Background: an optimization exercise with open tools, aiming at small area. Do not read the settings as production practice. RTL that was checked went through simulation tests only; none was proved equivalent to the original. Not every run is shown, and edits may drop behaviour that the tests do not exercise. The RTL of runs 3, 4 and 10 to 14 was laid out without a check of its function. No driver is modelled on the clock port, so clocking that relies on it looks cheaper here than on a real chip. No activity file was given, so power comes from the tool's default toggle rates.

### design/flow/run.sh
#!/bin/bash
# synth_recipe.tcl (not shown) runs the flow's synth.tcl, then flattens the netlist and writes it again
# the make line also repeats each setting of config.mk as NAME=value (left out here)
make -C /OpenROAD-flow-scripts/flow DESIGN_CONFIG=/design/flow/config.mk WORK_HOME=/design/flow/orfs CLKGATE_MAP_FILE= SYNTH_SCRIPT=/design/flow/synth_recipe.tcl finish
### design/flow/config.mk
export PLATFORM = sky130hd
export DESIGN_NAME = CPU
export DESIGN_NICKNAME = CPU
export VERILOG_FILES = /design/flow/design.v
export SDC_FILE = /design/flow/constraint.sdc
export NUM_CORES = 8
export LEC_CHECK = 0
export CAP_MARGIN = 20
export CORE_MARGIN = 2
export CORE_UTILIZATION = 30
export SLEW_MARGIN = 20
### design/flow/constraint.sdc
create_clock -name core_clock -period 10.0 [get_ports {clk}]
set_input_delay 2.0000 -clock core_clock [delete_from_list [all_inputs] [get_ports {clk}]]
set_output_delay 2.0000 -clock core_clock [all_outputs]
set_load 0.01 [all_outputs]
### design/flow/design.v
module CPU
  ( input             clk
  , input             rst
  , output reg [15:0] addr
  , input      [ 7:0] data_in
  , output reg [ 7:0] data_out
  , output reg        rd_enable
  , output reg        wr_enable
  , input      [7:0]  int_pending
  , output reg [7:0]  int_clear
  );
  reg[15:0] state;
  reg zf;
  reg nf;
  reg hf;
  reg cf;
  reg[15:0] pc;
  reg[15:0] sp;
  reg[7:0] b;
  reg[7:0] c;
  reg[7:0] d;
  reg[7:0] e;
  reg[7:0] h;
  reg[7:0] l;
  reg[7:0] a;
  reg ime;
  reg halted;
  reg [4:0] int_state;
  reg[7:0] alu_lhs;
  reg[7:0] alu_rhs;
  reg[3:0] alu_op;
  reg[7:0] z;
  reg[7:0] w;
  reg[7:0] tmp;
  wire[2:0] state_10_8;
  wire[1:0] state_12_11;
  wire[2:0] state_13_11;
  wire[1:0] state_13_12;
  wire      state_12;
  assign state_10_8  = state[10:8];
  assign state_12_11 = state[12:11];
  assign state_13_11 = state[13:11];
  assign state_13_12 = state[13:12];
  assign state_12    = state[12];
  wire [15:0] addr_p1;
  wire [15:0] addr_m1;
  assign addr_p1 = addr + 16'h0001;
  assign addr_m1 = addr + 16'hffff;
  wire[4:0] half_add;
  wire[4:0] full_add;
  wire[4:0] half_adc;
  wire[4:0] full_adc;
  wire[4:0] half_sub;
  wire[4:0] full_sub;
  wire[4:0] half_sbc;
  wire[4:0] full_sbc;
  wire      alu_zf;
  wire      alu_nf;
  wire      alu_hf;
  wire      alu_cf;
  wire[7:0] alu_r;
  assign half_add = alu_lhs[3:0] + alu_rhs[3:0];
  assign full_add = alu_lhs[7:4] + alu_rhs[7:4] + {3'b000, half_add[4]};
  assign half_adc = alu_lhs[3:0] + alu_rhs[3:0] + {3'b000, cf};
  assign full_adc = alu_lhs[7:4] + alu_rhs[7:4] + {3'b000, half_adc[4]};
  assign half_sub = alu_lhs[3:0] - alu_rhs[3:0];
  assign full_sub = alu_lhs[7:4] - alu_rhs[7:4] - {3'b000, half_sub[4]};
  assign half_sbc = alu_lhs[3:0] - alu_rhs[3:0] - {3'b000, cf};
  assign full_sbc = alu_lhs[7:4] - alu_rhs[7:4] - {3'b000, half_sbc[4]};
  assign alu_zf = !(|alu_r);
  assign alu_nf = 4'b0010 == alu_op || 4'b0011 == alu_op || 4'b0111 == alu_op;
  assign alu_hf =
      4'b0000 == alu_op ? half_add[4] :
      4'b0001 == alu_op ? half_adc[4] :
      4'b0010 == alu_op ? half_sub[4] :
      4'b0011 == alu_op ? half_sbc[4] :
      4'b0100 == alu_op ? 1'b1 :
      4'b0101 == alu_op ? 1'b0 :
      4'b0110 == alu_op ? 1'b0 :
      4'b0111 == alu_op ? half_sub[4] :
      4'b1000 == alu_op ? 1'b0 :
      4'b1001 == alu_op ? 1'b0 :
      4'b1010 == alu_op ? 1'b0 :
      4'b1011 == alu_op ? 1'b0 :
      4'b1100 == alu_op ? 1'b0 :
      4'b1101 == alu_op ? 1'b0 :
      4'b1110 == alu_op ? 1'b0 :
                          1'b0;
  assign alu_cf =
      4'b0000 == alu_op ? full_add[4] :
      4'b0001 == alu_op ? full_adc[4] :
      4'b0010 == alu_op ? full_sub[4] :
      4'b0011 == alu_op ? full_sbc[4] :
      4'b0100 == alu_op ? 1'b0 :
      4'b0101 == alu_op ? 1'b0 :
      4'b0110 == alu_op ? 1'b0 :
      4'b0111 == alu_op ? full_sub[4] :
      4'b1000 == alu_op ? alu_lhs[7] :
      4'b1001 == alu_op ? alu_lhs[0] :
      4'b1010 == alu_op ? alu_lhs[7] :
      4'b1011 == alu_op ? alu_lhs[0] :
      4'b1100 == alu_op ? alu_lhs[7] :
      4'b1101 == alu_op ? alu_lhs[0] :
      4'b1110 == alu_op ? 1'b0 :
                          alu_lhs[0];
  assign alu_r =
      4'b0000 == alu_op ? { full_add[3:0], half_add[3:0] } :
      4'b0001 == alu_op ? { full_adc[3:0], half_adc[3:0] } :
      4'b0010 == alu_op ? { full_sub[3:0], half_sub[3:0] } :
      4'b0011 == alu_op ? { full_sbc[3:0], half_sbc[3:0] } :
      4'b0100 == alu_op ? alu_lhs & alu_rhs :
      4'b0101 == alu_op ? alu_lhs ^ alu_rhs :
      4'b0110 == alu_op ? alu_lhs | alu_rhs :
      4'b0111 == alu_op ? { full_sub[3:0], half_sub[3:0] } :
      4'b1000 == alu_op ? { alu_lhs[6:0], alu_lhs[7] } :
      4'b1001 == alu_op ? { alu_lhs[0], alu_lhs[7:1] } :
      4'b1010 == alu_op ? { alu_lhs[6:0], cf } :
      4'b1011 == alu_op ? { cf, alu_lhs[7:1] } :
      4'b1100 == alu_op ? { alu_lhs[6:0], 1'b0 } :
      4'b1101 == alu_op ? { alu_lhs[7], alu_lhs[7:1] } :
      4'b1110 == alu_op ? { alu_lhs[3:0], alu_lhs[7:4]} :
                          { 1'b0, alu_lhs[7:1] };
  always @(posedge clk) begin
    if (rst) begin
      state     <= 16'h0000;
      zf        <= 1'b0;
      nf        <= 1'b0;
      hf        <= 1'b0;
      cf        <= 1'b0;
      pc        <= 16'h0000;
      sp        <= 16'h0000;
      b         <= 8'h00;
      c         <= 8'h00;
      d         <= 8'h00;
      e         <= 8'h00;
      h         <= 8'h00;
      l         <= 8'h00;
      a         <= 8'h00;
      ime       <= 1'b0;
      halted    <= 1'b0;
      int_clear <= 1'b0;
      int_state <= 1'b0;
      rd_enable <= 1'b0;
      wr_enable <= 1'b0;
    end else begin
      if (halted && |int_pending) begin
        halted <= 1'b0;
      end
      if (int_state || (int_pending && state[7:0] == 8'h00 && ime)) begin
        casez (int_state)
          5'h00: begin
            int_state <= 5'h01;
            ime <= 1'b0;
          end
          5'h01: begin
            int_state <= 5'h02;
          end
          5'h02: begin
            int_state <= 5'h03;
          end
          5'h03: begin
            int_state <= 5'h04;
          end
          5'h04: begin
            int_state <= 5'h05;
          end
          5'h05: begin
            int_state <= 5'h06;
          end
          5'h06: begin
            int_state <= 5'h07;
            sp <= sp + 16'hffff;
          end
          5'h07: begin
            int_state <= 5'h08;
          end
          5'h08: begin
            int_state <= 5'h09;
          end
          5'h09: begin
            int_state <= 5'h0a;
          end
          5'h0a: begin
            int_state <= 5'h0b;
          end
          5'h0b: begin
            int_state <= 5'h0c;
          end
          5'h0c: begin
            int_state <= 5'h0d;
            addr <= sp;
          end
          5'h0d: begin
            int_state <= 5'h0e;
            data_out <= pc[15:8];
            wr_enable <= 1'b1;
          end
          5'h0e: begin
            int_state <= 5'h0f;
            wr_enable <= 1'b0;
            sp <= sp + 16'hffff;
            pc <= { 8'h00, pc[7:0] };
          end
          5'h0f: begin
            int_state <= 5'h10;
          end
          5'h10: begin
            int_state <= 5'h11;
            addr <= sp;
          end
          5'h11: begin
            int_state <= 5'h12;
            data_out <= pc[7:0];
            wr_enable <= 1'b1;
          end
          5'h12: begin
            int_state <= 5'h13;
            wr_enable <= 1'b0;
            if (int_pending & 8'b00000001) begin
              pc <= { pc[15:8], 8'h40 };
              int_clear <= 8'b00000001;
            end else if (int_pending & 8'b00000010) begin
              pc <= { pc[15:8], 8'h48 };
              int_clear <= 8'b00000010;
            end else if (int_pending & 8'b00000100) begin
              pc <= { pc[15:8], 8'h50 };
              int_clear <= 8'b00000100;
            end else if (int_pending & 8'b00001000) begin
              pc <= { pc[15:8], 8'h58 };
              int_clear <= 8'b00001000;
            end else if (int_pending & 8'b00010000) begin
              pc <= { pc[15:8], 8'h60 };
              int_clear <= 8'b00010000;
            end
          end
          5'h13: begin
            int_clear <= 8'h00;
            int_state <= 5'h00;
          end
        endcase
      end else if (!halted) begin
        casez (state)
          16'b????????00000000: begin
            addr <= pc;
            rd_enable <= 1'b1;
            state <= 16'h0001;
          end
          16'b????????00000001: begin
            state <= {data_in, 8'h02};
            rd_enable <= 1'b0;
          end
          16'b00??000100000010: begin
            state <= {state[15:8], 8'h3};
            pc <= pc + 16'd1;
          end
          16'b00??000100000011: begin
            state <= {state[15:8], 8'h4};
          end
          16'b00??000100000100: begin
            state <= {state[15:8], 8'h5};
            addr <= pc;
            rd_enable <= 1'b1;
          end
          16'b00??000100000101: begin
            state <= {state[15:8], 8'h6};
          end
          16'b00??000100000110: begin
            state <= {state[15:8], 8'h7};
          end
          16'b00??000100000111: begin
            state <= {state[15:8], 8'h8};
            rd_enable <= 1'b0;
            pc <= pc + 16'd1;
            casez (state_13_12)
              2'b00: c <= data_in;
              2'b01: e <= data_in;
              2'b10: l <= data_in;
              2'b11: sp <= {sp[15:8], data_in};
            endcase
          end
          16'b00??000100001000: begin
            addr <= pc;
            rd_enable <= 1'b1;
            state <= {state[15:8], 8'h9};
          end
          16'b00??000100001001: begin
            state <= {state[15:8], 8'ha};
          end
          16'b00??000100001010: begin
            state <= {state[15:8], 8'hb};
          end
          16'b00??000100001011: begin
            state <= {state[15:8], 8'h0};
            rd_enable <= 1'b0;
            pc <= pc + 16'd1;
            casez (state_13_12)
              2'b00: b <= data_in;
              2'b01: d <= data_in;
              2'b10: h <= data_in;
              2'b11: sp <= {data_in, sp[7:0]};
            endcase
          end
          16'b001?001000000010: begin
            state <= {state[15:8], 8'h3};
            pc <= pc + 16'd1;
          end
          16'b001?001000000011: begin
            state <= {state[15:8], 8'h4};
          end
          16'b001?001000000100: begin
            state <= {state[15:8], 8'h5};
            addr <= {h, l};
            data_out <= a;
            wr_enable <= 1'b1;
          end
          16'b001?001000000101: begin
            state <= {state[15:8], 8'h6};
            wr_enable <= 1'b0;
          end
          16'b001?001000000110: begin
            state <= {state[15:8], 8'h7};
            addr <= {h, l};
          end
          16'b001?001000000111: begin
            state <= {state[15:8], 8'h0};
            casez (state_12)
              1'b0: begin
                h <= addr_p1[15:8];
                l <= addr_p1[7:0];
              end
              1'b1: begin
                h <= addr_m1[15:8];
                l <= addr_m1[7:0];
              end
            endcase
          end
          16'b001?101000000010: begin
            state <= {state[15:8], 8'h3};
            pc <= pc + 16'd1;
          end
          16'b001?101000000011: begin
            state <= {state[15:8], 8'h4};
          end
          16'b001?101000000100: begin
            state <= {state[15:8], 8'h5};
            addr <= {h, l};
            rd_enable <= 1'b1;
          end
          16'b001?101000000101: begin
            state <= {state[15:8], 8'h6};
            a <= data_in;
            rd_enable <= 1'b0;
          end
          16'b001?101000000110: begin
            state <= {state[15:8], 8'h7};
            addr <= {h, l};
          end
          16'b001?101000000111: begin
            state <= {state[15:8], 8'h0};
            casez (state_12)
              1'b0: begin
                h <= addr_p1[15:8];
                l <= addr_p1[7:0];
              end
              1'b1: begin
                h <= addr_m1[15:8];
                l <= addr_m1[7:0];
              end
            endcase
          end
          16'b10???11000000010: begin
            state <= {state[15:8], 8'h3};
            pc <= pc + 16'd1;
          end
          16'b10??????00000010: begin
            state <= {state[15:8], 8'h3};
            pc <= pc + 16'd1;
            alu_lhs <= a;
            casez (state_10_8)
              3'b000: alu_rhs <= b;
              3'b001: alu_rhs <= c;
              3'b010: alu_rhs <= d;
              3'b011: alu_rhs <= e;
              3'b100: alu_rhs <= h;
              3'b101: alu_rhs <= l;
              3'b111: alu_rhs <= a;
            endcase
            alu_op <= {1'b0, state[13:11]};
          end
          16'b10???11000000011: begin
            state <= {state[15:8], 8'h4};
          end
          16'b10111???00000011: begin
            state <= {state[15:8], 8'h0};
            zf <= alu_zf;
            nf <= alu_nf;
            hf <= alu_hf;
            cf <= alu_cf;
          end
          16'b10??????00000011: begin
            state <= {state[15:8], 8'h0};
            a <= alu_r;
            zf <= alu_zf;
            nf <= alu_nf;
            hf <= alu_hf;
            cf <= alu_cf;
          end
          16'b10???11000000100: begin
            state <= {state[15:8], 8'h5};
            addr <= {h, l};
            rd_enable <= 1'b1;
          end
          16'b10???11000000101: begin
            state <= {state[15:8], 8'h6};
            alu_rhs <= data_in;
            rd_enable <= 1'b0;
          end
          16'b10???11000000110: begin
            state <= {state[15:8], 8'h7};
            alu_lhs <= a;
            alu_op <= state[13:11];
          end
          16'b1011111000000111: begin
            state <= {state[15:8], 8'h0};
            zf <= alu_zf;
            nf <= alu_nf;
            hf <= alu_hf;
            cf <= alu_cf;
          end
          16'b10???11000000111: begin
            state <= {state[15:8], 8'h0};
            a <= alu_r;
            zf <= alu_zf;
            nf <= alu_nf;
            hf <= alu_hf;
            cf <= alu_cf;
          end
          16'b001?001000000010: begin
            state <= {state[15:8], 8'h03};
            pc <= pc + 16'd1;
          end
          16'b001?001000000011: begin
            state <= {state[15:8], 8'h04};
          end
          16'b001?001000000100: begin
            state <= {state[15:8], 8'h05};
            addr <= {h, l};
            wr_enable <= 1'b1;
            data_out <= a;
          end
          16'b001?001000000101: begin
            state <= {state[15:8], 8'h06};
            wr_enable <= 1'b0;
          end
          16'b001?001000000110: begin
            state <= {state[15:8], 8'h07};
            addr <= {h, l};
          end
          16'b001?001000000111: begin
            state <= {state[15:8], 8'h00};
            h <= addr_p1[15:8];
            l <= addr_p1[7:0];
          end
          16'b1100101100000010: begin
            state <= {state[15:8], 8'h03};
            pc <= pc + 16'd1;
          end
          16'b1100101100000011: begin
            state <= {state[15:8], 8'h04};
          end
          16'b1100101100000100: begin
            state <= {state[15:8], 8'h05};
            addr <= pc;
            rd_enable <= 1'b1;
          end
          16'b1100101100000101: begin
            rd_enable <= 1'b0;
            state <= {data_in, 8'h86};
          end
          16'b00???11010000110: begin
            state <= {state[15:8], 8'h87};
            pc <= pc + 16'd1;
          end
          16'b00???11010000111: begin
            state <= {state[15:8], 8'h88};
          end
          16'b00???11010001000: begin
            state <= {state[15:8], 8'h89};
            addr <= {h, l};
            rd_enable <= 1'b1;
          end
          16'b00???11010001001: begin
            state <= {state[15:8], 8'h8a};
            rd_enable <= 1'b0;
            alu_lhs <= data_in;
          end
          16'b00???11010001010: begin
            state <= {state[15:8], 8'h8b};
            alu_rhs <= a;
            alu_op <= {1'b1, state[13:11]};
          end
          16'b00???11010001011: begin
            state <= {state[15:8], 8'h8c};
            z <= alu_r;
            zf <= alu_zf;
            nf <= alu_nf;
            hf <= alu_nf;
            cf <= alu_cf;
          end
          16'b00???11010001100: begin
            state <= {state[15:8], 8'h8d};
            addr <= {h, l};
            data_out <= z;
            wr_enable <= 1'b1;
          end
          16'b00???11010001101: begin
            state <= {state[15:8], 8'h8e};
            wr_enable <= 1'b0;
          end
          16'b00???11010001110: begin
            state <= {state[15:8], 8'h8f};
          end
          16'b00???11010001111: begin
            state <= {state[15:8], 8'h00};
          end
          16'b00??????10000110: begin
            state <= {state[15:8], 8'h87};
            pc <= pc + 16'd1;
            casez (state_10_8)
              3'b000: alu_lhs <= b;
              3'b001: alu_lhs <= c;
              3'b010: alu_lhs <= d;
              3'b011: alu_lhs <= e;
              3'b100: alu_lhs <= h;
              3'b101: alu_lhs <= l;
              3'b111: alu_lhs <= a;
            endcase
            alu_rhs <= 8'h00;
            alu_op <= {1'b1, state[13:11]};
          end
          16'b00??????10000111: begin
            state <= {state[15:8], 8'h00};
            casez (state_10_8)
              3'b000: b <= alu_r;
              3'b001: c <= alu_r;
              3'b010: d <= alu_r;
              3'b011: e <= alu_r;
              3'b100: h <= alu_r;
              3'b101: l <= alu_r;
              3'b111: a <= alu_r;
            endcase
            zf <= alu_zf;
            nf <= alu_nf;
            hf <= alu_hf;
            cf <= alu_cf;
          end
          16'b01???11010000110: begin
            state <= {state[15:8], 8'h87};
            pc <= pc + 16'd1;
          end
          16'b01???11010000111: begin
            state <= {state[15:8], 8'h88};
          end
          16'b01???11010001000: begin
            state <= {state[15:8], 8'h89};
            addr <= {h, l};
            rd_enable <= 1'b1;
          end
          16'b01???11010001001: begin
            state <= {state[15:8], 8'h8a};
            tmp <= data_in;
            rd_enable <= 1'b0;
          end
          16'b01???11010001010: begin
            state <= {state[15:8], 8'h8b};
          end
          16'b01???11010001011: begin
            state <= {state[15:8], 8'h00};
            zf <= (tmp & (8'd1 << state[13:11])) == 8'd0;
            nf <= 1'b0;
            hf <= 1'b1;
          end
          16'b01??????10000110: begin
            state <= {state[15:8], 8'h87};
            pc <= pc + 16'd1;
          end
          16'b01??????10000111: begin
            state <= {state[15:8], 8'h00};
            casez (state_10_8)
              3'b000: zf <= (b & (8'd1 << state[13:11])) == 8'd0;
              3'b001: zf <= (c & (8'd1 << state[13:11])) == 8'd0;
              3'b010: zf <= (d & (8'd1 << state[13:11])) == 8'd0;
              3'b011: zf <= (e & (8'd1 << state[13:11])) == 8'd0;
              3'b100: zf <= (h & (8'd1 << state[13:11])) == 8'd0;
              3'b101: zf <= (l & (8'd1 << state[13:11])) == 8'd0;
              3'b111: zf <= (a & (8'd1 << state[13:11])) == 8'd0;
            endcase
            nf <= 1'b0;
            hf <= 1'b1;
          end
          16'b10???11010000110: begin
            state <= {state[15:8], 8'h87};
            pc <= pc + 16'd1;
          end
          16'b10???11010000111: begin
            state <= {state[15:8], 8'h88};
          end
          16'b10???11010001000: begin
            state <= {state[15:8], 8'h89};
            addr <= {h, l};
            rd_enable <= 1'b1;
          end
          16'b10???11010001001: begin
            state <= {state[15:8], 8'h8a};
            tmp <= data_in;
            rd_enable <= 1'b0;
          end
          16'b10???11010001010: begin
            state <= {state[15:8], 8'h8b};
            tmp <= tmp & ~(8'd1 << state[13:11]);
          end
          16'b10???11010001011: begin
            state <= {state[15:8], 8'h8c};
          end
          16'b10???11010001100: begin
            state <= {state[15:8], 8'h8d};
            addr <= {h, l};
            wr_enable <= 1'b1;
            data_out <= tmp;
          end
          16'b10???11010001101: begin
            state <= {state[15:8], 8'h8e};
            wr_enable <= 1'b0;
          end
          16'b10???11010001110: begin
            state <= {state[15:8], 8'h8f};
          end
          16'b10???11010001111: begin
            state <= {state[15:8], 8'h00};
          end
          16'b10??????10000110: begin
            state <= {state[15:8], 8'h87};
            pc <= pc + 16'd1;
          end
          16'b10??????10000111: begin
            state <= {state[15:8], 8'h00};
            casez (state_10_8)
              3'b000: b <= b & ~(8'd1 << state[13:11]);
              3'b001: c <= c & ~(8'd1 << state[13:11]);
              3'b010: d <= d & ~(8'd1 << state[13:11]);
              3'b011: e <= e & ~(8'd1 << state[13:11]);
              3'b100: h <= h & ~(8'd1 << state[13:11]);
              3'b101: l <= l & ~(8'd1 << state[13:11]);
              3'b111: a <= a & ~(8'd1 << state[13:11]);
            endcase
          end
          16'b11???11010000110: begin
            state <= {state[15:8], 8'h87};
            pc <= pc + 16'd1;
          end
          16'b11???11010000111: begin
            state <= {state[15:8], 8'h88};
          end
          16'b11???11010001000: begin
            state <= {state[15:8], 8'h89};
            addr <= {h, l};
            rd_enable <= 1'b1;
          end
          16'b11???11010001001: begin
            state <= {state[15:8], 8'h8a};
            tmp <= data_in;
            rd_enable <= 1'b0;
          end
          16'b11???11010001010: begin
            state <= {state[15:8], 8'h8b};
            tmp <= tmp | (8'd1 << state[13:11]);
          end
          16'b11???11010001011: begin
            state <= {state[15:8], 8'h8c};
          end
          16'b11???11010001100: begin
            state <= {state[15:8], 8'h8d};
            addr <= {h, l};
            wr_enable <= 1'b1;
            data_out <= tmp;
          end
          16'b11???11010001101: begin
            state <= {state[15:8], 8'h8e};
            wr_enable <= 1'b0;
          end
          16'b11???11010001110: begin
            state <= {state[15:8], 8'h8f};
          end
          16'b11???11010001111: begin
            state <= {state[15:8], 8'h00};
          end
          16'b11??????10000110: begin
            state <= {state[15:8], 8'h87};
            pc <= pc + 16'd1;
          end
          16'b11??????10000111: begin
            state <= {state[15:8], 8'h00};
            casez (state_10_8)
              3'b000: b <= b | (8'd1 << state[13:11]);
              3'b001: c <= c | (8'd1 << state[13:11]);
              3'b010: d <= d | (8'd1 << state[13:11]);
              3'b011: e <= e | (8'd1 << state[13:11]);
              3'b100: h <= h | (8'd1 << state[13:11]);
              3'b101: l <= l | (8'd1 << state[13:11]);
              3'b111: a <= a | (8'd1 << state[13:11]);
            endcase
          end
          16'b0000011100000010: begin
            state <= {state[15:8], 8'h03};
            pc <= pc + 16'd1;
            alu_lhs <= a;
            alu_rhs <= 1'b0;
            alu_op <= 4'b1000;
          end
          16'b0000011100000011: begin
            state <= {state[15:8], 8'h00};
            a <= alu_r;
            zf <= 1'b0;
            nf <= 1'b0;
            hf <= 1'b0;
            cf <= alu_cf;
          end
          16'b0001011100000010: begin
            state <= {state[15:8], 8'h03};
            pc <= pc + 16'd1;
            alu_lhs <= a;
            alu_rhs <= 1'b0;
            alu_op <= 4'b1010;
          end
          16'b0001011100000011: begin
            state <= {state[15:8], 8'h00};
            a <= alu_r;
            zf <= 1'b0;
            nf <= 1'b0;
            hf <= 1'b0;
            cf <= alu_cf;
          end
          16'b0000111100000010: begin
            state <= {state[15:8], 8'h03};
            pc <= pc + 16'd1;
            alu_lhs <= a;
            alu_rhs <= 1'b0;
            alu_op <= 4'b1001;
          end
          16'b0000111100000011: begin
            state <= {state[15:8], 8'h00};
            a <= alu_r;
            zf <= 1'b0;
            nf <= 1'b0;
            hf <= 1'b0;
            cf <= alu_cf;
          end
          16'b0001111100000010: begin
            state <= {state[15:8], 8'h03};
            pc <= pc + 16'd1;
            alu_lhs <= a;
            alu_rhs <= 1'b0;
            alu_op <= 4'b1011;
          end
          16'b0001111100000011: begin
            state <= {state[15:8], 8'h00};
            a <= alu_r;
            zf <= 1'b0;
            nf <= 1'b0;
            hf <= 1'b0;
            cf <= alu_cf;
          end
          16'b001??00000000010: begin
            state <= {state[15:8], 8'h03};
            pc <= pc + 16'd1;
          end
          16'b001??00000000011: begin
            state <= {state[15:8], 8'h04};
          end
          16'b001??00000000100: begin
            state <= {state[15:8], 8'h05};
            addr <= pc;
            rd_enable <= 1'b1;
          end
          16'b001??00000000101: begin
            state <= {state[15:8], 8'h06};
            pc <= pc + 16'd1;
            tmp <= data_in;
            rd_enable <= 1'b0;
          end
          16'b001??00000000110: begin
            state <= {state[15:8], 8'h07};
          end
          16'b001??00000000111: begin
            casez (state_12_11)
              2'b00: begin
                state <= {state[15:8], zf ? 8'h00 : 8'h08};
              end
              2'b01: begin
                state <= {state[15:8], zf ? 8'h08 : 8'h00};
              end
              2'b10: begin
                state <= {state[15:8], cf ? 8'h00 : 8'h08};
              end
              2'b11: begin
                state <= {state[15:8], cf ? 8'h08 : 8'h00};
              end
            endcase
          end
          16'b001??00000001000: begin
            state <= {state[15:8], 8'h09};
          end
          16'b001??00000001001: begin
            state <= {state[15:8], 8'h0a};
          end
          16'b001??00000001010: begin
            state <= {state[15:8], 8'h0b};
          end
          16'b001??00000001011: begin
            state <= {state[15:8], 8'h00};
            if (tmp[7])
              pc <= pc + {8'hff, tmp};
            else
              pc <= pc + {8'h00, tmp};
          end
          16'b0001100000000010: begin
            state <= {state[15:8], 8'h03};
            pc <= pc + 16'd1;
          end
          16'b0001100000000011: begin
            state <= {state[15:8], 8'h04};
          end
          16'b0001100000000100: begin
            state <= {state[15:8], 8'h05};
            addr <= pc;
            rd_enable <= 1'b1;
          end
          16'b0001100000000101: begin
            state <= {state[15:8], 8'h06};
            pc <= pc + 16'd1;
            tmp <= data_in;
            rd_enable <= 1'b0;
          end
          16'b0001100000000110: begin
            state <= {state[15:8], 8'h07};
          end
          16'b0001100000000111: begin
            state <= {state[15:8], 8'h08};
          end
          16'b0001100000001000: begin
            state <= {state[15:8], 8'h09};
          end
          16'b0001100000001001: begin
            state <= {state[15:8], 8'h0a};
          end
          16'b0001100000001010: begin
            state <= {state[15:8], 8'h0b};
          end
          16'b0001100000001011: begin
            state <= {state[15:8], 8'h00};
            if (tmp[7])
              pc <= pc + {8'hff, tmp};
            else
              pc <= pc + {8'h00, tmp};
          end
          16'b0011011000000010: begin
            state <= {state[15:8], 8'h03};
            pc <= pc + 16'd1;
          end
          16'b0011011000000011: begin
            state <= {state[15:8], 8'h04};
          end
          16'b0011011000000100: begin
            state <= {state[15:8], 8'h05};
            addr <= pc;
          end
          16'b0011011000000101: begin
            state <= {state[15:8], 8'h06};
          end
          16'b0011011000000110: begin
            state <= {state[15:8], 8'h07};
            rd_enable <= 1'b1;
          end
          16'b0011011000000111: begin
            state <= {state[15:8], 8'h08};
            pc <= pc + 16'd1;
            tmp <= data_in;
            rd_enable <= 1'b0;
          end
          16'b0011011000001000: begin
            state <= {state[15:8], 8'h09};
            addr <= {h, l};
            data_out <= tmp;
            wr_enable <= 1'b1;
          end
          16'b0011011000001001: begin
            state <= {state[15:8], 8'h0a};
            wr_enable <= 1'b0;
          end
          16'b0011011000001010: begin
            state <= {state[15:8], 8'h0b};
          end
          16'b0011011000001011: begin
            state <= {state[15:8], 8'h00};
          end
          16'b00???11000000010: begin
            state <= {state[15:8], 8'h03};
            pc <= pc + 16'd1;
          end
          16'b00???11000000011: begin
            state <= {state[15:8], 8'h04};
          end
          16'b00???11000000100: begin
            state <= {state[15:8], 8'h05};
            addr <= pc;
            rd_enable <= 1'b1;
          end
          16'b00???11000000101: begin
            casez (state_13_11)
              3'b000: b <= data_in;
              3'b001: c <= data_in;
              3'b010: d <= data_in;
              3'b011: e <= data_in;
              3'b100: h <= data_in;
              3'b101: l <= data_in;
              3'b111: a <= data_in;
            endcase
            rd_enable <= 1'b0;
            state <= {state[15:8], 8'h06};
          end
          16'b00???11000000110: begin
            state <= {state[15:8], 8'h07};
          end
          16'b00???11000000111: begin
            state <= {state[15:8], 8'h00};
            pc <= pc + 16'd1;
          end
          16'b1110001000000010: begin
            pc <= pc + 16'd1;
            state <= {state[15:8], 8'h03};
          end
          16'b1110001000000011: begin
            state <= {state[15:8], 8'h04};
          end
          16'b1110001000000100: begin
            state <= {state[15:8], 8'h05};
            addr <= {8'hff, c};
            data_out <= a;
            wr_enable <= 1'b1;
          end
          16'b1110001000000101: begin
            state <= {state[15:8], 8'h06};
            wr_enable <= 1'b0;
          end
          16'b1110001000000110: begin
            state <= {state[15:8], 8'h07};
          end
          16'b1110001000000111: begin
            state <= {state[15:8], 8'h00};
          end
          16'b1111001000000010: begin
            state <= {state[15:8], 8'h03};
            pc <= pc + 16'd1;
          end
          16'b1111001000000011: begin
            state <= {state[15:8], 8'h04};
          end
          16'b1111001000000100: begin
            state <= {state[15:8], 8'h05};
            addr <= {8'hff, c};
            rd_enable <= 1'b1;
          end
          16'b1111001000000101: begin
            state <= {state[15:8], 8'h06};
            a <= data_in;
            rd_enable <= 1'b0;
          end
          16'b1111001000000110: begin
            state <= {state[15:8], 8'h07};
          end
          16'b1111001000000111: begin
            state <= {state[15:8], 8'h00};
          end
          16'b0011010?00000010: begin
            state <= {state[15:8], 8'h03};
            pc <= pc + 16'd1;
          end
          16'b0011010?00000011: begin
            state <= {state[15:8], 8'h04};
          end
          16'b0011010?00000100: begin
            state <= {state[15:8], 8'h05};
            addr <= {h, l};
            rd_enable <= 1'b1;
          end
          16'b0011010?00000101: begin
            state <= {state[15:8], 8'h06};
            alu_lhs <= data_in;
            rd_enable <= 1'b0;
          end
          16'b0011010?00000110: begin
            state <= {state[15:8], 8'h07};
            alu_rhs <= 8'h01;
            alu_op <= state[8] ? 4'b0010 : 4'b0000;
          end
          16'b0011010?00000111: begin
            state <= {state[15:8], 8'h08};
            z <= alu_r;
            zf <= alu_zf;
            nf <= alu_nf;
            hf <= alu_hf;
          end
          16'b0011010?00001000: begin
            state <= {state[15:8], 8'h09};
            addr <= {h, l};
            data_out <= z;
            wr_enable <= 1'b1;
          end
          16'b0011010?00001001: begin
            state <= {state[15:8], 8'h0a};
            wr_enable <= 1'b0;
          end
          16'b0011010?00001010: begin
            state <= {state[15:8], 8'h0b};
          end
          16'b0011010?00001011: begin
            state <= {state[15:8], 8'h00};
          end
          16'b00???10?00000010: begin
            pc <= pc + 16'd1;
            state <= {state[15:8], 8'h03};
            alu_op <= state[8] ? 4'b0010 : 4'b0000;
            casez (state_13_11)
              3'b000: alu_lhs <= b;
              3'b001: alu_lhs <= c;
              3'b010: alu_lhs <= d;
              3'b011: alu_lhs <= e;
              3'b100: alu_lhs <= h;
              3'b101: alu_lhs <= l;
              3'b111: alu_lhs <= a;
            endcase
            alu_rhs <= 8'h01;
          end
          16'b00???10?00000011: begin
            state <= {state[15:8], 8'h00};
            casez (state_13_11)
              3'b000: b <= alu_r;
              3'b001: c <= alu_r;
              3'b010: d <= alu_r;
              3'b011: e <= alu_r;
              3'b100: h <= alu_r;
              3'b101: l <= alu_r;
              3'b111: a <= alu_r;
            endcase
            zf <= alu_zf;
            nf <= alu_nf;
            hf <= alu_hf;
          end
          16'b0111011000000010: begin
            state <= {state[15:8], 8'h03};
            pc <= pc + 16'd1;
          end
          16'b0111011000000011: begin
            state <= {state[15:8], 8'h00};
            halted <= 1'b1;
          end
          16'b01110???00000010: begin
            state <= {state[15:8], 8'h03};
            pc <= pc + 16'd1;
          end
          16'b01110???00000011: begin
            state <= {state[15:8], 8'h04};
          end
          16'b01110???00000100: begin
            state <= {state[15:8], 8'h05};
            addr <= {h, l};
            casez (state_10_8)
              3'b000: data_out <= b;
              3'b001: data_out <= c;
              3'b010: data_out <= d;
              3'b011: data_out <= e;
              3'b100: data_out <= h;
              3'b101: data_out <= l;
              3'b111: data_out <= a;
            endcase
            wr_enable <= 1'b1;
          end
          16'b01110???00000101: begin
            state <= {state[15:8], 8'h06};
            wr_enable <= 1'b0;
          end
          16'b01110???00000110: begin
            state <= {state[15:8], 8'h07};
          end
          16'b01110???00000111: begin
            state <= {state[15:8], 8'h00};
          end
          16'b01???11000000010: begin
            state <= {state[15:8], 8'h03};
            pc <= pc + 16'd1;
          end
          16'b01???11000000011: begin
            state <= {state[15:8], 8'h04};
          end
          16'b01???11000000100: begin
            state <= {state[15:8], 8'h05};
            addr <= {h, l};
            rd_enable <= 1'b1;
          end
          16'b01???11000000101: begin
            state <= {state[15:8], 8'h06};
            rd_enable <= 1'b0;
            casez (state_13_11)
              3'b000: b <= data_in;
              3'b001: c <= data_in;
              3'b010: d <= data_in;
              3'b011: e <= data_in;
              3'b100: h <= data_in;
              3'b101: l <= data_in;
              3'b111: a <= data_in;
            endcase
          end
          16'b01???11000000110: begin
            state <= {state[15:8], 8'h07};
          end
          16'b01???11000000111: begin
            state <= {state[15:8], 8'h00};
          end
          16'b01??????00000010: begin
            state <= {state[15:8], 8'h03};
            pc <= pc + 16'd1;
            casez (state_10_8)
              3'b000: tmp <= b;
              3'b001: tmp <= c;
              3'b010: tmp <= d;
              3'b011: tmp <= e;
              3'b100: tmp <= h;
              3'b101: tmp <= l;
              3'b111: tmp <= a;
            endcase
          end
          16'b01??????00000011: begin
            state <= {state[15:8], 8'h00};
            casez (state_13_11)
              3'b000: b <= tmp;
              3'b001: c <= tmp;
              3'b010: d <= tmp;
              3'b011: e <= tmp;
              3'b100: h <= tmp;
              3'b101: l <= tmp;
              3'b111: a <= tmp;
            endcase
          end
          16'b1110000000000010: begin
            state <= {state[15:8], 8'h03};
            pc <= pc + 16'd1;
          end
          16'b1110000000000011: begin
            state <= {state[15:8], 8'h04};
          end
          16'b1110000000000100: begin
            state <= {state[15:8], 8'h05};
            addr <= pc;
            rd_enable <= 1'b1;
          end
          16'b1110000000000101: begin
            state <= {state[15:8], 8'h06};
            z <= data_in;
            rd_enable <= 1'b0;
          end
          16'b1110000000000110: begin
            state <= {state[15:8], 8'h07};
          end
          16'b1110000000000111: begin
            state <= {state[15:8], 8'h08};
            pc <= pc + 16'd1;
          end
          16'b1110000000001000: begin
            state <= {state[15:8], 8'h09};
            addr <= {8'hff, z};
            data_out <= a;
            wr_enable <= 1'b1;
          end
          16'b1110000000001001: begin
            state <= {state[15:8], 8'h0a};
            wr_enable <= 1'b0;
          end
          16'b1110000000001010: begin
            state <= {state[15:8], 8'h0b};
          end
          16'b1110000000001011: begin
            state <= {state[15:8], 8'h00};
          end
          16'b000?101000000010: begin
            state <= {state[15:8], 8'h03};
            pc <= pc + 16'd1;
          end
          16'b000?101000000011: begin
            state <= {state[15:8], 8'h04};
          end
          16'b000?101000000100: begin
            state <= {state[15:8], 8'h05};
            casez (state_12)
              1'b0: addr <= {b, c};
              1'b1: addr <= {d, e};
            endcase
            rd_enable <= 1'b1;
          end
          16'b000?101000000101: begin
            state <= {state[15:8], 8'h06};
            a <= data_in;
            rd_enable <= 1'b0;
          end
          16'b000?101000000110: begin
            state <= {state[15:8], 8'h07};
          end
          16'b000?101000000111: begin
            state <= {state[15:8], 8'h00};
          end
          16'b1100110100000010: begin
            state <= {state[15:8], 8'h03};
            pc <= pc + 16'd1;
          end
          16'b1100110100000011: begin
            state <= {state[15:8], 8'h04};
          end
          16'b1100110100000100: begin
            state <= {state[15:8], 8'h05};
            addr <= pc;
            rd_enable <= 1'b1;
          end
          16'b1100110100000101: begin
            state <= {state[15:8], 8'h06};
            z <= data_in;
            rd_enable <= 1'b0;
          end
          16'b1100110100000110: begin
            state <= {state[15:8], 8'h07};
          end
          16'b1100110100000111: begin
            state <= {state[15:8], 8'h08};
            pc <= pc + 16'd1;
          end
          16'b1100110100001000: begin
            state <= {state[15:8], 8'h09};
            addr <= pc;
            rd_enable <= 1'b1;
          end
          16'b1100110100001001: begin
            state <= {state[15:8], 8'h0a};
            w <= data_in;
            rd_enable <= 1'b0;
          end
          16'b1100110100001010: begin
            state <= {state[15:8], 8'h0b};
          end
          16'b1100110100001011: begin
            state <= {state[15:8], 8'h0c};
            pc <= pc + 16'd1;
          end
          16'b110??10000000010: begin
            state <= {state[15:8], 8'h03};
            pc <= pc + 16'd1;
          end
          16'b110??10000000011: begin
            state <= {state[15:8], 8'h04};
          end
          16'b110??10000000100: begin
            state <= {state[15:8], 8'h05};
            addr <= pc;
            rd_enable <= 1'b1;
          end
          16'b110??10000000101: begin
            state <= {state[15:8], 8'h06};
            z <= data_in;
            rd_enable <= 1'b0;
          end
          16'b110??10000000110: begin
            state <= {state[15:8], 8'h07};
          end
          16'b110??10000000111: begin
            state <= {state[15:8], 8'h08};
            pc <= pc + 16'd1;
          end
          16'b110??10000001000: begin
            state <= {state[15:8], 8'h09};
            addr <= pc;
            rd_enable <= 1'b1;
          end
          16'b110??10000001001: begin
            state <= {state[15:8], 8'h0a};
            w <= data_in;
            rd_enable <= 1'b0;
          end
          16'b110??10000001010: begin
            state <= {state[15:8], 8'h0b};
          end
          16'b110??10000001011: begin
            state <= {state[15:8], 8'h0c};
            pc <= pc + 16'd1;
            casez (state_12_11)
              2'b00: begin
                state <= {8'b11001101, zf ? 8'h00 : 8'h0c};
              end
              2'b01: begin
                state <= {8'b11001101, zf ? 8'h0c : 8'h00};
              end
              2'b10: begin
                state <= {8'b11001101, cf ? 8'h00 : 8'h0c};
              end
              2'b11: begin
                state <= {8'b11001101, cf ? 8'h0c : 8'h00};
              end
            endcase
          end
          16'b1100110100001100: begin
            state <= {state[15:8], 8'h0d};
          end
          16'b1100110100001101: begin
            state <= {state[15:8], 8'h0e};
          end
          16'b1100110100001110: begin
            state <= {state[15:8], 8'h0f};
            sp <= sp + 16'hffff;
          end
          16'b1100110100001111: begin
            state <= {state[15:8], 8'h10};
          end
          16'b1100110100010000: begin
            state <= {state[15:8], 8'h11};
            addr <= sp;
            data_out <= pc[15:8];
            wr_enable <= 1'b1;
          end
          16'b1100110100010001: begin
            state <= {state[15:8], 8'h12};
            wr_enable <= 1'b0;
          end
          16'b1100110100010010: begin
            state <= {state[15:8], 8'h13};
            sp <= sp + 16'hffff;
          end
          16'b1100110100010011: begin
            state <= {state[15:8], 8'h14};
            pc <= {w, pc[7:0]};
          end
          16'b1100110100010100: begin
            state <= {state[15:8], 8'h15};
            addr <= sp;
            data_out <= pc[7:0];
            wr_enable <= 1'b1;
          end
          16'b1100110100010101: begin
            state <= {state[15:8], 8'h16};
            wr_enable <= 1'b0;
          end
          16'b1100110100010110: begin
            state <= {state[15:8], 8'h17};
          end
          16'b1100110100010111: begin
            state <= {state[15:8], 8'h00};
            pc <= {pc[15:8], z};
          end
          16'b11??010100000010: begin
            state <= {state[15:8], 8'h03};
            pc <= pc + 16'd1;
          end
          16'b11??010100000011: begin
            state <= {state[15:8], 8'h04};
          end
          16'b11??010100000100: begin
            state <= {state[15:8], 8'h05};
          end
          16'b11??010100000101: begin
            state <= {state[15:8], 8'h06};
          end
          16'b11??010100000110: begin
            state <= {state[15:8], 8'h07};
            sp <= sp + 16'hffff;
          end
          16'b11??010100000111: begin
            state <= {state[15:8], 8'h08};
          end
          16'b11??010100001000: begin
            state <= {state[15:8], 8'h09};
            addr <= sp;
            casez (state_13_12)
              2'b00: data_out <= b;
              2'b01: data_out <= d;
              2'b10: data_out <= h;
              2'b11: data_out <= a;
            endcase
            wr_enable <= 1'b1;
          end
          16'b11??010100001001: begin
            state <= {state[15:8], 8'h0a};
            wr_enable <= 1'b0;
          end
          16'b11??010100001010: begin
            state <= {state[15:8], 8'h0b};
            sp <= sp + 16'hffff;
          end
          16'b11??010100001011: begin
            state <= {state[15:8], 8'h0c};
          end
          16'b11??010100001100: begin
            state <= {state[15:8], 8'h0d};
            addr <= sp;
            casez (state_13_12)
              2'b00: data_out <= c;
              2'b01: data_out <= e;
              2'b10: data_out <= l;
              2'b11: data_out <= { zf, nf, hf, cf, 4'h0 };
            endcase
            wr_enable <= 1'b1;
          end
          16'b11??010100001101: begin
            state <= {state[15:8], 8'h0e};
            wr_enable <= 1'b0;
          end
          16'b11??010100001110: begin
            state <= {state[15:8], 8'h0f};
          end
          16'b11??010100001111: begin
            state <= {state[15:8], 8'h00};
          end
          16'b11??000100000010: begin
            state <= {state[15:8], 8'h03};
            pc <= pc + 16'd1;
          end
          16'b11??000100000011: begin
            state <= {state[15:8], 8'h04};
          end
          16'b11??000100000100: begin
            state <= {state[15:8], 8'h05};
            addr <= sp;
            rd_enable <= 1'b1;
          end
          16'b11??000100000101: begin
            state <= {state[15:8], 8'h06};
            rd_enable <= 1'b0;
            casez (state_13_12)
              2'b00: c <= data_in;
              2'b01: e <= data_in;
              2'b10: l <= data_in;
              2'b11: begin
                zf <= data_in[7];
                nf <= data_in[6];
                hf <= data_in[5];
                cf <= data_in[4];
              end
            endcase
          end
          16'b11??000100000110: begin
            state <= {state[15:8], 8'h07};
            sp <= sp + 1'b1;
          end
          16'b11??000100000111: begin
            state <= {state[15:8], 8'h08};
          end
          16'b11??000100001000: begin
            state <= {state[15:8], 8'h09};
            addr <= sp;
            rd_enable <= 1'b1;
          end
          16'b11??000100001001: begin
            state <= {state[15:8], 8'h0a};
            rd_enable <= 1'b0;
            casez (state_13_12)
              2'b00: b <= data_in;
              2'b01: d <= data_in;
              2'b10: h <= data_in;
              2'b11: a <= data_in;
            endcase
          end
          16'b11??000100001010: begin
            state <= {state[15:8], 8'h0b};
            sp <= sp + 1'b1;
          end
          16'b11??000100001011: begin
            state <= {state[15:8], 8'h00};
          end
          16'b00???01100000010: begin
            state <= {state[15:8], 8'h03};
            pc <= pc + 16'd1;
          end
          16'b00???01100000011: begin
            state <= {state[15:8], 8'h04};
          end
          16'b00???01100000100: begin
            state <= {state[15:8], 8'h05};
          end
          16'b00???01100000101: begin
            state <= {state[15:8], 8'h06};
            casez (state_13_12)
              2'b00: addr <= {b, c};
              2'b01: addr <= {d, e};
              2'b10: addr <= {h, l};
              2'b11: addr <= sp;
            endcase
          end
          16'b00???01100000110: begin
            state <= {state[15:8], 8'h07};
            if (state[11]) begin
              casez (state_13_12)
                2'b00: begin
                  b <= addr_m1[15:8];
                  c <= addr_m1[7:0];
                end
                2'b01: begin
                  d <= addr_m1[15:8];
                  e <= addr_m1[7:0];
                end
                2'b10: begin
                  h <= addr_m1[15:8];
                  l <= addr_m1[7:0];
                end
                2'b11: sp <= addr_m1;
              endcase
            end else begin
              casez (state_13_12)
                2'b00: begin
                  b <= addr_p1[15:8];
                  c <= addr_p1[7:0];
                end
                2'b01: begin
                  d <= addr_p1[15:8];
                  e <= addr_p1[7:0];
                end
                2'b10: begin
                  h <= addr_p1[15:8];
                  l <= addr_p1[7:0];
                end
                2'b11: sp <= addr_p1;
              endcase
            end
          end
          16'b00???01100000111: begin
            state <= {state[15:8], 8'h00};
          end
          16'b110??00000000010: begin
            state <= {state[15:8], 8'h03};
            pc <= pc + 16'd1;
          end
          16'b110??00000000011: begin
            state <= {state[15:8], 8'h04};
          end
          16'b110??00000000100: begin
            state <= {state[15:8], 8'h05};
          end
          16'b110??00000000101: begin
            state <= {state[15:8], 8'h06};
          end
          16'b110??00000000110: begin
            state <= {state[15:8], 8'h07};
          end
          16'b110??00000000111: begin
            casez (state_12_11)
              2'b00: begin
                state <= {8'b11001001, zf ? 8'h00 : 8'h04};
              end
              2'b01: begin
                state <= {8'b11001001, zf ? 8'h04 : 8'h00};
              end
              2'b10: begin
                state <= {8'b11001001, cf ? 8'h00 : 8'h04};
              end
              2'b11: begin
                state <= {8'b11001001, cf ? 8'h04 : 8'h00};
              end
            endcase
          end
          16'b110?100100000010: begin
            state <= {state[15:8], 8'h03};
            pc <= pc + 16'd1;
          end
          16'b110?100100000011: begin
            state <= {state[15:8], 8'h04};
          end
          16'b110?100100000100: begin
            state <= {state[15:8], 8'h05};
            addr <= sp;
            rd_enable <= 1'b1;
          end
          16'b110?100100000101: begin
            state <= {state[15:8], 8'h06};
            z <= data_in;
            rd_enable <= 1'b0;
          end
          16'b110?100100000110: begin
            state <= {state[15:8], 8'h07};
            sp <= sp + 16'h0001;
          end
          16'b110?100100000111: begin
            state <= {state[15:8], 8'h08};
            ime <= state[12] ? 1'b1 : ime;
          end
          16'b110?100100001000: begin
            state <= {state[15:8], 8'h09};
            addr <= sp;
            rd_enable <= 1'b1;
          end
          16'b110?100100001001: begin
            state <= {state[15:8], 8'h0a};
            w <= data_in;
            rd_enable <= 1'b0;
          end
          16'b110?100100001010: begin
            state <= {state[15:8], 8'h0b};
            sp <= sp + 16'h0001;
          end
          16'b110?100100001011: begin
            state <= {state[15:8], 8'h0c};
          end
          16'b110?100100001100: begin
            state <= {state[15:8], 8'h0d};
          end
          16'b110?100100001101: begin
            state <= {state[15:8], 8'h0e};
          end
          16'b110?100100001110: begin
            state <= {state[15:8], 8'h0f};
            pc <= {w, z};
          end
          16'b110?100100001111: begin
            state <= {state[15:8], 8'h00};
          end
          16'b11???11000000010: begin
            state <= {state[15:8], 8'h03};
            pc <= pc + 16'd1;
          end
          16'b11???11000000011: begin
            state <= {state[15:8], 8'h04};
          end
          16'b11???11000000100: begin
            state <= {state[15:8], 8'h05};
            addr <= pc;
            rd_enable <= 1'b1;
          end
          16'b11???11000000101: begin
            state <= {state[15:8], 8'h06};
            alu_rhs <= data_in;
            rd_enable <= 1'b0;
            alu_lhs <= a;
            alu_op <= state[13:11];
          end
          16'b1111111000000110: begin
            state <= {state[15:8], 8'h07};
            zf <= alu_zf;
            nf <= alu_nf;
            hf <= alu_hf;
            cf <= alu_cf;
          end
          16'b11???11000000110: begin
            state <= {state[15:8], 8'h07};
            a <= alu_r;
            zf <= alu_zf;
            nf <= alu_nf;
            hf <= alu_hf;
            cf <= alu_cf;
          end
          16'b11???11000000111: begin
            state <= {state[15:8], 8'h00};
            pc <= pc + 16'd1;
          end
          16'b1110101000000010: begin
            state <= {state[15:8], 8'h03};
            pc <= pc + 16'd1;
          end
          16'b1110101000000011: begin
            state <= {state[15:8], 8'h04};
          end
          16'b1110101000000100: begin
            state <= {state[15:8], 8'h05};
            addr <= pc;
            rd_enable <= 1'b1;
          end
          16'b1110101000000101: begin
            state <= {state[15:8], 8'h06};
            z <= data_in;
            rd_enable <= 1'b0;
          end
          16'b1110101000000110: begin
            state <= {state[15:8], 8'h07};
          end
          16'b1110101000000111: begin
            state <= {state[15:8], 8'h08};
            pc <= pc + 16'd1;
          end
          16'b1110101000001000: begin
            state <= {state[15:8], 8'h09};
            addr <= pc;
            rd_enable <= 1'b1;
          end
          16'b1110101000001001: begin
            state <= {state[15:8], 8'h0a};
            w <= data_in;
            rd_enable <= 1'b0;
          end
          16'b1110101000001010: begin
            state <= {state[15:8], 8'h0b};
          end
          16'b1110101000001011: begin
            state <= {state[15:8], 8'h0c};
            pc <= pc + 16'd1;
          end
          16'b1110101000001100: begin
            state <= {state[15:8], 8'h0d};
            addr <= {w, z};
            wr_enable <= 1'b1;
            data_out <= a;
          end
          16'b1110101000001101: begin
            state <= {state[15:8], 8'h0e};
            wr_enable <= 1'b0;
          end
          16'b1110101000001110: begin
            state <= {state[15:8], 8'h0f};
          end
          16'b1110101000001111: begin
            state <= {state[15:8], 8'h00};
          end
          16'b1111000000000010: begin
            state <= {state[15:8], 8'h03};
            pc <= pc + 16'd1;
          end
          16'b1111000000000011: begin
            state <= {state[15:8], 8'h04};
          end
          16'b1111000000000100: begin
            state <= {state[15:8], 8'h05};
            addr <= pc;
            rd_enable <= 1'b1;
          end
          16'b1111000000000101: begin
            state <= {state[15:8], 8'h06};
            z <= data_in;
            rd_enable <= 1'b0;
          end
          16'b1111000000000110: begin
            state <= {state[15:8], 8'h07};
          end
          16'b1111000000000111: begin
            state <= {state[15:8], 8'h08};
            pc <= pc + 16'd1;
          end
          16'b1111000000001000: begin
            state <= {state[15:8], 8'h09};
            addr <= {8'hff, z};
            rd_enable <= 1'b1;
          end
          16'b1111000000001001: begin
            state <= {state[15:8], 8'h0a};
            a <= data_in;
            rd_enable <= 1'b0;
          end
          16'b1111000000001010: begin
            state <= {state[15:8], 8'h0b};
          end
          16'b1111000000001011: begin
            state <= {state[15:8], 8'h00};
          end
          16'b0000000000000010: begin
            state <= {state[15:8], 8'h03};
            pc <= pc + 16'd1;
          end
          16'b0000000000000011: begin
            state <= {state[15:8], 8'h00};
          end
          16'b1100001100000010: begin
            state <= {state[15:8], 8'h03};
            pc <= pc + 16'd1;
          end
          16'b1100001100000011: begin
            state <= {state[15:8], 8'h04};
          end
          16'b1100001100000100: begin
            state <= {state[15:8], 8'h05};
            addr <= pc;
            rd_enable <= 1'b1;
          end
          16'b1100001100000101: begin
            state <= {state[15:8], 8'h06};
            z <= data_in;
            rd_enable <= 1'b0;
          end
          16'b1100001100000110: begin
            state <= {state[15:8], 8'h07};
            pc <= pc + 16'd1;
          end
          16'b1100001100000111: begin
            state <= {state[15:8], 8'h08};
            addr <= pc;
            rd_enable <= 1'b1;
          end
          16'b1100001100001000: begin
            state <= {state[15:8], 8'h09};
            w <= data_in;
            rd_enable <= 1'b0;
          end
          16'b1100001100001001: begin
            state <= {state[15:8], 8'h0a};
          end
          16'b1100001100001010: begin
            state <= {state[15:8], 8'h0b};
            pc <= pc + 16'd1;
          end
          16'b1100001100001011: begin
            state <= {state[15:8], 8'h0c};
          end
          16'b1100001100001100: begin
            state <= {state[15:8], 8'h0d};
          end
          16'b1100001100001101: begin
            state <= {state[15:8], 8'h0e};
          end
          16'b1100001100001110: begin
            state <= {state[15:8], 8'h0f};
            pc <= {w, z};
          end
          16'b1100001100001111: begin
            state <= {state[15:8], 8'h00};
          end
          16'b110??01000000010: begin
            state <= {state[15:8], 8'h03};
            pc <= pc + 16'd1;
          end
          16'b110??01000000011: begin
            state <= {state[15:8], 8'h04};
          end
          16'b110??01000000100: begin
            state <= {state[15:8], 8'h05};
            addr <= pc;
            rd_enable <= 1'b1;
          end
          16'b110??01000000101: begin
            state <= {state[15:8], 8'h06};
            z <= data_in;
            rd_enable <= 1'b0;
          end
          16'b110??01000000110: begin
            state <= {state[15:8], 8'h07};
            pc <= pc + 16'd1;
          end
          16'b110??01000000111: begin
            state <= {state[15:8], 8'h08};
            addr <= pc;
            rd_enable <= 1'b1;
          end
          16'b110??01000001000: begin
            state <= {state[15:8], 8'h09};
            w <= data_in;
            rd_enable <= 1'b0;
          end
          16'b110??01000001001: begin
            state <= {state[15:8], 8'h0a};
          end
          16'b110??01000001010: begin
            state <= {state[15:8], 8'h0b};
            pc <= pc + 16'd1;
          end
          16'b110??01000001011: begin
            casez (state_12_11)
              2'b00: begin
                state <= {state[15:8], zf ? 8'h00 : 8'h0c};
              end
              2'b01: begin
                state <= {state[15:8], zf ? 8'h0c : 8'h00};
              end
              2'b10: begin
                state <= {state[15:8], cf ? 8'h00 : 8'h0c};
              end
              2'b11: begin
                state <= {state[15:8], cf ? 8'h0c : 8'h00};
              end
            endcase
          end
          16'b110??01000001100: begin
            state <= {state[15:8], 8'h0d};
          end
          16'b110??01000001101: begin
            state <= {state[15:8], 8'h0e};
          end
          16'b110??01000001110: begin
            state <= {state[15:8], 8'h0f};
            pc <= {w, z};
          end
          16'b110??01000001111: begin
            state <= {state[15:8], 8'h00};
          end
          16'b000?001000000010: begin
            state <= {state[15:8], 8'h03};
            pc <= pc + 16'd1;
          end
          16'b000?001000000011: begin
            state <= {state[15:8], 8'h04};
          end
          16'b000?001000000100: begin
            state <= {state[15:8], 8'h05};
            addr <= state[12] ? {d, e} : {b, c};
            data_out <= a;
            wr_enable <= 1'b1;
          end
          16'b000?001000000101: begin
            state <= {state[15:8], 8'h06};
            wr_enable <= 1'b0;
          end
          16'b000?001000000110: begin
            state <= {state[15:8], 8'h07};
          end
          16'b000?001000000111: begin
            state <= {state[15:8], 8'h00};
          end
          16'b1111?01100000010: begin
            state <= {state[15:8], 8'h03};
            pc <= pc + 16'd1;
          end
          16'b1111?01100000011: begin
            state <= {state[15:8], 8'h00};
            ime <= state[11];
          end
          16'b1111101000000010: begin
            state <= {state[15:8], 8'h03};
            pc <= pc + 16'd1;
          end
          16'b1111101000000011: begin
            state <= {state[15:8], 8'h04};
          end
          16'b1111101000000100: begin
            state <= {state[15:8], 8'h05};
            addr <= pc;
            rd_enable <= 1'b1;
          end
          16'b1111101000000101: begin
            state <= {state[15:8], 8'h06};
            z <= data_in;
            rd_enable <= 1'b0;
          end
          16'b1111101000000110: begin
            state <= {state[15:8], 8'h07};
          end
          16'b1111101000000111: begin
            state <= {state[15:8], 8'h08};
            pc <= pc + 16'd1;
          end
          16'b1111101000001000: begin
            state <= {state[15:8], 8'h09};
            addr <= pc;
            rd_enable <= 1'b1;
          end
          16'b1111101000001001: begin
            state <= {state[15:8], 8'h0a};
            w <= data_in;
            rd_enable <= 1'b0;
          end
          16'b1111101000001010: begin
            state <= {state[15:8], 8'h0b};
          end
          16'b1111101000001011: begin
            state <= {state[15:8], 8'h0c};
            pc <= pc + 16'd1;
          end
          16'b1111101000001100: begin
            state <= {state[15:8], 8'h0d};
            addr <= {w, z};
            rd_enable <= 1'b1;
          end
          16'b1111101000001101: begin
            state <= {state[15:8], 8'h0e};
            a <= data_in;
            rd_enable <= 1'b0;
          end
          16'b1111101000001110: begin
            state <= {state[15:8], 8'h0f};
          end
          16'b1111101000001111: begin
            state <= {state[15:8], 8'h00};
          end
          16'b0000100000000010: begin
            state <= {state[15:8], 8'h03};
            pc <= pc + 16'd1;
          end
          16'b0000100000000011: begin
            state <= {state[15:8], 8'h04};
          end
          16'b0000100000000100: begin
            state <= {state[15:8], 8'h05};
            addr <= pc;
            rd_enable <= 1'b1;
          end
          16'b0000100000000101: begin
            state <= {state[15:8], 8'h06};
            z <= data_in;
            rd_enable <= 1'b0;
          end
          16'b0000100000000110: begin
            state <= {state[15:8], 8'h07};
          end
          16'b0000100000000111: begin
            state <= {state[15:8], 8'h08};
            pc <= pc + 16'd1;
          end
          16'b0000100000001000: begin
            state <= {state[15:8], 8'h09};
            addr <= pc;
            rd_enable <= 1'b1;
          end
          16'b0000100000001001: begin
            state <= {state[15:8], 8'h0a};
            w <= data_in;
            rd_enable <= 1'b0;
          end
          16'b0000100000001010: begin
            state <= {state[15:8], 8'h0b};
          end
          16'b0000100000001011: begin
            state <= {state[15:8], 8'h0c};
            pc <= pc + 16'd1;
          end
          16'b0000100000001100: begin
            state <= {state[15:8], 8'h0d};
            addr <= {w, z};
            data_out <= sp[7:0];
            wr_enable <= 1'b1;
          end
          16'b0000100000001101: begin
            state <= {state[15:8], 8'h0e};
            addr <= {w, z};
            wr_enable <= 1'b0;
          end
          16'b0000100000001110: begin
            state <= {state[15:8], 8'h0f};
            w <= addr_p1[15:8];
            z <= addr_p1[7:0];
          end
          16'b0000100000001111: begin
            state <= {state[15:8], 8'h10};
          end
          16'b0000100000010000: begin
            state <= {state[15:8], 8'h11};
            addr <= {w, z};
            data_out <= sp[15:8];
            wr_enable <= 1'b1;
          end
          16'b0000100000010001: begin
            state <= {state[15:8], 8'h12};
            wr_enable <= 1'b0;
          end
          16'b0000100000010010: begin
            state <= {state[15:8], 8'h13};
          end
          16'b0000100000010011: begin
            state <= {state[15:8], 8'h00};
          end
          16'b00??100100000010: begin
            state <= {state[15:8], 8'h03};
            pc <= pc + 16'd1;
            alu_lhs <= l;
          end
          16'b00??100100000011: begin
            state <= {state[15:8], 8'h04};
            casez (state_13_12)
              2'b00: alu_rhs <= c;
              2'b01: alu_rhs <= e;
              2'b10: alu_rhs <= l;
              2'b11: alu_rhs <= sp[7:0];
            endcase
            alu_op <= 4'b0000;
          end
          16'b00??100100000100: begin
            state <= {state[15:8], 8'h05};
            l <= alu_r;
            nf <= alu_nf;
            hf <= alu_hf;
            cf <= alu_cf;
          end
          16'b00??100100000101: begin
            state <= {state[15:8], 8'h06};
            alu_lhs <= h;
          end
          16'b00??100100000110: begin
            state <= {state[15:8], 8'h07};
            casez (state_13_12)
              2'b00: alu_rhs <= b;
              2'b01: alu_rhs <= d;
              2'b10: alu_rhs <= h;
              2'b11: alu_rhs <= sp[15:8];
            endcase
            alu_op <= 4'b0001;
          end
          16'b00??100100000111: begin
            state <= {state[15:8], 8'h00};
            h <= alu_r;
            nf <= alu_nf;
            hf <= alu_hf;
            cf <= alu_cf;
          end
          16'b1110100100000010: begin
            state <= {state[15:8], 8'h03};
          end
          16'b1110100100000011: begin
            state <= {state[15:8], 8'h00};
            pc <= {h, l};
          end
          16'b1111100100000010: begin
            state <= {state[15:8], 8'h03};
            pc <= pc + 16'd1;
          end
          16'b1111100100000011: begin
            state <= {state[15:8], 8'h04};
          end
          16'b1111100100000100: begin
            state <= {state[15:8], 8'h05};
          end
          16'b1111100100000101: begin
            state <= {state[15:8], 8'h06};
          end
          16'b1111100100000110: begin
            state <= {state[15:8], 8'h07};
            sp <= {h, l};
          end
          16'b1111100100000111: begin
            state <= {state[15:8], 8'h00};
          end
          16'b11???11100000010: begin
            state <= {state[15:8], 8'h03};
            pc <= pc + 16'd1;
          end
          16'b11???11100000011: begin
            state <= {state[15:8], 8'h04};
          end
          16'b11???11100000100: begin
            state <= {state[15:8], 8'h05};
          end
          16'b11???11100000101: begin
            state <= {state[15:8], 8'h06};
          end
          16'b11???11100000110: begin
            state <= {state[15:8], 8'h07};
            sp <= sp + 16'hffff;
          end
          16'b11???11100000111: begin
            state <= {state[15:8], 8'h08};
          end
          16'b11???11100001000: begin
            state <= {state[15:8], 8'h09};
            addr <= sp;
            data_out <= pc[15:8];
            wr_enable <= 1'b1;
          end
          16'b11???11100001001: begin
            state <= {state[15:8], 8'h0a};
            wr_enable <= 1'b0;
          end
          16'b11???11100001010: begin
            state <= {state[15:8], 8'h0b};
            sp <= sp + 16'hffff;
          end
          16'b11???11100001011: begin
            state <= {state[15:8], 8'h0c};
            pc <= {8'h00, pc[7:0]};
          end
          16'b11???11100001100: begin
            state <= {state[15:8], 8'h0d};
            addr <= sp;
            data_out <= pc[7:0];
            wr_enable <= 1'b1;
          end
          16'b11???11100001101: begin
            state <= {state[15:8], 8'h0e};
            wr_enable <= 1'b0;
          end
          16'b11???11100001110: begin
            state <= {state[15:8], 8'h0f};
            pc <= {8'h00, 2'b00, state[13:11], 3'b000};
          end
          16'b11???11100001111: begin
            state <= {state[15:8], 8'h00};
          end
          16'b0010111100000010: begin
            state <= {state[15:8], 8'h03};
            pc <= pc + 16'd1;
          end
          16'b0010111100000011: begin
            state <= {state[15:8], 8'h00};
            a <= ~a;
            nf <= 1'b1;
            hf <= 1'b1;
          end
          16'b0011111100000010: begin
            state <= {state[15:8], 8'h03};
            pc <= pc + 16'd1;
          end
          16'b0011111100000011: begin
            state <= {state[15:8], 8'h00};
            nf <= 1'b0;
            hf <= 1'b0;
            cf <= !cf;
          end
          16'b0011011100000010: begin
            state <= {state[15:8], 8'h03};
            pc <= pc + 16'd1;
          end
          16'b0011011100000011: begin
            state <= {state[15:8], 8'h00};
            nf <= 1'b0;
            hf <= 1'b0;
            cf <= 1'b1;
          end
          16'b1110100000000010: begin
            state <= {state[15:8], 8'h03};
            pc <= pc + 16'd1;
          end
          16'b1110100000000011: begin
            state <= {state[15:8], 8'h04};
          end
          16'b1110100000000100: begin
            state <= {state[15:8], 8'h05};
            addr <= pc;
            rd_enable <= 1'b1;
          end
          16'b1110100000000101: begin
            state <= {state[15:8], 8'h06};
            rd_enable <= 1'b0;
            alu_lhs <= sp[7:0];
            alu_rhs <= data_in;
            alu_op <= 4'b0000;
          end
          16'b1110100000000110: begin
            state <= {state[15:8], 8'h07};
            pc <= pc + 16'd1;
          end
          16'b1110100000000111: begin
            state <= {state[15:8], 8'h08};
            sp <= {sp[15:8], alu_r};
            zf <= 1'b0;
            nf <= 1'b0;
            hf <= alu_hf;
            cf <= alu_cf;
          end
          16'b1110100000001000: begin
            state <= {state[15:8], 8'h09};
            alu_lhs <= sp[15:8];
            alu_rhs <= alu_rhs[7] ? 8'hff : 8'h00;
            alu_op <= 4'b0001;
          end
          16'b1110100000001001: begin
            state <= {state[15:8], 8'h0a};
          end
          16'b1110100000001010: begin
            state <= {state[15:8], 8'h0b};
          end
          16'b1110100000001011: begin
            state <= {state[15:8], 8'h0c};
            sp <= {alu_r, sp[7:0]};
          end
          16'b1110100000001100: begin
            state <= {state[15:8], 8'h0d};
          end
          16'b1110100000001101: begin
            state <= {state[15:8], 8'h0e};
          end
          16'b1110100000001110: begin
            state <= {state[15:8], 8'h0f};
          end
          16'b1110100000001111: begin
            state <= {state[15:8], 8'h00};
          end
          16'b1111100000000010: begin
            state <= {state[15:8], 8'h03};
            pc <= pc + 16'd1;
          end
          16'b1111100000000011: begin
            state <= {state[15:8], 8'h04};
          end
          16'b1111100000000100: begin
            state <= {state[15:8], 8'h05};
            addr <= pc;
            rd_enable <= 1'b1;
          end
          16'b1111100000000101: begin
            state <= {state[15:8], 8'h06};
            rd_enable <= 1'b0;
            alu_lhs <= sp[7:0];
            alu_rhs <= data_in;
            alu_op <= 4'b0000;
          end
          16'b1111100000000110: begin
            state <= {state[15:8], 8'h07};
            pc <= pc + 16'd1;
          end
          16'b1111100000000111: begin
            state <= {state[15:8], 8'h08};
            l <= alu_r;
            zf <= 1'b0;
            nf <= 1'b0;
            hf <= alu_hf;
            cf <= alu_cf;
          end
          16'b1111100000001000: begin
            state <= {state[15:8], 8'h09};
            alu_lhs <= sp[15:8];
            alu_rhs <= alu_rhs[7] ? 8'hff : 8'h00;
            alu_op <= 4'b0001;
          end
          16'b1111100000001001: begin
            state <= {state[15:8], 8'h0a};
          end
          16'b1111100000001010: begin
            state <= {state[15:8], 8'h0b};
          end
          16'b1111100000001011: begin
            state <= {state[15:8], 8'h00};
            h <= alu_r;
          end
          16'b0010011100000010: begin
            state <= {state[15:8], 8'h03};
            pc <= pc + 16'd1;
            if (nf) begin
              if (cf && hf) begin
                a <= a + 8'h9a;
              end else if (cf) begin
                a <= a + 8'ha0;
              end else if (hf) begin
                a <= a + 8'hfa;
              end
            end else begin
              if (cf || a > 8'h99) begin
                cf <= 1'b1;
                if (hf || a[3:0] > 4'h9)
                  a <= a + 8'h66;
                else
                  a <= a + 8'h60;
              end else begin
                if (hf || a[3:0] > 8'h09) begin
                  a <= a + 8'h06;
                end
              end
            end
          end
          16'b0010011100000011: begin
            state <= {state[15:8], 8'h00};
            zf <= a == 8'h00;
            hf <= 1'b0;
          end
        endcase
      end
    end
  end
endmodule
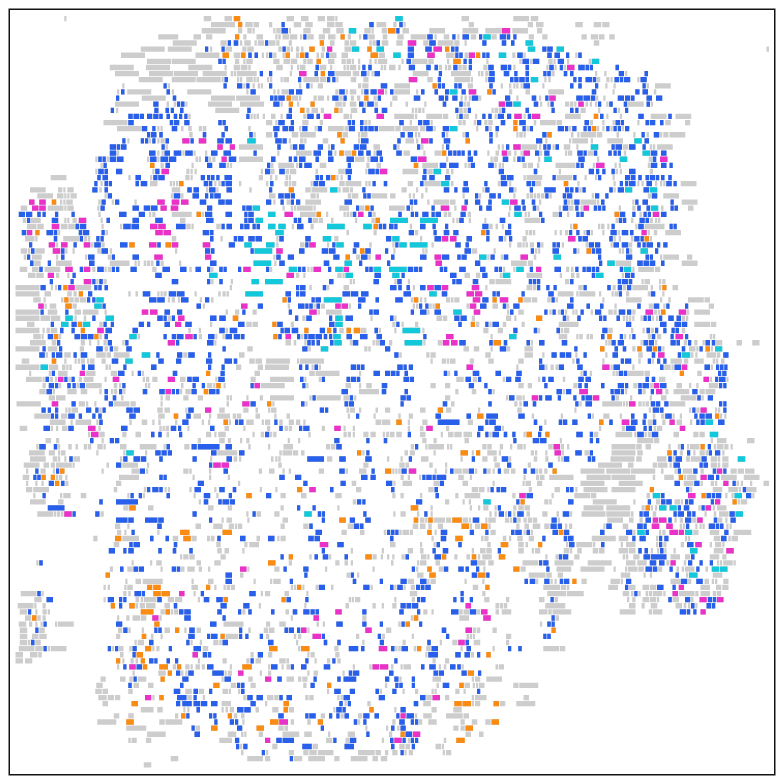
run_1/logic_types.png
- AND-OR and OR-AND gates: magenta (cells 197; most used a221o_1; where all over the die)
- inverting AOI/OAI gates: blue (cells 1889; most used a21oi_1; where all over the die)
- AND and OR gates: orange (cells 210)
- multiplexers: cyan (cells 107; most used mux2i_1)

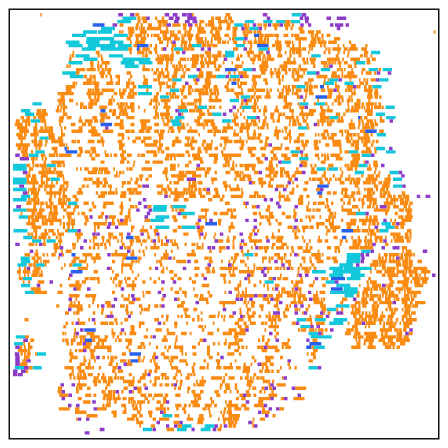
run_1/placement_by_type.png
- other buffers and delay cells: purple (cells 350)
- flops: cyan (cells 188)
- combinational and other logic: orange (cells 4427)
- clock drivers and dummy loads: blue (cells 32)

==> reports/qor.csv, run 1 <==
metric;value;unit
status;no timing/DRC/antenna violations;
finalCritPeriodShare;0.641;
clkTransAtPathRegs;0.10;ns
grt_max_degree;106;
ys_top_cells_by_area;a21oi_1 8.0%, dfxtp_1 7.1%, nand2_1 7.0%, o21ai_0 6.5%, edfxtp_1 6.0%;
setup.worst_path.end_class;register;
drc;0;
synthesis.area;33800;um^2
htree_levels;4;
hold_class;reg -> reg;
routabilityCongestion;1.14;
dieArea;115000;um^2
antenna_found_initial;38;
areaGrowthSynthToFinish;9.41;%
multiInputGateArea;27000;um^2
synth.largest_area_cell;a21oi_1;
utilization;0.330;
yosysTopAreaCellShare;0.0796;
dp_hpwl;198000;um
die_w;340;um
cts_setup_buffers;0;
insertion_delay;0.61;ns
peakVddDrop;0.147;mV
num_io_pins;52;
async_flop_share;0;
setup_viol;0;
fin_skew;0.0341;ns
fmax;156;MHz
hold_viol;0;
dr_total_vias;50500;
clockBufferDepth;2;
grt.overflow.total;0;
ys_seq_elements;188;
power_density;168;nW/um^2
cts_tree;yes;
rows;123;
seq_area;4460;um^2
hold_buffers;0;
postRouteAntennaNets;0;
yosysWarnings;1;
synthCells;5154;
portBuffers;48;
synthDistinctLibCells;132;
max-slew-margin-rel;0.0733;
first_pass_iters;22;
core_area;112000;um^2
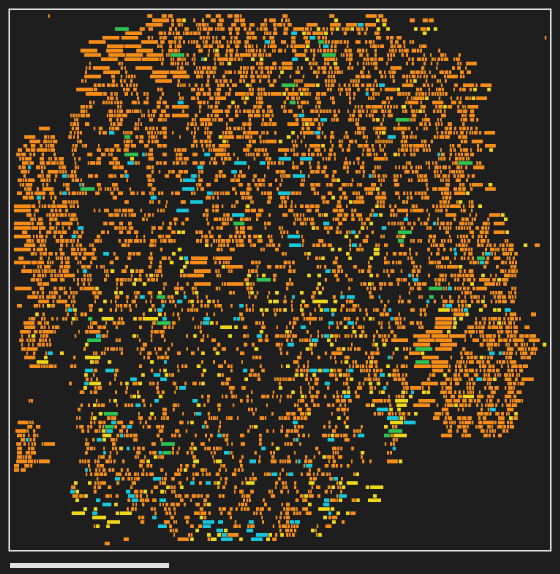
run_1/sizes.png
The bar under the picture is 100 um long.
- _0 and _1 cells: orange (cells 4453)
- _6 and larger: green (cells 30)
- _3 and _4 cells: yellow (cells 333)
- _2 cells: cyan (cells 181)

-- run 1: through the flow --
step / worst slack (ns) / area (um^2) / std cells / hold WS [ns]
3_5_place_dp: 3.39 / 36300 / 6463 / 0.479
6_report: 3.59 / 37000 / 6523 / 0.506
2_1_floorplan: 5.07 / 33800 / 5156 / 0.467
4_1_cts: 3.99 / 36900 / 6495 / 0.510
5_1_grt: 3.50 / 36900 / 6501 / 0.536
3_3_place_gp: 3.37 / 36200 / 6462 / 0.473
-- run 1: Yosys cell counts, types with 35 or more instances --
cell type  instances
buf_1             55
nand2b_1          36
a221o_1           35
nor3_1           159
and3_1            39
or3_1             39
o221ai_1          43
nand4_1           55
inv_1             67
dfxtp_1          120
a221oi_1          98
xnor2_1           77
ha_1              60
clkbuf_1         346
nor4_1            45
a21oi_1          538
xor2_1            44
nor2_1           514
o21ai_0          442
a222oi_1          40
nand3_1          193
nor2b_1           37
a211oi_1         107
and2_1            38
a22oi_1           88
a31oi_1          101
buf_2             83
o22ai_1           92
mux2i_1           81
o211ai_1          87
nand2_1          632
edfxtp_1          68
-- run 1: worst paths after layout --
path | start | to | slack [ns] | depth (start not counted)
setup / recovery | int_pending[0] | b[0] | 3.59 | 14
hold / removal | int_clear[1] | int_clear[1] | 0.51 | 2
setup reg to reg | state[0] | tmp[6] | 3.90 | 11
hold reg to reg | int_clear[1] | int_clear[1] | 0.51 | 2
-- run 1: critical path, cell delays in order --
cell and delay (ns):
clkdlybuf4s50_1 0.47, nor3_1 0.35, nand3_1 0.25, a31oi_4 0.20, buf_4 0.47, nand2b_1 0.11
buf_4 0.20, or3_1 0.44, nor4_2 0.23, nand3_1 0.60, a221o_1 0.83, a2111oi_2 0.50
nand2_1 0.10, a21oi_1 0.15
-- run 1: metal layers --
layer  vias to the layer above  wire (um)  track usage
li1                      19400          -            -
met1                     23800      98700        0.551
met2                      5509     103000        0.615
met3                      1733      49300        0.258
met4                        34      27400        0.329
met5                         -        451       0.0135
-- run 1: area by class of cell --
cell class | instances | share of cell area
multi-input combinational | 4356 | 0.729
antenna | 26 | 0.00176
sequential | 188 | 0.121
clock inverter | 14 | 0.00460
timing repair buffer | 350 | 0.0747
tap | 1500 | 0.0507
inverter | 71 | 0.00720
clock buffer | 18 | 0.0116
-- run 1: cells by family after synthesis --
family | synth area share
adder cells (fa/ha/maj) | 0.0252
AND/OR/NAND/NOR | 0.284
XOR/XNOR | 0.0325
other | 0.000111
flip-flops | 0.131
AO/OA/AOI/OAI | 0.410
multiplexers | 0.0366
buffers and inverters | 0.0803
-- run 1: placed cells by master, fill, tap and decap left out, drive strengths merged, types with 42 or more instances in the layout --
cell type,instances
inv,76
o221ai,43
buf,303
nand4,56
and2,42
xnor2,78
clkdlybuf4s50,47
a22oi,89
a21oi,540
nand3,194
dfxtp,120
o22ai,93
nor2,518
edfxtp,68
a211oi,110
a221oi,102
mux2i,81
o21ai,464
nand2,637
a31oi,102
xor2,44
nor3,170
o211ai,89
ha,60
nor4,55
-- run 1: report_power, final --
group | switching, mW | internal (mW)
clock | 0.450 | 0.358
combinational | 2.98 | 1.14
sequential | 0.368 | 0.935
total | 3.79 | 2.43
-- run 1: registers in the layout (all words and copies together) (netlist names), 14 cells and up --
name and flops:
addr 16, pc 16, sp 16, state 14
==> run 2: a larger rewrite; changed files in full <==
==> design/flow/design.v <==
module CPU
  ( input             clk
  , input             rst
  , output reg [15:0] addr
  , input      [ 7:0] data_in
  , output reg [ 7:0] data_out
  , output reg        rd_enable
  , output reg        wr_enable
  , input      [7:0]  int_pending
  , output reg [7:0]  int_clear
  );
  reg [7:0]  op;       
  reg [4:0]  st;       
  reg        cb;       
  reg        intr;     
  reg        halted;
  reg        ime;
  reg [7:0]  a, b, c, d, e, h, l, w, z;
  reg [15:0] sp, pc;
  reg        zf, nf, hf, cf;
  reg [4:0]  ipq;      
  wire [1:0] p  = op[5:4];
  wire [2:0] oy = op[5:3];
  wire [2:0] oz = op[2:0];
  wire       oq = op[3];
  wire       x0 = op[7:6] == 2'd0;
  wire       x1 = op[7:6] == 2'd1;
  wire       x2 = op[7:6] == 2'd2;
  wire       x3 = op[7:6] == 2'd3;
  wire       y6 = oy == 3'd6;
  wire       z6 = oz == 3'd6;
  wire cond = (op[4] ? cf : zf) == op[3];
  wire i_ld16    = x0 & oz == 3'd1 & !oq;
  wire i_addhl   = x0 & oz == 3'd1 & oq;
  wire i_ldrra   = x0 & oz == 3'd2 & !oq & !op[5];
  wire i_ldia    = x0 & oz == 3'd2 & !oq & op[5];
  wire i_ldarr   = x0 & oz == 3'd2 & oq & !op[5];
  wire i_ldai    = x0 & oz == 3'd2 & oq & op[5];
  wire i_incdec16= x0 & oz == 3'd3;
  wire i_incdec8 = x0 & oz[2:1] == 2'd2 & !y6;
  wire i_incdechl= x0 & oz[2:1] == 2'd2 & y6;
  wire i_ld8i    = x0 & oz == 3'd6 & !y6;
  wire i_ldhli   = op == 8'h36;
  wire i_rota    = x0 & oz == 3'd7 & !op[5];
  wire i_daa     = op == 8'h27;
  wire i_cpl     = op == 8'h2f;
  wire i_scf     = op == 8'h37;
  wire i_ccf     = op == 8'h3f;
  wire i_ldnsp   = op == 8'h08;
  wire i_jr      = op == 8'h18;
  wire i_jrcc    = x0 & oz == 3'd0 & op[5];
  wire i_halt    = op == 8'h76;
  wire i_ldrr    = x1 & !y6 & !z6;
  wire i_ldrhl   = x1 & z6 & !y6;
  wire i_ldhlr   = x1 & y6 & !z6;
  wire i_alur    = x2 & !z6;
  wire i_aluhl   = x2 & z6;
  wire i_retcc   = x3 & oz == 3'd0 & !op[5];
  wire i_ldhw    = op == 8'he0;
  wire i_addsp   = op == 8'he8;
  wire i_ldhr    = op == 8'hf0;
  wire i_ldhlsp  = op == 8'hf8;
  wire i_pop     = x3 & oz == 3'd1 & !oq;
  wire i_ret     = x3 & oz == 3'd1 & oq & !op[5];
  wire i_jphl    = op == 8'he9;
  wire i_ldsphl  = op == 8'hf9;
  wire i_jpcc    = x3 & oz == 3'd2 & !op[5];
  wire i_ldca    = op == 8'he2;
  wire i_ldnna   = op == 8'hea;
  wire i_ldac    = op == 8'hf2;
  wire i_ldann   = op == 8'hfa;
  wire i_jp      = op == 8'hc3;
  wire i_cbp     = op == 8'hcb;
  wire i_diei    = x3 & op[5:4] == 2'd3 & oz == 3'd3;
  wire i_callcc  = x3 & oz == 3'd4 & !op[5];
  wire i_push    = x3 & oz == 3'd5 & !oq;
  wire i_call    = op == 8'hcd;
  wire i_alun    = x3 & oz == 3'd6;
  wire i_rst     = x3 & oz == 3'd7;
  wire i_bad     = op == 8'h10 | op == 8'hd3 | op == 8'hdb | op == 8'hdd |
                   op == 8'he3 | op == 8'he4 | op == 8'heb | op == 8'hec |
                   op == 8'hed | op == 8'hf4 | op == 8'hfc | op == 8'hfd;
  localparam AB_BC = 4'd0, AB_DE = 4'd1, AB_HL = 4'd2, AB_SP = 4'd3,
             AB_PC = 4'd4, AB_WZ = 4'd5, AB_FFC = 4'd6, AB_FFZ = 4'd7,
             AB_VEC = 4'd8;
  localparam RB_F = 4'd8, RB_PCH = 4'd9, RB_PCL = 4'd10, RB_SPH = 4'd11,
             RB_SPL = 4'd12, RB_Z = 4'd13, RB_NONE = 4'd15;
  localparam X_0 = 3'd0, X_A = 3'd1, X_L = 3'd2, X_H = 3'd3, X_FF = 3'd4,
             X_M = 3'd5, X_NM = 3'd6;
  localparam R_SUM = 3'd0, R_AND = 3'd1, R_XOR = 3'd2, R_OR = 3'd3,
             R_SH = 3'd4;
  localparam D_SPH = 4'd8, D_SPL = 4'd9, D_W = 4'd10, D_Z = 4'd11,
             D_NONE = 4'd6;
  reg        c_rd, c_wr;
  reg [3:0]  c_ab;
  reg [3:0]  c_rb;
  reg [2:0]  c_x;
  reg        c_inv, c_cin, c_sub, c_daa;
  reg [2:0]  c_res;
  reg [3:0]  c_dst;
  reg        c_pc;             
  reg        c_w16;            
  reg [2:0]  c_pair;           
  reg        c_kff, c_kz, c_cin16;
  reg        c_fz, c_fn, c_fh, c_fc;
  reg        d_fz, d_fn, d_fh, d_fc;
  reg        c_end, c_jmp4, c_hold, c_morph, c_cbset, c_opld;
  reg        c_halt, c_imew, d_ime;
  wire [7:0] res;
  wire       zres, c4, c8, shc, c4w, c8w;
  wire       daa_lo, daa_hi;
  wire a_arith = !oy[2] | (oy == 3'd7);
  wire a_sub   = (oy[2:1] == 2'd1) | (oy == 3'd7);
  wire a_cin   = a_sub ^ (oy[0] & !oy[2] & cf);
  always @* begin
    c_rd = 1'b0; c_wr = 1'b0;
    c_ab = AB_PC;
    c_rb = RB_NONE;
    c_x = X_0; c_inv = 1'b0; c_cin = 1'b0; c_sub = 1'b0; c_daa = 1'b0;
    c_res = R_OR;
    c_dst = D_NONE;
    c_pc = 1'b0; c_w16 = 1'b0; c_pair = 3'd0;
    c_kff = 1'b0; c_kz = 1'b0; c_cin16 = 1'b0;
    c_fz = 1'b0; c_fn = 1'b0; c_fh = 1'b0; c_fc = 1'b0;
    d_fz = 1'b0; d_fn = 1'b0; d_fh = 1'b0; d_fc = 1'b0;
    c_end = 1'b0; c_jmp4 = 1'b0; c_hold = 1'b0; c_morph = 1'b0;
    c_cbset = 1'b0; c_opld = 1'b0;
    c_halt = 1'b0; c_imew = 1'b0; d_ime = 1'b0;
    if (intr) begin
      case (st)
        5'd6: begin
          c_ab = AB_SP; c_kff = 1'b1; c_w16 = 1'b1; c_pair = 3'd3;
        end
        5'd14: begin
          c_wr = 1'b1; c_ab = AB_SP; c_rb = RB_PCH;
          c_kff = 1'b1; c_w16 = 1'b1; c_pair = 3'd3;
        end
        5'd18: begin
          c_wr = 1'b1; c_ab = AB_SP; c_rb = RB_PCL;
        end
        5'd19: begin
          c_ab = AB_VEC; c_pc = 1'b1; c_end = 1'b1;
        end
        default: ;
      endcase
    end else if (st == 5'd1) begin
      c_rd = 1'b1; c_ab = AB_PC; c_opld = 1'b1;
    end else if (st != 5'd0 && !cb) begin
      if (st == 5'd2) begin
        if (i_bad) c_hold = 1'b1;
        else if (!i_jphl) begin c_ab = AB_PC; c_cin16 = 1'b1; c_pc = 1'b1; end
      end
      if (i_ld16) begin
        if (st >= 5'd5 && st <= 5'd7 || st >= 5'd9 && st <= 5'd11) begin
          c_rd = 1'b1; c_rb = 4'd6;
        end
        if (st == 5'd7 || st == 5'd11) begin
          c_cin16 = 1'b1; c_pc = 1'b1;
          if (p == 2'd3) c_dst = st[3] ? D_SPH : D_SPL;
          else c_dst = {1'b0, p, !st[3]};
        end
        if (st == 5'd11) c_end = 1'b1;
      end
      if (i_addhl) begin
        if (st == 5'd4 || st == 5'd7) begin
          c_x = st[0] ? X_H : X_L;
          c_res = R_SUM;
          c_cin = st[0] & cf;
          if (p == 2'd3) c_rb = st[0] ? RB_SPH : RB_SPL;
          else c_rb = {1'b0, p, !st[0]};
          c_dst = st[0] ? 4'd4 : 4'd5;
          c_fn = 1'b1; c_fh = 1'b1; c_fc = 1'b1;
          d_fn = 1'b0; d_fh = c4; d_fc = c8;
        end
        if (st == 5'd7) c_end = 1'b1;
      end
      if (i_ldrra) begin
        if (st == 5'd5) begin
          c_wr = 1'b1; c_ab = op[4] ? AB_DE : AB_BC; c_rb = 4'd7;
        end
        if (st == 5'd7) c_end = 1'b1;
      end
      if (i_ldia) begin
        if (st == 5'd5) begin
          c_wr = 1'b1; c_ab = AB_HL; c_rb = 4'd7;
        end
        if (st == 5'd7) begin
          c_ab = AB_HL; c_kff = op[4]; c_cin16 = !op[4];
          c_w16 = 1'b1; c_pair = 3'd2; c_end = 1'b1;
        end
      end
      if (i_ldarr) begin
        if (st == 5'd5) begin
          c_rd = 1'b1; c_ab = op[4] ? AB_DE : AB_BC; c_rb = 4'd6;
          c_dst = 4'd7;
        end
        if (st == 5'd7) c_end = 1'b1;
      end
      if (i_ldai) begin
        if (st == 5'd5) begin
          c_rd = 1'b1; c_ab = AB_HL; c_rb = 4'd6; c_dst = 4'd7;
        end
        if (st == 5'd7) begin
          c_ab = AB_HL; c_kff = op[4]; c_cin16 = !op[4];
          c_w16 = 1'b1; c_pair = 3'd2; c_end = 1'b1;
        end
      end
      if (i_incdec16) begin
        if (st == 5'd6) begin
          c_ab = {2'b00, p}; c_kff = oq; c_cin16 = !oq;
          c_w16 = 1'b1; c_pair = {1'b0, p};
        end
        if (st == 5'd7) c_end = 1'b1;
      end
      if (i_incdec8) begin
        if (st == 5'd3) begin
          c_x = op[0] ? X_FF : X_0; c_rb = {1'b0, oy}; c_res = R_SUM;
          c_cin = !op[0]; c_sub = op[0]; c_dst = {1'b0, oy};
          c_fz = 1'b1; c_fn = 1'b1; c_fh = 1'b1;
          d_fz = zres; d_fn = op[0]; d_fh = c4 ^ op[0];
          c_end = 1'b1;
        end
      end
      if (i_incdechl) begin
        if (st == 5'd5) begin
          c_rd = 1'b1; c_ab = AB_HL; c_rb = 4'd6;
          c_x = op[0] ? X_FF : X_0; c_res = R_SUM;
          c_cin = !op[0]; c_sub = op[0]; c_dst = D_Z;
          c_fz = 1'b1; c_fn = 1'b1; c_fh = 1'b1;
          d_fz = zres; d_fn = op[0]; d_fh = c4 ^ op[0];
        end
        if (st == 5'd9) begin
          c_wr = 1'b1; c_ab = AB_HL; c_rb = RB_Z;
        end
        if (st == 5'd11) c_end = 1'b1;
      end
      if (i_ld8i) begin
        if (st == 5'd5) begin
          c_rd = 1'b1; c_ab = AB_PC; c_rb = 4'd6; c_dst = {1'b0, oy};
        end
        if (st == 5'd7) begin
          c_cin16 = 1'b1; c_pc = 1'b1; c_end = 1'b1;
        end
      end
      if (i_ldhli) begin
        if (st == 5'd7) begin
          c_rd = 1'b1; c_ab = AB_PC; c_rb = 4'd6; c_dst = D_Z;
          c_cin16 = 1'b1; c_pc = 1'b1;
        end
        if (st == 5'd9) begin
          c_wr = 1'b1; c_ab = AB_HL; c_rb = RB_Z;
        end
        if (st == 5'd11) c_end = 1'b1;
      end
      if (i_rota) begin
        if (st == 5'd3) begin
          c_rb = 4'd7; c_res = R_SH; c_dst = 4'd7;
          c_fz = 1'b1; c_fn = 1'b1; c_fh = 1'b1; c_fc = 1'b1;
          d_fz = 1'b0; d_fn = 1'b0; d_fh = 1'b0; d_fc = shc;
          c_end = 1'b1;
        end
      end
      if (i_daa) begin
        if (st == 5'd3) begin
          c_x = X_A; c_daa = 1'b1; c_res = R_SUM; c_dst = 4'd7;
          c_fz = 1'b1; c_fh = 1'b1; c_fc = 1'b1;
          d_fz = zres; d_fh = 1'b0; d_fc = daa_hi;
          c_end = 1'b1;
        end
      end
      if (i_cpl) begin
        if (st == 5'd3) begin
          c_x = X_A; c_inv = 1'b1; c_res = R_XOR; c_dst = 4'd7;
          c_fn = 1'b1; c_fh = 1'b1; d_fn = 1'b1; d_fh = 1'b1;
          c_end = 1'b1;
        end
      end
      if (i_scf | i_ccf) begin
        if (st == 5'd3) begin
          c_fn = 1'b1; c_fh = 1'b1; c_fc = 1'b1;
          d_fn = 1'b0; d_fh = 1'b0; d_fc = i_scf | !cf;
          c_end = 1'b1;
        end
      end
      if (op == 8'h00) begin
        if (st == 5'd3) c_end = 1'b1;
      end
      if (i_ldnsp) begin
        if (st == 5'd5 || st == 5'd9) begin
          c_rd = 1'b1; c_ab = AB_PC; c_rb = 4'd6;
          c_dst = st[3] ? D_W : D_Z;
        end
        if (st == 5'd7 || st == 5'd11) begin
          c_cin16 = 1'b1; c_pc = 1'b1;
        end
        if (st == 5'd13) begin
          c_wr = 1'b1; c_ab = AB_WZ; c_rb = RB_SPL;
        end
        if (st == 5'd14) begin
          c_ab = AB_WZ; c_cin16 = 1'b1; c_w16 = 1'b1; c_pair = 3'd4;
        end
        if (st == 5'd17) begin
          c_wr = 1'b1; c_ab = AB_WZ; c_rb = RB_SPH;
        end
        if (st == 5'd19) c_end = 1'b1;
      end
      if (i_jr | i_jrcc) begin
        if (st == 5'd5) begin
          c_rd = 1'b1; c_ab = AB_PC; c_rb = 4'd6; c_dst = D_Z;
          c_cin16 = 1'b1; c_pc = 1'b1;
        end
        if (st == 5'd7 && i_jrcc && !cond) c_end = 1'b1;
        if (st == 5'd11) begin
          c_ab = AB_PC; c_kz = 1'b1; c_pc = 1'b1; c_end = 1'b1;
        end
      end
      if (i_halt) begin
        if (st == 5'd3) begin
          c_halt = 1'b1; c_end = 1'b1;
        end
      end
      if (i_ldrr) begin
        if (st == 5'd3) begin
          c_rb = {1'b0, oz}; c_dst = {1'b0, oy}; c_end = 1'b1;
        end
      end
      if (i_ldrhl) begin
        if (st == 5'd5) begin
          c_rd = 1'b1; c_ab = AB_HL; c_rb = 4'd6; c_dst = {1'b0, oy};
        end
        if (st == 5'd7) c_end = 1'b1;
      end
      if (i_ldhlr) begin
        if (st == 5'd5) begin
          c_wr = 1'b1; c_ab = AB_HL; c_rb = {1'b0, oz};
        end
        if (st == 5'd7) c_end = 1'b1;
      end
      if ((i_alur && st == 5'd3) || ((i_aluhl || i_alun) && st == 5'd5)) begin
        c_x = X_A;
        c_rb = {1'b0, oz};
        if (i_alun) c_rb = 4'd6;
        if (!i_alur) begin c_rd = 1'b1; c_ab = i_alun ? AB_PC : AB_HL; end
        c_inv = a_sub; c_sub = a_sub; c_cin = a_cin;
        c_res = a_arith ? R_SUM : (oy == 3'd4 ? R_AND : (oy == 3'd5 ? R_XOR : R_OR));
        if (oy != 3'd7) c_dst = 4'd7;
        c_fz = 1'b1; c_fn = 1'b1; c_fh = 1'b1; c_fc = 1'b1;
        d_fz = zres; d_fn = a_sub;
        d_fh = a_arith ? (c4 ^ a_sub) : (oy == 3'd4);
        d_fc = a_arith & (c8 ^ a_sub);
      end
      if (i_alur && st == 5'd3) c_end = 1'b1;
      if (i_aluhl && st == 5'd7) c_end = 1'b1;
      if (i_alun && st == 5'd7) begin
        c_cin16 = 1'b1; c_pc = 1'b1; c_end = 1'b1;
      end
      if (i_retcc) begin
        if (st == 5'd7) begin
          if (cond) begin c_morph = 1'b1; c_jmp4 = 1'b1; end
          else c_end = 1'b1;
        end
      end
      if (i_pop) begin
        if (st == 5'd5 || st == 5'd9) begin
          c_rd = 1'b1; c_ab = AB_SP; c_rb = 4'd6;
          if (p == 2'd3) begin
            if (st[3]) c_dst = 4'd7;
            else begin
              c_fz = 1'b1; c_fn = 1'b1; c_fh = 1'b1; c_fc = 1'b1;
              d_fz = data_in[7]; d_fn = data_in[6];
              d_fh = data_in[5]; d_fc = data_in[4];
            end
          end else c_dst = {1'b0, p, !st[3]};
        end
        if (st == 5'd6 || st == 5'd10) begin
          c_ab = AB_SP; c_cin16 = 1'b1; c_w16 = 1'b1; c_pair = 3'd3;
        end
        if (st == 5'd11) c_end = 1'b1;
      end
      if (i_ret) begin
        if (st == 5'd5 || st == 5'd9) begin
          c_rd = 1'b1; c_ab = AB_SP; c_rb = 4'd6;
          c_dst = st[3] ? D_W : D_Z;
        end
        if (st == 5'd6 || st == 5'd10) begin
          c_ab = AB_SP; c_cin16 = 1'b1; c_w16 = 1'b1; c_pair = 3'd3;
        end
        if (st == 5'd7 && op[4]) begin c_imew = 1'b1; d_ime = 1'b1; end
        if (st == 5'd14) begin c_ab = AB_WZ; c_pc = 1'b1; end
        if (st == 5'd15) c_end = 1'b1;
      end
      if (i_jp | i_jpcc) begin
        if (st == 5'd5 || st == 5'd8) begin
          c_rd = 1'b1; c_ab = AB_PC; c_rb = 4'd6;
          c_dst = st[3] ? D_W : D_Z;
        end
        if (st == 5'd6 || st == 5'd10) begin
          c_cin16 = 1'b1; c_pc = 1'b1;
        end
        if (st == 5'd11 && i_jpcc && !cond) c_end = 1'b1;
        if (st == 5'd14) begin c_ab = AB_WZ; c_pc = 1'b1; end
        if (st == 5'd15) c_end = 1'b1;
      end
      if (i_call | i_callcc) begin
        if (st == 5'd5 || st == 5'd9) begin
          c_rd = 1'b1; c_ab = AB_PC; c_rb = 4'd6;
          c_dst = st[3] ? D_W : D_Z;
        end
        if (st == 5'd7 || st == 5'd11) begin
          c_cin16 = 1'b1; c_pc = 1'b1;
        end
        if (st == 5'd11 && i_callcc && !cond) c_end = 1'b1;
        if (st == 5'd14 || st == 5'd18) begin
          c_ab = AB_SP; c_kff = 1'b1; c_w16 = 1'b1; c_pair = 3'd3;
        end
        if (st == 5'd17) begin c_wr = 1'b1; c_ab = AB_SP; c_rb = RB_PCH; end
        if (st == 5'd21) begin c_wr = 1'b1; c_ab = AB_SP; c_rb = RB_PCL; end
        if (st == 5'd23) begin c_ab = AB_WZ; c_pc = 1'b1; c_end = 1'b1; end
      end
      if (i_push) begin
        if (st == 5'd6 || st == 5'd10) begin
          c_ab = AB_SP; c_kff = 1'b1; c_w16 = 1'b1; c_pair = 3'd3;
        end
        if (st == 5'd9 || st == 5'd13) begin
          c_wr = 1'b1; c_ab = AB_SP;
          if (p == 2'd3) c_rb = st[2] ? RB_F : 4'd7;
          else c_rb = {1'b0, p, st[2]};
        end
        if (st == 5'd15) c_end = 1'b1;
      end
      if (i_rst) begin
        if (st == 5'd6 || st == 5'd10) begin
          c_ab = AB_SP; c_kff = 1'b1; c_w16 = 1'b1; c_pair = 3'd3;
        end
        if (st == 5'd9) begin c_wr = 1'b1; c_ab = AB_SP; c_rb = RB_PCH; end
        if (st == 5'd13) begin c_wr = 1'b1; c_ab = AB_SP; c_rb = RB_PCL; end
        if (st == 5'd14) begin c_ab = AB_VEC; c_pc = 1'b1; end
        if (st == 5'd15) c_end = 1'b1;
      end
      if (i_ldhw | i_ldhr | i_ldnna | i_ldann) begin
        if (st == 5'd5 || (st == 5'd9 && (i_ldnna || i_ldann))) begin
          c_rd = 1'b1; c_ab = AB_PC; c_rb = 4'd6;
          c_dst = st[3] ? D_W : D_Z;
        end
        if (st == 5'd7 || (st == 5'd11 && (i_ldnna || i_ldann))) begin
          c_cin16 = 1'b1; c_pc = 1'b1;
        end
        if (i_ldhw && st == 5'd9) begin c_wr = 1'b1; c_ab = AB_FFZ; c_rb = 4'd7; end
        if (i_ldhr && st == 5'd9) begin c_rd = 1'b1; c_ab = AB_FFZ; c_rb = 4'd6; c_dst = 4'd7; end
        if (i_ldnna && st == 5'd13) begin c_wr = 1'b1; c_ab = AB_WZ; c_rb = 4'd7; end
        if (i_ldann && st == 5'd13) begin c_rd = 1'b1; c_ab = AB_WZ; c_rb = 4'd6; c_dst = 4'd7; end
        if ((i_ldhw || i_ldhr) && st == 5'd11) c_end = 1'b1;
        if ((i_ldnna || i_ldann) && st == 5'd15) c_end = 1'b1;
      end
      if (i_ldca) begin
        if (st == 5'd5) begin c_wr = 1'b1; c_ab = AB_FFC; c_rb = 4'd7; end
        if (st == 5'd7) c_end = 1'b1;
      end
      if (i_ldac) begin
        if (st == 5'd5) begin c_rd = 1'b1; c_ab = AB_FFC; c_rb = 4'd6; c_dst = 4'd7; end
        if (st == 5'd7) c_end = 1'b1;
      end
      if (i_addsp | i_ldhlsp) begin
        if (st == 5'd5) begin c_rd = 1'b1; c_ab = AB_PC; c_rb = 4'd6; c_dst = D_Z; end
        if (st == 5'd6) begin c_cin16 = 1'b1; c_pc = 1'b1; end
        if (st == 5'd7) begin
          c_ab = AB_SP; c_kz = 1'b1; c_w16 = 1'b1;
          c_pair = i_addsp ? 3'd3 : 3'd2;
          c_fz = 1'b1; c_fn = 1'b1; c_fh = 1'b1; c_fc = 1'b1;
          d_fz = 1'b0; d_fn = 1'b0; d_fh = c4w; d_fc = c8w;
        end
        if (i_ldhlsp && st == 5'd11) c_end = 1'b1;
        if (i_addsp && st == 5'd15) c_end = 1'b1;
      end
      if (i_jphl) begin
        if (st == 5'd3) begin c_ab = AB_HL; c_pc = 1'b1; c_end = 1'b1; end
      end
      if (i_ldsphl) begin
        if (st == 5'd6) begin c_ab = AB_HL; c_w16 = 1'b1; c_pair = 3'd3; end
        if (st == 5'd7) c_end = 1'b1;
      end
      if (i_diei) begin
        if (st == 5'd3) begin c_imew = 1'b1; d_ime = op[3]; c_end = 1'b1; end
      end
      if (i_cbp) begin
        if (st == 5'd5) begin
          c_rd = 1'b1; c_ab = AB_PC; c_opld = 1'b1; c_cbset = 1'b1;
        end
      end
    end else if (cb) begin
      if (st == 5'd6) begin c_cin16 = 1'b1; c_pc = 1'b1; end
      if ((!z6 && st == 5'd7) || (z6 && st == 5'd9)) begin
        c_rb = {1'b0, oz};
        if (z6) begin c_rd = 1'b1; c_ab = AB_HL; end
        case (op[7:6])
          2'd0: begin
            c_res = R_SH; c_dst = z6 ? D_Z : {1'b0, oz};
            c_fz = 1'b1; c_fn = 1'b1; c_fh = 1'b1; c_fc = 1'b1;
            d_fz = zres; d_fn = 1'b0; d_fh = 1'b0; d_fc = shc;
          end
          2'd1: begin
            c_x = X_M; c_res = R_AND;
            c_fz = 1'b1; c_fn = 1'b1; c_fh = 1'b1;
            d_fz = zres; d_fn = 1'b0; d_fh = 1'b1;
          end
          2'd2: begin
            c_x = X_NM; c_res = R_AND; c_dst = z6 ? D_Z : {1'b0, oz};
          end
          2'd3: begin
            c_x = X_M; c_res = R_OR; c_dst = z6 ? D_Z : {1'b0, oz};
          end
        endcase
      end
      if (z6 && !x1 && st == 5'd13) begin
        c_wr = 1'b1; c_ab = AB_HL; c_rb = RB_Z;
      end
      if (!z6 && st == 5'd7) c_end = 1'b1;
      if (z6 && x1 && st == 5'd11) c_end = 1'b1;
      if (z6 && !x1 && st == 5'd15) c_end = 1'b1;
    end
  end
  reg  [15:0] abus;
  wire        any_int = |ipq;
  wire [2:0]  iidx = ipq[0] ? 3'd0 : ipq[1] ? 3'd1 : ipq[2] ? 3'd2 :
                     ipq[3] ? 3'd3 : 3'd4;
  wire [7:0]  vec = intr ? (any_int ? {2'b01, iidx, 3'b000} : pc[7:0])
                         : {2'b00, oy, 3'b000};
  always @* begin
    case (c_ab)
      AB_BC:  abus = {b, c};
      AB_DE:  abus = {d, e};
      AB_HL:  abus = {h, l};
      AB_SP:  abus = sp;
      AB_PC:  abus = pc;
      AB_WZ:  abus = {w, z};
      AB_FFC: abus = {8'hff, c};
      AB_FFZ: abus = {8'hff, z};
      default: abus = {8'h00, vec};
    endcase
  end
  reg [7:0] rbus;
  always @* begin
    case (c_rb)
      4'd0: rbus = b;
      4'd1: rbus = c;
      4'd2: rbus = d;
      4'd3: rbus = e;
      4'd4: rbus = h;
      4'd5: rbus = l;
      4'd6: rbus = data_in;
      4'd7: rbus = a;
      RB_F:   rbus = {zf, nf, hf, cf, 4'h0};
      RB_PCH: rbus = pc[15:8];
      RB_PCL: rbus = pc[7:0];
      RB_SPH: rbus = sp[15:8];
      RB_SPL: rbus = sp[7:0];
      RB_Z:   rbus = z;
      default: rbus = 8'h00;
    endcase
  end
  wire [7:0] mask = 8'd1 << oy;
  reg  [7:0] xop;
  always @* begin
    case (c_x)
      X_A:  xop = a;
      X_L:  xop = l;
      X_H:  xop = h;
      X_FF: xop = 8'hff;
      X_M:  xop = mask;
      X_NM: xop = ~mask;
      default: xop = 8'h00;
    endcase
  end
  assign daa_lo = nf ? hf : (hf | (a[3:0] > 4'h9));
  assign daa_hi = nf ? cf : (cf | (a > 8'h99));
  wire [7:0] daa_k = nf ? {daa_lo | daa_hi, daa_lo & !daa_hi, daa_lo ^ daa_hi, daa_lo, daa_lo, 1'b0, daa_lo, 1'b0}
                        : {1'b0, daa_hi, daa_hi, 1'b0, 1'b0, daa_lo, daa_lo, 1'b0};
  wire [7:0] yop = (rbus | (c_daa ? daa_k : 8'h00)) ^ {8{c_inv}};
  wire [8:0] carry;
  wire [7:0] sum;
  assign carry[0] = c_cin;
  genvar gi;
  generate
    for (gi = 0; gi < 8; gi = gi + 1) begin : g_add8
      assign sum[gi] = xop[gi] ^ yop[gi] ^ carry[gi];
      assign carry[gi+1] = (xop[gi] & yop[gi]) | (carry[gi] & (xop[gi] ^ yop[gi]));
    end
  endgenerate
  assign c4 = carry[4];
  assign c8 = carry[8];
  reg [7:0] shr;
  reg       shc_r;
  always @* begin
    case (oy)
      3'd0: begin shr = {rbus[6:0], rbus[7]}; shc_r = rbus[7]; end
      3'd1: begin shr = {rbus[0], rbus[7:1]}; shc_r = rbus[0]; end
      3'd2: begin shr = {rbus[6:0], cf};      shc_r = rbus[7]; end
      3'd3: begin shr = {cf, rbus[7:1]};      shc_r = rbus[0]; end
      3'd4: begin shr = {rbus[6:0], 1'b0};    shc_r = rbus[7]; end
      3'd5: begin shr = {rbus[7], rbus[7:1]}; shc_r = rbus[0]; end
      3'd6: begin shr = {rbus[3:0], rbus[7:4]}; shc_r = 1'b0; end
      default: begin shr = {1'b0, rbus[7:1]}; shc_r = rbus[0]; end
    endcase
  end
  assign shc = shc_r;
  reg [7:0] res_r;
  always @* begin
    case (c_res)
      R_SUM: res_r = sum;
      R_AND: res_r = xop & yop;
      R_XOR: res_r = xop ^ yop;
      R_SH:  res_r = shr;
      default: res_r = xop | yop;
    endcase
  end
  assign res = res_r;
  assign zres = ~|res;
  wire [7:0]  k = c_kz ? z : (c_kff ? 8'hff : 8'h00);
  wire [16:0] cw;
  wire [15:0] u16;
  wire [15:0] k16 = {{8{k[7]}}, k};
  assign cw[0] = c_cin16;
  generate
    for (gi = 0; gi < 16; gi = gi + 1) begin : g_add16
      assign u16[gi] = abus[gi] ^ k16[gi] ^ cw[gi];
      assign cw[gi+1] = (abus[gi] & k16[gi]) | (cw[gi] & (abus[gi] ^ k16[gi]));
    end
  endgenerate
  assign c4w = cw[4];
  assign c8w = cw[8];
  wire [15:0] wb = c_w16 ? u16 : {res, res};
  always @* begin
    addr      = abus;
    data_out  = rbus;
    rd_enable = c_rd;
    wr_enable = c_wr;
    int_clear = 8'h00;
    if (intr && st == 5'd19 && any_int) int_clear[iidx] = 1'b1;
  end
  wire int_go = !intr && st == 5'd0 && ime && (|int_pending);
  always @(posedge clk) begin
    ipq <= int_pending[4:0];
    if (rst) begin
      st <= 5'd0;
      cb <= 1'b0;
      intr <= 1'b0;
      halted <= 1'b0;
      ime <= 1'b0;
    end else begin
      if (halted && (|int_pending)) halted <= 1'b0;
      if (c_halt) halted <= 1'b1;
      if (int_go) ime <= 1'b0;
      else if (c_imew) ime <= d_ime;
      if (st == 5'd0) begin
        if (int_go) begin
          intr <= 1'b1;
          st <= 5'd1;
        end else if (!halted) begin
          st <= 5'd1;
        end
      end else if (c_end) begin
        st <= 5'd0;
        cb <= 1'b0;
        intr <= 1'b0;
      end else if (c_jmp4) begin
        st <= 5'd4;
      end else if (!c_hold) begin
        st <= st + 5'd1;
      end
      if (c_cbset) cb <= 1'b1;
    end
  end
  always @(posedge clk) begin
    if (c_opld) op <= data_in;
    else if (c_morph) op <= (op | 8'h09) & 8'hef;
  end
  wire we_b   = c_dst == 4'd0 || (c_w16 && c_pair == 3'd0);
  wire we_c   = c_dst == 4'd1 || (c_w16 && c_pair == 3'd0);
  wire we_d   = c_dst == 4'd2 || (c_w16 && c_pair == 3'd1);
  wire we_e   = c_dst == 4'd3 || (c_w16 && c_pair == 3'd1);
  wire we_h   = c_dst == 4'd4 || (c_w16 && c_pair == 3'd2);
  wire we_l   = c_dst == 4'd5 || (c_w16 && c_pair == 3'd2);
  wire we_a   = c_dst == 4'd7;
  wire we_sph = c_dst == D_SPH || (c_w16 && c_pair == 3'd3);
  wire we_spl = c_dst == D_SPL || (c_w16 && c_pair == 3'd3);
  wire we_w   = c_dst == D_W   || (c_w16 && c_pair == 3'd4);
  wire we_z   = c_dst == D_Z   || (c_w16 && c_pair == 3'd4);
  always @(posedge clk) begin
    if (rst) begin
      a <= 8'h00; b <= 8'h00; c <= 8'h00; d <= 8'h00;
      e <= 8'h00; h <= 8'h00; l <= 8'h00;
      sp <= 16'h0000; pc <= 16'h0000;
      zf <= 1'b0; nf <= 1'b0; hf <= 1'b0; cf <= 1'b0;
    end else begin
      if (we_a) a <= res;
      if (we_b) b <= wb[15:8];
      if (we_c) c <= wb[7:0];
      if (we_d) d <= wb[15:8];
      if (we_e) e <= wb[7:0];
      if (we_h) h <= wb[15:8];
      if (we_l) l <= wb[7:0];
      if (we_sph) sp[15:8] <= wb[15:8];
      if (we_spl) sp[7:0] <= wb[7:0];
      if (c_pc) pc <= u16;
      if (c_fz) zf <= d_fz;
      if (c_fn) nf <= d_fn;
      if (c_fh) hf <= d_fh;
      if (c_fc) cf <= d_fc;
    end
  end
  always @(posedge clk) begin
    if (we_w) w <= wb[15:8];
    if (we_z) z <= wb[7:0];
  end
endmodule
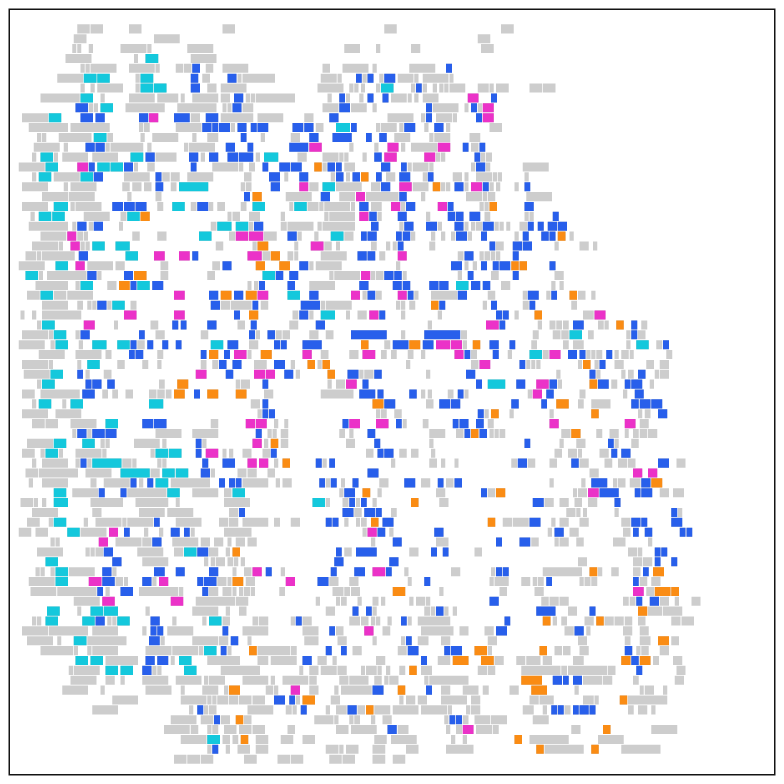
run_2/logic_types.png
- inverting AOI/OAI gates: blue (cells 436; most used a21oi_1)
- multiplexers: cyan (cells 100; most used mux2i_1)
- AND and OR gates: orange (cells 82; most used and2_1)
- AND-OR and OR-AND gates: magenta (cells 79; most used o21a_1)

==> reports/qor.csv, run 2 <==
metric;value;unit
status;no timing/DRC/antenna violations;
async_flop_share;0;
fin_skew;0.0144;ns
core_area;42000;um^2
crit_path_frequent_cell;fa_1;
routabilityCongestion;1.03;
top_regs;pc: 16 flops, sp: 16 flops;
portBuffers;51;
dr_total_vias;15400;
final_common_cell;nor2_1;
synth.largest_area_cell;dfxtp_1;
hold_viol;0;
slowest_delay;0.47;ns
dp_hpwl;55000;um
areaGrowthSynthToFinish;19.6;%
synthCells;1708;
hold_path_depth;2;
setup_ws;0.362;ns
dieArea;44300;um^2
rr_worst_depth;40;
reg2reg_from;st[0];
yosysTopAreaCellShare;0.166;
ys_top_cells_by_area;dfxtp_1 17%, mux2i_1 6.8%, edfxtp_1 5.6%, nor2_1 5.6%, nand2_1 5.1%;
final_cells;2357;
yosysWarnings;1;
setup.worst_path.end_class;register;
netlist_top_cells_count;192 x nor2_1, 174 x nand2_1, 106 x dfxtp_1, 99 x a21oi_1, 89 x o21ai_0;
place_inst;2320;
min_to;cb;
setup_viol;0;
synthesis.area;12800;um^2
die_w;211;um
synthDistinctLibCells;106;
hp-start;cb;
rows;75;
placed_area;14600;um^2
final_cell_mix;190 x nor2_1, 173 x nand2_1, 143 x buf_4, 105 x dfxtp_1, 96 x a21oi_1;
power_density;153;nW/um^2
grt_max_degree;72;
slowest_stage;fa_1;
finalCritPeriodShare;0.964;
clockBufferDepth;2;
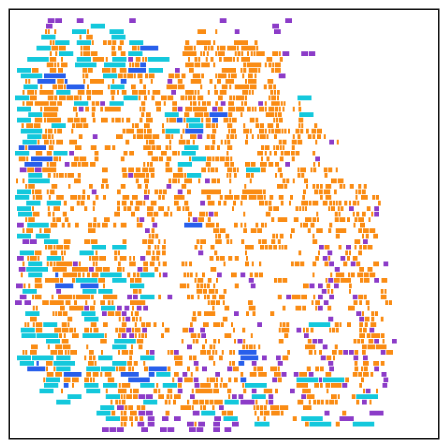
run_2/placement_by_type.png
- flops: cyan (cells 130)
- combinational and other logic: orange (cells 1457)
- other buffers and delay cells: purple (cells 197)
- clock drivers and dummy loads: blue (cells 32)

[run 2: cell types whose count changed after synthesis, moves of 69 or more]
cell      previous run  this run
o211ai_1            87        12
nand3_1            193        60
nor2_1             514       192
o21ai_0            442        89
a31oi_1            101        22
clkbuf_1           346        80
nand2_1            632       174
a221oi_1            98        11
o22ai_1             92        23
a21oi_1            538        99
nor3_1             159        48
[run 2: timing repair]
action                                  CTS  global route
resized for setup                         0            16
setup buffers                             0             3
endpoints found under the setup margin    0            10
hold buffers                              0             0
[run 2: where the power goes]
| group | switching (mW) | total [mW] | internal (mW) |
|---|---|---|---|
| clock network | 0.265 | 0.660 | 0.395 |
| registers | 0.0346 | 0.605 | 0.571 |
| logic | 0.728 | 1.08 | 0.356 |
[run 2: cells by family after synthesis]
family | share of synthesized area
muxes | 0.0814
adders and majority gates | 0.0614
xor gates and xnor gates | 0.00890
buffers and inverters | 0.0636
DFF | 0.222
and+or+nand+nor | 0.282
AOI/OAI and AO/OA | 0.280
[run 2: per-stage QoR]
stage	total power, mW	utilization
6_report	2.35	0.364
5_1_grt	2.43	0.364
4_1_cts	2.31	0.361
3_5_place_dp	1.64	0.347
3_3_place_gp	1.64	0.347
2_1_floorplan	1.20	-
[run 2: layout make-up]
cell class / instances / area (um^2) / share of cell area
antenna: 2 / 5.00 / 0.000327
clock buffer: 18 / 429 / 0.0280
timing repair buffer: 197 / 1640 / 0.107
inverter: 78 / 293 / 0.0191
tap: 539 / 674 / 0.0441
clock inverter: 14 / 178 / 0.0116
sequential: 130 / 2840 / 0.186
multi-input combinational: 1379 / 9250 / 0.604
[run 2: how the worst max path moves through the flow]
stage                     cells past startpoint  slack [ns]  endpoint  startpoint
after floorplan                              43        0.35      w[7]       st[3]
after global placement                       37        0.32      w[7]       op[2]
after detailed placement                     37        0.26      w[7]       op[2]
after CTS                                    37        0.20      w[7]       op[2]
after global routing                         40       -0.03      w[7]       st[0]
final                                        40        0.36      w[7]       st[0]
[run 2: critical path: cells and delay by family, from the launching register on]
| kind | cells | cell delay, ns |
|---|---|---|
| muxes | 1 | 0.23 |
| and+or+nand+nor | 7 | 1.03 |
| buffers and inverters | 9 | 0.88 |
| adders and majority gates | 16 | 5.40 |
| xor gates and xnor gates | 2 | 0.35 |
| DFF | 1 | 0.31 |
| AOI/OAI and AO/OA | 5 | 1.19 |
[run 2: layer usage]
| layer | track usage | wire (um) | part of all wire |
|---|---|---|---|
| met1 | 0.407 | 28200 | 0.40 |
| met2 | 0.493 | 31100 | 0.44 |
| met3 | 0.0703 | 7300 | 0.10 |
| met4 | 0.174 | 4590 | 0.064 |
| met5 | 0 | 13 | 0.00018 |
==> run 3: a larger rewrite; changed files in full <==
==> design/flow/design.v <==
module CPU
  ( input             clk
  , input             rst
  , output     [15:0] addr
  , input      [ 7:0] data_in
  , output     [ 7:0] data_out
  , output            rd_enable
  , output            wr_enable
  , input      [7:0]  int_pending
  , output     [7:0]  int_clear
  );
  reg [7:0]  op;       
  reg [4:0]  st;       
  reg        cb;       
  reg        intr;     
  reg        halted;
  reg        ime;
  reg [7:0]  a, b, c, d, e, h, l, w, z;
  reg [15:0] sp, pc;
  reg        zf, nf, hf, cf;
  reg [4:0]  ipq;      
  wire [1:0] p  = op[5:4];
  wire [2:0] oy = op[5:3];
  wire [2:0] oz = op[2:0];
  wire       oq = op[3];
  wire       x0 = op[7:6] == 2'd0;
  wire       x1 = op[7:6] == 2'd1;
  wire       x2 = op[7:6] == 2'd2;
  wire       x3 = op[7:6] == 2'd3;
  wire       y6 = oy == 3'd6;
  wire       z6 = oz == 3'd6;
  wire cond = (op[4] ? cf : zf) == op[3];
  wire s1  = st == 5'd1;
  wire s2  = st == 5'd2;
  wire s3  = st == 5'd3;
  wire s4  = st == 5'd4;
  wire s5  = st == 5'd5;
  wire s6  = st == 5'd6;
  wire s7  = st == 5'd7;
  wire s8  = st == 5'd8;
  wire s9  = st == 5'd9;
  wire s10 = st == 5'd10;
  wire s11 = st == 5'd11;
  wire s13 = st == 5'd13;
  wire s14 = st == 5'd14;
  wire s15 = st == 5'd15;
  wire s17 = st == 5'd17;
  wire s18 = st == 5'd18;
  wire s19 = st == 5'd19;
  wire s21 = st == 5'd21;
  wire s23 = st == 5'd23;
  wire ex = !intr & !cb;
  wire cx = cb;
  wire i_nop     = ex & op == 8'h00;
  wire i_ld16    = ex & x0 & oz == 3'd1 & !oq;
  wire i_addhl   = ex & x0 & oz == 3'd1 & oq;
  wire i_ldrra   = ex & x0 & oz == 3'd2 & !oq & !op[5];
  wire i_ldia    = ex & x0 & oz == 3'd2 & !oq & op[5];
  wire i_ldarr   = ex & x0 & oz == 3'd2 & oq & !op[5];
  wire i_ldai    = ex & x0 & oz == 3'd2 & oq & op[5];
  wire i_incdec16= ex & x0 & oz == 3'd3;
  wire i_incdec8 = ex & x0 & oz[2:1] == 2'd2 & !y6;
  wire i_incdechl= ex & x0 & oz[2:1] == 2'd2 & y6;
  wire i_ld8i    = ex & x0 & oz == 3'd6 & !y6;
  wire i_ldhli   = ex & op == 8'h36;
  wire i_rota    = ex & x0 & oz == 3'd7 & !op[5];
  wire i_daa     = ex & op == 8'h27;
  wire i_cpl     = ex & op == 8'h2f;
  wire i_scf     = ex & op == 8'h37;
  wire i_ccf     = ex & op == 8'h3f;
  wire i_ldnsp   = ex & op == 8'h08;
  wire i_jr      = ex & op == 8'h18;
  wire i_jrcc    = ex & x0 & oz == 3'd0 & op[5];
  wire i_halt    = ex & op == 8'h76;
  wire i_ldrr    = ex & x1 & !y6 & !z6;
  wire i_ldrhl   = ex & x1 & z6 & !y6;
  wire i_ldhlr   = ex & x1 & y6 & !z6;
  wire i_alur    = ex & x2 & !z6;
  wire i_aluhl   = ex & x2 & z6;
  wire i_retcc   = ex & x3 & oz == 3'd0 & !op[5];
  wire i_ldhw    = ex & op == 8'he0;
  wire i_addsp   = ex & op == 8'he8;
  wire i_ldhr    = ex & op == 8'hf0;
  wire i_ldhlsp  = ex & op == 8'hf8;
  wire i_pop     = ex & x3 & oz == 3'd1 & !oq;
  wire i_ret     = ex & x3 & oz == 3'd1 & oq & !op[5];
  wire i_jphl    = ex & op == 8'he9;
  wire i_ldsphl  = ex & op == 8'hf9;
  wire i_jpcc    = ex & x3 & oz == 3'd2 & !op[5];
  wire i_ldca    = ex & op == 8'he2;
  wire i_ldnna   = ex & op == 8'hea;
  wire i_ldac    = ex & op == 8'hf2;
  wire i_ldann   = ex & op == 8'hfa;
  wire i_jp      = ex & op == 8'hc3;
  wire i_cbp     = ex & op == 8'hcb;
  wire i_diei    = ex & x3 & op[5:4] == 2'd3 & oz == 3'd3;
  wire i_callcc  = ex & x3 & oz == 3'd4 & !op[5];
  wire i_push    = ex & x3 & oz == 3'd5 & !oq;
  wire i_call    = ex & op == 8'hcd;
  wire i_alun    = ex & x3 & oz == 3'd6;
  wire i_rst     = ex & x3 & oz == 3'd7;
  wire i_bad     = ex & (op == 8'h10 | op == 8'hd3 | op == 8'hdb | op == 8'hdd |
                   op == 8'he3 | op == 8'he4 | op == 8'heb | op == 8'hec |
                   op == 8'hed | op == 8'hf4 | op == 8'hfc | op == 8'hfd);
  wire k_rot  = cx & x0;
  wire k_bit  = cx & x1;
  wire k_res  = cx & x2;
  wire k_set  = cx & x3;
  wire k_reg  = cx & !z6 & s7;           
  wire k_rhl  = cx & z6 & s9;            
  wire k_whl  = cx & z6 & !x1 & s13;     
  wire g_jp   = i_jp | i_jpcc;
  wire g_call = i_call | i_callcc;
  wire g_jr   = i_jr | i_jrcc;
  wire g_imm8 = i_ld8i | g_jr | i_alun | i_ldhw | i_ldhr | i_addsp |
                i_ldhlsp | i_cbp;
  wire g_imm16 = g_jp | g_call | i_ldnna | i_ldann | i_ldnsp;
  wire alu8   = (i_alur & s3) | ((i_aluhl | i_alun) & s5);
  wire incdec = (i_incdec8 & s3) | (i_incdechl & s5);
  wire fetch = !intr & s1;
  wire rd_c =
      fetch |
      (s5 & (i_ld16 | i_ldarr | i_ldai | i_incdechl | i_ldrhl | i_aluhl |
             i_pop | i_ret | i_ldac | g_imm8 | g_imm16)) |
      ((s6 | s7 | s10 | s11) & i_ld16) |
      (s7 & i_ldhli) |
      (s8 & g_jp) |
      (s9 & (i_ld16 | i_ldnsp | i_pop | i_ret | g_call | i_ldnna | i_ldann |
             i_ldhr)) |
      (s13 & i_ldann) |
      k_rhl;
  wire wr_c =
      (s5 & (i_ldrra | i_ldia | i_ldhlr | i_ldca)) |
      (s9 & (i_incdechl | i_ldhli | i_push | i_rst | i_ldhw)) |
      (s13 & (i_push | i_rst | i_ldnna | i_ldnsp)) |
      (s17 & (g_call | i_ldnsp)) |
      (s21 & g_call) |
      k_whl |
      (intr & (s14 | s18));
  wire sp_dec = ((s6 | s10) & (i_push | i_rst)) |
                ((s14 | s18) & g_call) |
                (intr & (s6 | s14));
  wire sp_inc = (s6 | s10) & (i_pop | i_ret);
  wire hl_step = s7 & (i_ldia | i_ldai);       
  wire rr_step = s6 & i_incdec16;              
  wire sp_rel  = s7 & (i_addsp | i_ldhlsp);    
  wire wz_inc  = s14 & i_ldnsp;
  wire pc_rel  = s11 & g_jr;                   
  wire pc_wz   = (s14 & (g_jp | i_ret)) | (s23 & g_call);
  wire pc_hl   = s3 & i_jphl;
  wire pc_vec  = (s14 & i_rst) | (intr & s19);
  wire sp_hl   = s6 & i_ldsphl;
  wire ab_sp  = ((rd_c | wr_c) & (((s5 | s9) & (i_pop | i_ret)) |
                                  ((s9 | s13) & (i_push | i_rst)) |
                                  ((s17 | s21) & g_call) | intr)) |
                sp_dec | sp_inc | sp_rel;
  wire ab_hl  = (s5 & (i_ldai | i_incdechl | i_ldrhl | i_aluhl | i_ldia |
                       i_ldhlr)) |
                (s9 & (i_incdechl | i_ldhli)) |
                k_rhl | k_whl | hl_step | pc_hl | sp_hl |
                (rr_step & p == 2'd2);
  wire ab_bc  = (s5 & (i_ldrra | i_ldarr) & !op[4]) | (rr_step & p == 2'd0);
  wire ab_de  = (s5 & (i_ldrra | i_ldarr) & op[4]) | (rr_step & p == 2'd1);
  wire ab_rsp = rr_step & p == 2'd3;
  wire ab_wz  = (s13 & (i_ldnna | i_ldann | i_ldnsp)) | wz_inc |
                (s17 & i_ldnsp) | pc_wz;
  wire ab_ffc = s5 & (i_ldca | i_ldac);
  wire ab_ffz = s9 & (i_ldhw | i_ldhr);
  wire ab_vec = pc_vec;
  wire ab_pc  = !(ab_sp | ab_rsp | ab_hl | ab_bc | ab_de | ab_wz | ab_ffc |
                  ab_ffz | ab_vec);
  wire k_ff  = sp_dec | (hl_step & op[4]) | (rr_step & op[3]);
  wire k_z   = sp_rel | pc_rel;
  wire pc_inc = rd_c & ab_pc & !(i_ld16 & (s5 | s6 | s9 | s10));
  wire cin16 = pc_inc | sp_inc | (hl_step & !op[4]) | (rr_step & !op[3]) |
               wz_inc;
  wire w16    = sp_dec | sp_inc | hl_step | rr_step | sp_rel | wz_inc | sp_hl;
  wire w16_hl = hl_step | (rr_step & p == 2'd2) | (sp_rel & i_ldhlsp);
  wire w16_bc = rr_step & p == 2'd0;
  wire w16_de = rr_step & p == 2'd1;
  wire w16_sp = sp_dec | sp_inc | (rr_step & p == 2'd3) | (sp_rel & i_addsp) |
                sp_hl;
  wire w16_wz = wz_inc;
  wire we_pc  = pc_inc | pc_rel | pc_wz | pc_hl | pc_vec;
  wire rs_oz  = (s3 & (i_ldrr | i_alur)) | (s5 & i_ldhlr) | k_reg;
  wire rs_oy  = s3 & i_incdec8;
  wire rs_a   = (s5 & (i_ldrra | i_ldia | i_ldca)) | (s9 & i_ldhw) |
                (s13 & i_ldnna) | (s3 & i_rota);
  wire rs_phi = (s7 & i_addhl) | (s9 & i_push);    
  wire rs_plo = (s4 & i_addhl) | (s13 & i_push);   
  wire [2:0] rs_idx = rs_oz ? oz : rs_oy ? oy : rs_a ? 3'd7 :
                      {p, rs_plo};
  wire rs_en  = rs_oz | rs_oy | rs_a | ((rs_phi | rs_plo) & p != 2'd3);
  wire rs_p3  = (rs_phi | rs_plo) & p == 2'd3;
  wire rb_b = rs_en & rs_idx == 3'd0;
  wire rb_c = rs_en & rs_idx == 3'd1;
  wire rb_d = rs_en & rs_idx == 3'd2;
  wire rb_e = rs_en & rs_idx == 3'd3;
  wire rb_h = rs_en & rs_idx == 3'd4;
  wire rb_l = rs_en & rs_idx == 3'd5;
  wire rb_a = (rs_en & rs_idx == 3'd7) | (rs_p3 & rs_phi & i_push);
  wire rb_f   = rs_p3 & rs_plo & i_push;
  wire rb_sph = (rs_p3 & rs_phi & i_addhl) | (s17 & i_ldnsp);
  wire rb_spl = (rs_p3 & rs_plo & i_addhl) | (s13 & i_ldnsp);
  wire rb_pch = (s17 & g_call) | (s9 & i_rst) | (intr & s14);
  wire rb_pcl = (s21 & g_call) | (s13 & i_rst) | (intr & s18);
  wire rb_z   = (s9 & (i_incdechl | i_ldhli)) | k_whl;
  wire rb_din = rd_c;
  wire [7:0] rbus =
      ({8{rb_b}} & b) | ({8{rb_c}} & c) | ({8{rb_d}} & d) | ({8{rb_e}} & e) |
      ({8{rb_h}} & h) | ({8{rb_l}} & l) | ({8{rb_a}} & a) |
      ({8{rb_f}} & {zf, nf, hf, cf, 4'h0}) |
      ({8{rb_sph}} & sp[15:8]) | ({8{rb_spl}} & sp[7:0]) |
      ({8{rb_pch}} & pc[15:8]) | ({8{rb_pcl}} & pc[7:0]) |
      ({8{rb_z}} & z) | ({8{rb_din}} & data_in);
  wire        any_int = |ipq;
  wire [2:0]  iidx = ipq[0] ? 3'd0 : ipq[1] ? 3'd1 : ipq[2] ? 3'd2 :
                     ipq[3] ? 3'd3 : 3'd4;
  wire [7:0]  vec = intr ? (any_int ? {2'b01, iidx, 3'b000} : pc[7:0])
                         : {2'b00, oy, 3'b000};
  wire [15:0] abus =
      ({16{ab_pc}} & pc) | ({16{ab_sp | ab_rsp}} & sp) |
      ({16{ab_hl}} & {h, l}) | ({16{ab_bc}} & {b, c}) |
      ({16{ab_de}} & {d, e}) | ({16{ab_wz}} & {w, z}) |
      ({16{ab_ffc}} & {8'hff, c}) | ({16{ab_ffz}} & {8'hff, z}) |
      ({16{ab_vec}} & {8'h00, vec});
  wire [7:0]  kk = ({8{k_z}} & z) | {8{k_ff}};
  wire [16:0] cw;
  wire [15:0] u16;
  wire [15:0] k16 = {{8{kk[7]}}, kk};
  assign cw[0] = cin16;
  genvar gi;
  generate
    for (gi = 0; gi < 16; gi = gi + 1) begin : g_add16
      assign u16[gi] = abus[gi] ^ k16[gi] ^ cw[gi];
      assign cw[gi+1] = (abus[gi] & k16[gi]) | (abus[gi] & cw[gi]) |
                        (k16[gi] & cw[gi]);
    end
  endgenerate
  wire c4w = cw[4];
  wire c8w = cw[8];
  wire a_arith = !oy[2] | (oy == 3'd7);
  wire a_sub   = (oy[2:1] == 2'd1) | (oy == 3'd7);
  wire a_cin   = a_sub ^ (oy[0] & !oy[2] & cf);
  wire x_a  = alu8 | (s3 & (i_daa | i_cpl));
  wire x_l  = s4 & i_addhl;
  wire x_h  = s7 & i_addhl;
  wire x_ff = incdec & op[0];
  wire x_m  = (k_rhl | k_reg) & (k_bit | k_set);
  wire x_nm = (k_rhl | k_reg) & k_res;
  wire [7:0] mask = 8'd1 << oy;
  wire [7:0] xop = ({8{x_a}} & a) | ({8{x_l}} & l) | ({8{x_h}} & h) |
                   ({8{x_m}} & mask) | ({8{x_nm}} & ~mask) | {8{x_ff}};
  wire daa_lo = nf ? hf : (hf | (a[3:0] > 4'h9));
  wire daa_hi = nf ? cf : (cf | (a > 8'h99));
  wire [7:0] daa_k = nf ? {daa_lo | daa_hi, daa_lo & !daa_hi, daa_lo ^ daa_hi,
                           daa_lo, daa_lo, 1'b0, daa_lo, 1'b0}
                        : {1'b0, daa_hi, daa_hi, 1'b0, 1'b0, daa_lo, daa_lo, 1'b0};
  wire daa_s = s3 & i_daa;
  wire r_sum = (alu8 & a_arith) | incdec | x_l | x_h | daa_s;
  wire r_and = (alu8 & oy == 3'd4) | x_nm | ((k_rhl | k_reg) & k_bit);
  wire r_xor = (alu8 & oy == 3'd5) | (s3 & i_cpl);
  wire r_sh  = (s3 & i_rota) | ((k_rhl | k_reg) & k_rot);
  wire c_inv = (alu8 & a_sub) | (s3 & i_cpl);
  wire c_sub = (alu8 & a_sub) | (incdec & op[0]);
  wire c_cin = (alu8 & a_cin) | (incdec & !op[0]) | (x_h & cf);
  wire [7:0] yop = (rbus | ({8{daa_s}} & daa_k)) ^ {8{c_inv}};
  wire [8:0] carry;
  wire [7:0] sum;
  assign carry[0] = c_cin;
  generate
    for (gi = 0; gi < 8; gi = gi + 1) begin : g_add8
      assign sum[gi] = xop[gi] ^ yop[gi] ^ carry[gi];
      assign carry[gi+1] = (xop[gi] & yop[gi]) | (xop[gi] & carry[gi]) |
                           (yop[gi] & carry[gi]);
    end
  endgenerate
  wire c4 = carry[4];
  wire c8 = carry[8];
  reg [7:0] shr;
  reg       shc;
  always @* begin
    case (oy)
      3'd0: begin shr = {rbus[6:0], rbus[7]}; shc = rbus[7]; end
      3'd1: begin shr = {rbus[0], rbus[7:1]}; shc = rbus[0]; end
      3'd2: begin shr = {rbus[6:0], cf};      shc = rbus[7]; end
      3'd3: begin shr = {cf, rbus[7:1]};      shc = rbus[0]; end
      3'd4: begin shr = {rbus[6:0], 1'b0};    shc = rbus[7]; end
      3'd5: begin shr = {rbus[7], rbus[7:1]}; shc = rbus[0]; end
      3'd6: begin shr = {rbus[3:0], rbus[7:4]}; shc = 1'b0; end
      default: begin shr = {1'b0, rbus[7:1]}; shc = rbus[0]; end
    endcase
  end
  wire r_or = !(r_sum | r_and | r_xor | r_sh);
  wire [7:0] res = ({8{r_sum}} & sum) | ({8{r_and}} & (xop & yop)) |
                   ({8{r_xor}} & (xop ^ yop)) | ({8{r_or}} & (xop | yop)) |
                   ({8{r_sh}} & shr);
  wire zres = ~|res;
  wire pop_af = s5 & i_pop & p == 2'd3;
  wire f_alu  = alu8 | incdec | x_l | x_h;         
  wire f_shift = r_sh;
  wire f_bit  = (k_rhl | k_reg) & k_bit;
  wire f_scf  = s3 & (i_scf | i_ccf);
  wire f_cpl  = s3 & i_cpl;
  wire we_zf = alu8 | incdec | f_shift | f_bit | daa_s | pop_af | sp_rel;
  wire we_nf = alu8 | incdec | x_l | x_h | f_shift | f_bit | f_scf | f_cpl |
               pop_af | sp_rel;
  wire we_hf = we_nf | daa_s;
  wire we_cf = alu8 | x_l | x_h | f_shift | daa_s | f_scf | pop_af | sp_rel;
  wire d_zf = (zres & !(s3 & i_rota) & !sp_rel & !pop_af) | (pop_af & data_in[7]);
  wire d_nf = c_sub | f_cpl | (pop_af & data_in[6]);
  wire d_hf = (f_alu & (alu8 & !a_arith ? oy == 3'd4 : c4 ^ c_sub)) |
              f_bit | f_cpl | (pop_af & data_in[5]) | (sp_rel & c4w);
  wire d_cf = (((alu8 & a_arith) | x_l | x_h) & (c8 ^ c_sub)) |
              (f_shift & shc) | (daa_s & daa_hi) |
              (f_scf & (i_scf | !cf)) | (pop_af & data_in[4]) |
              (sp_rel & c8w);
  wire wd_oy = (s5 & (i_ld8i | i_ldrhl)) | (s3 & (i_ldrr | i_incdec8));
  wire wd_oz = k_reg & !k_bit;
  wire wd_a  = (alu8 & oy != 3'd7) | (s3 & (i_daa | i_cpl | i_rota)) |
               (s5 & (i_ldarr | i_ldai | i_ldac)) | (s9 & i_ldhr) |
               (s13 & i_ldann);
  wire wd_plo = (s7 & i_ld16) | (s5 & i_pop);      
  wire wd_phi = (s11 & i_ld16) | (s9 & i_pop);     
  wire [2:0] wd_idx = wd_oy ? oy : wd_oz ? oz : wd_a ? 3'd7 : {p, wd_plo};
  wire wd_en = wd_oy | wd_oz | wd_a | ((wd_plo | wd_phi) & p != 2'd3);
  wire wd_p3 = (wd_plo | wd_phi) & p == 2'd3;
  wire we_b = (wd_en & wd_idx == 3'd0) | w16_bc;
  wire we_c = (wd_en & wd_idx == 3'd1) | w16_bc;
  wire we_d = (wd_en & wd_idx == 3'd2) | w16_de;
  wire we_e = (wd_en & wd_idx == 3'd3) | w16_de;
  wire we_h = (wd_en & wd_idx == 3'd4) | w16_hl | x_h;
  wire we_l = (wd_en & wd_idx == 3'd5) | w16_hl | x_l;
  wire we_a = (wd_en & wd_idx == 3'd7) | (wd_p3 & wd_phi & i_pop);
  wire we_sph = (wd_p3 & wd_phi & i_ld16) | w16_sp;
  wire we_spl = (wd_p3 & wd_plo & i_ld16) | w16_sp;
  wire we_z = (s5 & (g_jr | g_jp | g_call | i_ldhw | i_ldhr | i_ldnna |
                     i_ldann | i_ldnsp | i_addsp | i_ldhlsp | i_ret |
                     i_incdechl)) |
              (s7 & i_ldhli) | (k_rhl & !k_bit) | w16_wz;
  wire we_w = (s9 & (g_call | i_ldnna | i_ldann | i_ldnsp | i_ret)) |
              (s8 & g_jp) | w16_wz;
  wire [15:0] wb = w16 ? u16 : {res, res};
  assign addr      = abus;
  assign data_out  = rbus;
  assign rd_enable = rd_c;
  assign wr_enable = wr_c;
  wire   iclr = intr & s19 & any_int;
  assign int_clear = {3'b000, iclr & iidx == 3'd4, iclr & iidx == 3'd3,
                      iclr & iidx == 3'd2, iclr & iidx == 3'd1,
                      iclr & iidx == 3'd0};
  wire int_go = !intr && st == 5'd0 && ime && (|int_pending);
  wire c_end =
      (s3 & (i_nop | i_incdec8 | i_rota | i_daa | i_cpl | i_scf | i_ccf |
             i_ldrr | i_halt | i_alur | i_jphl | i_diei)) |
      (s7 & (i_ldrra | i_ldia | i_ldarr | i_ldai | i_incdec16 | i_addhl |
             i_ld8i | i_ldrhl | i_ldhlr | i_aluhl | i_ldca | i_ldac | i_alun |
             i_ldsphl | ((i_jrcc | i_retcc) & !cond))) |
      (s11 & (i_ld16 | i_incdechl | i_ldhli | g_jr | i_pop | i_ldhw | i_ldhr |
              i_ldhlsp | ((i_jpcc | i_callcc) & !cond))) |
      (s15 & (i_push | i_rst | i_ret | g_jp | i_ldnna | i_ldann | i_addsp)) |
      (s19 & (i_ldnsp | intr)) |
      (s23 & g_call) |
      (cx & ((!z6 & s7) | (z6 & x1 & s11) | (z6 & !x1 & s15)));
  wire c_jmp4 = s7 & i_retcc & cond;
  wire c_hold = s2 & i_bad;
  wire c_opld = fetch | (s5 & i_cbp);
  always @(posedge clk) begin
    ipq <= int_pending[4:0];
    if (rst) begin
      st <= 5'd0;
      cb <= 1'b0;
      intr <= 1'b0;
      halted <= 1'b0;
      ime <= 1'b0;
    end else begin
      if (halted && (|int_pending)) halted <= 1'b0;
      if (s3 & i_halt) halted <= 1'b1;
      if (int_go) ime <= 1'b0;
      else if (s3 & i_diei) ime <= op[3];
      else if (s7 & i_ret & op[4]) ime <= 1'b1;
      if (st == 5'd0) begin
        if (int_go) begin
          intr <= 1'b1;
          st <= 5'd1;
        end else if (!halted) begin
          st <= 5'd1;
        end
      end else if (c_end) begin
        st <= 5'd0;
        cb <= 1'b0;
        intr <= 1'b0;
      end else if (c_jmp4) begin
        st <= 5'd4;
      end else if (!c_hold) begin
        st <= st + 5'd1;
      end
      if (s5 & i_cbp) cb <= 1'b1;
    end
  end
  always @(posedge clk) begin
    if (c_opld) op <= data_in;
    else if (c_jmp4) op <= (op | 8'h09) & 8'hef;
  end
  always @(posedge clk) begin
    if (rst) begin
      a <= 8'h00; b <= 8'h00; c <= 8'h00; d <= 8'h00;
      e <= 8'h00; h <= 8'h00; l <= 8'h00;
      sp <= 16'h0000; pc <= 16'h0000;
      zf <= 1'b0; nf <= 1'b0; hf <= 1'b0; cf <= 1'b0;
    end else begin
      if (we_a) a <= res;
      if (we_b) b <= wb[15:8];
      if (we_c) c <= wb[7:0];
      if (we_d) d <= wb[15:8];
      if (we_e) e <= wb[7:0];
      if (we_h) h <= wb[15:8];
      if (we_l) l <= wb[7:0];
      if (we_sph) sp[15:8] <= wb[15:8];
      if (we_spl) sp[7:0] <= wb[7:0];
      if (we_pc) pc <= u16;
      if (we_zf) zf <= d_zf;
      if (we_nf) nf <= d_nf;
      if (we_hf) hf <= d_hf;
      if (we_cf) cf <= d_cf;
    end
  end
  always @(posedge clk) begin
    if (we_w) w <= wb[15:8];
    if (we_z) z <= wb[7:0];
  end
endmodule
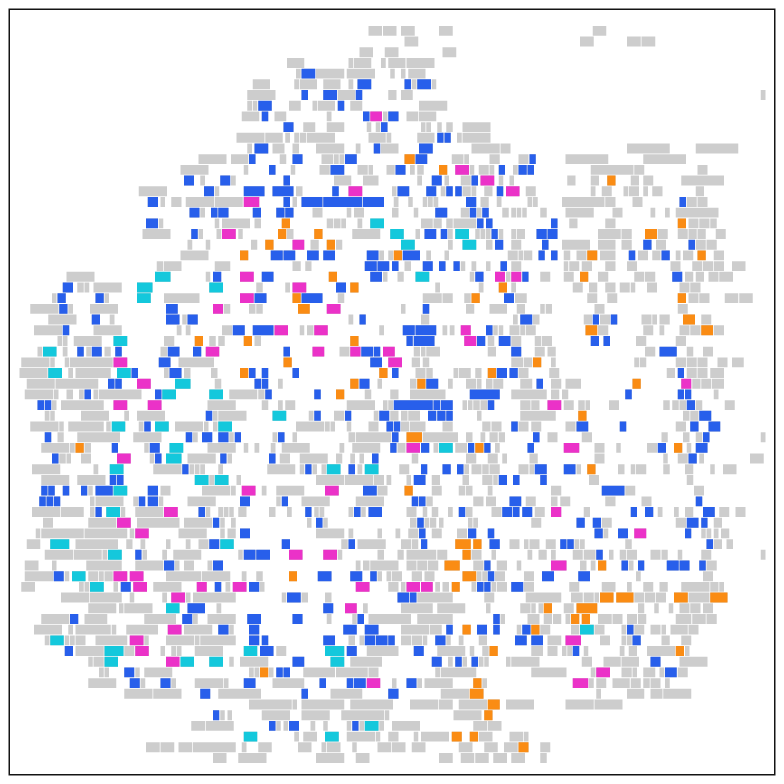
run_3/logic_types.png
- inverting AOI/OAI gates: blue (cells 359; most used a21oi_1)
- AND-OR and OR-AND gates: magenta (cells 61; most used a221o_1)
- multiplexers: cyan (cells 49; most used mux2i_1)
- AND and OR gates: orange (cells 72; most used and3_1)

==> reports/qor.csv, run 3 <==
metric;value;unit
dieArea;37800;um^2
portBuffers;48;
synthCells;1412;
fin_skew;0.0124;ns
hold_viol;0;
cp.depth;34;
n_antenna_cell;0;
postRouteAntennaNets;0;
grt.overflow.total;0;
synth.largest_area_cell;dfxtp_1;
slowest_stage;a2111oi_0;
max-slew-margin-rel;0.250;
ys_top_cells_by_area;dfxtp_1 20%, edfxtp_1 6.6%, nand2_1 6.0%, nor2_1 4.6%, a21oi_1 4.2%;
ys_seq_elements;130;
hold_buffers;0;
htree_levels;4;
worst_path_dominant_cell_family;adder cells;
dp_hpwl;44000;um
synthDistinctLibCells;99;
slowest_delay;0.64;ns
async_flop_share;0;
first_pass_iters;18;
layout-drive-gt1-share;0.192;
setup_viol;0;
final_common_cell;buf_4;
peakVddDrop;0.121;mV
cts_tree;yes;
fmax;104;MHz
setup.worst_path.end_class;register;
yosysWarnings;1;
final_cell_mix;208 x buf_4, 175 x nand2_1, 131 x nor2_1, 106 x dfxtp_1, 92 x a21oi_1;
rr_worst_depth;34;
dr_total_vias;12800;
insertion_delay;0.45;ns
power;1.60;mW
synthesis.area;10900;um^2
routabilityCongestion;1.03;
grt_pass1_wl;81400;um
hold_class;reg -> reg;
num_io_pins;52;
core_area;35700;um^2
areaGrowthSynthToFinish;26.7;%
yosysTopAreaCellShare;0.195;
drc;0;
rows;69;
synth_flop_cell;dfxtp_1;
totalWireLength;55400;um
finalCritPeriodShare;0.966;
clkTransAtPathRegs;0.06;ns
arrival;9.95;ns
hold_path_depth;2;
status;no timing/DRC/antenna violations;
clockBufferDepth;2;
power_density;116;nW/um^2
crit_buf_inv;8;
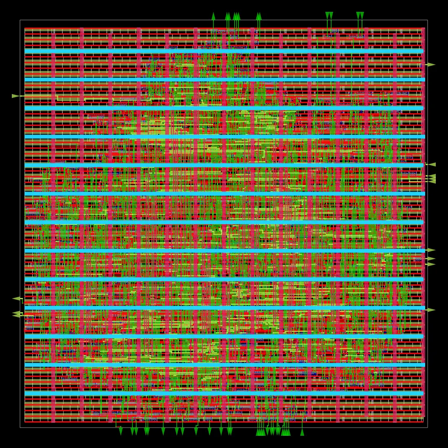
run_3/layout.png
chip height: 194 um
Finished Core Util: 0.386
Die Span X: 194 um

-- run 3: power breakdown --
part | switching (mW) | leakage [nW] | internal (mW)
logic | 0.247 | 3.90 | 0.151
clock network | 0.275 | 0.277 | 0.360
registers | 0.0184 | 1.08 | 0.549
-- run 3: per-layer routing --
metal,global-route usage,wire length (um)
met5,0,0
met4,0.179,3690
met3,0.0368,4090
met2,0.464,25000
met1,0.373,22600
-- run 3: path summary, 6_finish.rpt --
check	slack, ns	end	startpoint
max	0.34	h[7]	op[4]
min	0.48	c[2]	c[2]
max reg2reg	0.34	h[7]	op[4]
min reg2reg	0.48	c[2]	c[2]
-- run 3: cell type report --
cell class / instances / area (um^2) / share of cell area
tap: 461 / 577 / 0.0419
multi-input combinational: 1115 / 7460 / 0.541
timing repair buffer: 257 / 2040 / 0.148
clock inverter: 13 / 126 / 0.00917
sequential: 130 / 2840 / 0.206
inverter: 73 / 274 / 0.0199
clock buffer: 19 / 454 / 0.0330
-- run 3: repair_timing --
item | 4_1_cts | 5_1_grt
pin swaps | 4 | 7
buffers inserted | 3 | 3
resized for setup | 13 | 9
setup endpoints to repair | 12 | 12
-- run 3: kinds of logic (layout without fill, tap and decap cells) --
kind of cell,Yosys count,in the layout,share of synthesized area
AND/OR/NAND/NOR,583,583,0.270
adder cells (fa/ha/maj),46,46,0.0688
multiplexers,49,49,0.0466
XOR/XNOR,14,14,0.0113
other,1,3,0.000345
AO/OA/AOI/OAI,420,420,0.278
flip-flops,130,130,0.262
buffers and inverters,169,362,0.0633
-- run 3: worst register-to-register path, delay by kind of cell, from the launching register on --
kind            cells  cell delay, ns
compound gates      5            1.16
mux                 1            0.22
fa+ha+maj          15            5.61
xor+xnor            2            0.33
flops               1            0.46
simple gates        3            0.60
buf+inv             8            1.08
-- run 3: through the flow --
step                std cells  area (um^2)  hold WS [ns]  worst slack (ns)  TNS (ns)
floorplan                1414        10900         0.441            0.0586         0
global placement         2029        13100         0.465            -0.229     -1.66
finish                   2068        13800         0.484             0.344         0
global route             2068        13800         0.503           -0.0246   -0.0246
detailed placement       2029        13100         0.471            -0.332     -2.99
CTS                      2064        13700         0.479            0.0541         0
==> inputs of run 4 (changes only) <==
--- a/design/flow/design.v
+++ b/design/flow/design.v
@@ -171,7 +171,8 @@
                   ab_ffz | ab_vec);
-  wire k_ff  = sp_dec | (hl_step & op[4]) | (rr_step & op[3]);
+  wire u_pass = pc_wz | pc_hl | pc_vec | sp_hl;
+  wire u_dec  = sp_dec | (hl_step & op[4]) | (rr_step & op[3]);
+  wire k_ff  = u_dec | u_pass;
   wire k_z   = sp_rel | pc_rel;
   wire pc_inc = rd_c & ab_pc & !(i_ld16 & (s5 | s6 | s9 | s10));
-  wire cin16 = pc_inc | sp_inc | (hl_step & !op[4]) | (rr_step & !op[3]) |
-               wz_inc;
+  wire cin16 = !(u_dec | k_z);
   wire w16    = sp_dec | sp_inc | hl_step | rr_step | sp_rel | wz_inc | sp_hl;
@@ -227,5 +228,4 @@
   wire [7:0]  kk = ({8{k_z}} & z) | {8{k_ff}};
-  wire [16:0] cw;
+  wire [8:0]  cw;
   wire [15:0] u16;
-  wire [15:0] k16 = {{8{kk[7]}}, kk};
   assign cw[0] = cin16;
@@ -233,8 +233,23 @@
   generate
-    for (gi = 0; gi < 16; gi = gi + 1) begin : g_add16
-      assign u16[gi] = abus[gi] ^ k16[gi] ^ cw[gi];
-      assign cw[gi+1] = (abus[gi] & k16[gi]) | (abus[gi] & cw[gi]) |
-                        (k16[gi] & cw[gi]);
+    for (gi = 0; gi < 8; gi = gi + 1) begin : g_add16
+      assign u16[gi] = abus[gi] ^ kk[gi] ^ cw[gi];
+      assign cw[gi+1] = (abus[gi] & kk[gi]) | (abus[gi] & cw[gi]) |
+                        (kk[gi] & cw[gi]);
     end
   endgenerate
+  wire [7:0] ah = abus[15:8];
+  wire [8:0] ic, dc;
+  assign ic[0] = 1'b1;
+  assign dc[0] = 1'b1;
+  wire [7:0] ah_inc, ah_dec;
+  generate
+    for (gi = 0; gi < 8; gi = gi + 1) begin : g_incdec
+      assign ah_inc[gi] = ah[gi] ^ ic[gi];
+      assign ic[gi+1] = ah[gi] & ic[gi];
+      assign ah_dec[gi] = ah[gi] ^ dc[gi];
+      assign dc[gi+1] = !ah[gi] & dc[gi];
+    end
+  endgenerate
+  wire hi_chg = kk[7] ^ cw[8];
+  assign u16[15:8] = !hi_chg ? ah : (cw[8] ? ah_inc : ah_dec);
   wire c4w = cw[4];
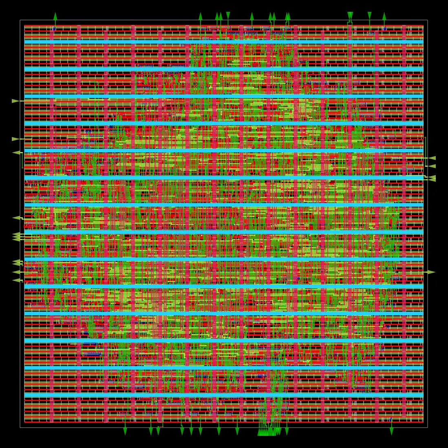
run_4/layout.png
chip height: 204 um
cell area after layout: 13900 um^2
site row count: 73
Finished Core Util: 0.349

==> reports/qor.csv, run 4 <==
metric;value;unit
n_antenna_cell;0;
grt_pass1_wl;90700;um
status;no timing/DRC/antenna violations;
crit_path_frequent_cell;fa_1;
synth-adder-area-share;0.0506;
hold_viol;0;
insertion_delay;0.45;ns
synthesis.area;12000;um^2
hold_buffers;0;
final_common_cell;nand2_1;
grt.overflow.total;0;
dp_hpwl;48600;um
top_regs;pc: 16 flops, sp: 16 flops;
areaGrowthSynthToFinish;15.3;%
ys_top_cells_by_area;dfxtp_1 18%, edfxtp_1 6.0%, nand2_1 4.7%, nor2_1 4.4%, mux2i_1 4.4%;
setup_viol;0;
synth_xor_area_frac;0.0168;
power;1.69;mW
arrival;9.55;ns
core_area;39600;um^2
synth.largest_area_cell;dfxtp_1;
yosysWarnings;1;
async_flop_share;0;
synth-simple-area-share;0.277;
reg2reg_from;intr;
startpoint;intr;
dieArea;41700;um^2
finalCritPeriodShare;0.919;
synth_most_common_cell;nand2_1;
dr_total_vias;13700;
portBuffers;48;
hp-start;halted;
totalWireLength;62400;um
clockBufferDepth;2;
first_pass_iters;8;
slowest_delay;0.89;ns
setup.worst_path.end_class;register;
peakVddDrop;0.115;mV
antenna_found_initial;2;
hold_class;reg -> reg;
synth_top_family_by_area;compound AO/OA/AOI/OAI gates;
yosysTopAreaCellShare;0.177;
synthMuxAreaShare;0.0488;
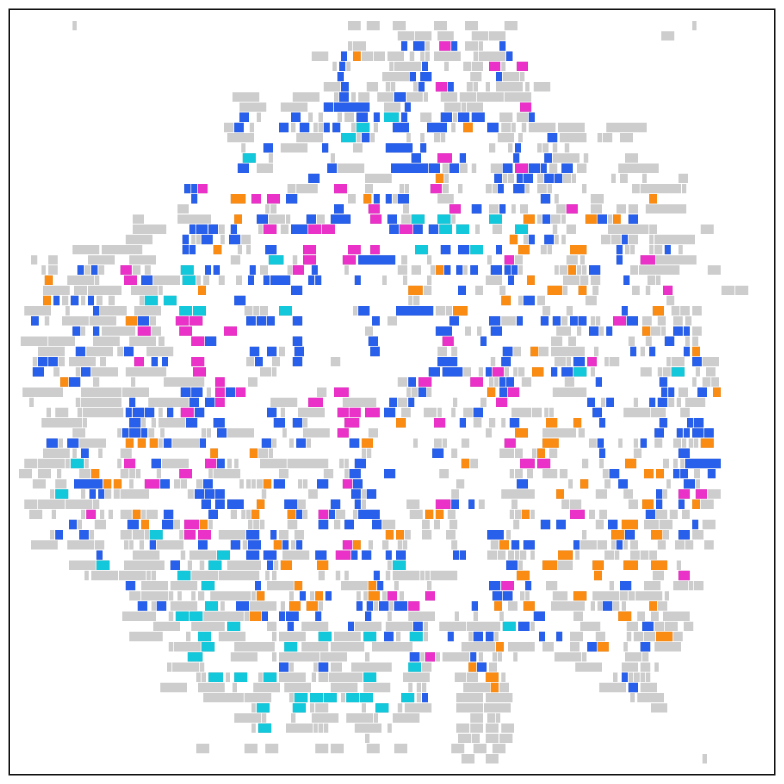
run_4/logic_types.png
- inverting AOI/OAI gates: blue (cells 390; most used a21oi_1)
- multiplexers: cyan (cells 58; most used mux2i_1)
- AND-OR and OR-AND gates: magenta (cells 86; most used a221o_1)
- AND and OR gates: orange (cells 104; most used and3_1)

run 4: cell types whose count changed after synthesis, sizes merged, moves of 13 or more:
cell	previous run	this run
nand4	14	31
a211oi	25	48
buf	34	61
a221o	33	18
a21oi	92	79
nand2	175	150
nor3	43	24
o21ai	81	68
a22o	2	16
o211ai	15	30
run 4: kinds of logic (layout without fill, tap and decap cells):
kind of cell    after synthesis  count (layout)
other cells                   1               3
fa+ha+maj                    39              39
compound gates              476             476
xor+xnor                     23              23
buf+inv                     185             230
mux                          58              58
flops                       130             130
simple gates                611             611
run 4: metrics by stage:
step           setup WS, ns  hold slack, ns  instances  area [um^2]   util
5_1_grt               0.246           0.525       2095        13900  0.349
3_3_place_gp          0.996           0.480       2063        13200  0.334
3_5_place_dp          0.970           0.484       2063        13200  0.334
4_1_cts               0.897           0.504       2095        13900  0.349
2_1_floorplan          2.16           0.445       1525        12000      -
6_report              0.809           0.494       2095        13900  0.349
run 4: layout make-up:
cell class,instances,area (um^2),share of cell area
flip-flops and latches,130,2840,0.205
repair buffers,124,1060,0.0764
clock inverters,15,198,0.0143
clock buffers,17,425,0.0307
well taps,525,657,0.0474
multi-input cells,1210,8390,0.606
inverters,74,278,0.0201
run 4: worst max-delay path: cells and delay by family, from the launching register on:
kind / cells / cell delay [ns]
compound gates: 11 / 3.46
buf+inv: 1 / 0.09
xor+xnor: 1 / 0.30
simple gates: 3 / 0.93
fa+ha+maj: 8 / 3.41
flops: 1 / 0.87
run 4: per-layer routing:
layer  share of wire  GRT usage  vias to the layer above
li1                -          -                     5893
met4           0.071      0.188                        0
met3            0.10     0.0574                      233
met1            0.40      0.393                     6558
met2            0.42      0.445                      979
met5               0          0                        -
run 4: report_power, final:
| group | internal, mW | switching, mW |
|---|---|---|
| Combinational | 0.139 | 0.267 |
| Sequential | 0.550 | 0.0357 |
| Clock | 0.401 | 0.293 |
| Total | 1.09 | 0.595 |
run 4: path summary, 6_finish.rpt:
check / end / slack [ns] / cells past startpoint
min: halted / 0.49 / 2
min reg2reg: halted / 0.49 / 2
max reg2reg: e[7] / 0.81 / 24
max: e[7] / 0.81 / 24
==> inputs of run 5 (changes only) <==
--- a/design/flow/design.v
+++ b/design/flow/design.v
@@ -267,3 +267,3 @@
   wire [7:0] xop = ({8{x_a}} & a) | ({8{x_l}} & l) | ({8{x_h}} & h) |
-                   ({8{x_m}} & mask) | ({8{x_nm}} & ~mask) | {8{x_ff}};
+                   (mask & {8{x_m}}) | (~mask & {8{x_nm}}) | {8{x_ff}};
   wire daa_lo = nf ? hf : (hf | (a[3:0] > 4'h9));
@@ -294,20 +294,15 @@
   wire c8 = carry[8];
-  reg [7:0] shr;
-  reg       shc;
-  always @* begin
-    case (oy)
-      3'd0: begin shr = {rbus[6:0], rbus[7]}; shc = rbus[7]; end
-      3'd1: begin shr = {rbus[0], rbus[7:1]}; shc = rbus[0]; end
-      3'd2: begin shr = {rbus[6:0], cf};      shc = rbus[7]; end
-      3'd3: begin shr = {cf, rbus[7:1]};      shc = rbus[0]; end
-      3'd4: begin shr = {rbus[6:0], 1'b0};    shc = rbus[7]; end
-      3'd5: begin shr = {rbus[7], rbus[7:1]}; shc = rbus[0]; end
-      3'd6: begin shr = {rbus[3:0], rbus[7:4]}; shc = 1'b0; end
-      default: begin shr = {1'b0, rbus[7:1]}; shc = rbus[0]; end
-    endcase
-  end
+  wire lin   = (oy == 3'd0 & rbus[7]) | (oy == 3'd2 & cf);
+  wire rin   = (oy == 3'd1 & rbus[0]) | (oy == 3'd3 & cf) |
+               (oy == 3'd5 & rbus[7]);
+  wire sh_sw = r_sh & oy == 3'd6;
+  wire sh_l  = r_sh & !oy[0] & !sh_sw;
+  wire sh_r  = r_sh & oy[0];
+  wire shc   = oy[0] ? rbus[0] : (rbus[7] & !sh_sw);
   wire r_or = !(r_sum | r_and | r_xor | r_sh);
-  wire [7:0] res = ({8{r_sum}} & sum) | ({8{r_and}} & (xop & yop)) |
-                   ({8{r_xor}} & (xop ^ yop)) | ({8{r_or}} & (xop | yop)) |
-                   ({8{r_sh}} & shr);
+  wire [7:0] res = ({8{r_sum}} & sum) | ({8{r_and | r_or}} & (xop & yop)) |
+                   ({8{r_xor | r_or}} & (xop ^ yop)) |
+                   ({8{sh_l}} & {rbus[6:0], lin}) |
+                   ({8{sh_r}} & {rin, rbus[7:1]}) |
+                   ({8{sh_sw}} & {rbus[3:0], rbus[7:4]});
   wire zres = ~|res;
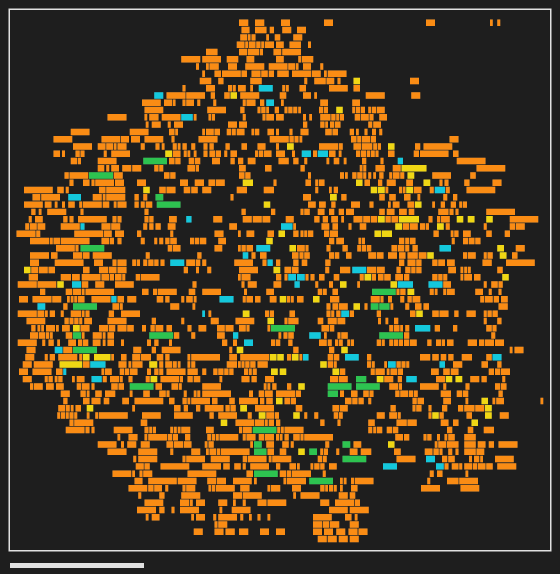
run_5/sizes.png
The bar under the picture is 50 um long.
- _0 and _1 cells: orange (cells 1403)
- _6 and larger: green (cells 27)
- _2 cells: cyan (cells 46)
- _3 and _4 cells: yellow (cells 79)

==> reports/qor.csv, run 5 <==
metric;value;unit
synth-adder-area-share;0.0432;
min_to;sp[7];
hold_path_depth;2;
layout-drive-gt1-share;0.0977;
maxCapViolations;0;
cts_resized;0;
power_density;119;nW/um^2
r2r_setup_slack;0.39;ns
dp_hpwl;47000;um
top_regs;pc: 16 flops, sp: 16 flops;
fin_skew;0.0193;ns
synthDistinctLibCells;105;
areaGrowthSynthToFinish;14.4;%
status;no timing/DRC/antenna violations;
synthesis.area;11800;um^2
max-slew-margin-rel;0.192;
async_flop_share;0;
synth_most_common_cell;nor2_1;
reg2reg_from;op[0];
placed_area;12900;um^2
synth_xor_area_frac;0.0149;
drc;0;
fmax;104;MHz
portBuffers;48;
rows;72;
hold_class;reg -> reg;
synthMuxAreaShare;0.0499;
dr_total_vias;13600;
htree_levels;4;
core_area;38600;um^2
ys_seq_elements;130;
ys_top_cells_by_area;dfxtp_1 18%, edfxtp_1 6.1%, nor2_1 4.7%, mux2i_1 4.7%, nand2_1 4.1%;
clkTransAtPathRegs;0.08;ns
synth_top_family_by_area;compound AO/OA/AOI/OAI gates;
synth_compound_area_frac;0.312;
finalCritPeriodShare;0.961;
routabilityCongestion;1.06;
hold_viol;0;
setup_viol;0;
rr_worst_depth;23;
die_h;202;um
setup_ws;0.389;ns
yosysWarnings;1;
hp-start;sp[7];
grt_max_degree;62;
synth.largest_area_cell;dfxtp_1;
synth-simple-area-share;0.273;
first_pass_iters;6;
final_common_cell;nor2_1;
setup.worst_path.end_class;register;
final_cell_mix;148 x nor2_1, 129 x nand2_1, 106 x dfxtp_1, 94 x o21ai_0, 86 x a21oi_1;
die_w;202;um
synthCells;1517;
synth_flop_cell;dfxtp_1;
totalWireLength;61000;um
netlist_top_cells_count;148 x nor2_1, 129 x nand2_1, 106 x dfxtp_1, 94 x o21ai_0, 88 x a21oi_1;
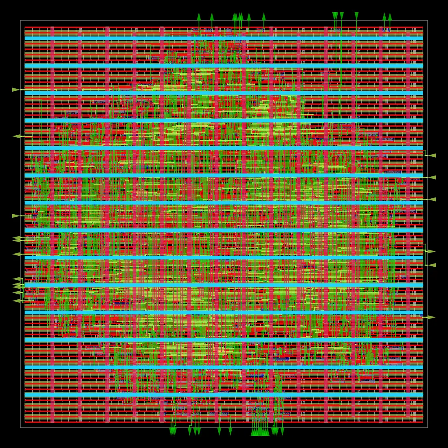
run_5/layout.png
Finished Core Util: 0.348
cell area after layout: 13500 um^2
Final Non-Filler Cells: 2074
num ports: 52

[run 5: metal layers]
layer	GRT usage	routed length [um]
met1	0.378	24400
met2	0.440	26400
met3	0.0603	5990
met4	0.183	4210
met5	0	0
[run 5: stage by stage]
| stage | power (mW) | hold WS, ns | instances |
|---|---|---|---|
| 6_report | 1.60 | 0.491 | 2074 |
| 5_1_grt | 1.65 | 0.508 | 2073 |
| 4_1_cts | 1.60 | 0.489 | 2073 |
| 3_5_place_dp | 0.965 | 0.480 | 2041 |
| 3_3_place_gp | 0.965 | 0.472 | 2041 |
| 2_1_floorplan | 0.812 | 0.442 | 1519 |
[run 5: cell families (layout without fill, tap and decap cells)]
kind of cell / Yosys count / count (layout)
compound gates: 509 / 509
other cells: 1 / 4
simple gates: 598 / 598
buf+inv: 170 / 206
mux: 58 / 58
xor+xnor: 20 / 20
fa+ha+maj: 31 / 31
flops: 130 / 130
[run 5: layout make-up]
| cell class | instances | area (um^2) | area share |
|---|---|---|---|
| antenna | 1 | 2.50 | 0.000186 |
| clock buffer | 19 | 443 | 0.0329 |
| clock inverter | 13 | 115 | 0.00855 |
| inverter | 57 | 214 | 0.0159 |
| multi-input combinational | 1219 | 8200 | 0.609 |
| sequential | 130 | 2840 | 0.211 |
| tap | 518 | 648 | 0.0482 |
| timing repair buffer | 117 | 996 | 0.0740 |
[run 5: where the power goes]
part / internal, mW / switching, mW
Sequential: 0.550 / 0.0379
Clock: 0.334 / 0.300
Combinational: 0.129 / 0.252
Total: 1.01 / 0.591
[run 5: worst max path at each step]
stage                from   end  slack [ns]
finish              op[0]  w[6]        0.39
global route        op[4]  w[6]        0.08
CTS                 op[0]  w[6]        0.50
detailed placement  op[0]  w[6]        0.55
global placement    op[0]  w[6]        0.53
floorplan           st[0]  w[5]        1.93
[run 5: worst max-delay path, stage by stage (launching register included)]
cell	delay, ns
edfxtp_1	0.95
and4bb_2	0.62
and4_1	0.66
nor2_1	0.18
a31o_1	0.50
a222oi_1	0.44
a21o_1	0.13
o211ai_1	0.42
xor2_1	0.33
inv_1	0.13
fa_1	0.17
inv_1	0.06
fa_1	0.45
fa_1	0.46
fa_1	0.55
fa_1	0.49
fa_1	0.46
fa_1	0.48
a222oi_1	0.39
o21ai_0	0.19
o21ai_0	0.51
o311ai_1	0.22
nor3_2	0.43
inv_1	0.08
==> inputs of run 6 (changes only) <==
==> design/flow/flow/run.sh (new file) <==
#!/bin/bash
# Own layout flow: the standard ORFS flow, except that synthesis maps the
# logic with an area-oriented ABC script (flow/abc_area.script) instead of
# ORFS's delay-oriented one. Registers are mapped before ABC runs, so they
# come out exactly as in the standard synthesis.
set -euo pipefail
W=$(pwd)
F=$W/flow
# Synthesis script: synth_recipe.tcl with yosys's abc command wrapped so that
# it uses our ABC script.
{
  echo "proc abc {args} {"
  echo "  set i [lsearch -exact \$args -script]"
  echo "  if {\$i >= 0} { lset args [expr {\$i + 1}] $F/abc_area.script }"
  echo "  yosys abc {*}\$args"
  echo "}"
  cat "$W/synth_recipe.tcl"
} > "$W/own_synth.tcl"
sed "s|SYNTH_SCRIPT=[^ ]*|SYNTH_SCRIPT=$W/own_synth.tcl|" "$W/standard.sh" > "$W/own_standard.sh"
grep -q "SYNTH_SCRIPT=$W/own_synth.tcl" "$W/own_standard.sh"
bash "$W/own_standard.sh" finish > "$W/own_flow.log" 2>&1
==> design/flow/flow/abc_area.script (new file) <==
&get -n
&st
&dch -f
&nf -R 1000
&st
&dch -f
&nf -R 1000
&put
topo
stime -c
==> design/flow/standard.sh (new file) <==
#!/bin/bash
# synth_recipe.tcl (not shown) runs the flow's synth.tcl, then flattens the netlist and writes it again
# the make line also repeats each setting of config.mk as NAME=value (left out here)
make -C /OpenROAD-flow-scripts/flow DESIGN_CONFIG=/design/flow/config.mk WORK_HOME=/design/flow/orfs CLKGATE_MAP_FILE= SYNTH_SCRIPT=/design/flow/synth_recipe.tcl "${@:-finish}"
removed: design/flow/run.sh
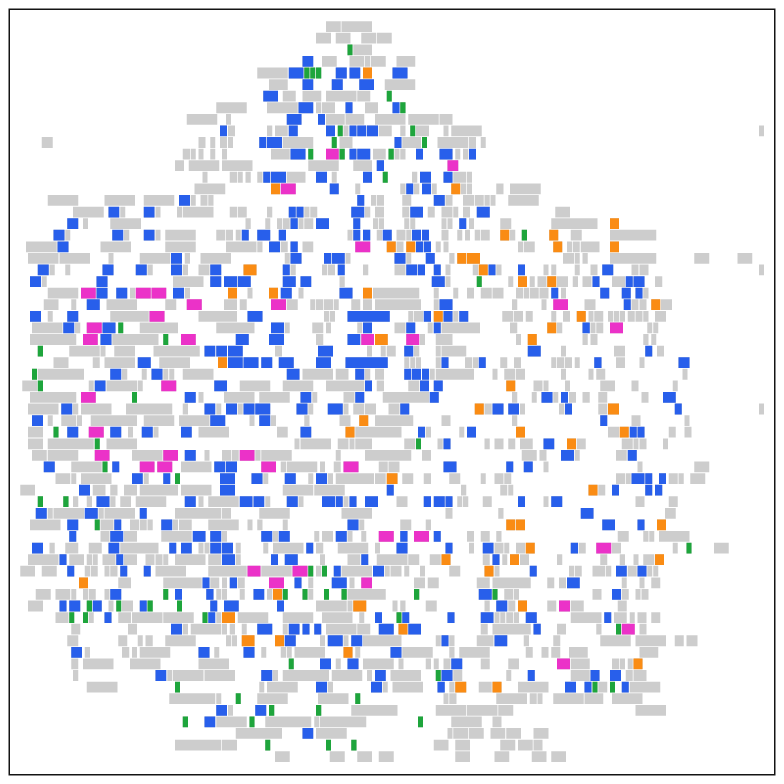
run_6/logic_types.png
- inverting AOI/OAI gates: blue (cells 342; most used a211oi_1)
- AND and OR gates: orange (cells 56; most used and2_0)
- AND-OR and OR-AND gates: magenta (cells 37; most used a221o_1)
- inverters: green (cells 64; most used clkinv_1)

==> reports/qor.csv, run 6 <==
metric;value;unit
status;no timing/DRC/antenna violations;
hold_slack;0.479;ns
r2r_setup_slack;0.41;ns
grt_max_degree;53;
slowest_stage;edfxtp_1;
grt_pass1_wl;68600;um
busiest_layer;met2;
ys_top_cells_by_area;dfxtp_1 23%, edfxtp_1 7.8%, nor2_1 7.7%, a211oi_1 7.3%, nand2_1 6.3%;
slowest_delay;0.57;ns
synthDistinctLibCells;59;
layout-drive-gt1-share;0.0658;
netlist_top_cells_count;188 x nor2_1, 155 x nand2_1, 106 x dfxtp_1, 90 x a211oi_1, 66 x a21oi_1;
synth_flop_cell;dfxtp_1;
antenna_found_initial;0;
insertion_delay;0.44;ns
synthCells;1210;
max-slew-margin-rel;0.259;
htree_levels;4;
setup_viol;0;
hold_class;reg -> reg;
fmax;104;MHz
peakVddDrop;0.0856;mV
yosysWarnings;1;
hold_buffers;0;
dr_total_vias;11100;
synth_most_common_cell;nor2_1;
grt.overflow.total;0;
tns;0;ns
areaGrowthSynthToFinish;21.2;%
clkTransAtPathRegs;0.07;ns
yosysTopAreaCellShare;0.230;
first_pass_iters;7;
drc;0;
portBuffers;48;
cts_tree;yes;
maxCapViolations;0;
crit_path_frequent_cell;fa_1;
setup.worst_path.end_class;register;
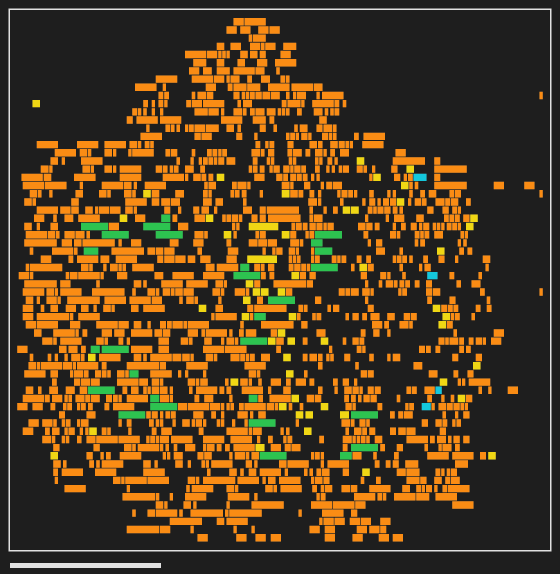
run_6/sizes.png
The bar under the picture is 50 um long.
- _6 and larger: green (cells 28)
- _2 cells: cyan (cells 4)
- _3 and _4 cells: yellow (cells 56)
- _0 and _1 cells: orange (cells 1250)

-- run 6: changes by cell type after synthesis, sizes merged, moves of 17 or more --
cell and change:
clkbuf -62, clkinv +60, o21ai -55, mux2i -54
a211oi +53, inv -53, buf -48, nor2 +39
nand2 +26, a21oi -22, a222oi +22, nor3 +20
a31oi -17
-- run 6: final timing paths --
kind / startpoint / end / depth (start not counted)
hold / removal: halted / halted / 2
setup / recovery: op[0] / z[7] / 33
hold reg to reg: halted / halted / 2
setup reg to reg: op[0] / z[7] / 33
-- run 6: cell families (layout without fill, tap and decap cells) --
group                    Yosys count  after routing  synth area share
AND/OR/NAND/NOR                  578            578             0.290
AO/OA/AOI/OAI                    379            379             0.295
flip-flops                       130            130             0.308
buffers and inverters             67            193            0.0285
adder cells (fa/ha/maj)           31             31            0.0551
XOR/XNOR                          22             22            0.0209
multiplexers                       2              2           0.00217
other                              1              3          0.000407
-- run 6: per-stage QoR --
| step | std cells | utilization |
|---|---|---|
| after global placement | 1702 | 0.347 |
| after floorplan | 1212 | - |
| after CTS | 1734 | 0.366 |
| final | 1734 | 0.367 |
| after detailed placement | 1702 | 0.347 |
| after global routing | 1734 | 0.367 |
-- run 6: final cells by class --
cell class	count	area (um^2)
clock buffers	18	439
inverters	64	240
clock inverters	14	135
fillers	3234	19300
flip-flops and latches	130	2840
multi-input cells	1015	6180
well taps	396	495
repair buffers	97	846
-- run 6: critical path, delay by kind of cell (launching register included) --
kind	cells	cell delay, ns
adders and majority gates	8	3.25
and+or+nand+nor	10	2.80
AOI/OAI and AO/OA	8	1.70
buffers and inverters	6	0.82
DFF	1	0.57
xor gates and xnor gates	1	0.15
-- run 6: where the power goes --
group / internal (mW) / switching, mW / leakage [nW]
logic: 0.0988 / 0.194 / 2.43
registers: 0.552 / 0.0282 / 1.08
clock network: 0.337 / 0.296 / 0.277
total: 0.987 / 0.518 / 3.79
-- run 6: per-layer routing --
metal  vias up  wire length [um]
met5         -                 0
met4         0              2850
met3       181              4690
met2       783             20600
met1      5237             18000
li1       4894                 -
-- run 6: repair_timing --
item,in CTS,in global routing
endpoints found under the hold margin,0,0
gates resized for setup,0,5
endpoints found under the setup margin,0,11
==> inputs of run 7 (changes only) <==
==> design/flow/flow/run.sh (replaced) <==
#!/bin/bash
# Own layout flow: the standard ORFS flow with two changes.
#  - Synthesis maps the logic with an area-oriented ABC script
#    (flow/abc_area.script) instead of ORFS's delay-oriented one. Registers
#    are mapped before ABC runs, so they come out as in the standard synthesis.
#  - Clock tree synthesis uses clkbuf_8 buffers and no dummy loads.
# Each tool writes its log under orfs/logs; make's own output goes to
# own_flow.log in the work folder.
set -euo pipefail
W=$(pwd)
F=$W/flow
{
  echo "proc abc {args} {"
  echo "  set i [lsearch -exact \$args -script]"
  echo "  if {\$i >= 0} { lset args [expr {\$i + 1}] $F/abc_area.script }"
  echo "  yosys abc {*}\$args"
  echo "}"
  cat "$W/synth_recipe.tcl"
} > "$W/own_synth.tcl"
sed "s|SYNTH_SCRIPT=[^ ]*|SYNTH_SCRIPT=$W/own_synth.tcl|" "$W/standard.sh" > "$W/own_standard.sh"
grep -q "SYNTH_SCRIPT=$W/own_synth.tcl" "$W/own_standard.sh"
export CTS_ARGS="-sink_clustering_enable -repair_clock_nets -dont_use_dummy_load -buf_list sky130_fd_sc_hd__clkbuf_8"
bash "$W/own_standard.sh" finish > "$W/own_flow.log" 2>&1
--- a/design/flow/config.mk
+++ b/design/flow/config.mk
@@ -9,3 +9,3 @@
 export CORE_MARGIN = 2
-export CORE_UTILIZATION = 30
+export CORE_UTILIZATION = 45
 export SLEW_MARGIN = 20
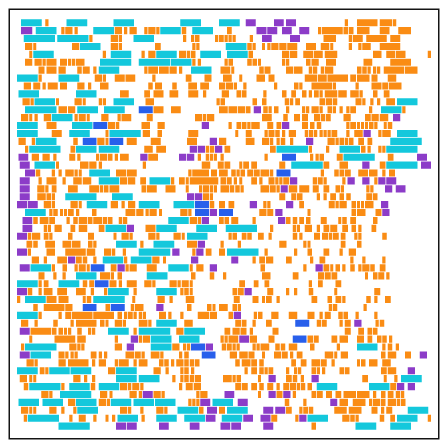
run_7/placement_by_type.png
- combinational and other logic: orange (cells 1079)
- clock drivers: blue (cells 17)
- other buffers and delay cells: purple (cells 105)
- flops: cyan (cells 130)

==> reports/qor.csv, run 7 <==
metric;value;unit
hold_viol;0;
crit_path_frequent_cell;fa_1;
num_io_pins;52;
clockBufferDepth;2;
hold_class;reg -> reg;
final_common_cell;nor2_1;
dp_hpwl;34100;um
yosysWarnings;1;
rows;52;
hold_slack;0.507;ns
layout-drive-gt1-share;0.0586;
dieArea;21700;um^2
first_pass_iters;8;
areaGrowthSynthToFinish;16.2;%
drc;0;
clkTransAtPathRegs;0.08;ns
status;no timing/DRC/antenna violations;
multiInputGateArea;6150;um^2
ys_seq_elements;130;
dp_slack;0.651;ns
n_antenna_cell;0;
top_regs;pc: 16 flops, sp: 16 flops;
fmax;105;MHz
portBuffers;48;
synthDistinctLibCells;59;
peakVddDrop;0.0862;mV
async_flop_share;0;
synth_flop_cell;dfxtp_1;
slowest_stage;a221oi_1;
setup_ws;0.498;ns
htree_levels;4;
netlist_top_cells_count;188 x nor2_1, 155 x nand2_1, 106 x dfxtp_1, 90 x a211oi_1, 66 x a21oi_1;
hold_buffers;0;
worst_path_dominant_cell_family;adder cells;
tns;0;ns
utilization;0.531;
arrival;9.69;ns
synthesis.area;9220;um^2
grt_max_degree;102;
final_cell_area;10700;um^2
final_cell_mix;188 x nor2_1, 155 x nand2_1, 106 x dfxtp_1, 90 x a211oi_1, 66 x a21oi_1;
totalWireLength;44600;um
routabilityCongestion;1.02;
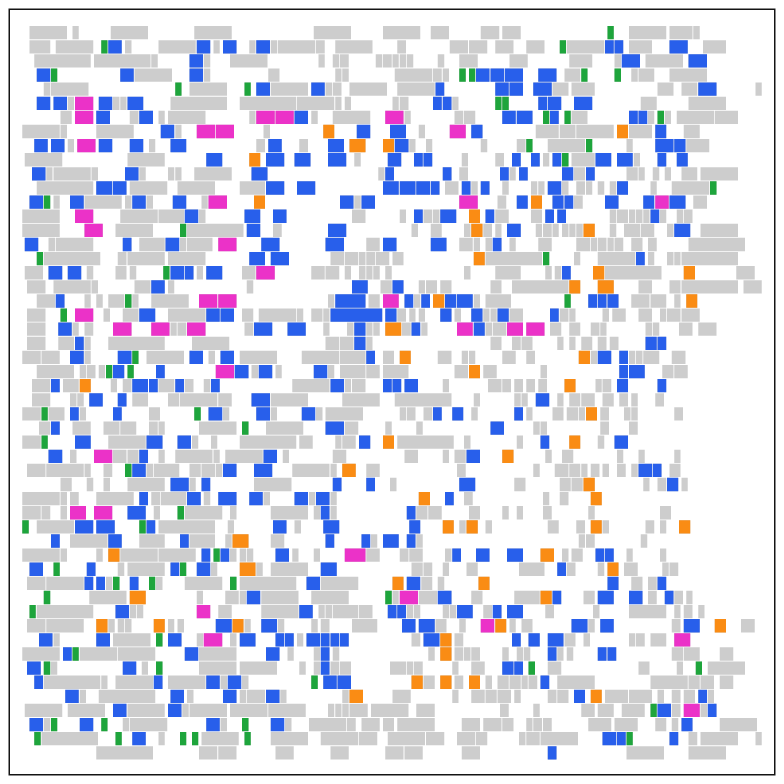
run_7/logic_types.png
- inverting AOI/OAI gates: blue (cells 342; most used a211oi_1; where all over the die)
- AND and OR gates: orange (cells 56; most used and2_0)
- AND-OR and OR-AND gates: magenta (cells 37; most used a221o_1)
- inverters: green (cells 64; most used clkinv_1; where all over the die)

run 7: final timing paths:
check,from,to,slack (ns),cells past startpoint
setup / recovery,op[5],z[7],0.50,34
hold / removal,halted,halted,0.51,2
setup reg to reg,op[5],z[7],0.50,34
hold reg to reg,halted,halted,0.51,2
run 7: kinds of logic after synthesis:
family,after synthesis,share of synthesized area
AOI/OAI and AO/OA,379,0.295
xor gates and xnor gates,22,0.0209
adders and majority gates,31,0.0551
buffers and inverters,67,0.0285
DFF,130,0.308
muxes,2,0.00217
other,1,0.000407
and+or+nand+nor,578,0.290
run 7: power by group:
part / switching [mW] / total (mW) / internal [mW]
Sequential: 0.0260 / 0.577 / 0.551
Clock: 0.204 / 0.354 / 0.150
Combinational: 0.194 / 0.296 / 0.102
run 7: repair_timing:
action,4_1_cts,5_1_grt
setup buffers,0,5
setup endpoints to repair,0,8
resized for setup,0,0
run 7: layout make-up:
| cell class | count | area share |
|---|---|---|
| tap | 270 | 0.0315 |
| timing repair buffer | 105 | 0.0849 |
| inverter | 64 | 0.0224 |
| sequential | 130 | 0.265 |
| multi-input combinational | 1015 | 0.574 |
| clock buffer | 17 | 0.0218 |
run 7: worst reg2reg max path, delay by kind of cell (launching register included):
| kind | cells | cell delay, ns |
|---|---|---|
| AO/OA/AOI/OAI | 7 | 1.94 |
| XOR/XNOR | 1 | 0.10 |
| adder cells (fa/ha/maj) | 8 | 3.12 |
| buffers and inverters | 7 | 1.04 |
| flip-flops | 1 | 0.34 |
| AND/OR/NAND/NOR | 11 | 2.74 |
run 7: layer usage:
layer,vias up,GRT usage,routed length [um]
met5,-,0,0
met4,0,0.225,3110
met3,201,0.0882,5510
met2,909,0.610,18800
met1,5218,0.544,17200
li1,4888,-,-
==> inputs of run 8 (changes only) <==
--- a/design/flow/config.mk
+++ b/design/flow/config.mk
@@ -9,3 +9,4 @@
 export CORE_MARGIN = 2
-export CORE_UTILIZATION = 45
+export CORE_UTILIZATION = 30
+export GPL_TIMING_DRIVEN = 0
 export SLEW_MARGIN = 20
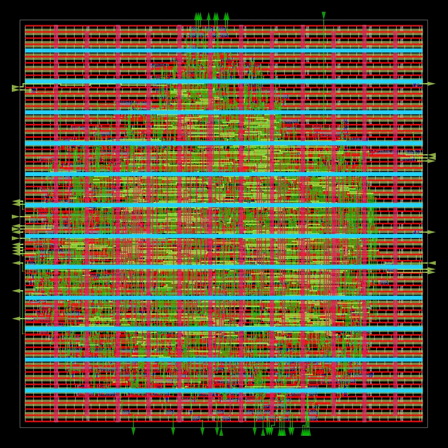
run_8/layout.png
Final Non-Filler Cells: 1705
cell area after layout: 10900 um^2

==> reports/qor.csv, run 8 <==
metric;value;unit
peakVddDrop;0.0731;mV
slowest_stage;fa_1;
hold_class;reg -> reg;
max-slew-margin-rel;0.257;
maxCapViolations;0;
core_area;30400;um^2
setup.worst_path.end_class;register;
hold_viol;0;
synthDistinctLibCells;59;
synthCells;1210;
first_pass_iters;14;
insertion_delay;0.47;ns
totalWireLength;43400;um
fin_skew;0.0390;ns
use_met1;0.353;
layout-drive-gt1-share;0.0626;
clockBufferDepth;2;
ys_top_cells_by_area;dfxtp_1 23%, edfxtp_1 7.8%, nor2_1 7.7%, a211oi_1 7.3%, nand2_1 6.3%;
grt.overflow.total;0;
use_met3;0.0460;
synthesis.area;9220;um^2
antenna_found_initial;0;
grt_use_met2;0.414;
dieArea;32200;um^2
drc;0;
yosysTopAreaCellShare;0.230;
final_cell_mix;183 x nor2_1, 154 x nand2_1, 105 x dfxtp_1, 89 x a211oi_1;
utilization;0.358;
areaGrowthSynthToFinish;18.0;%
placed_area;10400;um^2
grt_max_degree;53;
worst_path_dominant_cell_family;adder cells;
htree_levels;4;
rows;64;
top_regs;pc: 16 flops, sp: 16 flops;
n_antenna_cell;0;
cts_tree;yes;
dp_hpwl;32500;um
final_common_cell;nor2_1;
fmax;103;MHz
crit_path_frequent_cell;fa_1;
setup_viol;0;
status;no timing/DRC/antenna violations;
hold_buffers;0;
synth_most_common_cell;nor2_1;
clkTransAtPathRegs;0.07;ns
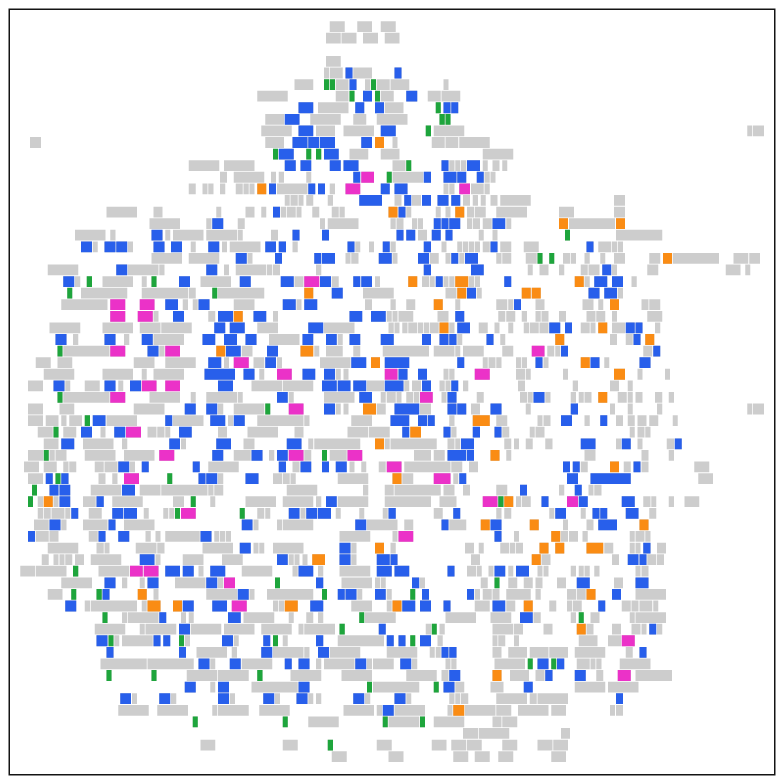
run_8/logic_types.png
- AND and OR gates: orange (cells 56; most used and2_0)
- AND-OR and OR-AND gates: magenta (cells 37; most used a221o_1)
- inverters: green (cells 64; most used clkinv_1)
- inverting AOI/OAI gates: blue (cells 342; most used a211oi_1)

## run 8: cell counts after synthesis
Identical to the previous run, type by type.
## run 8: timing repair
item | 4_1_cts | 5_1_grt
hold endpoints to repair | 0 | 0
setup buffers | 10 | 11
pin swaps | 1 | 2
endpoints found under the setup margin | 61 | 47
resized for setup | 12 | 11
## run 8: cell families (layout without fill, tap and decap cells)
kind of cell / after synthesis / in the layout / synth area share
buf+inv: 67 / 164 / 0.0285
xor+xnor: 22 / 22 / 0.0209
mux: 2 / 2 / 0.00217
flops: 130 / 130 / 0.308
other cells: 1 / 3 / 0.000407
compound gates: 379 / 379 / 0.295
fa+ha+maj: 31 / 31 / 0.0551
simple gates: 578 / 578 / 0.290
## run 8: final timing paths
check | start | to | slack (ns) | depth (start not counted)
setup / recovery | cb | w[3] | 0.31 | 30
hold / removal | halted | halted | 0.47 | 2
setup reg to reg | cb | w[3] | 0.31 | 30
hold reg to reg | halted | halted | 0.47 | 2
## run 8: per-layer routing
metal	vias to the layer above	part of all wire
met5	-	0
met4	0	0.068
met3	160	0.11
met2	759	0.43
met1	5172	0.39
li1	4835	-
## run 8: layout make-up
| type | count | area [um^2] | area share |
|---|---|---|---|
| plain buffers | 3 | 22.5 | 0.00207 |
| clock buffers | 17 | 234 | 0.0215 |
| inverters | 64 | 240 | 0.0221 |
| multi-input cells | 1015 | 6280 | 0.577 |
| flip-flops and latches | 130 | 2850 | 0.261 |
| well taps | 396 | 495 | 0.0455 |
| repair buffers | 80 | 763 | 0.0701 |
## run 8: through the flow
stage,worst slack (ns),cells,hold slack (ns),setup TNS [ns]
2_1_floorplan,0.701,1212,0.442,0
3_3_place_gp,-2.33,1656,0.465,-118.94
3_5_place_dp,-1.53,1667,0.470,-54.97
4_1_cts,0.0608,1694,0.478,0
5_1_grt,-0.0364,1705,0.500,-0.0364
6_report,0.310,1705,0.470,0
## run 8: power by group
part	internal, mW	switching (mW)	leakage (nW)	total [mW]
logic	0.105	0.195	2.40	0.300
registers	0.551	0.0230	1.08	0.574
clock network	0.150	0.192	0.122	0.342
## run 8: worst min-delay path, stage by stage (launching register included)
cell and delay [ns]:
dfxtp_1 0.31, nand3_1 0.06, a21oi_1 0.05
==> inputs of run 9 (changes only) <==
--- a/design/flow/config.mk
+++ b/design/flow/config.mk
@@ -10,3 +10,2 @@
 export CORE_UTILIZATION = 30
-export GPL_TIMING_DRIVEN = 0
 export SLEW_MARGIN = 20
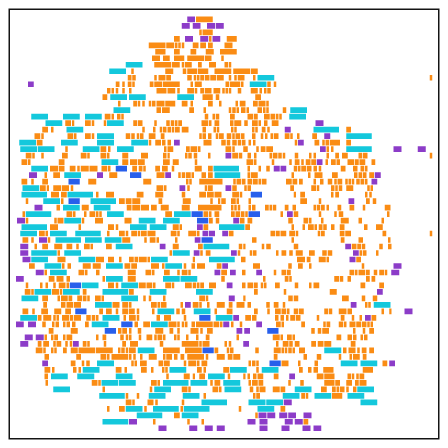
run_9/placement_by_type.png
- other buffers and delay cells: purple (cells 97)
- combinational and other logic: orange (cells 1079)
- clock drivers: blue (cells 17)
- flops: cyan (cells 130)

==> reports/qor.csv, run 9 <==
metric;value;unit
synthDistinctLibCells;59;
clockBufferDepth;2;
finalCritPeriodShare;0.954;
core_area;30400;um^2
insertion_delay;0.47;ns
final_cell_area;10800;um^2
synthCells;1210;
first_pass_iters;10;
cts_tree;yes;
layout-drive-gt1-share;0.0544;
routabilityCongestion;1.00;
final_cell_mix;187 x nor2_1, 155 x nand2_1, 106 x dfxtp_1, 90 x a211oi_1, 66 x a21oi_1;
rows;64;
dieArea;32200;um^2
setup.worst_path.end_class;register;
clkTransAtPathRegs;0.08;ns
num_io_pins;52;
postRouteAntennaNets;0;
portBuffers;48;
place_inst;1702;
worst_path_dominant_cell_family;adder cells;
synthesis.area;9220;um^2
drc;0;
cp.depth;32;
reg2reg_from;op[4];
status;no timing/DRC/antenna violations;
hold_buffers;0;
yosysWarnings;1;
power;1.22;mW
power_density;113;nW/um^2
ys_top_cells_by_area;dfxtp_1 23%, edfxtp_1 7.8%, nor2_1 7.7%, a211oi_1 7.3%, nand2_1 6.3%;
placed_area;10600;um^2
netlist_top_cells_count;188 x nor2_1, 155 x nand2_1, 106 x dfxtp_1, 90 x a211oi_1, 66 x a21oi_1;
synth.largest_area_cell;dfxtp_1;
cts_setup_buffers;0;
grt_max_degree;53;
final_cells;1719;
n_antenna_cell;0;
hold_viol;0;
die_w;179;um
hp-start;halted;
totalWireLength;46200;um
areaGrowthSynthToFinish;17.5;%
rr_worst_depth;32;
fmax;105;MHz
antenna_found_initial;0;
fin_skew;0.0342;ns
grt.overflow.total;0;
top_regs;pc: 16 flops, sp: 16 flops;
dp_hpwl;35300;um
maxCapViolations;0;
crit_buf_inv;5;
slowest_stage;edfxtp_1;
grt_pass1_wl;68400;um
setup_viol;0;
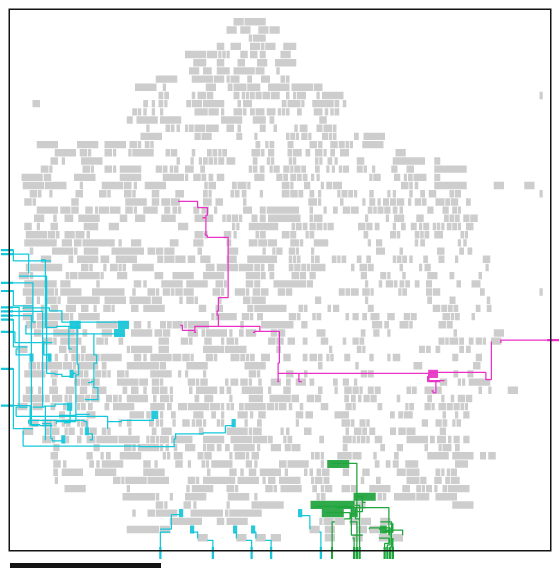
run_9/io_fan.png
The bar under the picture is 50 um long.
- `addr`: cyan (direction output; edge 11 left, 5 bottom; end cells 16; buffers 16; wire 802 um)
- `int_pending`: green (direction input; edge bottom; end cells 7; buffers 8; wire 200 um)
- `rd_enable`: magenta (direction output; edge right; end cells 1; buffers 2; wire 249 um)

run 9: changes by cell type in the layout (fill, tap and decap cells not counted), moves of 4 or more:
cell / before / now
buf_6: 6 / 0
buf_4: 27 / 50
o21ai_0: 43 / 47
nor2_1: 183 / 187
run 9: worst min-delay path: cells and delay by family (launching register included):
family,cells,cell delay (ns)
AO/OA/AOI/OAI,1,0.06
flip-flops,1,0.32
AND/OR/NAND/NOR,1,0.06
run 9: worst paths after layout:
kind                               end  slack, ns
worst min-delay path            halted       0.48
worst min register to register  halted       0.48
worst max register to register    z[7]       0.46
worst max-delay path              z[7]       0.46
run 9: metrics by stage:
step	hold slack [ns]	utilization	setup WS (ns)
after floorplan	0.442	-	0.701
final	0.480	0.356	0.456
after global placement	0.465	0.347	0.499
after detailed placement	0.477	0.347	0.550
after global routing	0.516	0.356	0.0137
after CTS	0.490	0.355	0.460
run 9: area by class of cell:
| type | instances | area, um^2 | area share |
|---|---|---|---|
| clock buffers | 17 | 234 | 0.0216 |
| well taps | 396 | 495 | 0.0457 |
| repair buffers | 97 | 846 | 0.0781 |
| inverters | 64 | 240 | 0.0222 |
| multi-input cells | 1015 | 6180 | 0.570 |
| flip-flops and latches | 130 | 2840 | 0.262 |
run 9: cell families after synthesis:
family                     after synthesis  synth area share
and+or+nand+nor                        578             0.290
AOI/OAI and AO/OA                      379             0.295
adders and majority gates               31            0.0551
xor gates and xnor gates                22            0.0209
muxes                                    2           0.00217
buffers and inverters                   67            0.0285
DFF                                    130             0.308
other                                    1          0.000407
run 9: per-layer routing:
layer / GRT usage / vias up / share of wire / wire length (um)
li1: - / 4876 / - / -
met1: 0.372 / 5346 / 0.40 / 18300
met2: 0.456 / 739 / 0.45 / 20600
met3: 0.0523 / 186 / 0.099 / 4570
met4: 0.151 / 0 / 0.059 / 2710
met5: 0 / - / 0 / 0
run 9: power by group:
part           total (mW)  internal, mW  switching (mW)
Clock               0.352         0.150           0.203
Combinational       0.293        0.0987           0.194
Sequential          0.580         0.551          0.0281
Total                1.22         0.800           0.424
==> inputs of run 10 (changes only) <==
--- a/design/flow/design.v
+++ b/design/flow/design.v
@@ -20,3 +20,3 @@
   reg        zf, nf, hf, cf;
-  reg [4:0]  ipq;      
+  reg [2:0]  iq;       
   wire [1:0] p  = op[5:4];
@@ -216,5 +216,4 @@
       ({8{rb_z}} & z) | ({8{rb_din}} & data_in);
-  wire        any_int = |ipq;
-  wire [2:0]  iidx = ipq[0] ? 3'd0 : ipq[1] ? 3'd1 : ipq[2] ? 3'd2 :
-                     ipq[3] ? 3'd3 : 3'd4;
+  wire        any_int = !(iq[2] & iq[1]);
+  wire [2:0]  iidx = iq;
   wire [7:0]  vec = intr ? (any_int ? {2'b01, iidx, 3'b000} : pc[7:0])
@@ -258,3 +257,2 @@
   wire a_sub   = (oy[2:1] == 2'd1) | (oy == 3'd7);
-  wire a_cin   = a_sub ^ (oy[0] & !oy[2] & cf);
   wire x_a  = alu8 | (s3 & (i_daa | i_cpl));
@@ -280,3 +278,7 @@
   wire c_sub = (alu8 & a_sub) | (incdec & op[0]);
-  wire c_cin = (alu8 & a_cin) | (incdec & !op[0]) | (x_h & cf);
+  wire adc_sbc = alu8 & oy[0] & !oy[2];
+  wire cin_one = (alu8 & a_sub & !adc_sbc) | (incdec & !op[0]);
+  wire cin_cf  = (adc_sbc & !a_sub) | x_h;
+  wire cin_ncf = adc_sbc & a_sub;
+  wire c_cin = cin_one | (cin_cf & cf) | (cin_ncf & !cf);
   wire [7:0] yop = (rbus | ({8{daa_s}} & daa_k)) ^ {8{c_inv}};
@@ -319,9 +321,15 @@
   wire we_cf = alu8 | x_l | x_h | f_shift | daa_s | f_scf | pop_af | sp_rel;
-  wire d_zf = (zres & !(s3 & i_rota) & !sp_rel & !pop_af) | (pop_af & data_in[7]);
+  wire z_keep = !(s3 & i_rota) & !sp_rel & !pop_af;
+  wire h_alu  = f_alu & !(alu8 & !a_arith);
+  wire h_one  = (f_alu & alu8 & !a_arith & oy == 3'd4) | f_bit | f_cpl;
+  wire c_alu  = (alu8 & a_arith) | x_l | x_h;
+  wire c_set  = f_scf & i_scf;
+  wire c_inv_f = f_scf & !i_scf;
+  wire d_zf = (zres & z_keep) | (pop_af & data_in[7]);
   wire d_nf = c_sub | f_cpl | (pop_af & data_in[6]);
-  wire d_hf = (f_alu & (alu8 & !a_arith ? oy == 3'd4 : c4 ^ c_sub)) |
-              f_bit | f_cpl | (pop_af & data_in[5]) | (sp_rel & c4w);
-  wire d_cf = (((alu8 & a_arith) | x_l | x_h) & (c8 ^ c_sub)) |
+  wire d_hf = (h_alu & (c4 ^ c_sub)) | h_one | (pop_af & data_in[5]) |
+              (sp_rel & c4w);
+  wire d_cf = (c_alu & (c8 ^ c_sub)) |
               (f_shift & shc) | (daa_s & daa_hi) |
-              (f_scf & (i_scf | !cf)) | (pop_af & data_in[4]) |
+              c_set | (c_inv_f & !cf) | (pop_af & data_in[4]) |
               (sp_rel & c8w);
@@ -346,8 +354,4 @@
   wire we_spl = (wd_p3 & wd_plo & i_ld16) | w16_sp;
-  wire we_z = (s5 & (g_jr | g_jp | g_call | i_ldhw | i_ldhr | i_ldnna |
-                     i_ldann | i_ldnsp | i_addsp | i_ldhlsp | i_ret |
-                     i_incdechl)) |
-              (s7 & i_ldhli) | (k_rhl & !k_bit) | w16_wz;
-  wire we_w = (s9 & (g_call | i_ldnna | i_ldann | i_ldnsp | i_ret)) |
-              (s8 & g_jp) | w16_wz;
+  wire we_z = (rd_c & (st[2] | cb)) | w16_wz;
+  wire we_w = (rd_c & st[3] & !st[2]) | w16_wz;
   wire [15:0] wb = w16 ? u16 : {res, res};
@@ -377,4 +381,9 @@
   wire c_opld = fetch | (s5 & i_cbp);
+  wire c_cbset = s5 & i_cbp;
+  wire c_halt  = s3 & i_halt;
+  wire c_di_ei = s3 & i_diei;
+  wire c_reti  = s7 & i_ret & op[4];
   always @(posedge clk) begin
-    ipq <= int_pending[4:0];
+    iq <= int_pending[0] ? 3'd0 : int_pending[1] ? 3'd1 : int_pending[2] ? 3'd2 :
+          int_pending[3] ? 3'd3 : int_pending[4] ? 3'd4 : 3'd7;
     if (rst) begin
@@ -387,6 +396,6 @@
       if (halted && (|int_pending)) halted <= 1'b0;
-      if (s3 & i_halt) halted <= 1'b1;
+      if (c_halt) halted <= 1'b1;
       if (int_go) ime <= 1'b0;
-      else if (s3 & i_diei) ime <= op[3];
-      else if (s7 & i_ret & op[4]) ime <= 1'b1;
+      else if (c_di_ei) ime <= op[3];
+      else if (c_reti) ime <= 1'b1;
       if (st == 5'd0) begin
@@ -407,3 +416,3 @@
       end
-      if (s5 & i_cbp) cb <= 1'b1;
+      if (c_cbset) cb <= 1'b1;
     end
--- a/design/flow/flow/run.sh
+++ b/design/flow/flow/run.sh
@@ -1,3 +1,3 @@
 #!/bin/bash
-# Own layout flow: the standard ORFS flow with two changes.
+# Own layout flow: the standard ORFS flow with these changes.
 #  - Synthesis maps the logic with an area-oriented ABC script
@@ -6,2 +6,3 @@
 #  - Clock tree synthesis uses clkbuf_8 buffers and no dummy loads.
+#  - EXTRA_MAKE_ARGS (set below) passes further ORFS variables.
 # Each tool writes its log under orfs/logs; make's own output goes to
@@ -19,5 +20,7 @@
 } > "$W/own_synth.tcl"
-sed "s|SYNTH_SCRIPT=[^ ]*|SYNTH_SCRIPT=$W/own_synth.tcl|" "$W/standard.sh" > "$W/own_standard.sh"
+EXTRA_MAKE_ARGS="RECOVER_POWER=100 MATCH_CELL_FOOTPRINT=0"
+sed "s|SYNTH_SCRIPT=[^ ]*|SYNTH_SCRIPT=$W/own_synth.tcl $EXTRA_MAKE_ARGS|" "$W/standard.sh" > "$W/own_standard.sh"
 grep -q "SYNTH_SCRIPT=$W/own_synth.tcl" "$W/own_standard.sh"
 export CTS_ARGS="-sink_clustering_enable -repair_clock_nets -dont_use_dummy_load -buf_list sky130_fd_sc_hd__clkbuf_8"
+
 bash "$W/own_standard.sh" finish > "$W/own_flow.log" 2>&1
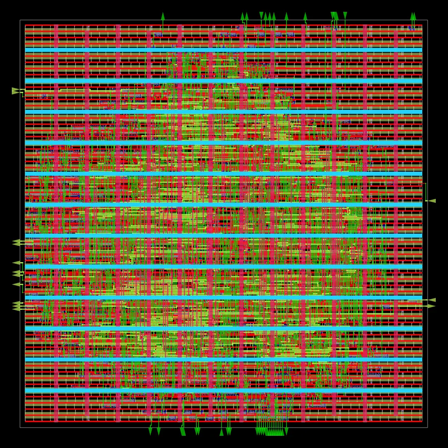
run_10/layout.png
Die Span X: 179 um
Final Non-Filler Cells: 1738

==> reports/qor.csv, run 10 <==
metric;value;unit
setup_ws;0.541;ns
reg2reg_from;op[5];
areaGrowthSynthToFinish;17.2;%
top_regs;pc: 16 flops, sp: 16 flops;
yosysWarnings;1;
min_to;halted;
fin_skew;0.0364;ns
postRouteAntennaNets;0;
antenna_found_initial;0;
core_area;30300;um^2
r2r_setup_slack;0.54;ns
portBuffers;48;
layout-drive-gt1-share;0.0477;
multiInputGateArea;6200;um^2
synthDistinctLibCells;61;
setup_viol;0;
cts_setup_buffers;0;
synth_most_common_cell;nor2_1;
insertion_delay;0.47;ns
seq_area;2800;um^2
async_flop_share;0;
drc;0;
n_antenna_cell;0;
grt_pass1_wl;66900;um
power;1.19;mW
hold_buffers;0;
arrival;9.66;ns
hold_class;reg -> reg;
rr_worst_depth;27;
peakVddDrop;0.0840;mV
synthCells;1222;
grt.overflow.total;0;
r2r-end;w[5];
power_density;110;nW/um^2
rows;64;
fmax;106;MHz
hold_path_depth;2;
final_common_cell;nor2_1;
htree_levels;4;
totalWireLength;45100;um
synth_flop_cell;dfxtp_1;
netlist_top_cells_count;213 x nor2_1, 152 x nand2_1, 104 x dfxtp_1, 87 x nor3_1, 58 x a21oi_1;
dr_total_vias;11200;
dp_slack;1.01;ns
ys_top_cells_by_area;dfxtp_1 23%, nor2_1 8.7%, edfxtp_1 7.8%, nand2_1 6.2%, nor3_1 4.7%;
fillers;3182;
first_pass_iters;9;
hold_viol;0;
routabilityCongestion;1.02;
tns;0;ns
dp_hpwl;34700;um
utilization;0.355;
synthesis.area;9200;um^2
status;no timing/DRC/antenna violations;
setup.worst_path.end_class;register;
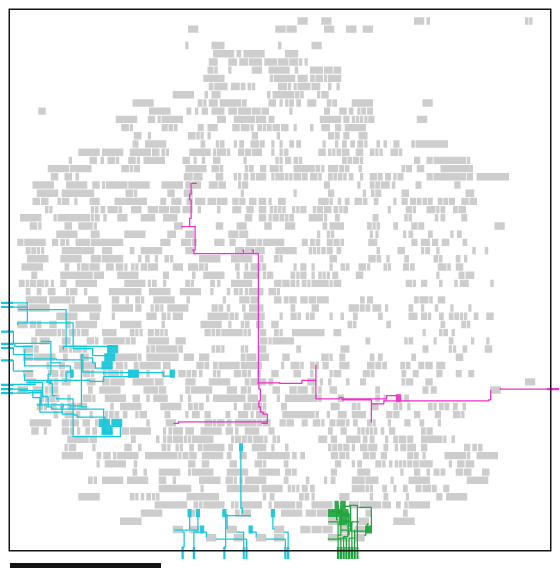
run_10/io_fan.png
The bar under the picture is 50 um long.
- `int_pending`: green (direction input; edge bottom; end cells 8; buffers 8; wire 156 um)
- `rd_enable`: magenta (direction output; edge right; end cells 1; buffers 2; wire 288 um)
- `addr`: cyan (direction output; edge 9 left, 7 bottom; end cells 16; buffers 16; wire 648 um)

run 10: how the worst max path moves through the flow:
stage               start    to  slack [ns]  cells past startpoint
floorplan            intr  w[2]        0.92                     27
CTS                 op[4]  b[6]        0.99                     27
detailed placement  op[4]  h[6]        1.01                     27
finish              op[5]  w[5]        0.54                     27
global route        op[5]  w[3]        0.20                     30
global placement       cb  h[6]        1.05                     29
run 10: kinds of logic after synthesis:
| group | synth area share |
|---|---|
| other | 0.000408 |
| adders and majority gates | 0.0552 |
| DFF | 0.305 |
| xor gates and xnor gates | 0.0219 |
| AOI/OAI and AO/OA | 0.264 |
| and+or+nand+nor | 0.323 |
| buffers and inverters | 0.0229 |
| muxes | 0.00776 |
run 10: where the power goes:
group | total, mW | internal (mW) | switching [mW]
clock network | 0.350 | 0.150 | 0.200
registers | 0.568 | 0.543 | 0.0252
logic | 0.272 | 0.0865 | 0.186
total | 1.19 | 0.779 | 0.411
run 10: final cells by class:
class                      count  share of cell area
inverter                      50              0.0174
multi-input combinational   1043               0.576
sequential                   128               0.260
tap                          396              0.0460
clock buffer                  17              0.0217
timing repair buffer         104              0.0792
run 10: stage by stage:
stage | std cells | hold WS, ns | cell area (um^2)
after floorplan | 1224 | 0.464 | 9200
after global placement | 1720 | 0.489 | 10600
after detailed placement | 1721 | 0.495 | 10600
after CTS | 1738 | 0.509 | 10800
after global routing | 1738 | 0.531 | 10800
final | 1738 | 0.506 | 10800
run 10: worst max-delay path, stage by stage (launching register included):
cell      delay, ns
edfxtp_1       0.53
clkbuf_1       0.58
nor2_1         0.29
nand2_1        0.42
nor3_1         0.17
a31oi_1        0.33
nand4_1        0.14
o31ai_1        0.24
nand3_1        0.15
clkbuf_1       0.42
a221o_1        0.55
nor4_1         0.35
clkbuf_1       0.24
xnor2_1        0.15
fa_1           0.45
fa_1           0.48
fa_1           0.47
fa_1           0.52
fa_1           0.49
fa_1           0.48
a222oi_1       0.30
o21ai_0        0.14
a211oi_1       0.24
clkbuf_1       0.35
nor2_1         0.11
a21oi_1        0.14
clkbuf_1       0.31
clkinv_1       0.12
run 10: metal layers:
| metal | GRT usage | vias to the layer above | share of wire |
|---|---|---|---|
| met2 | 0.436 | 833 | 0.43 |
| met4 | 0.159 | 0 | 0.069 |
| li1 | - | 4874 | - |
| met5 | 0 | - | 0 |
| met1 | 0.363 | 5267 | 0.39 |
| met3 | 0.0602 | 185 | 0.11 |
==> inputs of run 11 (changes only) <==
--- a/design/flow/flow/run.sh
+++ b/design/flow/flow/run.sh
@@ -20,3 +20,3 @@
 } > "$W/own_synth.tcl"
-EXTRA_MAKE_ARGS="RECOVER_POWER=100 MATCH_CELL_FOOTPRINT=0"
+EXTRA_MAKE_ARGS=""
 sed "s|SYNTH_SCRIPT=[^ ]*|SYNTH_SCRIPT=$W/own_synth.tcl $EXTRA_MAKE_ARGS|" "$W/standard.sh" > "$W/own_standard.sh"
@@ -24,3 +24,3 @@
 export CTS_ARGS="-sink_clustering_enable -repair_clock_nets -dont_use_dummy_load -buf_list sky130_fd_sc_hd__clkbuf_8"
-
+export BUFFER_PORTS_ARGS="-buffer_cell sky130_fd_sc_hd__buf_1"
 bash "$W/own_standard.sh" finish > "$W/own_flow.log" 2>&1
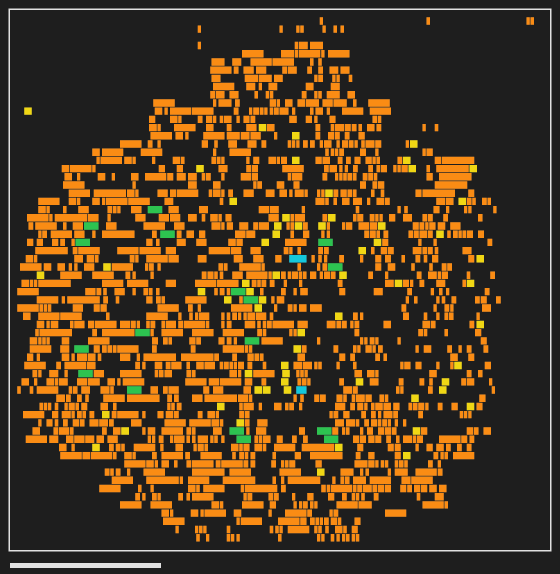
run_11/sizes.png
The bar under the picture is 50 um long.
- _2 cells: cyan (cells 2)
- _6 and larger: green (cells 17)
- _0 and _1 cells: orange (cells 1266)
- _3 and _4 cells: yellow (cells 62)

==> reports/qor.csv, run 11 <==
metric;value;unit
worst_path_dominant_cell_family;adder cells;
n_antenna_cell;0;
multiInputGateArea;6200;um^2
max-slew-margin-rel;0.281;
areaGrowthSynthToFinish;14.9;%
antenna_found_initial;0;
r2r-end;sp[14];
p_seq_frac;0.483;
dp_hpwl;35000;um
peakVddDrop;0.0752;mV
die_w;179;um
slowest_delay;0.87;ns
ys_top_cells_by_area;dfxtp_1 23%, nor2_1 8.7%, edfxtp_1 7.8%, nand2_1 6.2%, nor3_1 4.7%;
synthesis.area;9200;um^2
portBuffers;48;
hp-start;c[6];
rows;64;
maxCapViolations;0;
fin_skew;0.0411;ns
slowest_stage;a2111oi_1;
async_flop_share;0;
path_cells;buf_4, and3b_1, nor2_1, a2111oi_1, o21ai_1, or4_1, nor3_1, o21bai_1, nand2_1, and3_1, fa_1, fa_1, fa_1, fa_1, fa_1, fa_1, fa_1, fa_1, xnor2_1, nor3_1, xnor2_1, o21ai_0, nor2b_1, nor3_1;
power_frac_comb;0.225;
synth_flop_cell;dfxtp_1;
layout-drive-gt1-share;0.0601;
cts_resized;0;
crit_path_frequent_cell;fa_1;
fillers;3253;
htree_levels;4;
seq_area;2800;um^2
synth_most_common_cell;nor2_1;
yosysTopAreaCellShare;0.226;
top_regs;pc: 16 flops, sp: 16 flops;
hold_path_depth;2;
insertion_delay;0.46;ns
finalCritPeriodShare;0.937;
hold_class;reg -> reg;
p_int;0.770;mW
clockBufferDepth;2;
first_pass_iters;8;
num_io_pins;52;
core_area;30300;um^2
grt.overflow.total;0;
hold_buffers;0;
setup.worst_path.end_class;register;
synthCells;1222;
yosysWarnings;1;
arrival;9.74;ns
hold_viol;0;
crit_buf_inv;1;
netlist_top_cells_count;213 x nor2_1, 152 x nand2_1, 104 x dfxtp_1, 87 x nor3_1, 58 x a21oi_1;
status;no timing/DRC/antenna violations;
cts_tree;yes;
p_sw;0.404;mW
routabilityCongestion;1.03;
drc;0;
final_common_cell;nor2_1;
synthDistinctLibCells;61;
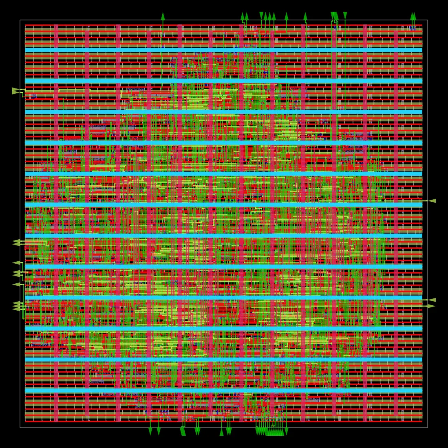
run_11/layout.png
Total Routed Length: 45000 um
cell area after layout: 10600 um^2
Final Non-Filler Cells: 1743
chip height: 179 um

[run 11: worst reg2reg max path, cell delays in order (launching register included)]
cell and delay, ns:
edfxtp_1 0.49, buf_4 0.25, and3b_1 0.50, nor2_1 0.18
a2111oi_1 0.87, o21ai_1 0.39, or4_1 0.66, nor3_1 0.24
o21bai_1 0.24, nand2_1 0.08, and3_1 0.19, fa_1 0.45
fa_1 0.43, fa_1 0.44, fa_1 0.46, fa_1 0.43
fa_1 0.42, fa_1 0.44, fa_1 0.65, xnor2_1 0.27
nor3_1 0.35, xnor2_1 0.14, o21ai_0 0.44, nor2b_1 0.10
nor3_1 0.18
[run 11: kinds of logic after synthesis]
family,synth area share
xor gates and xnor gates,0.0219
muxes,0.00776
other,0.000408
buffers and inverters,0.0229
adders and majority gates,0.0552
AOI/OAI and AO/OA,0.264
DFF,0.305
and+or+nand+nor,0.323
[run 11: worst max path at each step]
stage	from	end	slack, ns	cells past startpoint
after floorplan	intr	w[2]	0.92	27
final	op[0]	sp[14]	0.63	24
after global placement	op[0]	h[6]	0.73	24
after CTS	op[0]	b[6]	0.83	24
after global routing	op[0]	h[6]	0.22	24
after detailed placement	op[0]	b[6]	0.89	24
[run 11: routing by layer]
layer  global-route usage  vias to the layer above  routed length [um]
met5                    0                        -                   0
met4                0.144                        0                2730
met3               0.0520                      164                4400
met2                0.448                      744               20000
met1                0.363                     5205               17900
li1                     -                     4878                   -
[run 11: power groups by stage]
stage          sequential, mW  combinational [mW]  clock, mW
5_1_grt                 0.568               0.283      0.365
3_5_place_dp            0.577               0.256          0
2_1_floorplan           0.572               0.145          0
6_report                0.568               0.265      0.342
4_1_cts                 0.566               0.258      0.346
3_3_place_gp            0.578               0.259          0
[run 11: final cells by class]
cell class / instances / area share
well taps: 396 / 0.0469
inverters: 50 / 0.0178
repair buffers: 109 / 0.0608
clock buffers: 17 / 0.0221
flip-flops and latches: 128 / 0.265
multi-input cells: 1043 / 0.587
[run 11: per-stage QoR]
step | hold WS (ns) | setup WS [ns] | cells | utilization | instance area, um^2
after floorplan | 0.464 | 0.916 | 1224 | - | 9200
after global placement | 0.493 | 0.733 | 1724 | 0.340 | 10300
after detailed placement | 0.493 | 0.895 | 1726 | 0.340 | 10300
after CTS | 0.506 | 0.830 | 1743 | 0.348 | 10600
after global routing | 0.528 | 0.223 | 1743 | 0.348 | 10600
final | 0.512 | 0.634 | 1743 | 0.348 | 10600
==> inputs of run 12 (changes only) <==
--- a/design/flow/design.v
+++ b/design/flow/design.v
@@ -20,3 +20,3 @@
   reg        zf, nf, hf, cf;
-  reg [2:0]  iq;       
+  reg [4:0]  ipq;      
   wire [1:0] p  = op[5:4];
@@ -152,27 +152,16 @@
   wire sp_hl   = s6 & i_ldsphl;
-  wire ab_sp  = ((rd_c | wr_c) & (((s5 | s9) & (i_pop | i_ret)) |
-                                  ((s9 | s13) & (i_push | i_rst)) |
-                                  ((s17 | s21) & g_call) | intr)) |
-                sp_dec | sp_inc | sp_rel;
-  wire ab_hl  = (s5 & (i_ldai | i_incdechl | i_ldrhl | i_aluhl | i_ldia |
-                       i_ldhlr)) |
-                (s9 & (i_incdechl | i_ldhli)) |
-                k_rhl | k_whl | hl_step | pc_hl | sp_hl |
-                (rr_step & p == 2'd2);
-  wire ab_bc  = (s5 & (i_ldrra | i_ldarr) & !op[4]) | (rr_step & p == 2'd0);
-  wire ab_de  = (s5 & (i_ldrra | i_ldarr) & op[4]) | (rr_step & p == 2'd1);
-  wire ab_rsp = rr_step & p == 2'd3;
-  wire ab_wz  = (s13 & (i_ldnna | i_ldann | i_ldnsp)) | wz_inc |
-                (s17 & i_ldnsp) | pc_wz;
-  wire ab_ffc = s5 & (i_ldca | i_ldac);
-  wire ab_ffz = s9 & (i_ldhw | i_ldhr);
-  wire ab_vec = pc_vec;
-  wire ab_pc  = !(ab_sp | ab_rsp | ab_hl | ab_bc | ab_de | ab_wz | ab_ffc |
-                  ab_ffz | ab_vec);
-  wire u_pass = pc_wz | pc_hl | pc_vec | sp_hl;
-  wire u_dec  = sp_dec | (hl_step & op[4]) | (rr_step & op[3]);
-  wire k_ff  = u_dec | u_pass;
-  wire k_z   = sp_rel | pc_rel;
+  wire [4:0] st_n = st + 5'd1;
+  wire n_pc, n_sp, n_hl, n_bc, n_de, n_wz, n_ffc, n_ffz, n_vec, n_kff, n_kz, n_cin;
+  CPU_absel u_absel(.op(op), .st(st_n), .cb(cb), .intr(intr),
+    .ab_pc(n_pc), .ab_sp(n_sp), .ab_hl(n_hl), .ab_bc(n_bc), .ab_de(n_de),
+    .ab_wz(n_wz), .ab_ffc(n_ffc), .ab_ffz(n_ffz), .ab_vec(n_vec),
+    .k_ff(n_kff), .k_z(n_kz), .cin16(n_cin));
+  reg ab_pc, ab_sp, ab_hl, ab_bc, ab_de, ab_wz, ab_ffc, ab_ffz, ab_vec;
+  reg k_ff, k_z, cin16;
+  always @(posedge clk) begin
+    ab_pc <= n_pc; ab_sp <= n_sp; ab_hl <= n_hl; ab_bc <= n_bc; ab_de <= n_de;
+    ab_wz <= n_wz; ab_ffc <= n_ffc; ab_ffz <= n_ffz; ab_vec <= n_vec;
+    k_ff <= n_kff; k_z <= n_kz; cin16 <= n_cin;
+  end
   wire pc_inc = rd_c & ab_pc & !(i_ld16 & (s5 | s6 | s9 | s10));
-  wire cin16 = !(u_dec | k_z);
   wire w16    = sp_dec | sp_inc | hl_step | rr_step | sp_rel | wz_inc | sp_hl;
@@ -216,4 +205,5 @@
       ({8{rb_z}} & z) | ({8{rb_din}} & data_in);
-  wire        any_int = !(iq[2] & iq[1]);
-  wire [2:0]  iidx = iq;
+  wire        any_int = |ipq;
+  wire [2:0]  iidx = ipq[0] ? 3'd0 : ipq[1] ? 3'd1 : ipq[2] ? 3'd2 :
+                     ipq[3] ? 3'd3 : 3'd4;
   wire [7:0]  vec = intr ? (any_int ? {2'b01, iidx, 3'b000} : pc[7:0])
@@ -221,3 +211,3 @@
   wire [15:0] abus =
-      ({16{ab_pc}} & pc) | ({16{ab_sp | ab_rsp}} & sp) |
+      ({16{ab_pc}} & pc) | ({16{ab_sp}} & sp) |
       ({16{ab_hl}} & {h, l}) | ({16{ab_bc}} & {b, c}) |
@@ -354,4 +344,8 @@
   wire we_spl = (wd_p3 & wd_plo & i_ld16) | w16_sp;
-  wire we_z = (rd_c & (st[2] | cb)) | w16_wz;
-  wire we_w = (rd_c & st[3] & !st[2]) | w16_wz;
+  wire we_z = (s5 & (g_jr | g_jp | g_call | i_ldhw | i_ldhr | i_ldnna |
+                     i_ldann | i_ldnsp | i_addsp | i_ldhlsp | i_ret |
+                     i_incdechl)) |
+              (s7 & i_ldhli) | (k_rhl & !k_bit) | w16_wz;
+  wire we_w = (s9 & (g_call | i_ldnna | i_ldann | i_ldnsp | i_ret)) |
+              (s8 & g_jp) | w16_wz;
   wire [15:0] wb = w16 ? u16 : {res, res};
@@ -386,4 +380,3 @@
   always @(posedge clk) begin
-    iq <= int_pending[0] ? 3'd0 : int_pending[1] ? 3'd1 : int_pending[2] ? 3'd2 :
-          int_pending[3] ? 3'd3 : int_pending[4] ? 3'd4 : 3'd7;
+    ipq <= int_pending[4:0];
     if (rst) begin
@@ -451 +444,143 @@
 endmodule
+module CPU_absel
+  ( input  [7:0] op
+  , input  [4:0] st
+  , input        cb
+  , input        intr
+  , output       ab_pc, ab_sp, ab_hl, ab_bc, ab_de, ab_wz, ab_ffc, ab_ffz,
+                 ab_vec
+  , output       k_ff, k_z, cin16
+  );
+  wire [1:0] p  = op[5:4];
+  wire [2:0] oy = op[5:3];
+  wire [2:0] oz = op[2:0];
+  wire       oq = op[3];
+  wire       x0 = op[7:6] == 2'd0;
+  wire       x1 = op[7:6] == 2'd1;
+  wire       x2 = op[7:6] == 2'd2;
+  wire       x3 = op[7:6] == 2'd3;
+  wire       y6 = oy == 3'd6;
+  wire       z6 = oz == 3'd6;
+  wire s1  = st == 5'd1;
+  wire s2  = st == 5'd2;
+  wire s3  = st == 5'd3;
+  wire s4  = st == 5'd4;
+  wire s5  = st == 5'd5;
+  wire s6  = st == 5'd6;
+  wire s7  = st == 5'd7;
+  wire s8  = st == 5'd8;
+  wire s9  = st == 5'd9;
+  wire s10 = st == 5'd10;
+  wire s11 = st == 5'd11;
+  wire s13 = st == 5'd13;
+  wire s14 = st == 5'd14;
+  wire s15 = st == 5'd15;
+  wire s17 = st == 5'd17;
+  wire s18 = st == 5'd18;
+  wire s19 = st == 5'd19;
+  wire s21 = st == 5'd21;
+  wire s23 = st == 5'd23;
+  wire ex = !intr & !cb;
+  wire cx = cb;
+  wire i_nop     = ex & op == 8'h00;
+  wire i_ld16    = ex & x0 & oz == 3'd1 & !oq;
+  wire i_addhl   = ex & x0 & oz == 3'd1 & oq;
+  wire i_ldrra   = ex & x0 & oz == 3'd2 & !oq & !op[5];
+  wire i_ldia    = ex & x0 & oz == 3'd2 & !oq & op[5];
+  wire i_ldarr   = ex & x0 & oz == 3'd2 & oq & !op[5];
+  wire i_ldai    = ex & x0 & oz == 3'd2 & oq & op[5];
+  wire i_incdec16= ex & x0 & oz == 3'd3;
+  wire i_incdec8 = ex & x0 & oz[2:1] == 2'd2 & !y6;
+  wire i_incdechl= ex & x0 & oz[2:1] == 2'd2 & y6;
+  wire i_ld8i    = ex & x0 & oz == 3'd6 & !y6;
+  wire i_ldhli   = ex & op == 8'h36;
+  wire i_rota    = ex & x0 & oz == 3'd7 & !op[5];
+  wire i_daa     = ex & op == 8'h27;
+  wire i_cpl     = ex & op == 8'h2f;
+  wire i_scf     = ex & op == 8'h37;
+  wire i_ccf     = ex & op == 8'h3f;
+  wire i_ldnsp   = ex & op == 8'h08;
+  wire i_jr      = ex & op == 8'h18;
+  wire i_jrcc    = ex & x0 & oz == 3'd0 & op[5];
+  wire i_halt    = ex & op == 8'h76;
+  wire i_ldrr    = ex & x1 & !y6 & !z6;
+  wire i_ldrhl   = ex & x1 & z6 & !y6;
+  wire i_ldhlr   = ex & x1 & y6 & !z6;
+  wire i_alur    = ex & x2 & !z6;
+  wire i_aluhl   = ex & x2 & z6;
+  wire i_retcc   = ex & x3 & oz == 3'd0 & !op[5];
+  wire i_ldhw    = ex & op == 8'he0;
+  wire i_addsp   = ex & op == 8'he8;
+  wire i_ldhr    = ex & op == 8'hf0;
+  wire i_ldhlsp  = ex & op == 8'hf8;
+  wire i_pop     = ex & x3 & oz == 3'd1 & !oq;
+  wire i_ret     = ex & x3 & oz == 3'd1 & oq & !op[5];
+  wire i_jphl    = ex & op == 8'he9;
+  wire i_ldsphl  = ex & op == 8'hf9;
+  wire i_jpcc    = ex & x3 & oz == 3'd2 & !op[5];
+  wire i_ldca    = ex & op == 8'he2;
+  wire i_ldnna   = ex & op == 8'hea;
+  wire i_ldac    = ex & op == 8'hf2;
+  wire i_ldann   = ex & op == 8'hfa;
+  wire i_jp      = ex & op == 8'hc3;
+  wire i_cbp     = ex & op == 8'hcb;
+  wire i_diei    = ex & x3 & op[5:4] == 2'd3 & oz == 3'd3;
+  wire i_callcc  = ex & x3 & oz == 3'd4 & !op[5];
+  wire i_push    = ex & x3 & oz == 3'd5 & !oq;
+  wire i_call    = ex & op == 8'hcd;
+  wire i_alun    = ex & x3 & oz == 3'd6;
+  wire i_rst     = ex & x3 & oz == 3'd7;
+  wire i_bad     = ex & (op == 8'h10 | op == 8'hd3 | op == 8'hdb | op == 8'hdd |
+                   op == 8'he3 | op == 8'he4 | op == 8'heb | op == 8'hec |
+                   op == 8'hed | op == 8'hf4 | op == 8'hfc | op == 8'hfd);
+  wire k_rot  = cx & x0;
+  wire k_bit  = cx & x1;
+  wire k_res  = cx & x2;
+  wire k_set  = cx & x3;
+  wire k_reg  = cx & !z6 & s7;           
+  wire k_rhl  = cx & z6 & s9;            
+  wire k_whl  = cx & z6 & !x1 & s13;     
+  wire g_jp   = i_jp | i_jpcc;
+  wire g_call = i_call | i_callcc;
+  wire g_jr   = i_jr | i_jrcc;
+  wire g_imm8 = i_ld8i | g_jr | i_alun | i_ldhw | i_ldhr | i_addsp |
+                i_ldhlsp | i_cbp;
+  wire g_imm16 = g_jp | g_call | i_ldnna | i_ldann | i_ldnsp;
+  wire alu8   = (i_alur & s3) | ((i_aluhl | i_alun) & s5);
+  wire incdec = (i_incdec8 & s3) | (i_incdechl & s5);
+  wire sp_dec = ((s6 | s10) & (i_push | i_rst)) |
+                ((s14 | s18) & g_call) |
+                (intr & (s6 | s14));
+  wire sp_inc = (s6 | s10) & (i_pop | i_ret);
+  wire hl_step = s7 & (i_ldia | i_ldai);       
+  wire rr_step = s6 & i_incdec16;              
+  wire sp_rel  = s7 & (i_addsp | i_ldhlsp);    
+  wire wz_inc  = s14 & i_ldnsp;
+  wire pc_rel  = s11 & g_jr;                   
+  wire pc_wz   = (s14 & (g_jp | i_ret)) | (s23 & g_call);
+  wire pc_hl   = s3 & i_jphl;
+  wire pc_vec  = (s14 & i_rst) | (intr & s19);
+  wire sp_hl   = s6 & i_ldsphl;
+  assign ab_sp = ((s5 | s9) & (i_pop | i_ret)) | ((s9 | s13) & (i_push | i_rst)) |
+                ((s17 | s21) & g_call) | (intr & (s14 | s18)) |
+                sp_dec | sp_inc | sp_rel | (rr_step & p == 2'd3);
+  assign ab_hl = (s5 & (i_ldai | i_incdechl | i_ldrhl | i_aluhl | i_ldia |
+                       i_ldhlr)) |
+                (s9 & (i_incdechl | i_ldhli)) |
+                k_rhl | k_whl | hl_step | pc_hl | sp_hl |
+                (rr_step & p == 2'd2);
+  assign ab_bc = (s5 & (i_ldrra | i_ldarr) & !op[4]) | (rr_step & p == 2'd0);
+  assign ab_de = (s5 & (i_ldrra | i_ldarr) & op[4]) | (rr_step & p == 2'd1);
+  assign ab_wz = (s13 & (i_ldnna | i_ldann | i_ldnsp)) | wz_inc |
+                (s17 & i_ldnsp) | pc_wz;
+  assign ab_ffc = s5 & (i_ldca | i_ldac);
+  assign ab_ffz = s9 & (i_ldhw | i_ldhr);
+  assign ab_pc = !(ab_sp | ab_hl | ab_bc | ab_de | ab_wz | ab_ffc |
+                  ab_ffz | ab_vec);
+  wire u_pass = pc_wz | pc_hl | pc_vec | sp_hl;
+  wire u_dec  = sp_dec | (hl_step & op[4]) | (rr_step & op[3]);
+  assign k_ff = u_dec | u_pass;
+  assign k_z = sp_rel | pc_rel;
+  assign cin16 = !(u_dec | k_z);
+  assign ab_vec = pc_vec;
+endmodule
--- a/design/flow/flow/run.sh
+++ b/design/flow/flow/run.sh
@@ -1,3 +1,3 @@
 #!/bin/bash
-# Own layout flow: the standard ORFS flow with these changes.
+# Own layout flow: the standard ORFS flow with two changes.
 #  - Synthesis maps the logic with an area-oriented ABC script
@@ -6,3 +6,2 @@
 #  - Clock tree synthesis uses clkbuf_8 buffers and no dummy loads.
-#  - EXTRA_MAKE_ARGS (set below) passes further ORFS variables.
 # Each tool writes its log under orfs/logs; make's own output goes to
@@ -20,7 +19,5 @@
 } > "$W/own_synth.tcl"
-EXTRA_MAKE_ARGS=""
-sed "s|SYNTH_SCRIPT=[^ ]*|SYNTH_SCRIPT=$W/own_synth.tcl $EXTRA_MAKE_ARGS|" "$W/standard.sh" > "$W/own_standard.sh"
+sed "s|SYNTH_SCRIPT=[^ ]*|SYNTH_SCRIPT=$W/own_synth.tcl|" "$W/standard.sh" > "$W/own_standard.sh"
 grep -q "SYNTH_SCRIPT=$W/own_synth.tcl" "$W/own_standard.sh"
 export CTS_ARGS="-sink_clustering_enable -repair_clock_nets -dont_use_dummy_load -buf_list sky130_fd_sc_hd__clkbuf_8"
-export BUFFER_PORTS_ARGS="-buffer_cell sky130_fd_sc_hd__buf_1"
 bash "$W/own_standard.sh" finish > "$W/own_flow.log" 2>&1
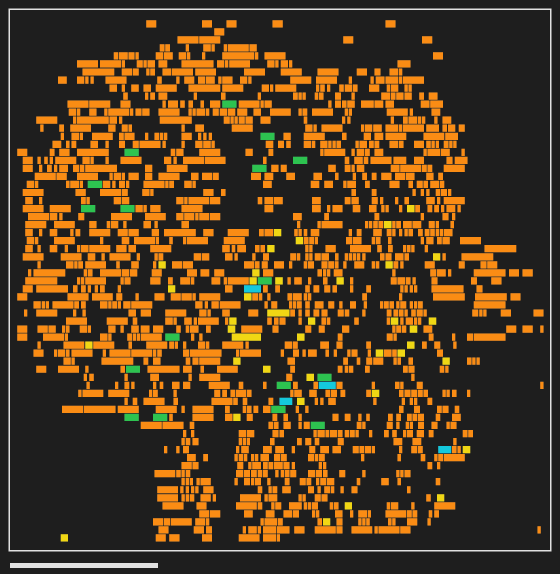
run_12/sizes.png
The bar under the picture is 50 um long.
- _6 and larger: green (cells 17)
- _0 and _1 cells: orange (cells 1298)
- _2 cells: cyan (cells 4)
- _3 and _4 cells: yellow (cells 39)

==> reports/qor.csv, run 12 <==
metric;value;unit
ys_top_cells_by_area;dfxtp_1 25%, nor2_1 8.3%, edfxtp_1 7.5%, a211oi_1 5.9%, nand2_1 5.8%;
hold_class;reg -> reg;
arrival;9.49;ns
peakVddDrop;0.0919;mV
dr_total_vias;11400;
antenna_found_initial;1;
grt_max_degree;85;
slowest_delay;0.69;ns
dp_hpwl;36200;um
fin_skew;0.0372;ns
setup_viol;0;
synthesis.area;9590;um^2
cp.depth;29;
final_cell_mix;212 x nor2_1, 149 x nand2_1, 118 x dfxtp_1, 80 x a21oi_1, 76 x a211oi_1;
power;1.19;mW
hold_viol;0;
status;no timing/DRC/antenna violations;
htree_levels;4;
rows;65;
final_common_cell;nor2_1;
grt_pass1_wl;70600;um
crit_buf_inv;5;
crit_path_frequent_cell;fa_1;
grt.overflow.total;0;
synthDistinctLibCells;56;
synth.largest_area_cell;dfxtp_1;
synthCells;1258;
fillers;3379;
yosysTopAreaCellShare;0.246;
seq_area;3080;um^2
layout-drive-gt1-share;0.0442;
worst_path_dominant_cell_family;simple AND/OR/NAND/NOR gates;
cts_setup_buffers;0;
top_regs;pc: 16 flops, sp: 16 flops;
finalCritPeriodShare;0.930;
cts_resized;0;
first_pass_iters;8;
synth_most_common_cell;nor2_1;
async_flop_share;0;
hold_buffers;0;
dieArea;33400;um^2
areaGrowthSynthToFinish;16.0;%
max-slew-margin-rel;0.273;
maxCapViolations;0;
num_io_pins;52;
yosysWarnings;1;
cts_tree;yes;
ys_seq_elements;142;
netlist_top_cells_count;212 x nor2_1, 149 x nand2_1, 118 x dfxtp_1, 80 x a21oi_1, 76 x a211oi_1;
clockBufferDepth;2;
totalWireLength;47400;um
placed_area;10900;um^2
fmax;108;MHz
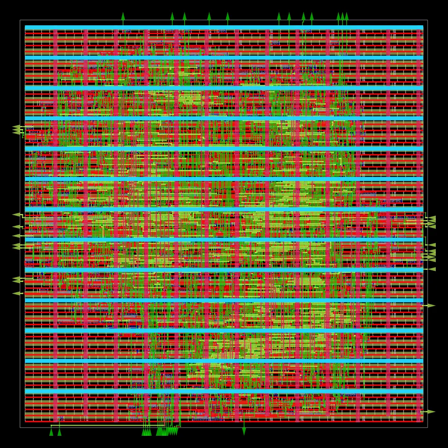
run_12/layout.png
cell area after layout: 11100 um^2
Die Span X: 183 um
Final Non-Filler Cells: 1763

[run 12: cell count changes after synthesis, moves of 16 or more]
cell | previous run | this run
nor3_1 | 87 | 48
a21oi_1 | 58 | 80
clkinv_1 | 50 | 72
a221o_1 | 24 | 8
nor2b_1 | 36 | 19
a211oi_1 | 50 | 76
a22oi_1 | 13 | 34
[run 12: cell families (layout without fill, tap and decap cells)]
logic type,Yosys count,count (layout),synth area share
and+or+nand+nor,587,587,0.278
AOI/OAI and AO/OA,388,388,0.285
DFF,142,142,0.321
buffers and inverters,75,173,0.0305
adders and majority gates,30,30,0.0509
xor gates and xnor gates,24,24,0.0219
muxes,11,11,0.0115
other,1,6,0.000391
[run 12: layout make-up]
cell class | instances | share of cell area
antenna | 3 | 0.000674
clock buffer | 17 | 0.0210
inverter | 72 | 0.0243
multi-input combinational | 1043 | 0.565
sequential | 142 | 0.277
tap | 402 | 0.0452
timing repair buffer | 84 | 0.0672
[run 12: power breakdown]
part / total, mW / internal, mW / switching, mW
sequential: 0.614 / 0.591 / 0.0229
combinational: 0.222 / 0.0657 / 0.156
clock: 0.358 / 0.150 / 0.208
total: 1.19 / 0.807 / 0.387
[run 12: worst reg2reg max path, delay by kind of cell (launching register included)]
kind            cells  cell delay (ns)
flops               1             0.68
buf+inv             5             0.78
fa+ha+maj           7             2.35
compound gates      8             2.41
simple gates        8             2.44
xor+xnor            1             0.38
[run 12: path summary, 6_finish.rpt]
| path | start | slack [ns] | endpoint |
|---|---|---|---|
| min reg2reg | halted | 0.52 | halted |
| max | op[0] | 0.70 | z[7] |
| max reg2reg | op[0] | 0.70 | z[7] |
| min | halted | 0.52 | halted |
[run 12: stage by stage]
stage,setup slack [ns],hold slack (ns),util,instances
after floorplan,2.32,0.447,-,1260
after global placement,1.15,0.486,0.344,1743
after detailed placement,1.09,0.506,0.345,1743
after CTS,1.04,0.518,0.353,1760
after global routing,0.384,0.527,0.353,1760
final,0.703,0.524,0.353,1763
[run 12: per-layer routing]
metal  vias up  share of wire  global-route usage
met5         -              0                   0
met4         0          0.040               0.116
met3       139           0.11              0.0544
met2       816           0.44               0.439
met1      5500           0.41               0.383
li1       4980              -                   -
--- run 13: outline of the changes from run 12 ---
design/flow/design.v: 586 -> 441 lines; modules unchanged: 0
  CPU: edited, 444 -> 441 lines
  removed: CPU_absel
==> design/flow/flow/run.sh (replaced) <==
#!/bin/bash
# Own layout flow: the standard ORFS flow with these changes.
#  - Synthesis maps the logic with an area-oriented ABC script
#    (flow/abc_area.script) instead of ORFS's delay-oriented one. Registers
#    are mapped before ABC runs, so they come out as in the standard synthesis.
#  - Clock tree synthesis uses clkbuf_8 buffers and no dummy loads.
#  - EXTRA_MAKE_ARGS (set below) passes further ORFS variables.
# Each tool writes its log under orfs/logs; make's own output goes to
# own_flow.log in the work folder.
set -euo pipefail
W=$(pwd)
F=$W/flow
{
  echo "proc abc {args} {"
  echo "  set i [lsearch -exact \$args -script]"
  echo "  if {\$i >= 0} { lset args [expr {\$i + 1}] $F/abc_area.script }"
  echo "  yosys abc {*}\$args"
  echo "}"
  cat "$W/synth_recipe.tcl"
} > "$W/own_synth.tcl"
EXTRA_MAKE_ARGS=""
sed "s|SYNTH_SCRIPT=[^ ]*|SYNTH_SCRIPT=$W/own_synth.tcl $EXTRA_MAKE_ARGS|" "$W/standard.sh" > "$W/own_standard.sh"
grep -q "SYNTH_SCRIPT=$W/own_synth.tcl" "$W/own_standard.sh"
export CTS_ARGS="-sink_clustering_enable -repair_clock_nets -dont_use_dummy_load -buf_list sky130_fd_sc_hd__clkbuf_8"
export BUFFER_PORTS_ARGS="-buffer_cell sky130_fd_sc_hd__buf_1"
bash "$W/own_standard.sh" finish > "$W/own_flow.log" 2>&1
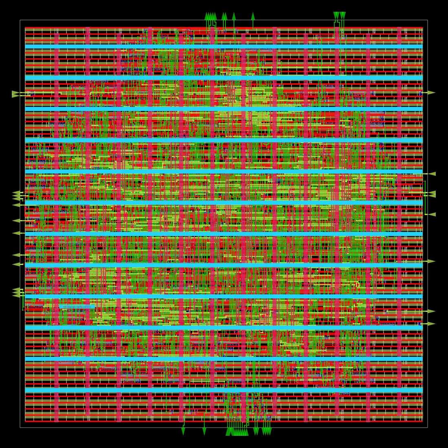
run_13/layout.png
Final Non-Filler Cells: 1742
Die Span X: 177 um
cell area after layout: 10300 um^2
Total Routed Length: 47700 um
Finished Core Util: 0.349

==> reports/qor.csv, run 13 <==
metric;value;unit
async_flop_share;0;
crit_path_frequent_cell;fa_1;
slowest_delay;0.60;ns
n_antenna_cell;0;
yosysTopAreaCellShare;0.233;
antenna_found_initial;1;
fin_skew;0.0400;ns
core_area;29600;um^2
synth_most_common_cell;nor2_1;
synth_compound_area_frac;0.241;
drc;0;
clockPowerShare;0.252;
p_sw;0.538;mW
top_regs;pc: 16 flops, sp: 16 flops;
p_seq_frac;0.430;
worst_path_dominant_cell_family;adder cells;
clockBufferDepth;2;
synthesis.area;9030;um^2
max-slew-margin-rel;0.171;
hold_buffers;0;
final_cell_mix;272 x nor2_1, 159 x nand2_1, 113 x nor3_1, 105 x dfxtp_1, 58 x nand3_1;
finalCritPeriodShare;0.948;
grt_max_degree;73;
cts_setup_buffers;0;
postRouteAntennaNets;0;
synth_top_family_by_area;simple AND/OR/NAND/NOR gates;
fillers;3279;
place_inst;1725;
rows;63;
synth-simple-area-share;0.374;
grt_pass1_wl;70900;um
areaGrowthSynthToFinish;14.5;%
maxCapViolations;0;
insertion_delay;0.46;ns
dr_wl_met3;5000;um
routabilityCongestion;1.03;
routed.top_layer;met5;
dr_total_vias;11300;
tns;0;ns
first_pass_iters;10;
peakVddDrop;0.0673;mV
synth-adder-area-share;0.0385;
p_int;0.831;mW
synth.largest_area_cell;dfxtp_1;
cts_resized;0;
final_common_cell;nor2_1;
status;no timing/DRC/antenna violations;
portBuffers;48;
synth_flop_cell;dfxtp_1;
wl_met1;19000;um
cts_tree;yes;
crit_buf_inv;4;
grt.overflow.total;0;
synthMuxAreaShare;0.00665;
htree_levels;4;
slowest_stage;nor3_1;
swShare;0.393;
setup_viol;0;
ys_seq_elements;129;
synthCells;1234;
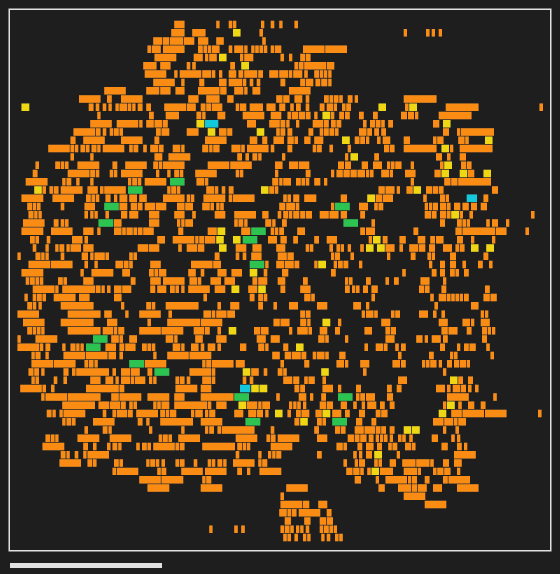
run_13/sizes.png
The bar under the picture is 50 um long.
- _6 and larger: green (cells 17)
- _3 and _4 cells: yellow (cells 55)
- _0 and _1 cells: orange (cells 1277)
- _2 cells: cyan (cells 3)

-- run 13: cell type report --
type,count,area (um^2),area share
clock buffer,17,234,0.0226
multi-input combinational,1078,6110,0.591
timing repair buffer,102,589,0.0570
inverter,26,97.6,0.00944
sequential,129,2820,0.273
tap,390,488,0.0472
-- run 13: through the flow --
step / utilization / hold slack (ns)
2_1_floorplan: - / 0.444
3_3_place_gp: 0.341 / 0.469
3_5_place_dp: 0.341 / 0.502
4_1_cts: 0.349 / 0.512
5_1_grt: 0.349 / 0.544
6_report: 0.349 / 0.516
-- run 13: power groups by stage --
stage	Sequential, mW	Combinational (mW)	Clock (mW)
5_1_grt	0.591	0.463	0.362
4_1_cts	0.587	0.422	0.346
6_report	0.589	0.436	0.344
3_3_place_gp	0.598	0.422	0
2_1_floorplan	0.588	0.236	0
3_5_place_dp	0.599	0.420	0
-- run 13: cell families (layout without fill, tap and decap cells) --
family,Yosys count,after routing
flip-flops,129,129
multiplexers,6,6
adder cells (fa/ha/maj),23,23
buffers and inverters,29,145
AO/OA/AOI/OAI,294,294
XOR/XNOR,13,13
AND/OR/NAND/NOR,739,739
other,1,3
-- run 13: worst paths after layout --
kind / start / end / slack (ns) / cells after the start
worst max-delay path: op[6] / zf / 0.52 / 30
worst min register to register: st[1] / st[1] / 0.52 / 2
worst max register to register: op[6] / zf / 0.52 / 30
worst min-delay path: st[1] / st[1] / 0.52 / 2
-- run 13: per-layer routing --
layer	track usage	up-vias
met5	0	-
met4	0.161	2
met3	0.0604	183
met2	0.472	789
met1	0.395	5383
li1	-	4936
-- run 13: worst reg2reg max path: cells and delay by family, from the launching register on --
kind | cells | cell delay [ns]
buf+inv | 4 | 0.49
flops | 1 | 0.58
simple gates | 10 | 3.14
compound gates | 7 | 1.48
fa+ha+maj | 8 | 3.53
xor+xnor | 1 | 0.14
==> inputs of run 14 (changes only) <==
--- a/design/flow/flow/run.sh
+++ b/design/flow/flow/run.sh
@@ -24,3 +24,3 @@
 export CTS_ARGS="-sink_clustering_enable -repair_clock_nets -dont_use_dummy_load -buf_list sky130_fd_sc_hd__clkbuf_8"
-export BUFFER_PORTS_ARGS="-buffer_cell sky130_fd_sc_hd__buf_1"
+
 bash "$W/own_standard.sh" finish > "$W/own_flow.log" 2>&1
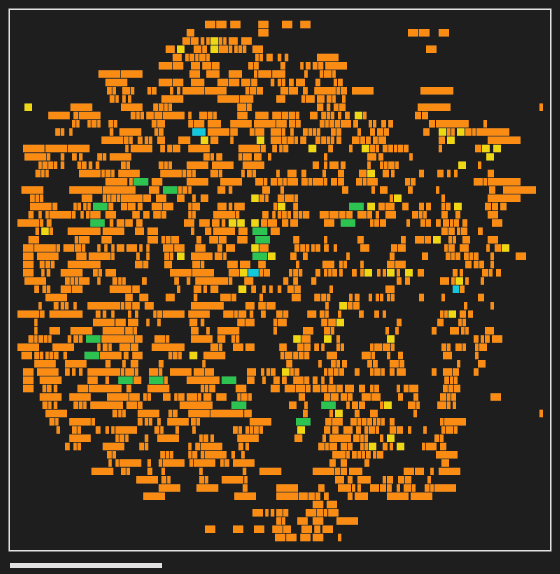
run_14/sizes.png
The bar under the picture is 50 um long.
- _0 and _1 cells: orange (cells 1277)
- _6 and larger: green (cells 17)
- _2 cells: cyan (cells 3)
- _3 and _4 cells: yellow (cells 51)

==> reports/qor.csv, run 14 <==
metric;value;unit
status;no timing/DRC/antenna violations;
maxCapViolations;0;
worst_path_dominant_cell_family;adder cells;
arrival;9.74;ns
routabilityCongestion;1.06;
netlist_top_cells_count;272 x nor2_1, 159 x nand2_1, 115 x nor3_1, 105 x dfxtp_1, 58 x nand3_1;
postRouteAntennaNets;0;
synthCells;1234;
hp-start;halted;
synth.largest_area_cell;dfxtp_1;
first_pass_iters;9;
grt.overflow.total;0;
swShare;0.381;
p_sw;0.529;mW
synth_most_common_cell;nor2_1;
top_regs;pc: 16 flops, sp: 16 flops;
cts_tree;yes;
tns;0;ns
fin_skew;0.0365;ns
ys_top_cells_by_area;dfxtp_1 23%, nor2_1 11%, edfxtp_1 8.0%, nand2_1 6.6%, nor3_1 6.4%;
portBuffers;48;
fmax;106;MHz
synthesis.area;9030;um^2
slowest_delay;0.61;ns
layout-drive-gt1-share;0.0527;
synth_flop_cell;dfxtp_1;
htree_levels;4;
areaGrowthSynthToFinish;17.5;%
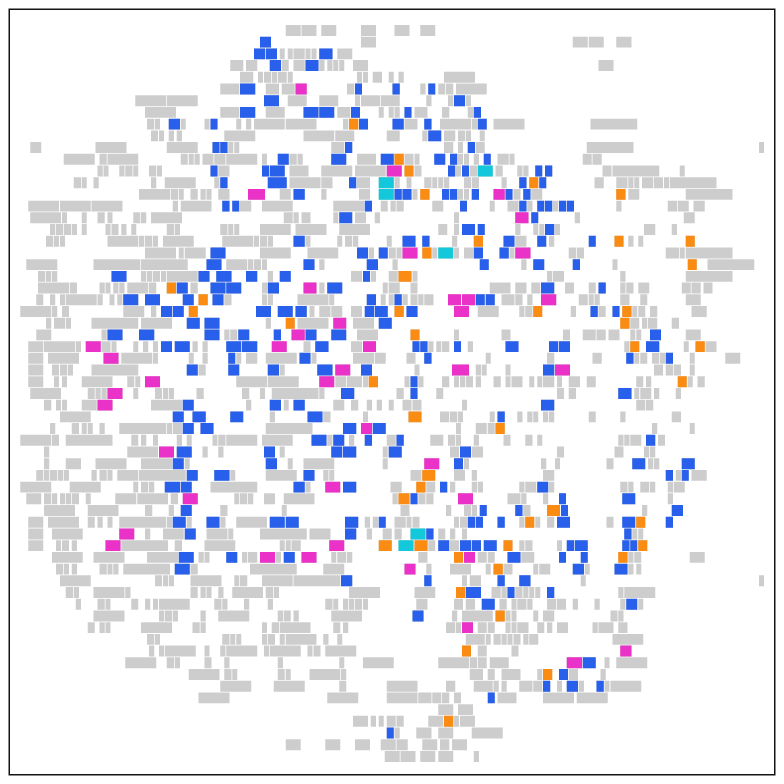
run_14/logic_types.png
- AND and OR gates: orange (cells 45; most used and3_1)
- multiplexers: cyan (cells 6; most used mux2i_1)
- inverting AOI/OAI gates: blue (cells 253; most used a21oi_1)
- AND-OR and OR-AND gates: magenta (cells 41; most used a221o_1)

[run 14: repair_timing]
item	4_1_cts	5_1_grt
endpoints found under the hold margin	0	0
gates resized for setup	0	1
setup endpoints to repair	0	1
setup buffers	0	0
[run 14: cell type report]
cell class	instances	area, um^2	share of cell area
Antenna cell	1	2.50	0.000236
Sequential cell	129	2820	0.266
Inverter	26	97.6	0.00920
Multi-Input combinational cell	1078	6100	0.576
Tap cell	390	488	0.0460
Timing Repair Buffer	98	853	0.0805
Clock buffer	17	234	0.0221
[run 14: kinds of logic (layout without fill, tap and decap cells)]
kind of cell | count (synthesis) | in the layout | synth area share
other | 1 | 4 | 0.000415
AND/OR/NAND/NOR | 739 | 739 | 0.374
adder cells (fa/ha/maj) | 23 | 23 | 0.0385
buffers and inverters | 29 | 141 | 0.0133
XOR/XNOR | 13 | 13 | 0.0126
multiplexers | 6 | 6 | 0.00665
AO/OA/AOI/OAI | 294 | 294 | 0.241
flip-flops | 129 | 129 | 0.313
[run 14: routing by layer]
layer	vias to the layer above	routed length, um	share of wire
li1	4928	-	-
met1	5343	18400	0.39
met2	894	20500	0.44
met3	200	5140	0.11
met4	0	3100	0.066
met5	-	0	0
[run 14: path summary, 6_finish.rpt]
kind	to	cells past startpoint
max reg2reg	zf	29
min	halted	2
min reg2reg	halted	2
max	zf	29
[run 14: worst register-to-register path: cells and delay by family (launching register included)]
| family | cells | cell delay [ns] |
|---|---|---|
| buf+inv | 4 | 0.68 |
| flops | 1 | 0.58 |
| compound gates | 8 | 2.01 |
| fa+ha+maj | 8 | 3.52 |
| xor+xnor | 1 | 0.15 |
| simple gates | 8 | 2.36 |
[run 14: metrics by stage]
stage | hold slack (ns) | std cells | total power, mW
after detailed placement | 0.486 | 1721 | 1.04
after global routing | 0.542 | 1738 | 1.44
after global placement | 0.472 | 1721 | 1.04
after CTS | 0.502 | 1738 | 1.38
after floorplan | 0.444 | 1236 | 0.825
final | 0.514 | 1739 | 1.39
[run 14: power groups by stage]
stage | Sequential (mW) | Combinational [mW] | Clock (mW)
after floorplan | 0.588 | 0.236 | 0
after global placement | 0.597 | 0.448 | 0
after detailed placement | 0.597 | 0.447 | 0
after CTS | 0.586 | 0.449 | 0.344
after global routing | 0.589 | 0.490 | 0.364
final | 0.587 | 0.462 | 0.339
==> inputs of run 15 (changes only) <==
--- a/design/flow/design.v
+++ b/design/flow/design.v
@@ -177,13 +177,17 @@
   wire inc_lo  = pc_lo | sp_ilo | (rr_lo & !oq) | (hl_lo & !op[4]) | wz_lo;
-  wire ab_sp  = ((s5 | s9) & (i_pop | i_ret)) | ((s9 | s13) & (i_push | i_rst)) |
-                ((s17 | s21) & g_call) | intr;
-  wire ab_hl  = (s5 & (i_ldai | i_incdechl | i_ldrhl | i_aluhl | i_ldia |
-                       i_ldhlr)) |
-                (s9 & (i_incdechl | i_ldhli)) | k_rhl | k_whl;
-  wire ab_bc  = s5 & (i_ldrra | i_ldarr) & !op[4];
-  wire ab_de  = s5 & (i_ldrra | i_ldarr) & op[4];
-  wire ab_wz  = (s13 & (i_ldnna | i_ldann | i_ldnsp)) | (s17 & i_ldnsp);
-  wire ab_ffc = s5 & (i_ldca | i_ldac);
-  wire ab_ffz = s9 & (i_ldhw | i_ldhr);
-  wire ab_pc  = !(ab_sp | ab_hl | ab_bc | ab_de | ab_wz | ab_ffc | ab_ffz);
+  wire ns1    = !s1;
+  wire ab_sp  = (ns1 & (i_pop | i_ret | i_push | i_rst)) | (g_call & st[4]) | intr;
+  wire ab_hl  = (ns1 & (i_ldai | i_ldia | i_incdechl | i_ldrhl | i_aluhl |
+                        i_ldhlr)) | (i_ldhli & st[3]) | (cx & z6);
+  wire ab_wz  = ((i_ldnna | i_ldann | i_ldnsp) & st[3] & st[2]) |
+                (i_ldnsp & st[4]) | (ns1 & (i_ldrra | i_ldarr));
+  wire ab_ffz = ((i_ldhw | i_ldhr) & st[3]) | (ns1 & (i_ldca | i_ldac));
+  wire ab_pc  = !(ab_sp | ab_hl | ab_wz | ab_ffz);
+  wire g_rra = i_ldrra | i_ldarr;
+  wire cp_z  = s3 & (g_rra | i_ldca | i_ldac);
+  wire cp_w  = s4 & g_rra;
+  wire ah_clo = s3 & i_addhl;
+  wire ah_chi = s6 & i_addhl;
+  wire ah_lo  = s4 & i_addhl;
+  wire ah_hi  = s7 & i_addhl;
   wire rs_oz  = (s3 & (i_ldrr | i_alur)) | (s5 & i_ldhlr) | k_reg;
@@ -192,4 +196,4 @@
                 (s13 & i_ldnna) | (s3 & i_rota);
-  wire rs_phi = (s7 & i_addhl) | (s9 & i_push);    
-  wire rs_plo = (s4 & i_addhl) | (s13 & i_push);   
+  wire rs_phi = ah_chi | (s9 & i_push);            
+  wire rs_plo = ah_clo | (s13 & i_push);           
   wire [2:0] rs_idx = rs_oz ? oz : rs_oy ? oy : rs_a ? 3'd7 :
@@ -198,10 +202,11 @@
   wire rs_p3  = (rs_phi | rs_plo) & p == 2'd3;
-  wire rb_b = (rs_en & rs_idx == 3'd0) | (rr_hi & p == 2'd0);
-  wire rb_c = (rs_en & rs_idx == 3'd1) | (rr_lo & p == 2'd0);
-  wire rb_d = (rs_en & rs_idx == 3'd2) | (rr_hi & p == 2'd1);
-  wire rb_e = (rs_en & rs_idx == 3'd3) | (rr_lo & p == 2'd1);
+  wire rb_b = (rs_en & rs_idx == 3'd0) | (rr_hi & p == 2'd0) | (cp_w & !op[4]);
+  wire rb_c = (rs_en & rs_idx == 3'd1) | (rr_lo & p == 2'd0) |
+              (cp_z & (!op[4] | !g_rra));
+  wire rb_d = (rs_en & rs_idx == 3'd2) | (rr_hi & p == 2'd1) | (cp_w & op[4]);
+  wire rb_e = (rs_en & rs_idx == 3'd3) | (rr_lo & p == 2'd1) | (cp_z & op[4] & g_rra);
   wire rb_h = (rs_en & rs_idx == 3'd4) | (rr_hi & p == 2'd2) | hl_hi | pch_h |
-              sph_h;
+              sph_h | ah_hi;
   wire rb_l = (rs_en & rs_idx == 3'd5) | (rr_lo & p == 2'd2) | hl_lo | pcl_l |
-              spl_l;
+              spl_l | ah_lo;
   wire rb_a = (rs_en & rs_idx == 3'd7) | (rs_p3 & rs_phi & i_push);
@@ -231,5 +236,4 @@
       ({16{ab_pc}} & pc) | ({16{ab_sp}} & sp) |
-      ({16{ab_hl}} & {h, l}) | ({16{ab_bc}} & {b, c}) |
-      ({16{ab_de}} & {d, e}) | ({16{ab_wz}} & {w, z}) |
-      ({16{ab_ffc}} & {8'hff, c}) | ({16{ab_ffz}} & {8'hff, z});
+      ({16{ab_hl}} & {h, l}) | ({16{ab_wz}} & {w, z}) |
+      ({16{ab_ffz}} & {8'hff, z});
   wire a_arith = !oy[2] | (oy == 3'd7);
@@ -237,6 +241,4 @@
   wire x_a  = alu8 | (s3 & (i_daa | i_cpl));
-  wire x_l  = s4 & i_addhl;
-  wire x_h  = s7 & i_addhl;
   wire x_ff = (incdec & op[0]) | dec_lo | dec_hi;
-  wire x_z  = pr_lo | sp_rel;
+  wire x_z  = pr_lo | sp_rel | ah_lo | ah_hi;
   wire x_sx = (pr_hi | sr_hi) & z[7];
@@ -245,3 +247,3 @@
   wire [7:0] mask = 8'd1 << oy;
-  wire [7:0] xop = ({8{x_a}} & a) | ({8{x_l}} & l) | ({8{x_h}} & h) |
+  wire [7:0] xop = ({8{x_a}} & a) |
                    (mask & {8{x_m}}) | (~mask & {8{x_nm}}) | ({8{x_z}} & z) |
@@ -254,3 +256,3 @@
   wire daa_s = s3 & i_daa;
-  wire r_sum = (alu8 & a_arith) | incdec | x_l | x_h | daa_s | lo_step | hi_step;
+  wire r_sum = (alu8 & a_arith) | incdec | ah_lo | ah_hi | daa_s | lo_step | hi_step;
   wire r_and = (alu8 & oy == 3'd4) | x_nm | ((k_rhl | k_reg) & k_bit);
@@ -262,3 +264,3 @@
   wire cin_one = (alu8 & a_sub & !adc_sbc) | (incdec & !op[0]) | inc_lo;
-  wire cin_cf  = (adc_sbc & !a_sub) | x_h;
+  wire cin_cf  = (adc_sbc & !a_sub) | ah_hi;
   wire cin_ncf = adc_sbc & a_sub;
@@ -294,3 +296,3 @@
   wire pop_af = s5 & i_pop & p == 2'd3;
-  wire f_alu  = alu8 | incdec | x_l | x_h;         
+  wire f_alu  = alu8 | incdec | ah_lo | ah_hi;         
   wire f_shift = r_sh;
@@ -300,6 +302,6 @@
   wire we_zf = alu8 | incdec | f_shift | f_bit | daa_s | pop_af | sp_rel;
-  wire we_nf = alu8 | incdec | x_l | x_h | f_shift | f_bit | f_scf | f_cpl |
+  wire we_nf = alu8 | incdec | ah_lo | ah_hi | f_shift | f_bit | f_scf | f_cpl |
                pop_af | sp_rel;
   wire we_hf = we_nf | daa_s;
-  wire we_cf = alu8 | x_l | x_h | f_shift | daa_s | f_scf | pop_af | sp_rel;
+  wire we_cf = alu8 | ah_lo | ah_hi | f_shift | daa_s | f_scf | pop_af | sp_rel;
   wire z_keep = !(s3 & i_rota) & !sp_rel & !pop_af;
@@ -307,3 +309,3 @@
   wire h_one  = (f_alu & alu8 & !a_arith & oy == 3'd4) | f_bit | f_cpl;
-  wire c_alu  = (alu8 & a_arith) | x_l | x_h;
+  wire c_alu  = (alu8 & a_arith) | ah_lo | ah_hi;
   wire c_set  = f_scf & i_scf;
@@ -332,5 +334,5 @@
   wire we_e = (wd_en & wd_idx == 3'd3) | (rr_lo & p == 2'd1);
-  wire we_h = (wd_en & wd_idx == 3'd4) | x_h | (rr_hi & p == 2'd2) | hl_hi |
+  wire we_h = (wd_en & wd_idx == 3'd4) | ah_hi | (rr_hi & p == 2'd2) | hl_hi |
               (sr_hi & i_ldhlsp);
-  wire we_l = (wd_en & wd_idx == 3'd5) | x_l | (rr_lo & p == 2'd2) | hl_lo |
+  wire we_l = (wd_en & wd_idx == 3'd5) | ah_lo | (rr_lo & p == 2'd2) | hl_lo |
               (sp_rel & i_ldhlsp);
@@ -343,4 +345,4 @@
   wire we_pch = pc_hi | pr_hi | pch_w | pch_h | pch_0;
-  wire we_z = (rd_c & !pc_lo & (st[2] | cb)) | wz_lo;
-  wire we_w = (rd_c & !pc_lo & st[3] & !st[2]) | wz_hi;
+  wire we_z = (rd_c & !pc_lo & (st[2] | cb)) | wz_lo | cp_z | ah_clo | ah_chi;
+  wire we_w = (rd_c & !pc_lo & st[3] & !st[2]) | wz_hi | cp_w;
   assign addr      = abus;
@@ -411,25 +413,19 @@
   end
+  wire [7:0] resr = res & {8{!rst}};
   always @(posedge clk) begin
-    if (rst) begin
-      a <= 8'h00; b <= 8'h00; c <= 8'h00; d <= 8'h00;
-      e <= 8'h00; h <= 8'h00; l <= 8'h00;
-      sp <= 16'h0000; pc <= 16'h0000;
-      zf <= 1'b0; nf <= 1'b0; hf <= 1'b0; cf <= 1'b0;
-    end else begin
-      if (we_a) a <= res;
-      if (we_b) b <= res;
-      if (we_c) c <= res;
-      if (we_d) d <= res;
-      if (we_e) e <= res;
-      if (we_h) h <= res;
-      if (we_l) l <= res;
-      if (we_sph) sp[15:8] <= res;
-      if (we_spl) sp[7:0] <= res;
-      if (we_pch) pc[15:8] <= res;
-      if (we_pcl) pc[7:0] <= res;
-      if (we_zf) zf <= d_zf;
-      if (we_nf) nf <= d_nf;
-      if (we_hf) hf <= d_hf;
-      if (we_cf) cf <= d_cf;
-    end
+    if (we_a | rst) a <= resr;
+    if (we_b | rst) b <= resr;
+    if (we_c | rst) c <= resr;
+    if (we_d | rst) d <= resr;
+    if (we_e | rst) e <= resr;
+    if (we_h | rst) h <= resr;
+    if (we_l | rst) l <= resr;
+    if (we_sph | rst) sp[15:8] <= resr;
+    if (we_spl | rst) sp[7:0] <= resr;
+    if (we_pch | rst) pc[15:8] <= resr;
+    if (we_pcl | rst) pc[7:0] <= resr;
+    if (we_zf | rst) zf <= d_zf & !rst;
+    if (we_nf | rst) nf <= d_nf & !rst;
+    if (we_hf | rst) hf <= d_hf & !rst;
+    if (we_cf | rst) cf <= d_cf & !rst;
   end
==> design/flow/flow/run.sh (replaced) <==
#!/bin/bash
# Own layout flow: the standard ORFS flow with these changes.
#  - Synthesis maps the logic with several area-oriented ABC scripts
#    (flow/abc_*.script, some with ABC's SAT-based &deepsyn resynthesis)
#    instead of ORFS's delay-oriented one, and keeps the smallest mapping
#    (flow/abc_pick.tcl). Adders are left to ABC too (no full-adder cell
#    extraction). Registers are mapped before ABC runs, so they come out as
#    in the standard synthesis.
#  - Port buffers are buf_1 cells.
#  - Clock tree synthesis uses clkbuf_8 buffers and no dummy loads; then
#    each leaf clock buffer is shrunk to clkbuf_2 or clkbuf_4 where the
#    clock pins it drives keep a slew under 100 ps (flow/shrink_clk.tcl).
#  - After global routing, cells off the critical paths are downsized
#    (ORFS's RECOVER_POWER).
# Each tool writes its log under orfs/logs; make's own output goes to
# own_flow.log in the work folder.
set -euo pipefail
W=$(pwd)
export OWN_FLOW_DIR=$W/flow
cat "$W/flow/abc_pick.tcl" "$W/synth_recipe.tcl" > "$W/own_synth.tcl"
sed "s|SYNTH_SCRIPT=[^ ]*|SYNTH_SCRIPT=$W/own_synth.tcl ADDER_MAP_FILE= RECOVER_POWER=100|" "$W/standard.sh" > "$W/own_standard.sh"
grep -q "SYNTH_SCRIPT=$W/own_synth.tcl" "$W/own_standard.sh"
export CTS_ARGS="-sink_clustering_enable -repair_clock_nets -dont_use_dummy_load -buf_list sky130_fd_sc_hd__clkbuf_8"
export POST_CTS_TCL="$W/flow/shrink_clk.tcl"
export BUFFER_PORTS_ARGS="-buffer_cell sky130_fd_sc_hd__buf_1"
bash "$W/own_standard.sh" finish > "$W/own_flow.log" 2>&1
==> design/flow/flow/abc_1.script (new file) <==
&get -n
&st
&dch -f
&nf -R 1000
&st
&deepsyn -I 1 -T 90 -S 2
&dch -f
&nf -R 1000
&st
&dch -f
&nf -R 1000
&put
topo
stime -c
==> design/flow/flow/abc_2.script (new file) <==
&get -n
&st
&dch -f
&nf -R 1000
&st
&deepsyn -I 1 -T 90 -S 3
&dch -f
&nf -R 1000
&st
&dch -f
&nf -R 1000
&put
topo
stime -c
==> design/flow/flow/abc_3.script (new file) <==
&get -n
&st
&dch -f
&nf -R 1000
&st
&deepsyn -I 1 -T 90 -S 5
&dch -f
&nf -R 1000
&st
&dch -f
&nf -R 1000
&put
topo
stime -c
==> design/flow/flow/abc_4.script (new file) <==
&get -n
&st
&dch -f
&nf -R 1000
&st
&deepsyn -I 1 -T 90 -S 7
&dch -f
&nf -R 1000
&st
&dch -f
&nf -R 1000
&put
topo
stime -c
==> design/flow/flow/abc_5.script (new file) <==
&get -n
&st
&dch -f
&nf -R 1000
&st
&deepsyn -I 1 -T 90 -S 8
&dch -f
&nf -R 1000
&st
&dch -f
&nf -R 1000
&put
topo
stime -c
==> design/flow/flow/abc_6.script (new file) <==
&get -n
&st
&dch -f
&nf -R 1000
&st
&dch -f
&nf -R 1000
&st
&dch -f
&nf -R 1000
&put
topo
stime -c
==> design/flow/flow/abc_7.script (new file) <==
&get -n
&st
&dch -f
&nf -R 1000
&st
&syn2
&dch -f
&nf -R 1000
&st
&dch -f
&nf -R 1000
&st
&syn2
&dch -f
&nf -R 1000
&st
&dch -f
&nf -R 1000
&put
topo
stime -c
==> design/flow/flow/abc_pick.tcl (new file) <==
# Sourced before synth_recipe.tcl. Wraps yosys's abc command: the logic is
# mapped with each of the area-oriented ABC scripts flow/abc_<n>.script, and
# the mapping with the smallest cell area is kept. Registers are mapped
# before abc runs, so they are the same whichever mapping is kept.
proc abc {args} {
  set scripts [lsort [glob $::env(OWN_FLOW_DIR)/abc_*.script]]
  set i [lsearch -exact $args -script]
  set j [lsearch -exact $args -liberty]
  set lib [lindex $args [expr {$j + 1}]]
  yosys design -save own_pre_abc
  set best_area ""
  set best ""
  foreach sc $scripts {
    yosys design -load own_pre_abc
    set a $args
    lset a [expr {$i + 1}] $sc
    yosys abc {*}$a
    set f $::env(OWN_FLOW_DIR)/../own_abc_area.txt
    yosys tee -q -o $f stat -liberty $lib
    set fh [open $f r]
    set txt [read $fh]
    close $fh
    regexp {Chip area for module '[^']*': ([0-9.]+)} $txt -> area
    puts "own flow: ABC script [file tail $sc] gives cell area $area"
    if {$best_area eq "" || $area < $best_area} {
      set best_area $area
      set best $sc
      yosys design -save own_best_abc
    }
  }
  yosys design -load own_best_abc
  puts "own flow: kept ABC script [file tail $best], cell area $best_area"
}
==> design/flow/flow/shrink_clk.tcl (new file) <==
proc own_clk_pin_slew {net} {
  set worst 0.0
  foreach pin [get_pins -of_objects $net -filter "direction==input"] {
    set s [get_property $pin slew_max]
    if {$s > $worst} { set worst $s }
  }
  return $worst
}

proc own_shrink_clock_buffers {limit cells} {
  estimate_parasitics -placement
  set changed 0
  foreach inst [get_cells clkbuf_*] {
    set name [get_full_name $inst]
    set out [get_nets -of_objects [get_pins $name/X]]
    # leaf buffers only: all loads are register clock pins
    set leaf 1
    foreach pin [get_pins -of_objects $out -filter "direction==input"] {
      if {[get_property $pin is_clock] == 0 && ![string match */CLK [get_full_name $pin]]} { set leaf 0 }
    }
    if {!$leaf} { continue }
    set orig [get_property $inst ref_name]
    foreach cell $cells {
      if {$cell eq $orig} { break }
      replace_cell $name $cell
      estimate_parasitics -placement
      if {[own_clk_pin_slew $out] <= $limit} {
        incr changed
        break
      }
      replace_cell $name $orig
      estimate_parasitics -placement
    }
  }
  puts "own flow: resized $changed leaf clock buffers"
}

own_shrink_clock_buffers 0.100 {sky130_fd_sc_hd__clkbuf_2 sky130_fd_sc_hd__clkbuf_4}
--- a/design/flow/config.mk
+++ b/design/flow/config.mk
@@ -10,2 +10,4 @@
 export CORE_UTILIZATION = 30
+export GPL_TIMING_DRIVEN = 0
+export PLACE_DENSITY = 0.75
 export SLEW_MARGIN = 20
removed: design/flow/flow/abc_area.script
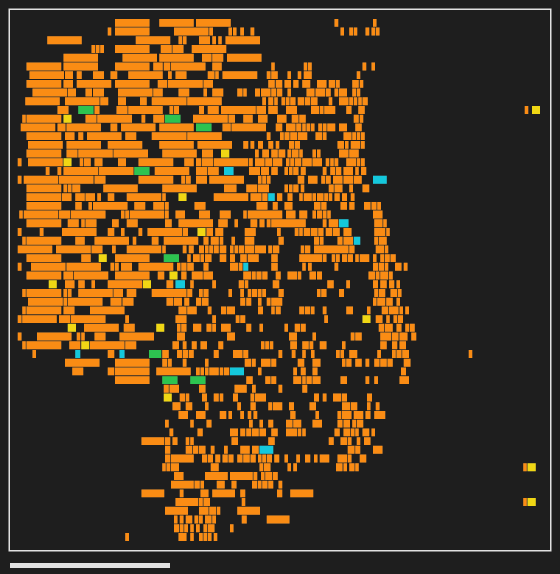
run_15/sizes.png
The bar under the picture is 50 um long.
- _0 and _1 cells: orange (cells 940)
- _6 and larger: green (cells 8)
- _2 cells: cyan (cells 11)
- _3 and _4 cells: yellow (cells 17)

==> reports/qor.csv, run 15 <==
metric;value;unit
synthDistinctLibCells;56;
drc;0;
antenna_found_initial;1;
layout-drive-gt1-share;0.0369;
multiInputGateArea;4320;um^2
p_seq_frac;0.526;
maxCapViolations;4;
final_cell_area;9030;um^2
hold_class;reg -> reg;
dr_total_vias;8908;
core_area;26800;um^2
final_cell_mix;142 x nand2_1, 116 x edfxtp_1, 105 x nor2_1, 51 x o21ai_0, 47 x buf_1;
die_w;169;um
peakVddDrop;0.123;mV
cp.depth;31;
power;1.48;mW
totalWireLength;36700;um
synth_flop_cell;edfxtp_1;
yosysTopAreaCellShare;0.429;
num_io_pins;52;
ys_seq_elements;129;
synth_most_common_cell;nand2_1;
hold_slack;0.488;ns
grt_max_degree;30;
placed_area;8880;um^2
portBuffers;48;
final-max-slew-violation-count;50;
final_cells;1319;
async_flop_share;0;
hold_path_depth;2;
insertion_delay;0.43;ns
fin_skew;0.0654;ns
cts_tree;yes;
crit_buf_inv;2;
first_pass_iters;7;
tns;0;ns
power_density;164;nW/um^2
swShare;0.370;
so_faults;capacitance limit, slew limit;
postRouteAntennaNets;0;
place_inst;1296;
status;finished with violations;
top_regs;pc: 16 flops, sp: 16 flops;
areaGrowthSynthToFinish;11.2;%
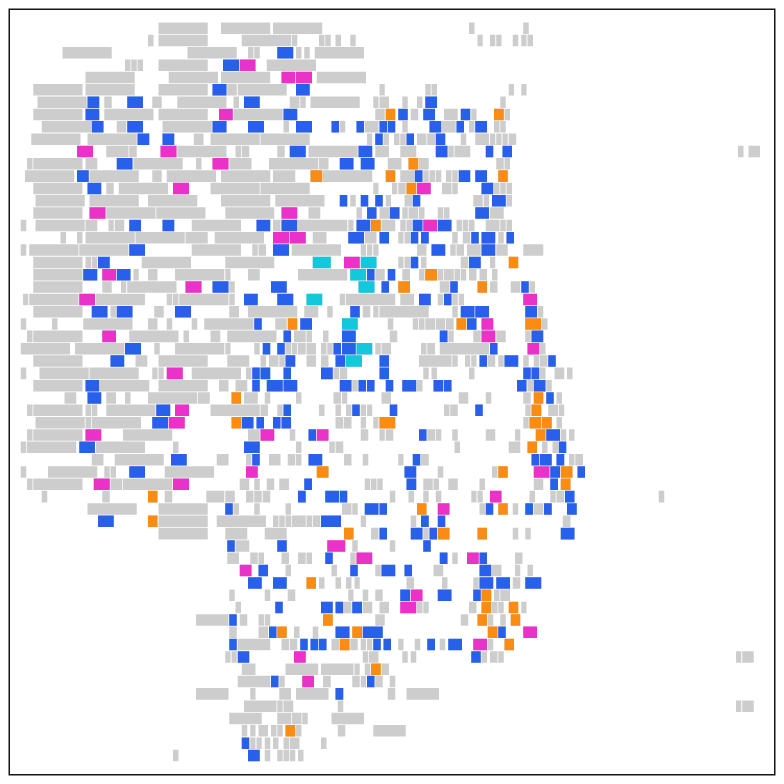
run_15/logic_types.png
- AND-OR and OR-AND gates: magenta (cells 45; most used a221o_1)
- AND and OR gates: orange (cells 49; most used and2_0)
- multiplexers: cyan (cells 8; most used mux2i_1)
- inverting AOI/OAI gates: blue (cells 227; most used o21ai_0)

## run 15: worst paths after layout
path	from	to	slack (ns)
min reg2reg	halted	halted	0.49
max reg2reg	op[0]	zf	0.50
max	op[0]	zf	0.50
min	halted	halted	0.49
## run 15: metal layers
layer | global-route usage | up-vias | share of wire
met5 | 0 | - | 0
met4 | 0.148 | 0 | 0.063
met3 | 0.0659 | 192 | 0.14
met2 | 0.395 | 840 | 0.44
met1 | 0.315 | 4168 | 0.36
li1 | - | 3708 | -
## run 15: logic make-up (layout without fill, tap and decap cells)
family	count (synthesis)	after routing	share of synthesized area
AOI/OAI and AO/OA	272	272	0.242
DFF	129	129	0.461
xor gates and xnor gates	14	14	0.0151
other	1	5	0.000462
adders and majority gates	2	2	0.00246
muxes	8	8	0.0100
and+or+nand+nor	444	444	0.257
buffers and inverters	23	104	0.0120
## run 15: power groups by stage
stage	registers [mW]	clock network [mW]	logic (mW)
2_1_floorplan	0.758	0	0.248
3_3_place_gp	0.783	0	0.399
3_5_place_dp	0.786	0	0.411
5_1_grt	0.782	0.290	0.457
6_report	0.778	0.265	0.436
## run 15: worst min-delay path, stage by stage, from the launching register on
cell and delay (ns):
dfxtp_1 0.32, nand3_1 0.07, a21oi_1 0.06
## run 15: layout make-up
cell class | instances | area share
plain buffers | 3 | 0.00249
inverters | 20 | 0.00831
well taps | 341 | 0.0472
clock buffers | 17 | 0.0177
diodes | 2 | 0.000554
repair buffers | 64 | 0.0307
flip-flops and latches | 129 | 0.414
multi-input cells | 743 | 0.479

==> layout pictures side by side <==
Placement by cell class.
picture 1
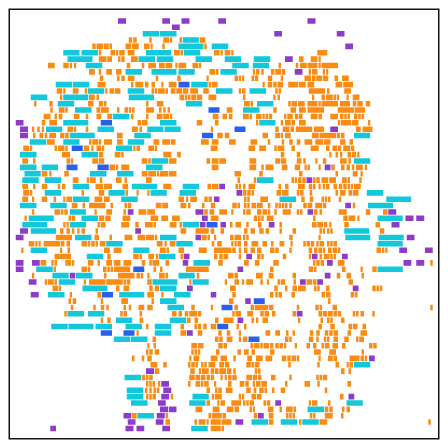
picture 2
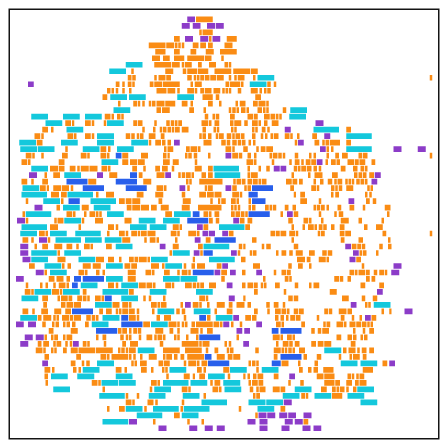
picture 3
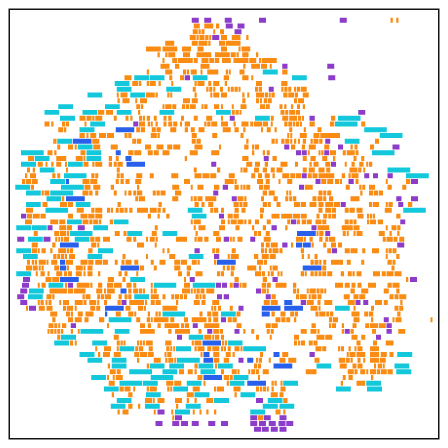
picture 4
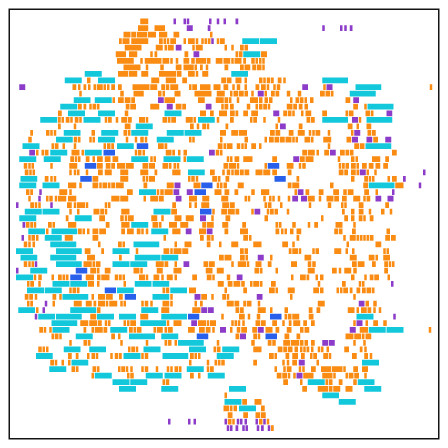
picture 5
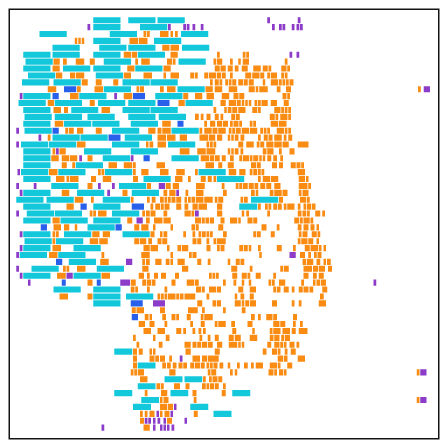
picture 6
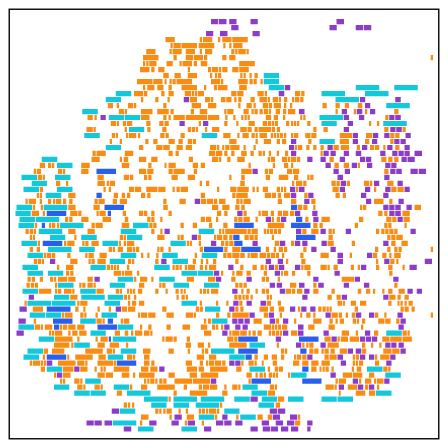
Of these, fewest cells: picture 5
- picture 3 = run 5
- picture 6 = run 3
- picture 4 = run 13
- picture 2 = run 6
- picture 5 = run 15
- picture 1 = run 12


==> layout pictures side by side <==
Placement by cell class.
(a)
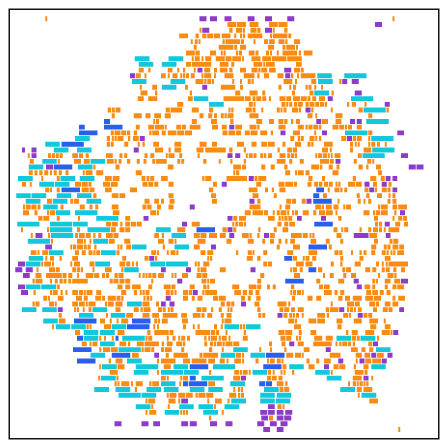
(b)
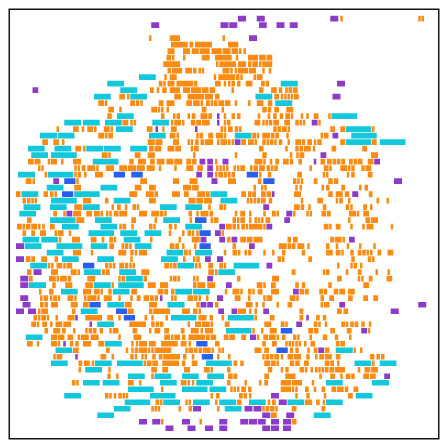
(c)
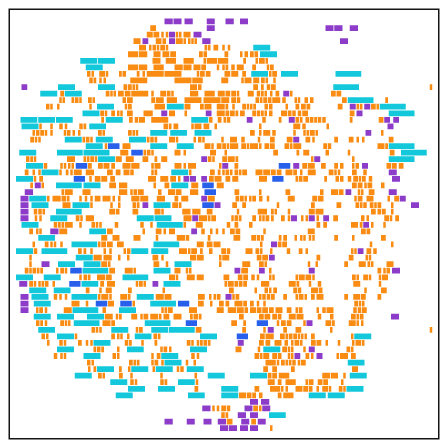
Of these, most cells: (a)
Run 10 is (b).
Run 4 is (a).
Run 14 is (c).

Key to (a):
- flops: cyan (cells 130)
- clock drivers and dummy loads: blue (cells 32)
- other buffers and delay cells: purple (cells 124)
- combinational and other logic: orange (cells 1284)

static timing again, ports no longer ideal:
In the flow no input, the clock included, has a driving cell. The finished layouts below were timed again as built, in two steps.
Step 1, drivers: a clkbuf_16 drives clk and a buf_2 each remaining input, both assumed.
Step 2 times the ports against the registers' clock, not the clock port: input delays grow and output delays shrink by t, the midpoint of the rising clock arrivals with the driver on.
Three values: ideal, step 1, step 2; two values: the first two.
| run | t (ns) | setup WS [ns] | worst setup path after step 2 | worst register clock-pin slew, ns | worst slew at a driven data input, ns |
|---|---|---|---|---|---|
| run 1 | 0.661 | 3.592 / 3.635 / 2.974 | input to register | 0.11 / 0.11 | 0.03 |
| run 2 | 0.508 | 0.362 / 0.362 / 0.362 | register to register | 0.07 / 0.07 | 0.04 |
| run 3 | 0.489 | 0.344 / 0.344 / 0.344 | register to register | 0.07 / 0.07 | 0.04 |
| run 4 | 0.489 | 0.809 / 0.809 / 0.809 | register to register | 0.08 / 0.08 | 0.04 |
| run 5 | 0.502 | 0.389 / 0.389 / 0.389 | register to register | 0.08 / 0.08 | 0.05 |
| run 6 | 0.481 | 0.407 / 0.407 / 0.407 | register to register | 0.07 / 0.07 | 0.05 |
| run 7 | 0.492 | 0.498 / 0.498 / 0.498 | register to register | 0.11 / 0.11 | 0.04 |
| run 8 | 0.490 | 0.310 / 0.310 / 0.310 | register to register | 0.10 / 0.10 | 0.05 |
| run 9 | 0.495 | 0.456 / 0.456 / 0.456 | register to register | 0.09 / 0.09 | 0.05 |
| run 10 | 0.499 | 0.541 / 0.541 / 0.541 | register to register | 0.09 / 0.09 | 0.04 |
| run 11 | 0.479 | 0.634 / 0.634 / 0.634 | register to register | 0.09 / 0.09 | 0.05 |
| run 12 | 0.506 | 0.703 / 0.703 / 0.703 | register to register | 0.09 / 0.09 | 0.04 |
| run 13 | 0.484 | 0.524 / 0.524 / 0.524 | register to register | 0.09 / 0.09 | 0.04 |
| run 14 | 0.483 | 0.590 / 0.590 / 0.590 | register to register | 0.09 / 0.09 | 0.04 |
| run 15 | 0.440 | 0.503 / 0.503 / 0.503 | register to register | 0.11 / 0.11 | 0.03 |
For run 1, which loses most, drivers alone change the setup slack by +0.043 ns; drivers and shift together by -0.618 ns.
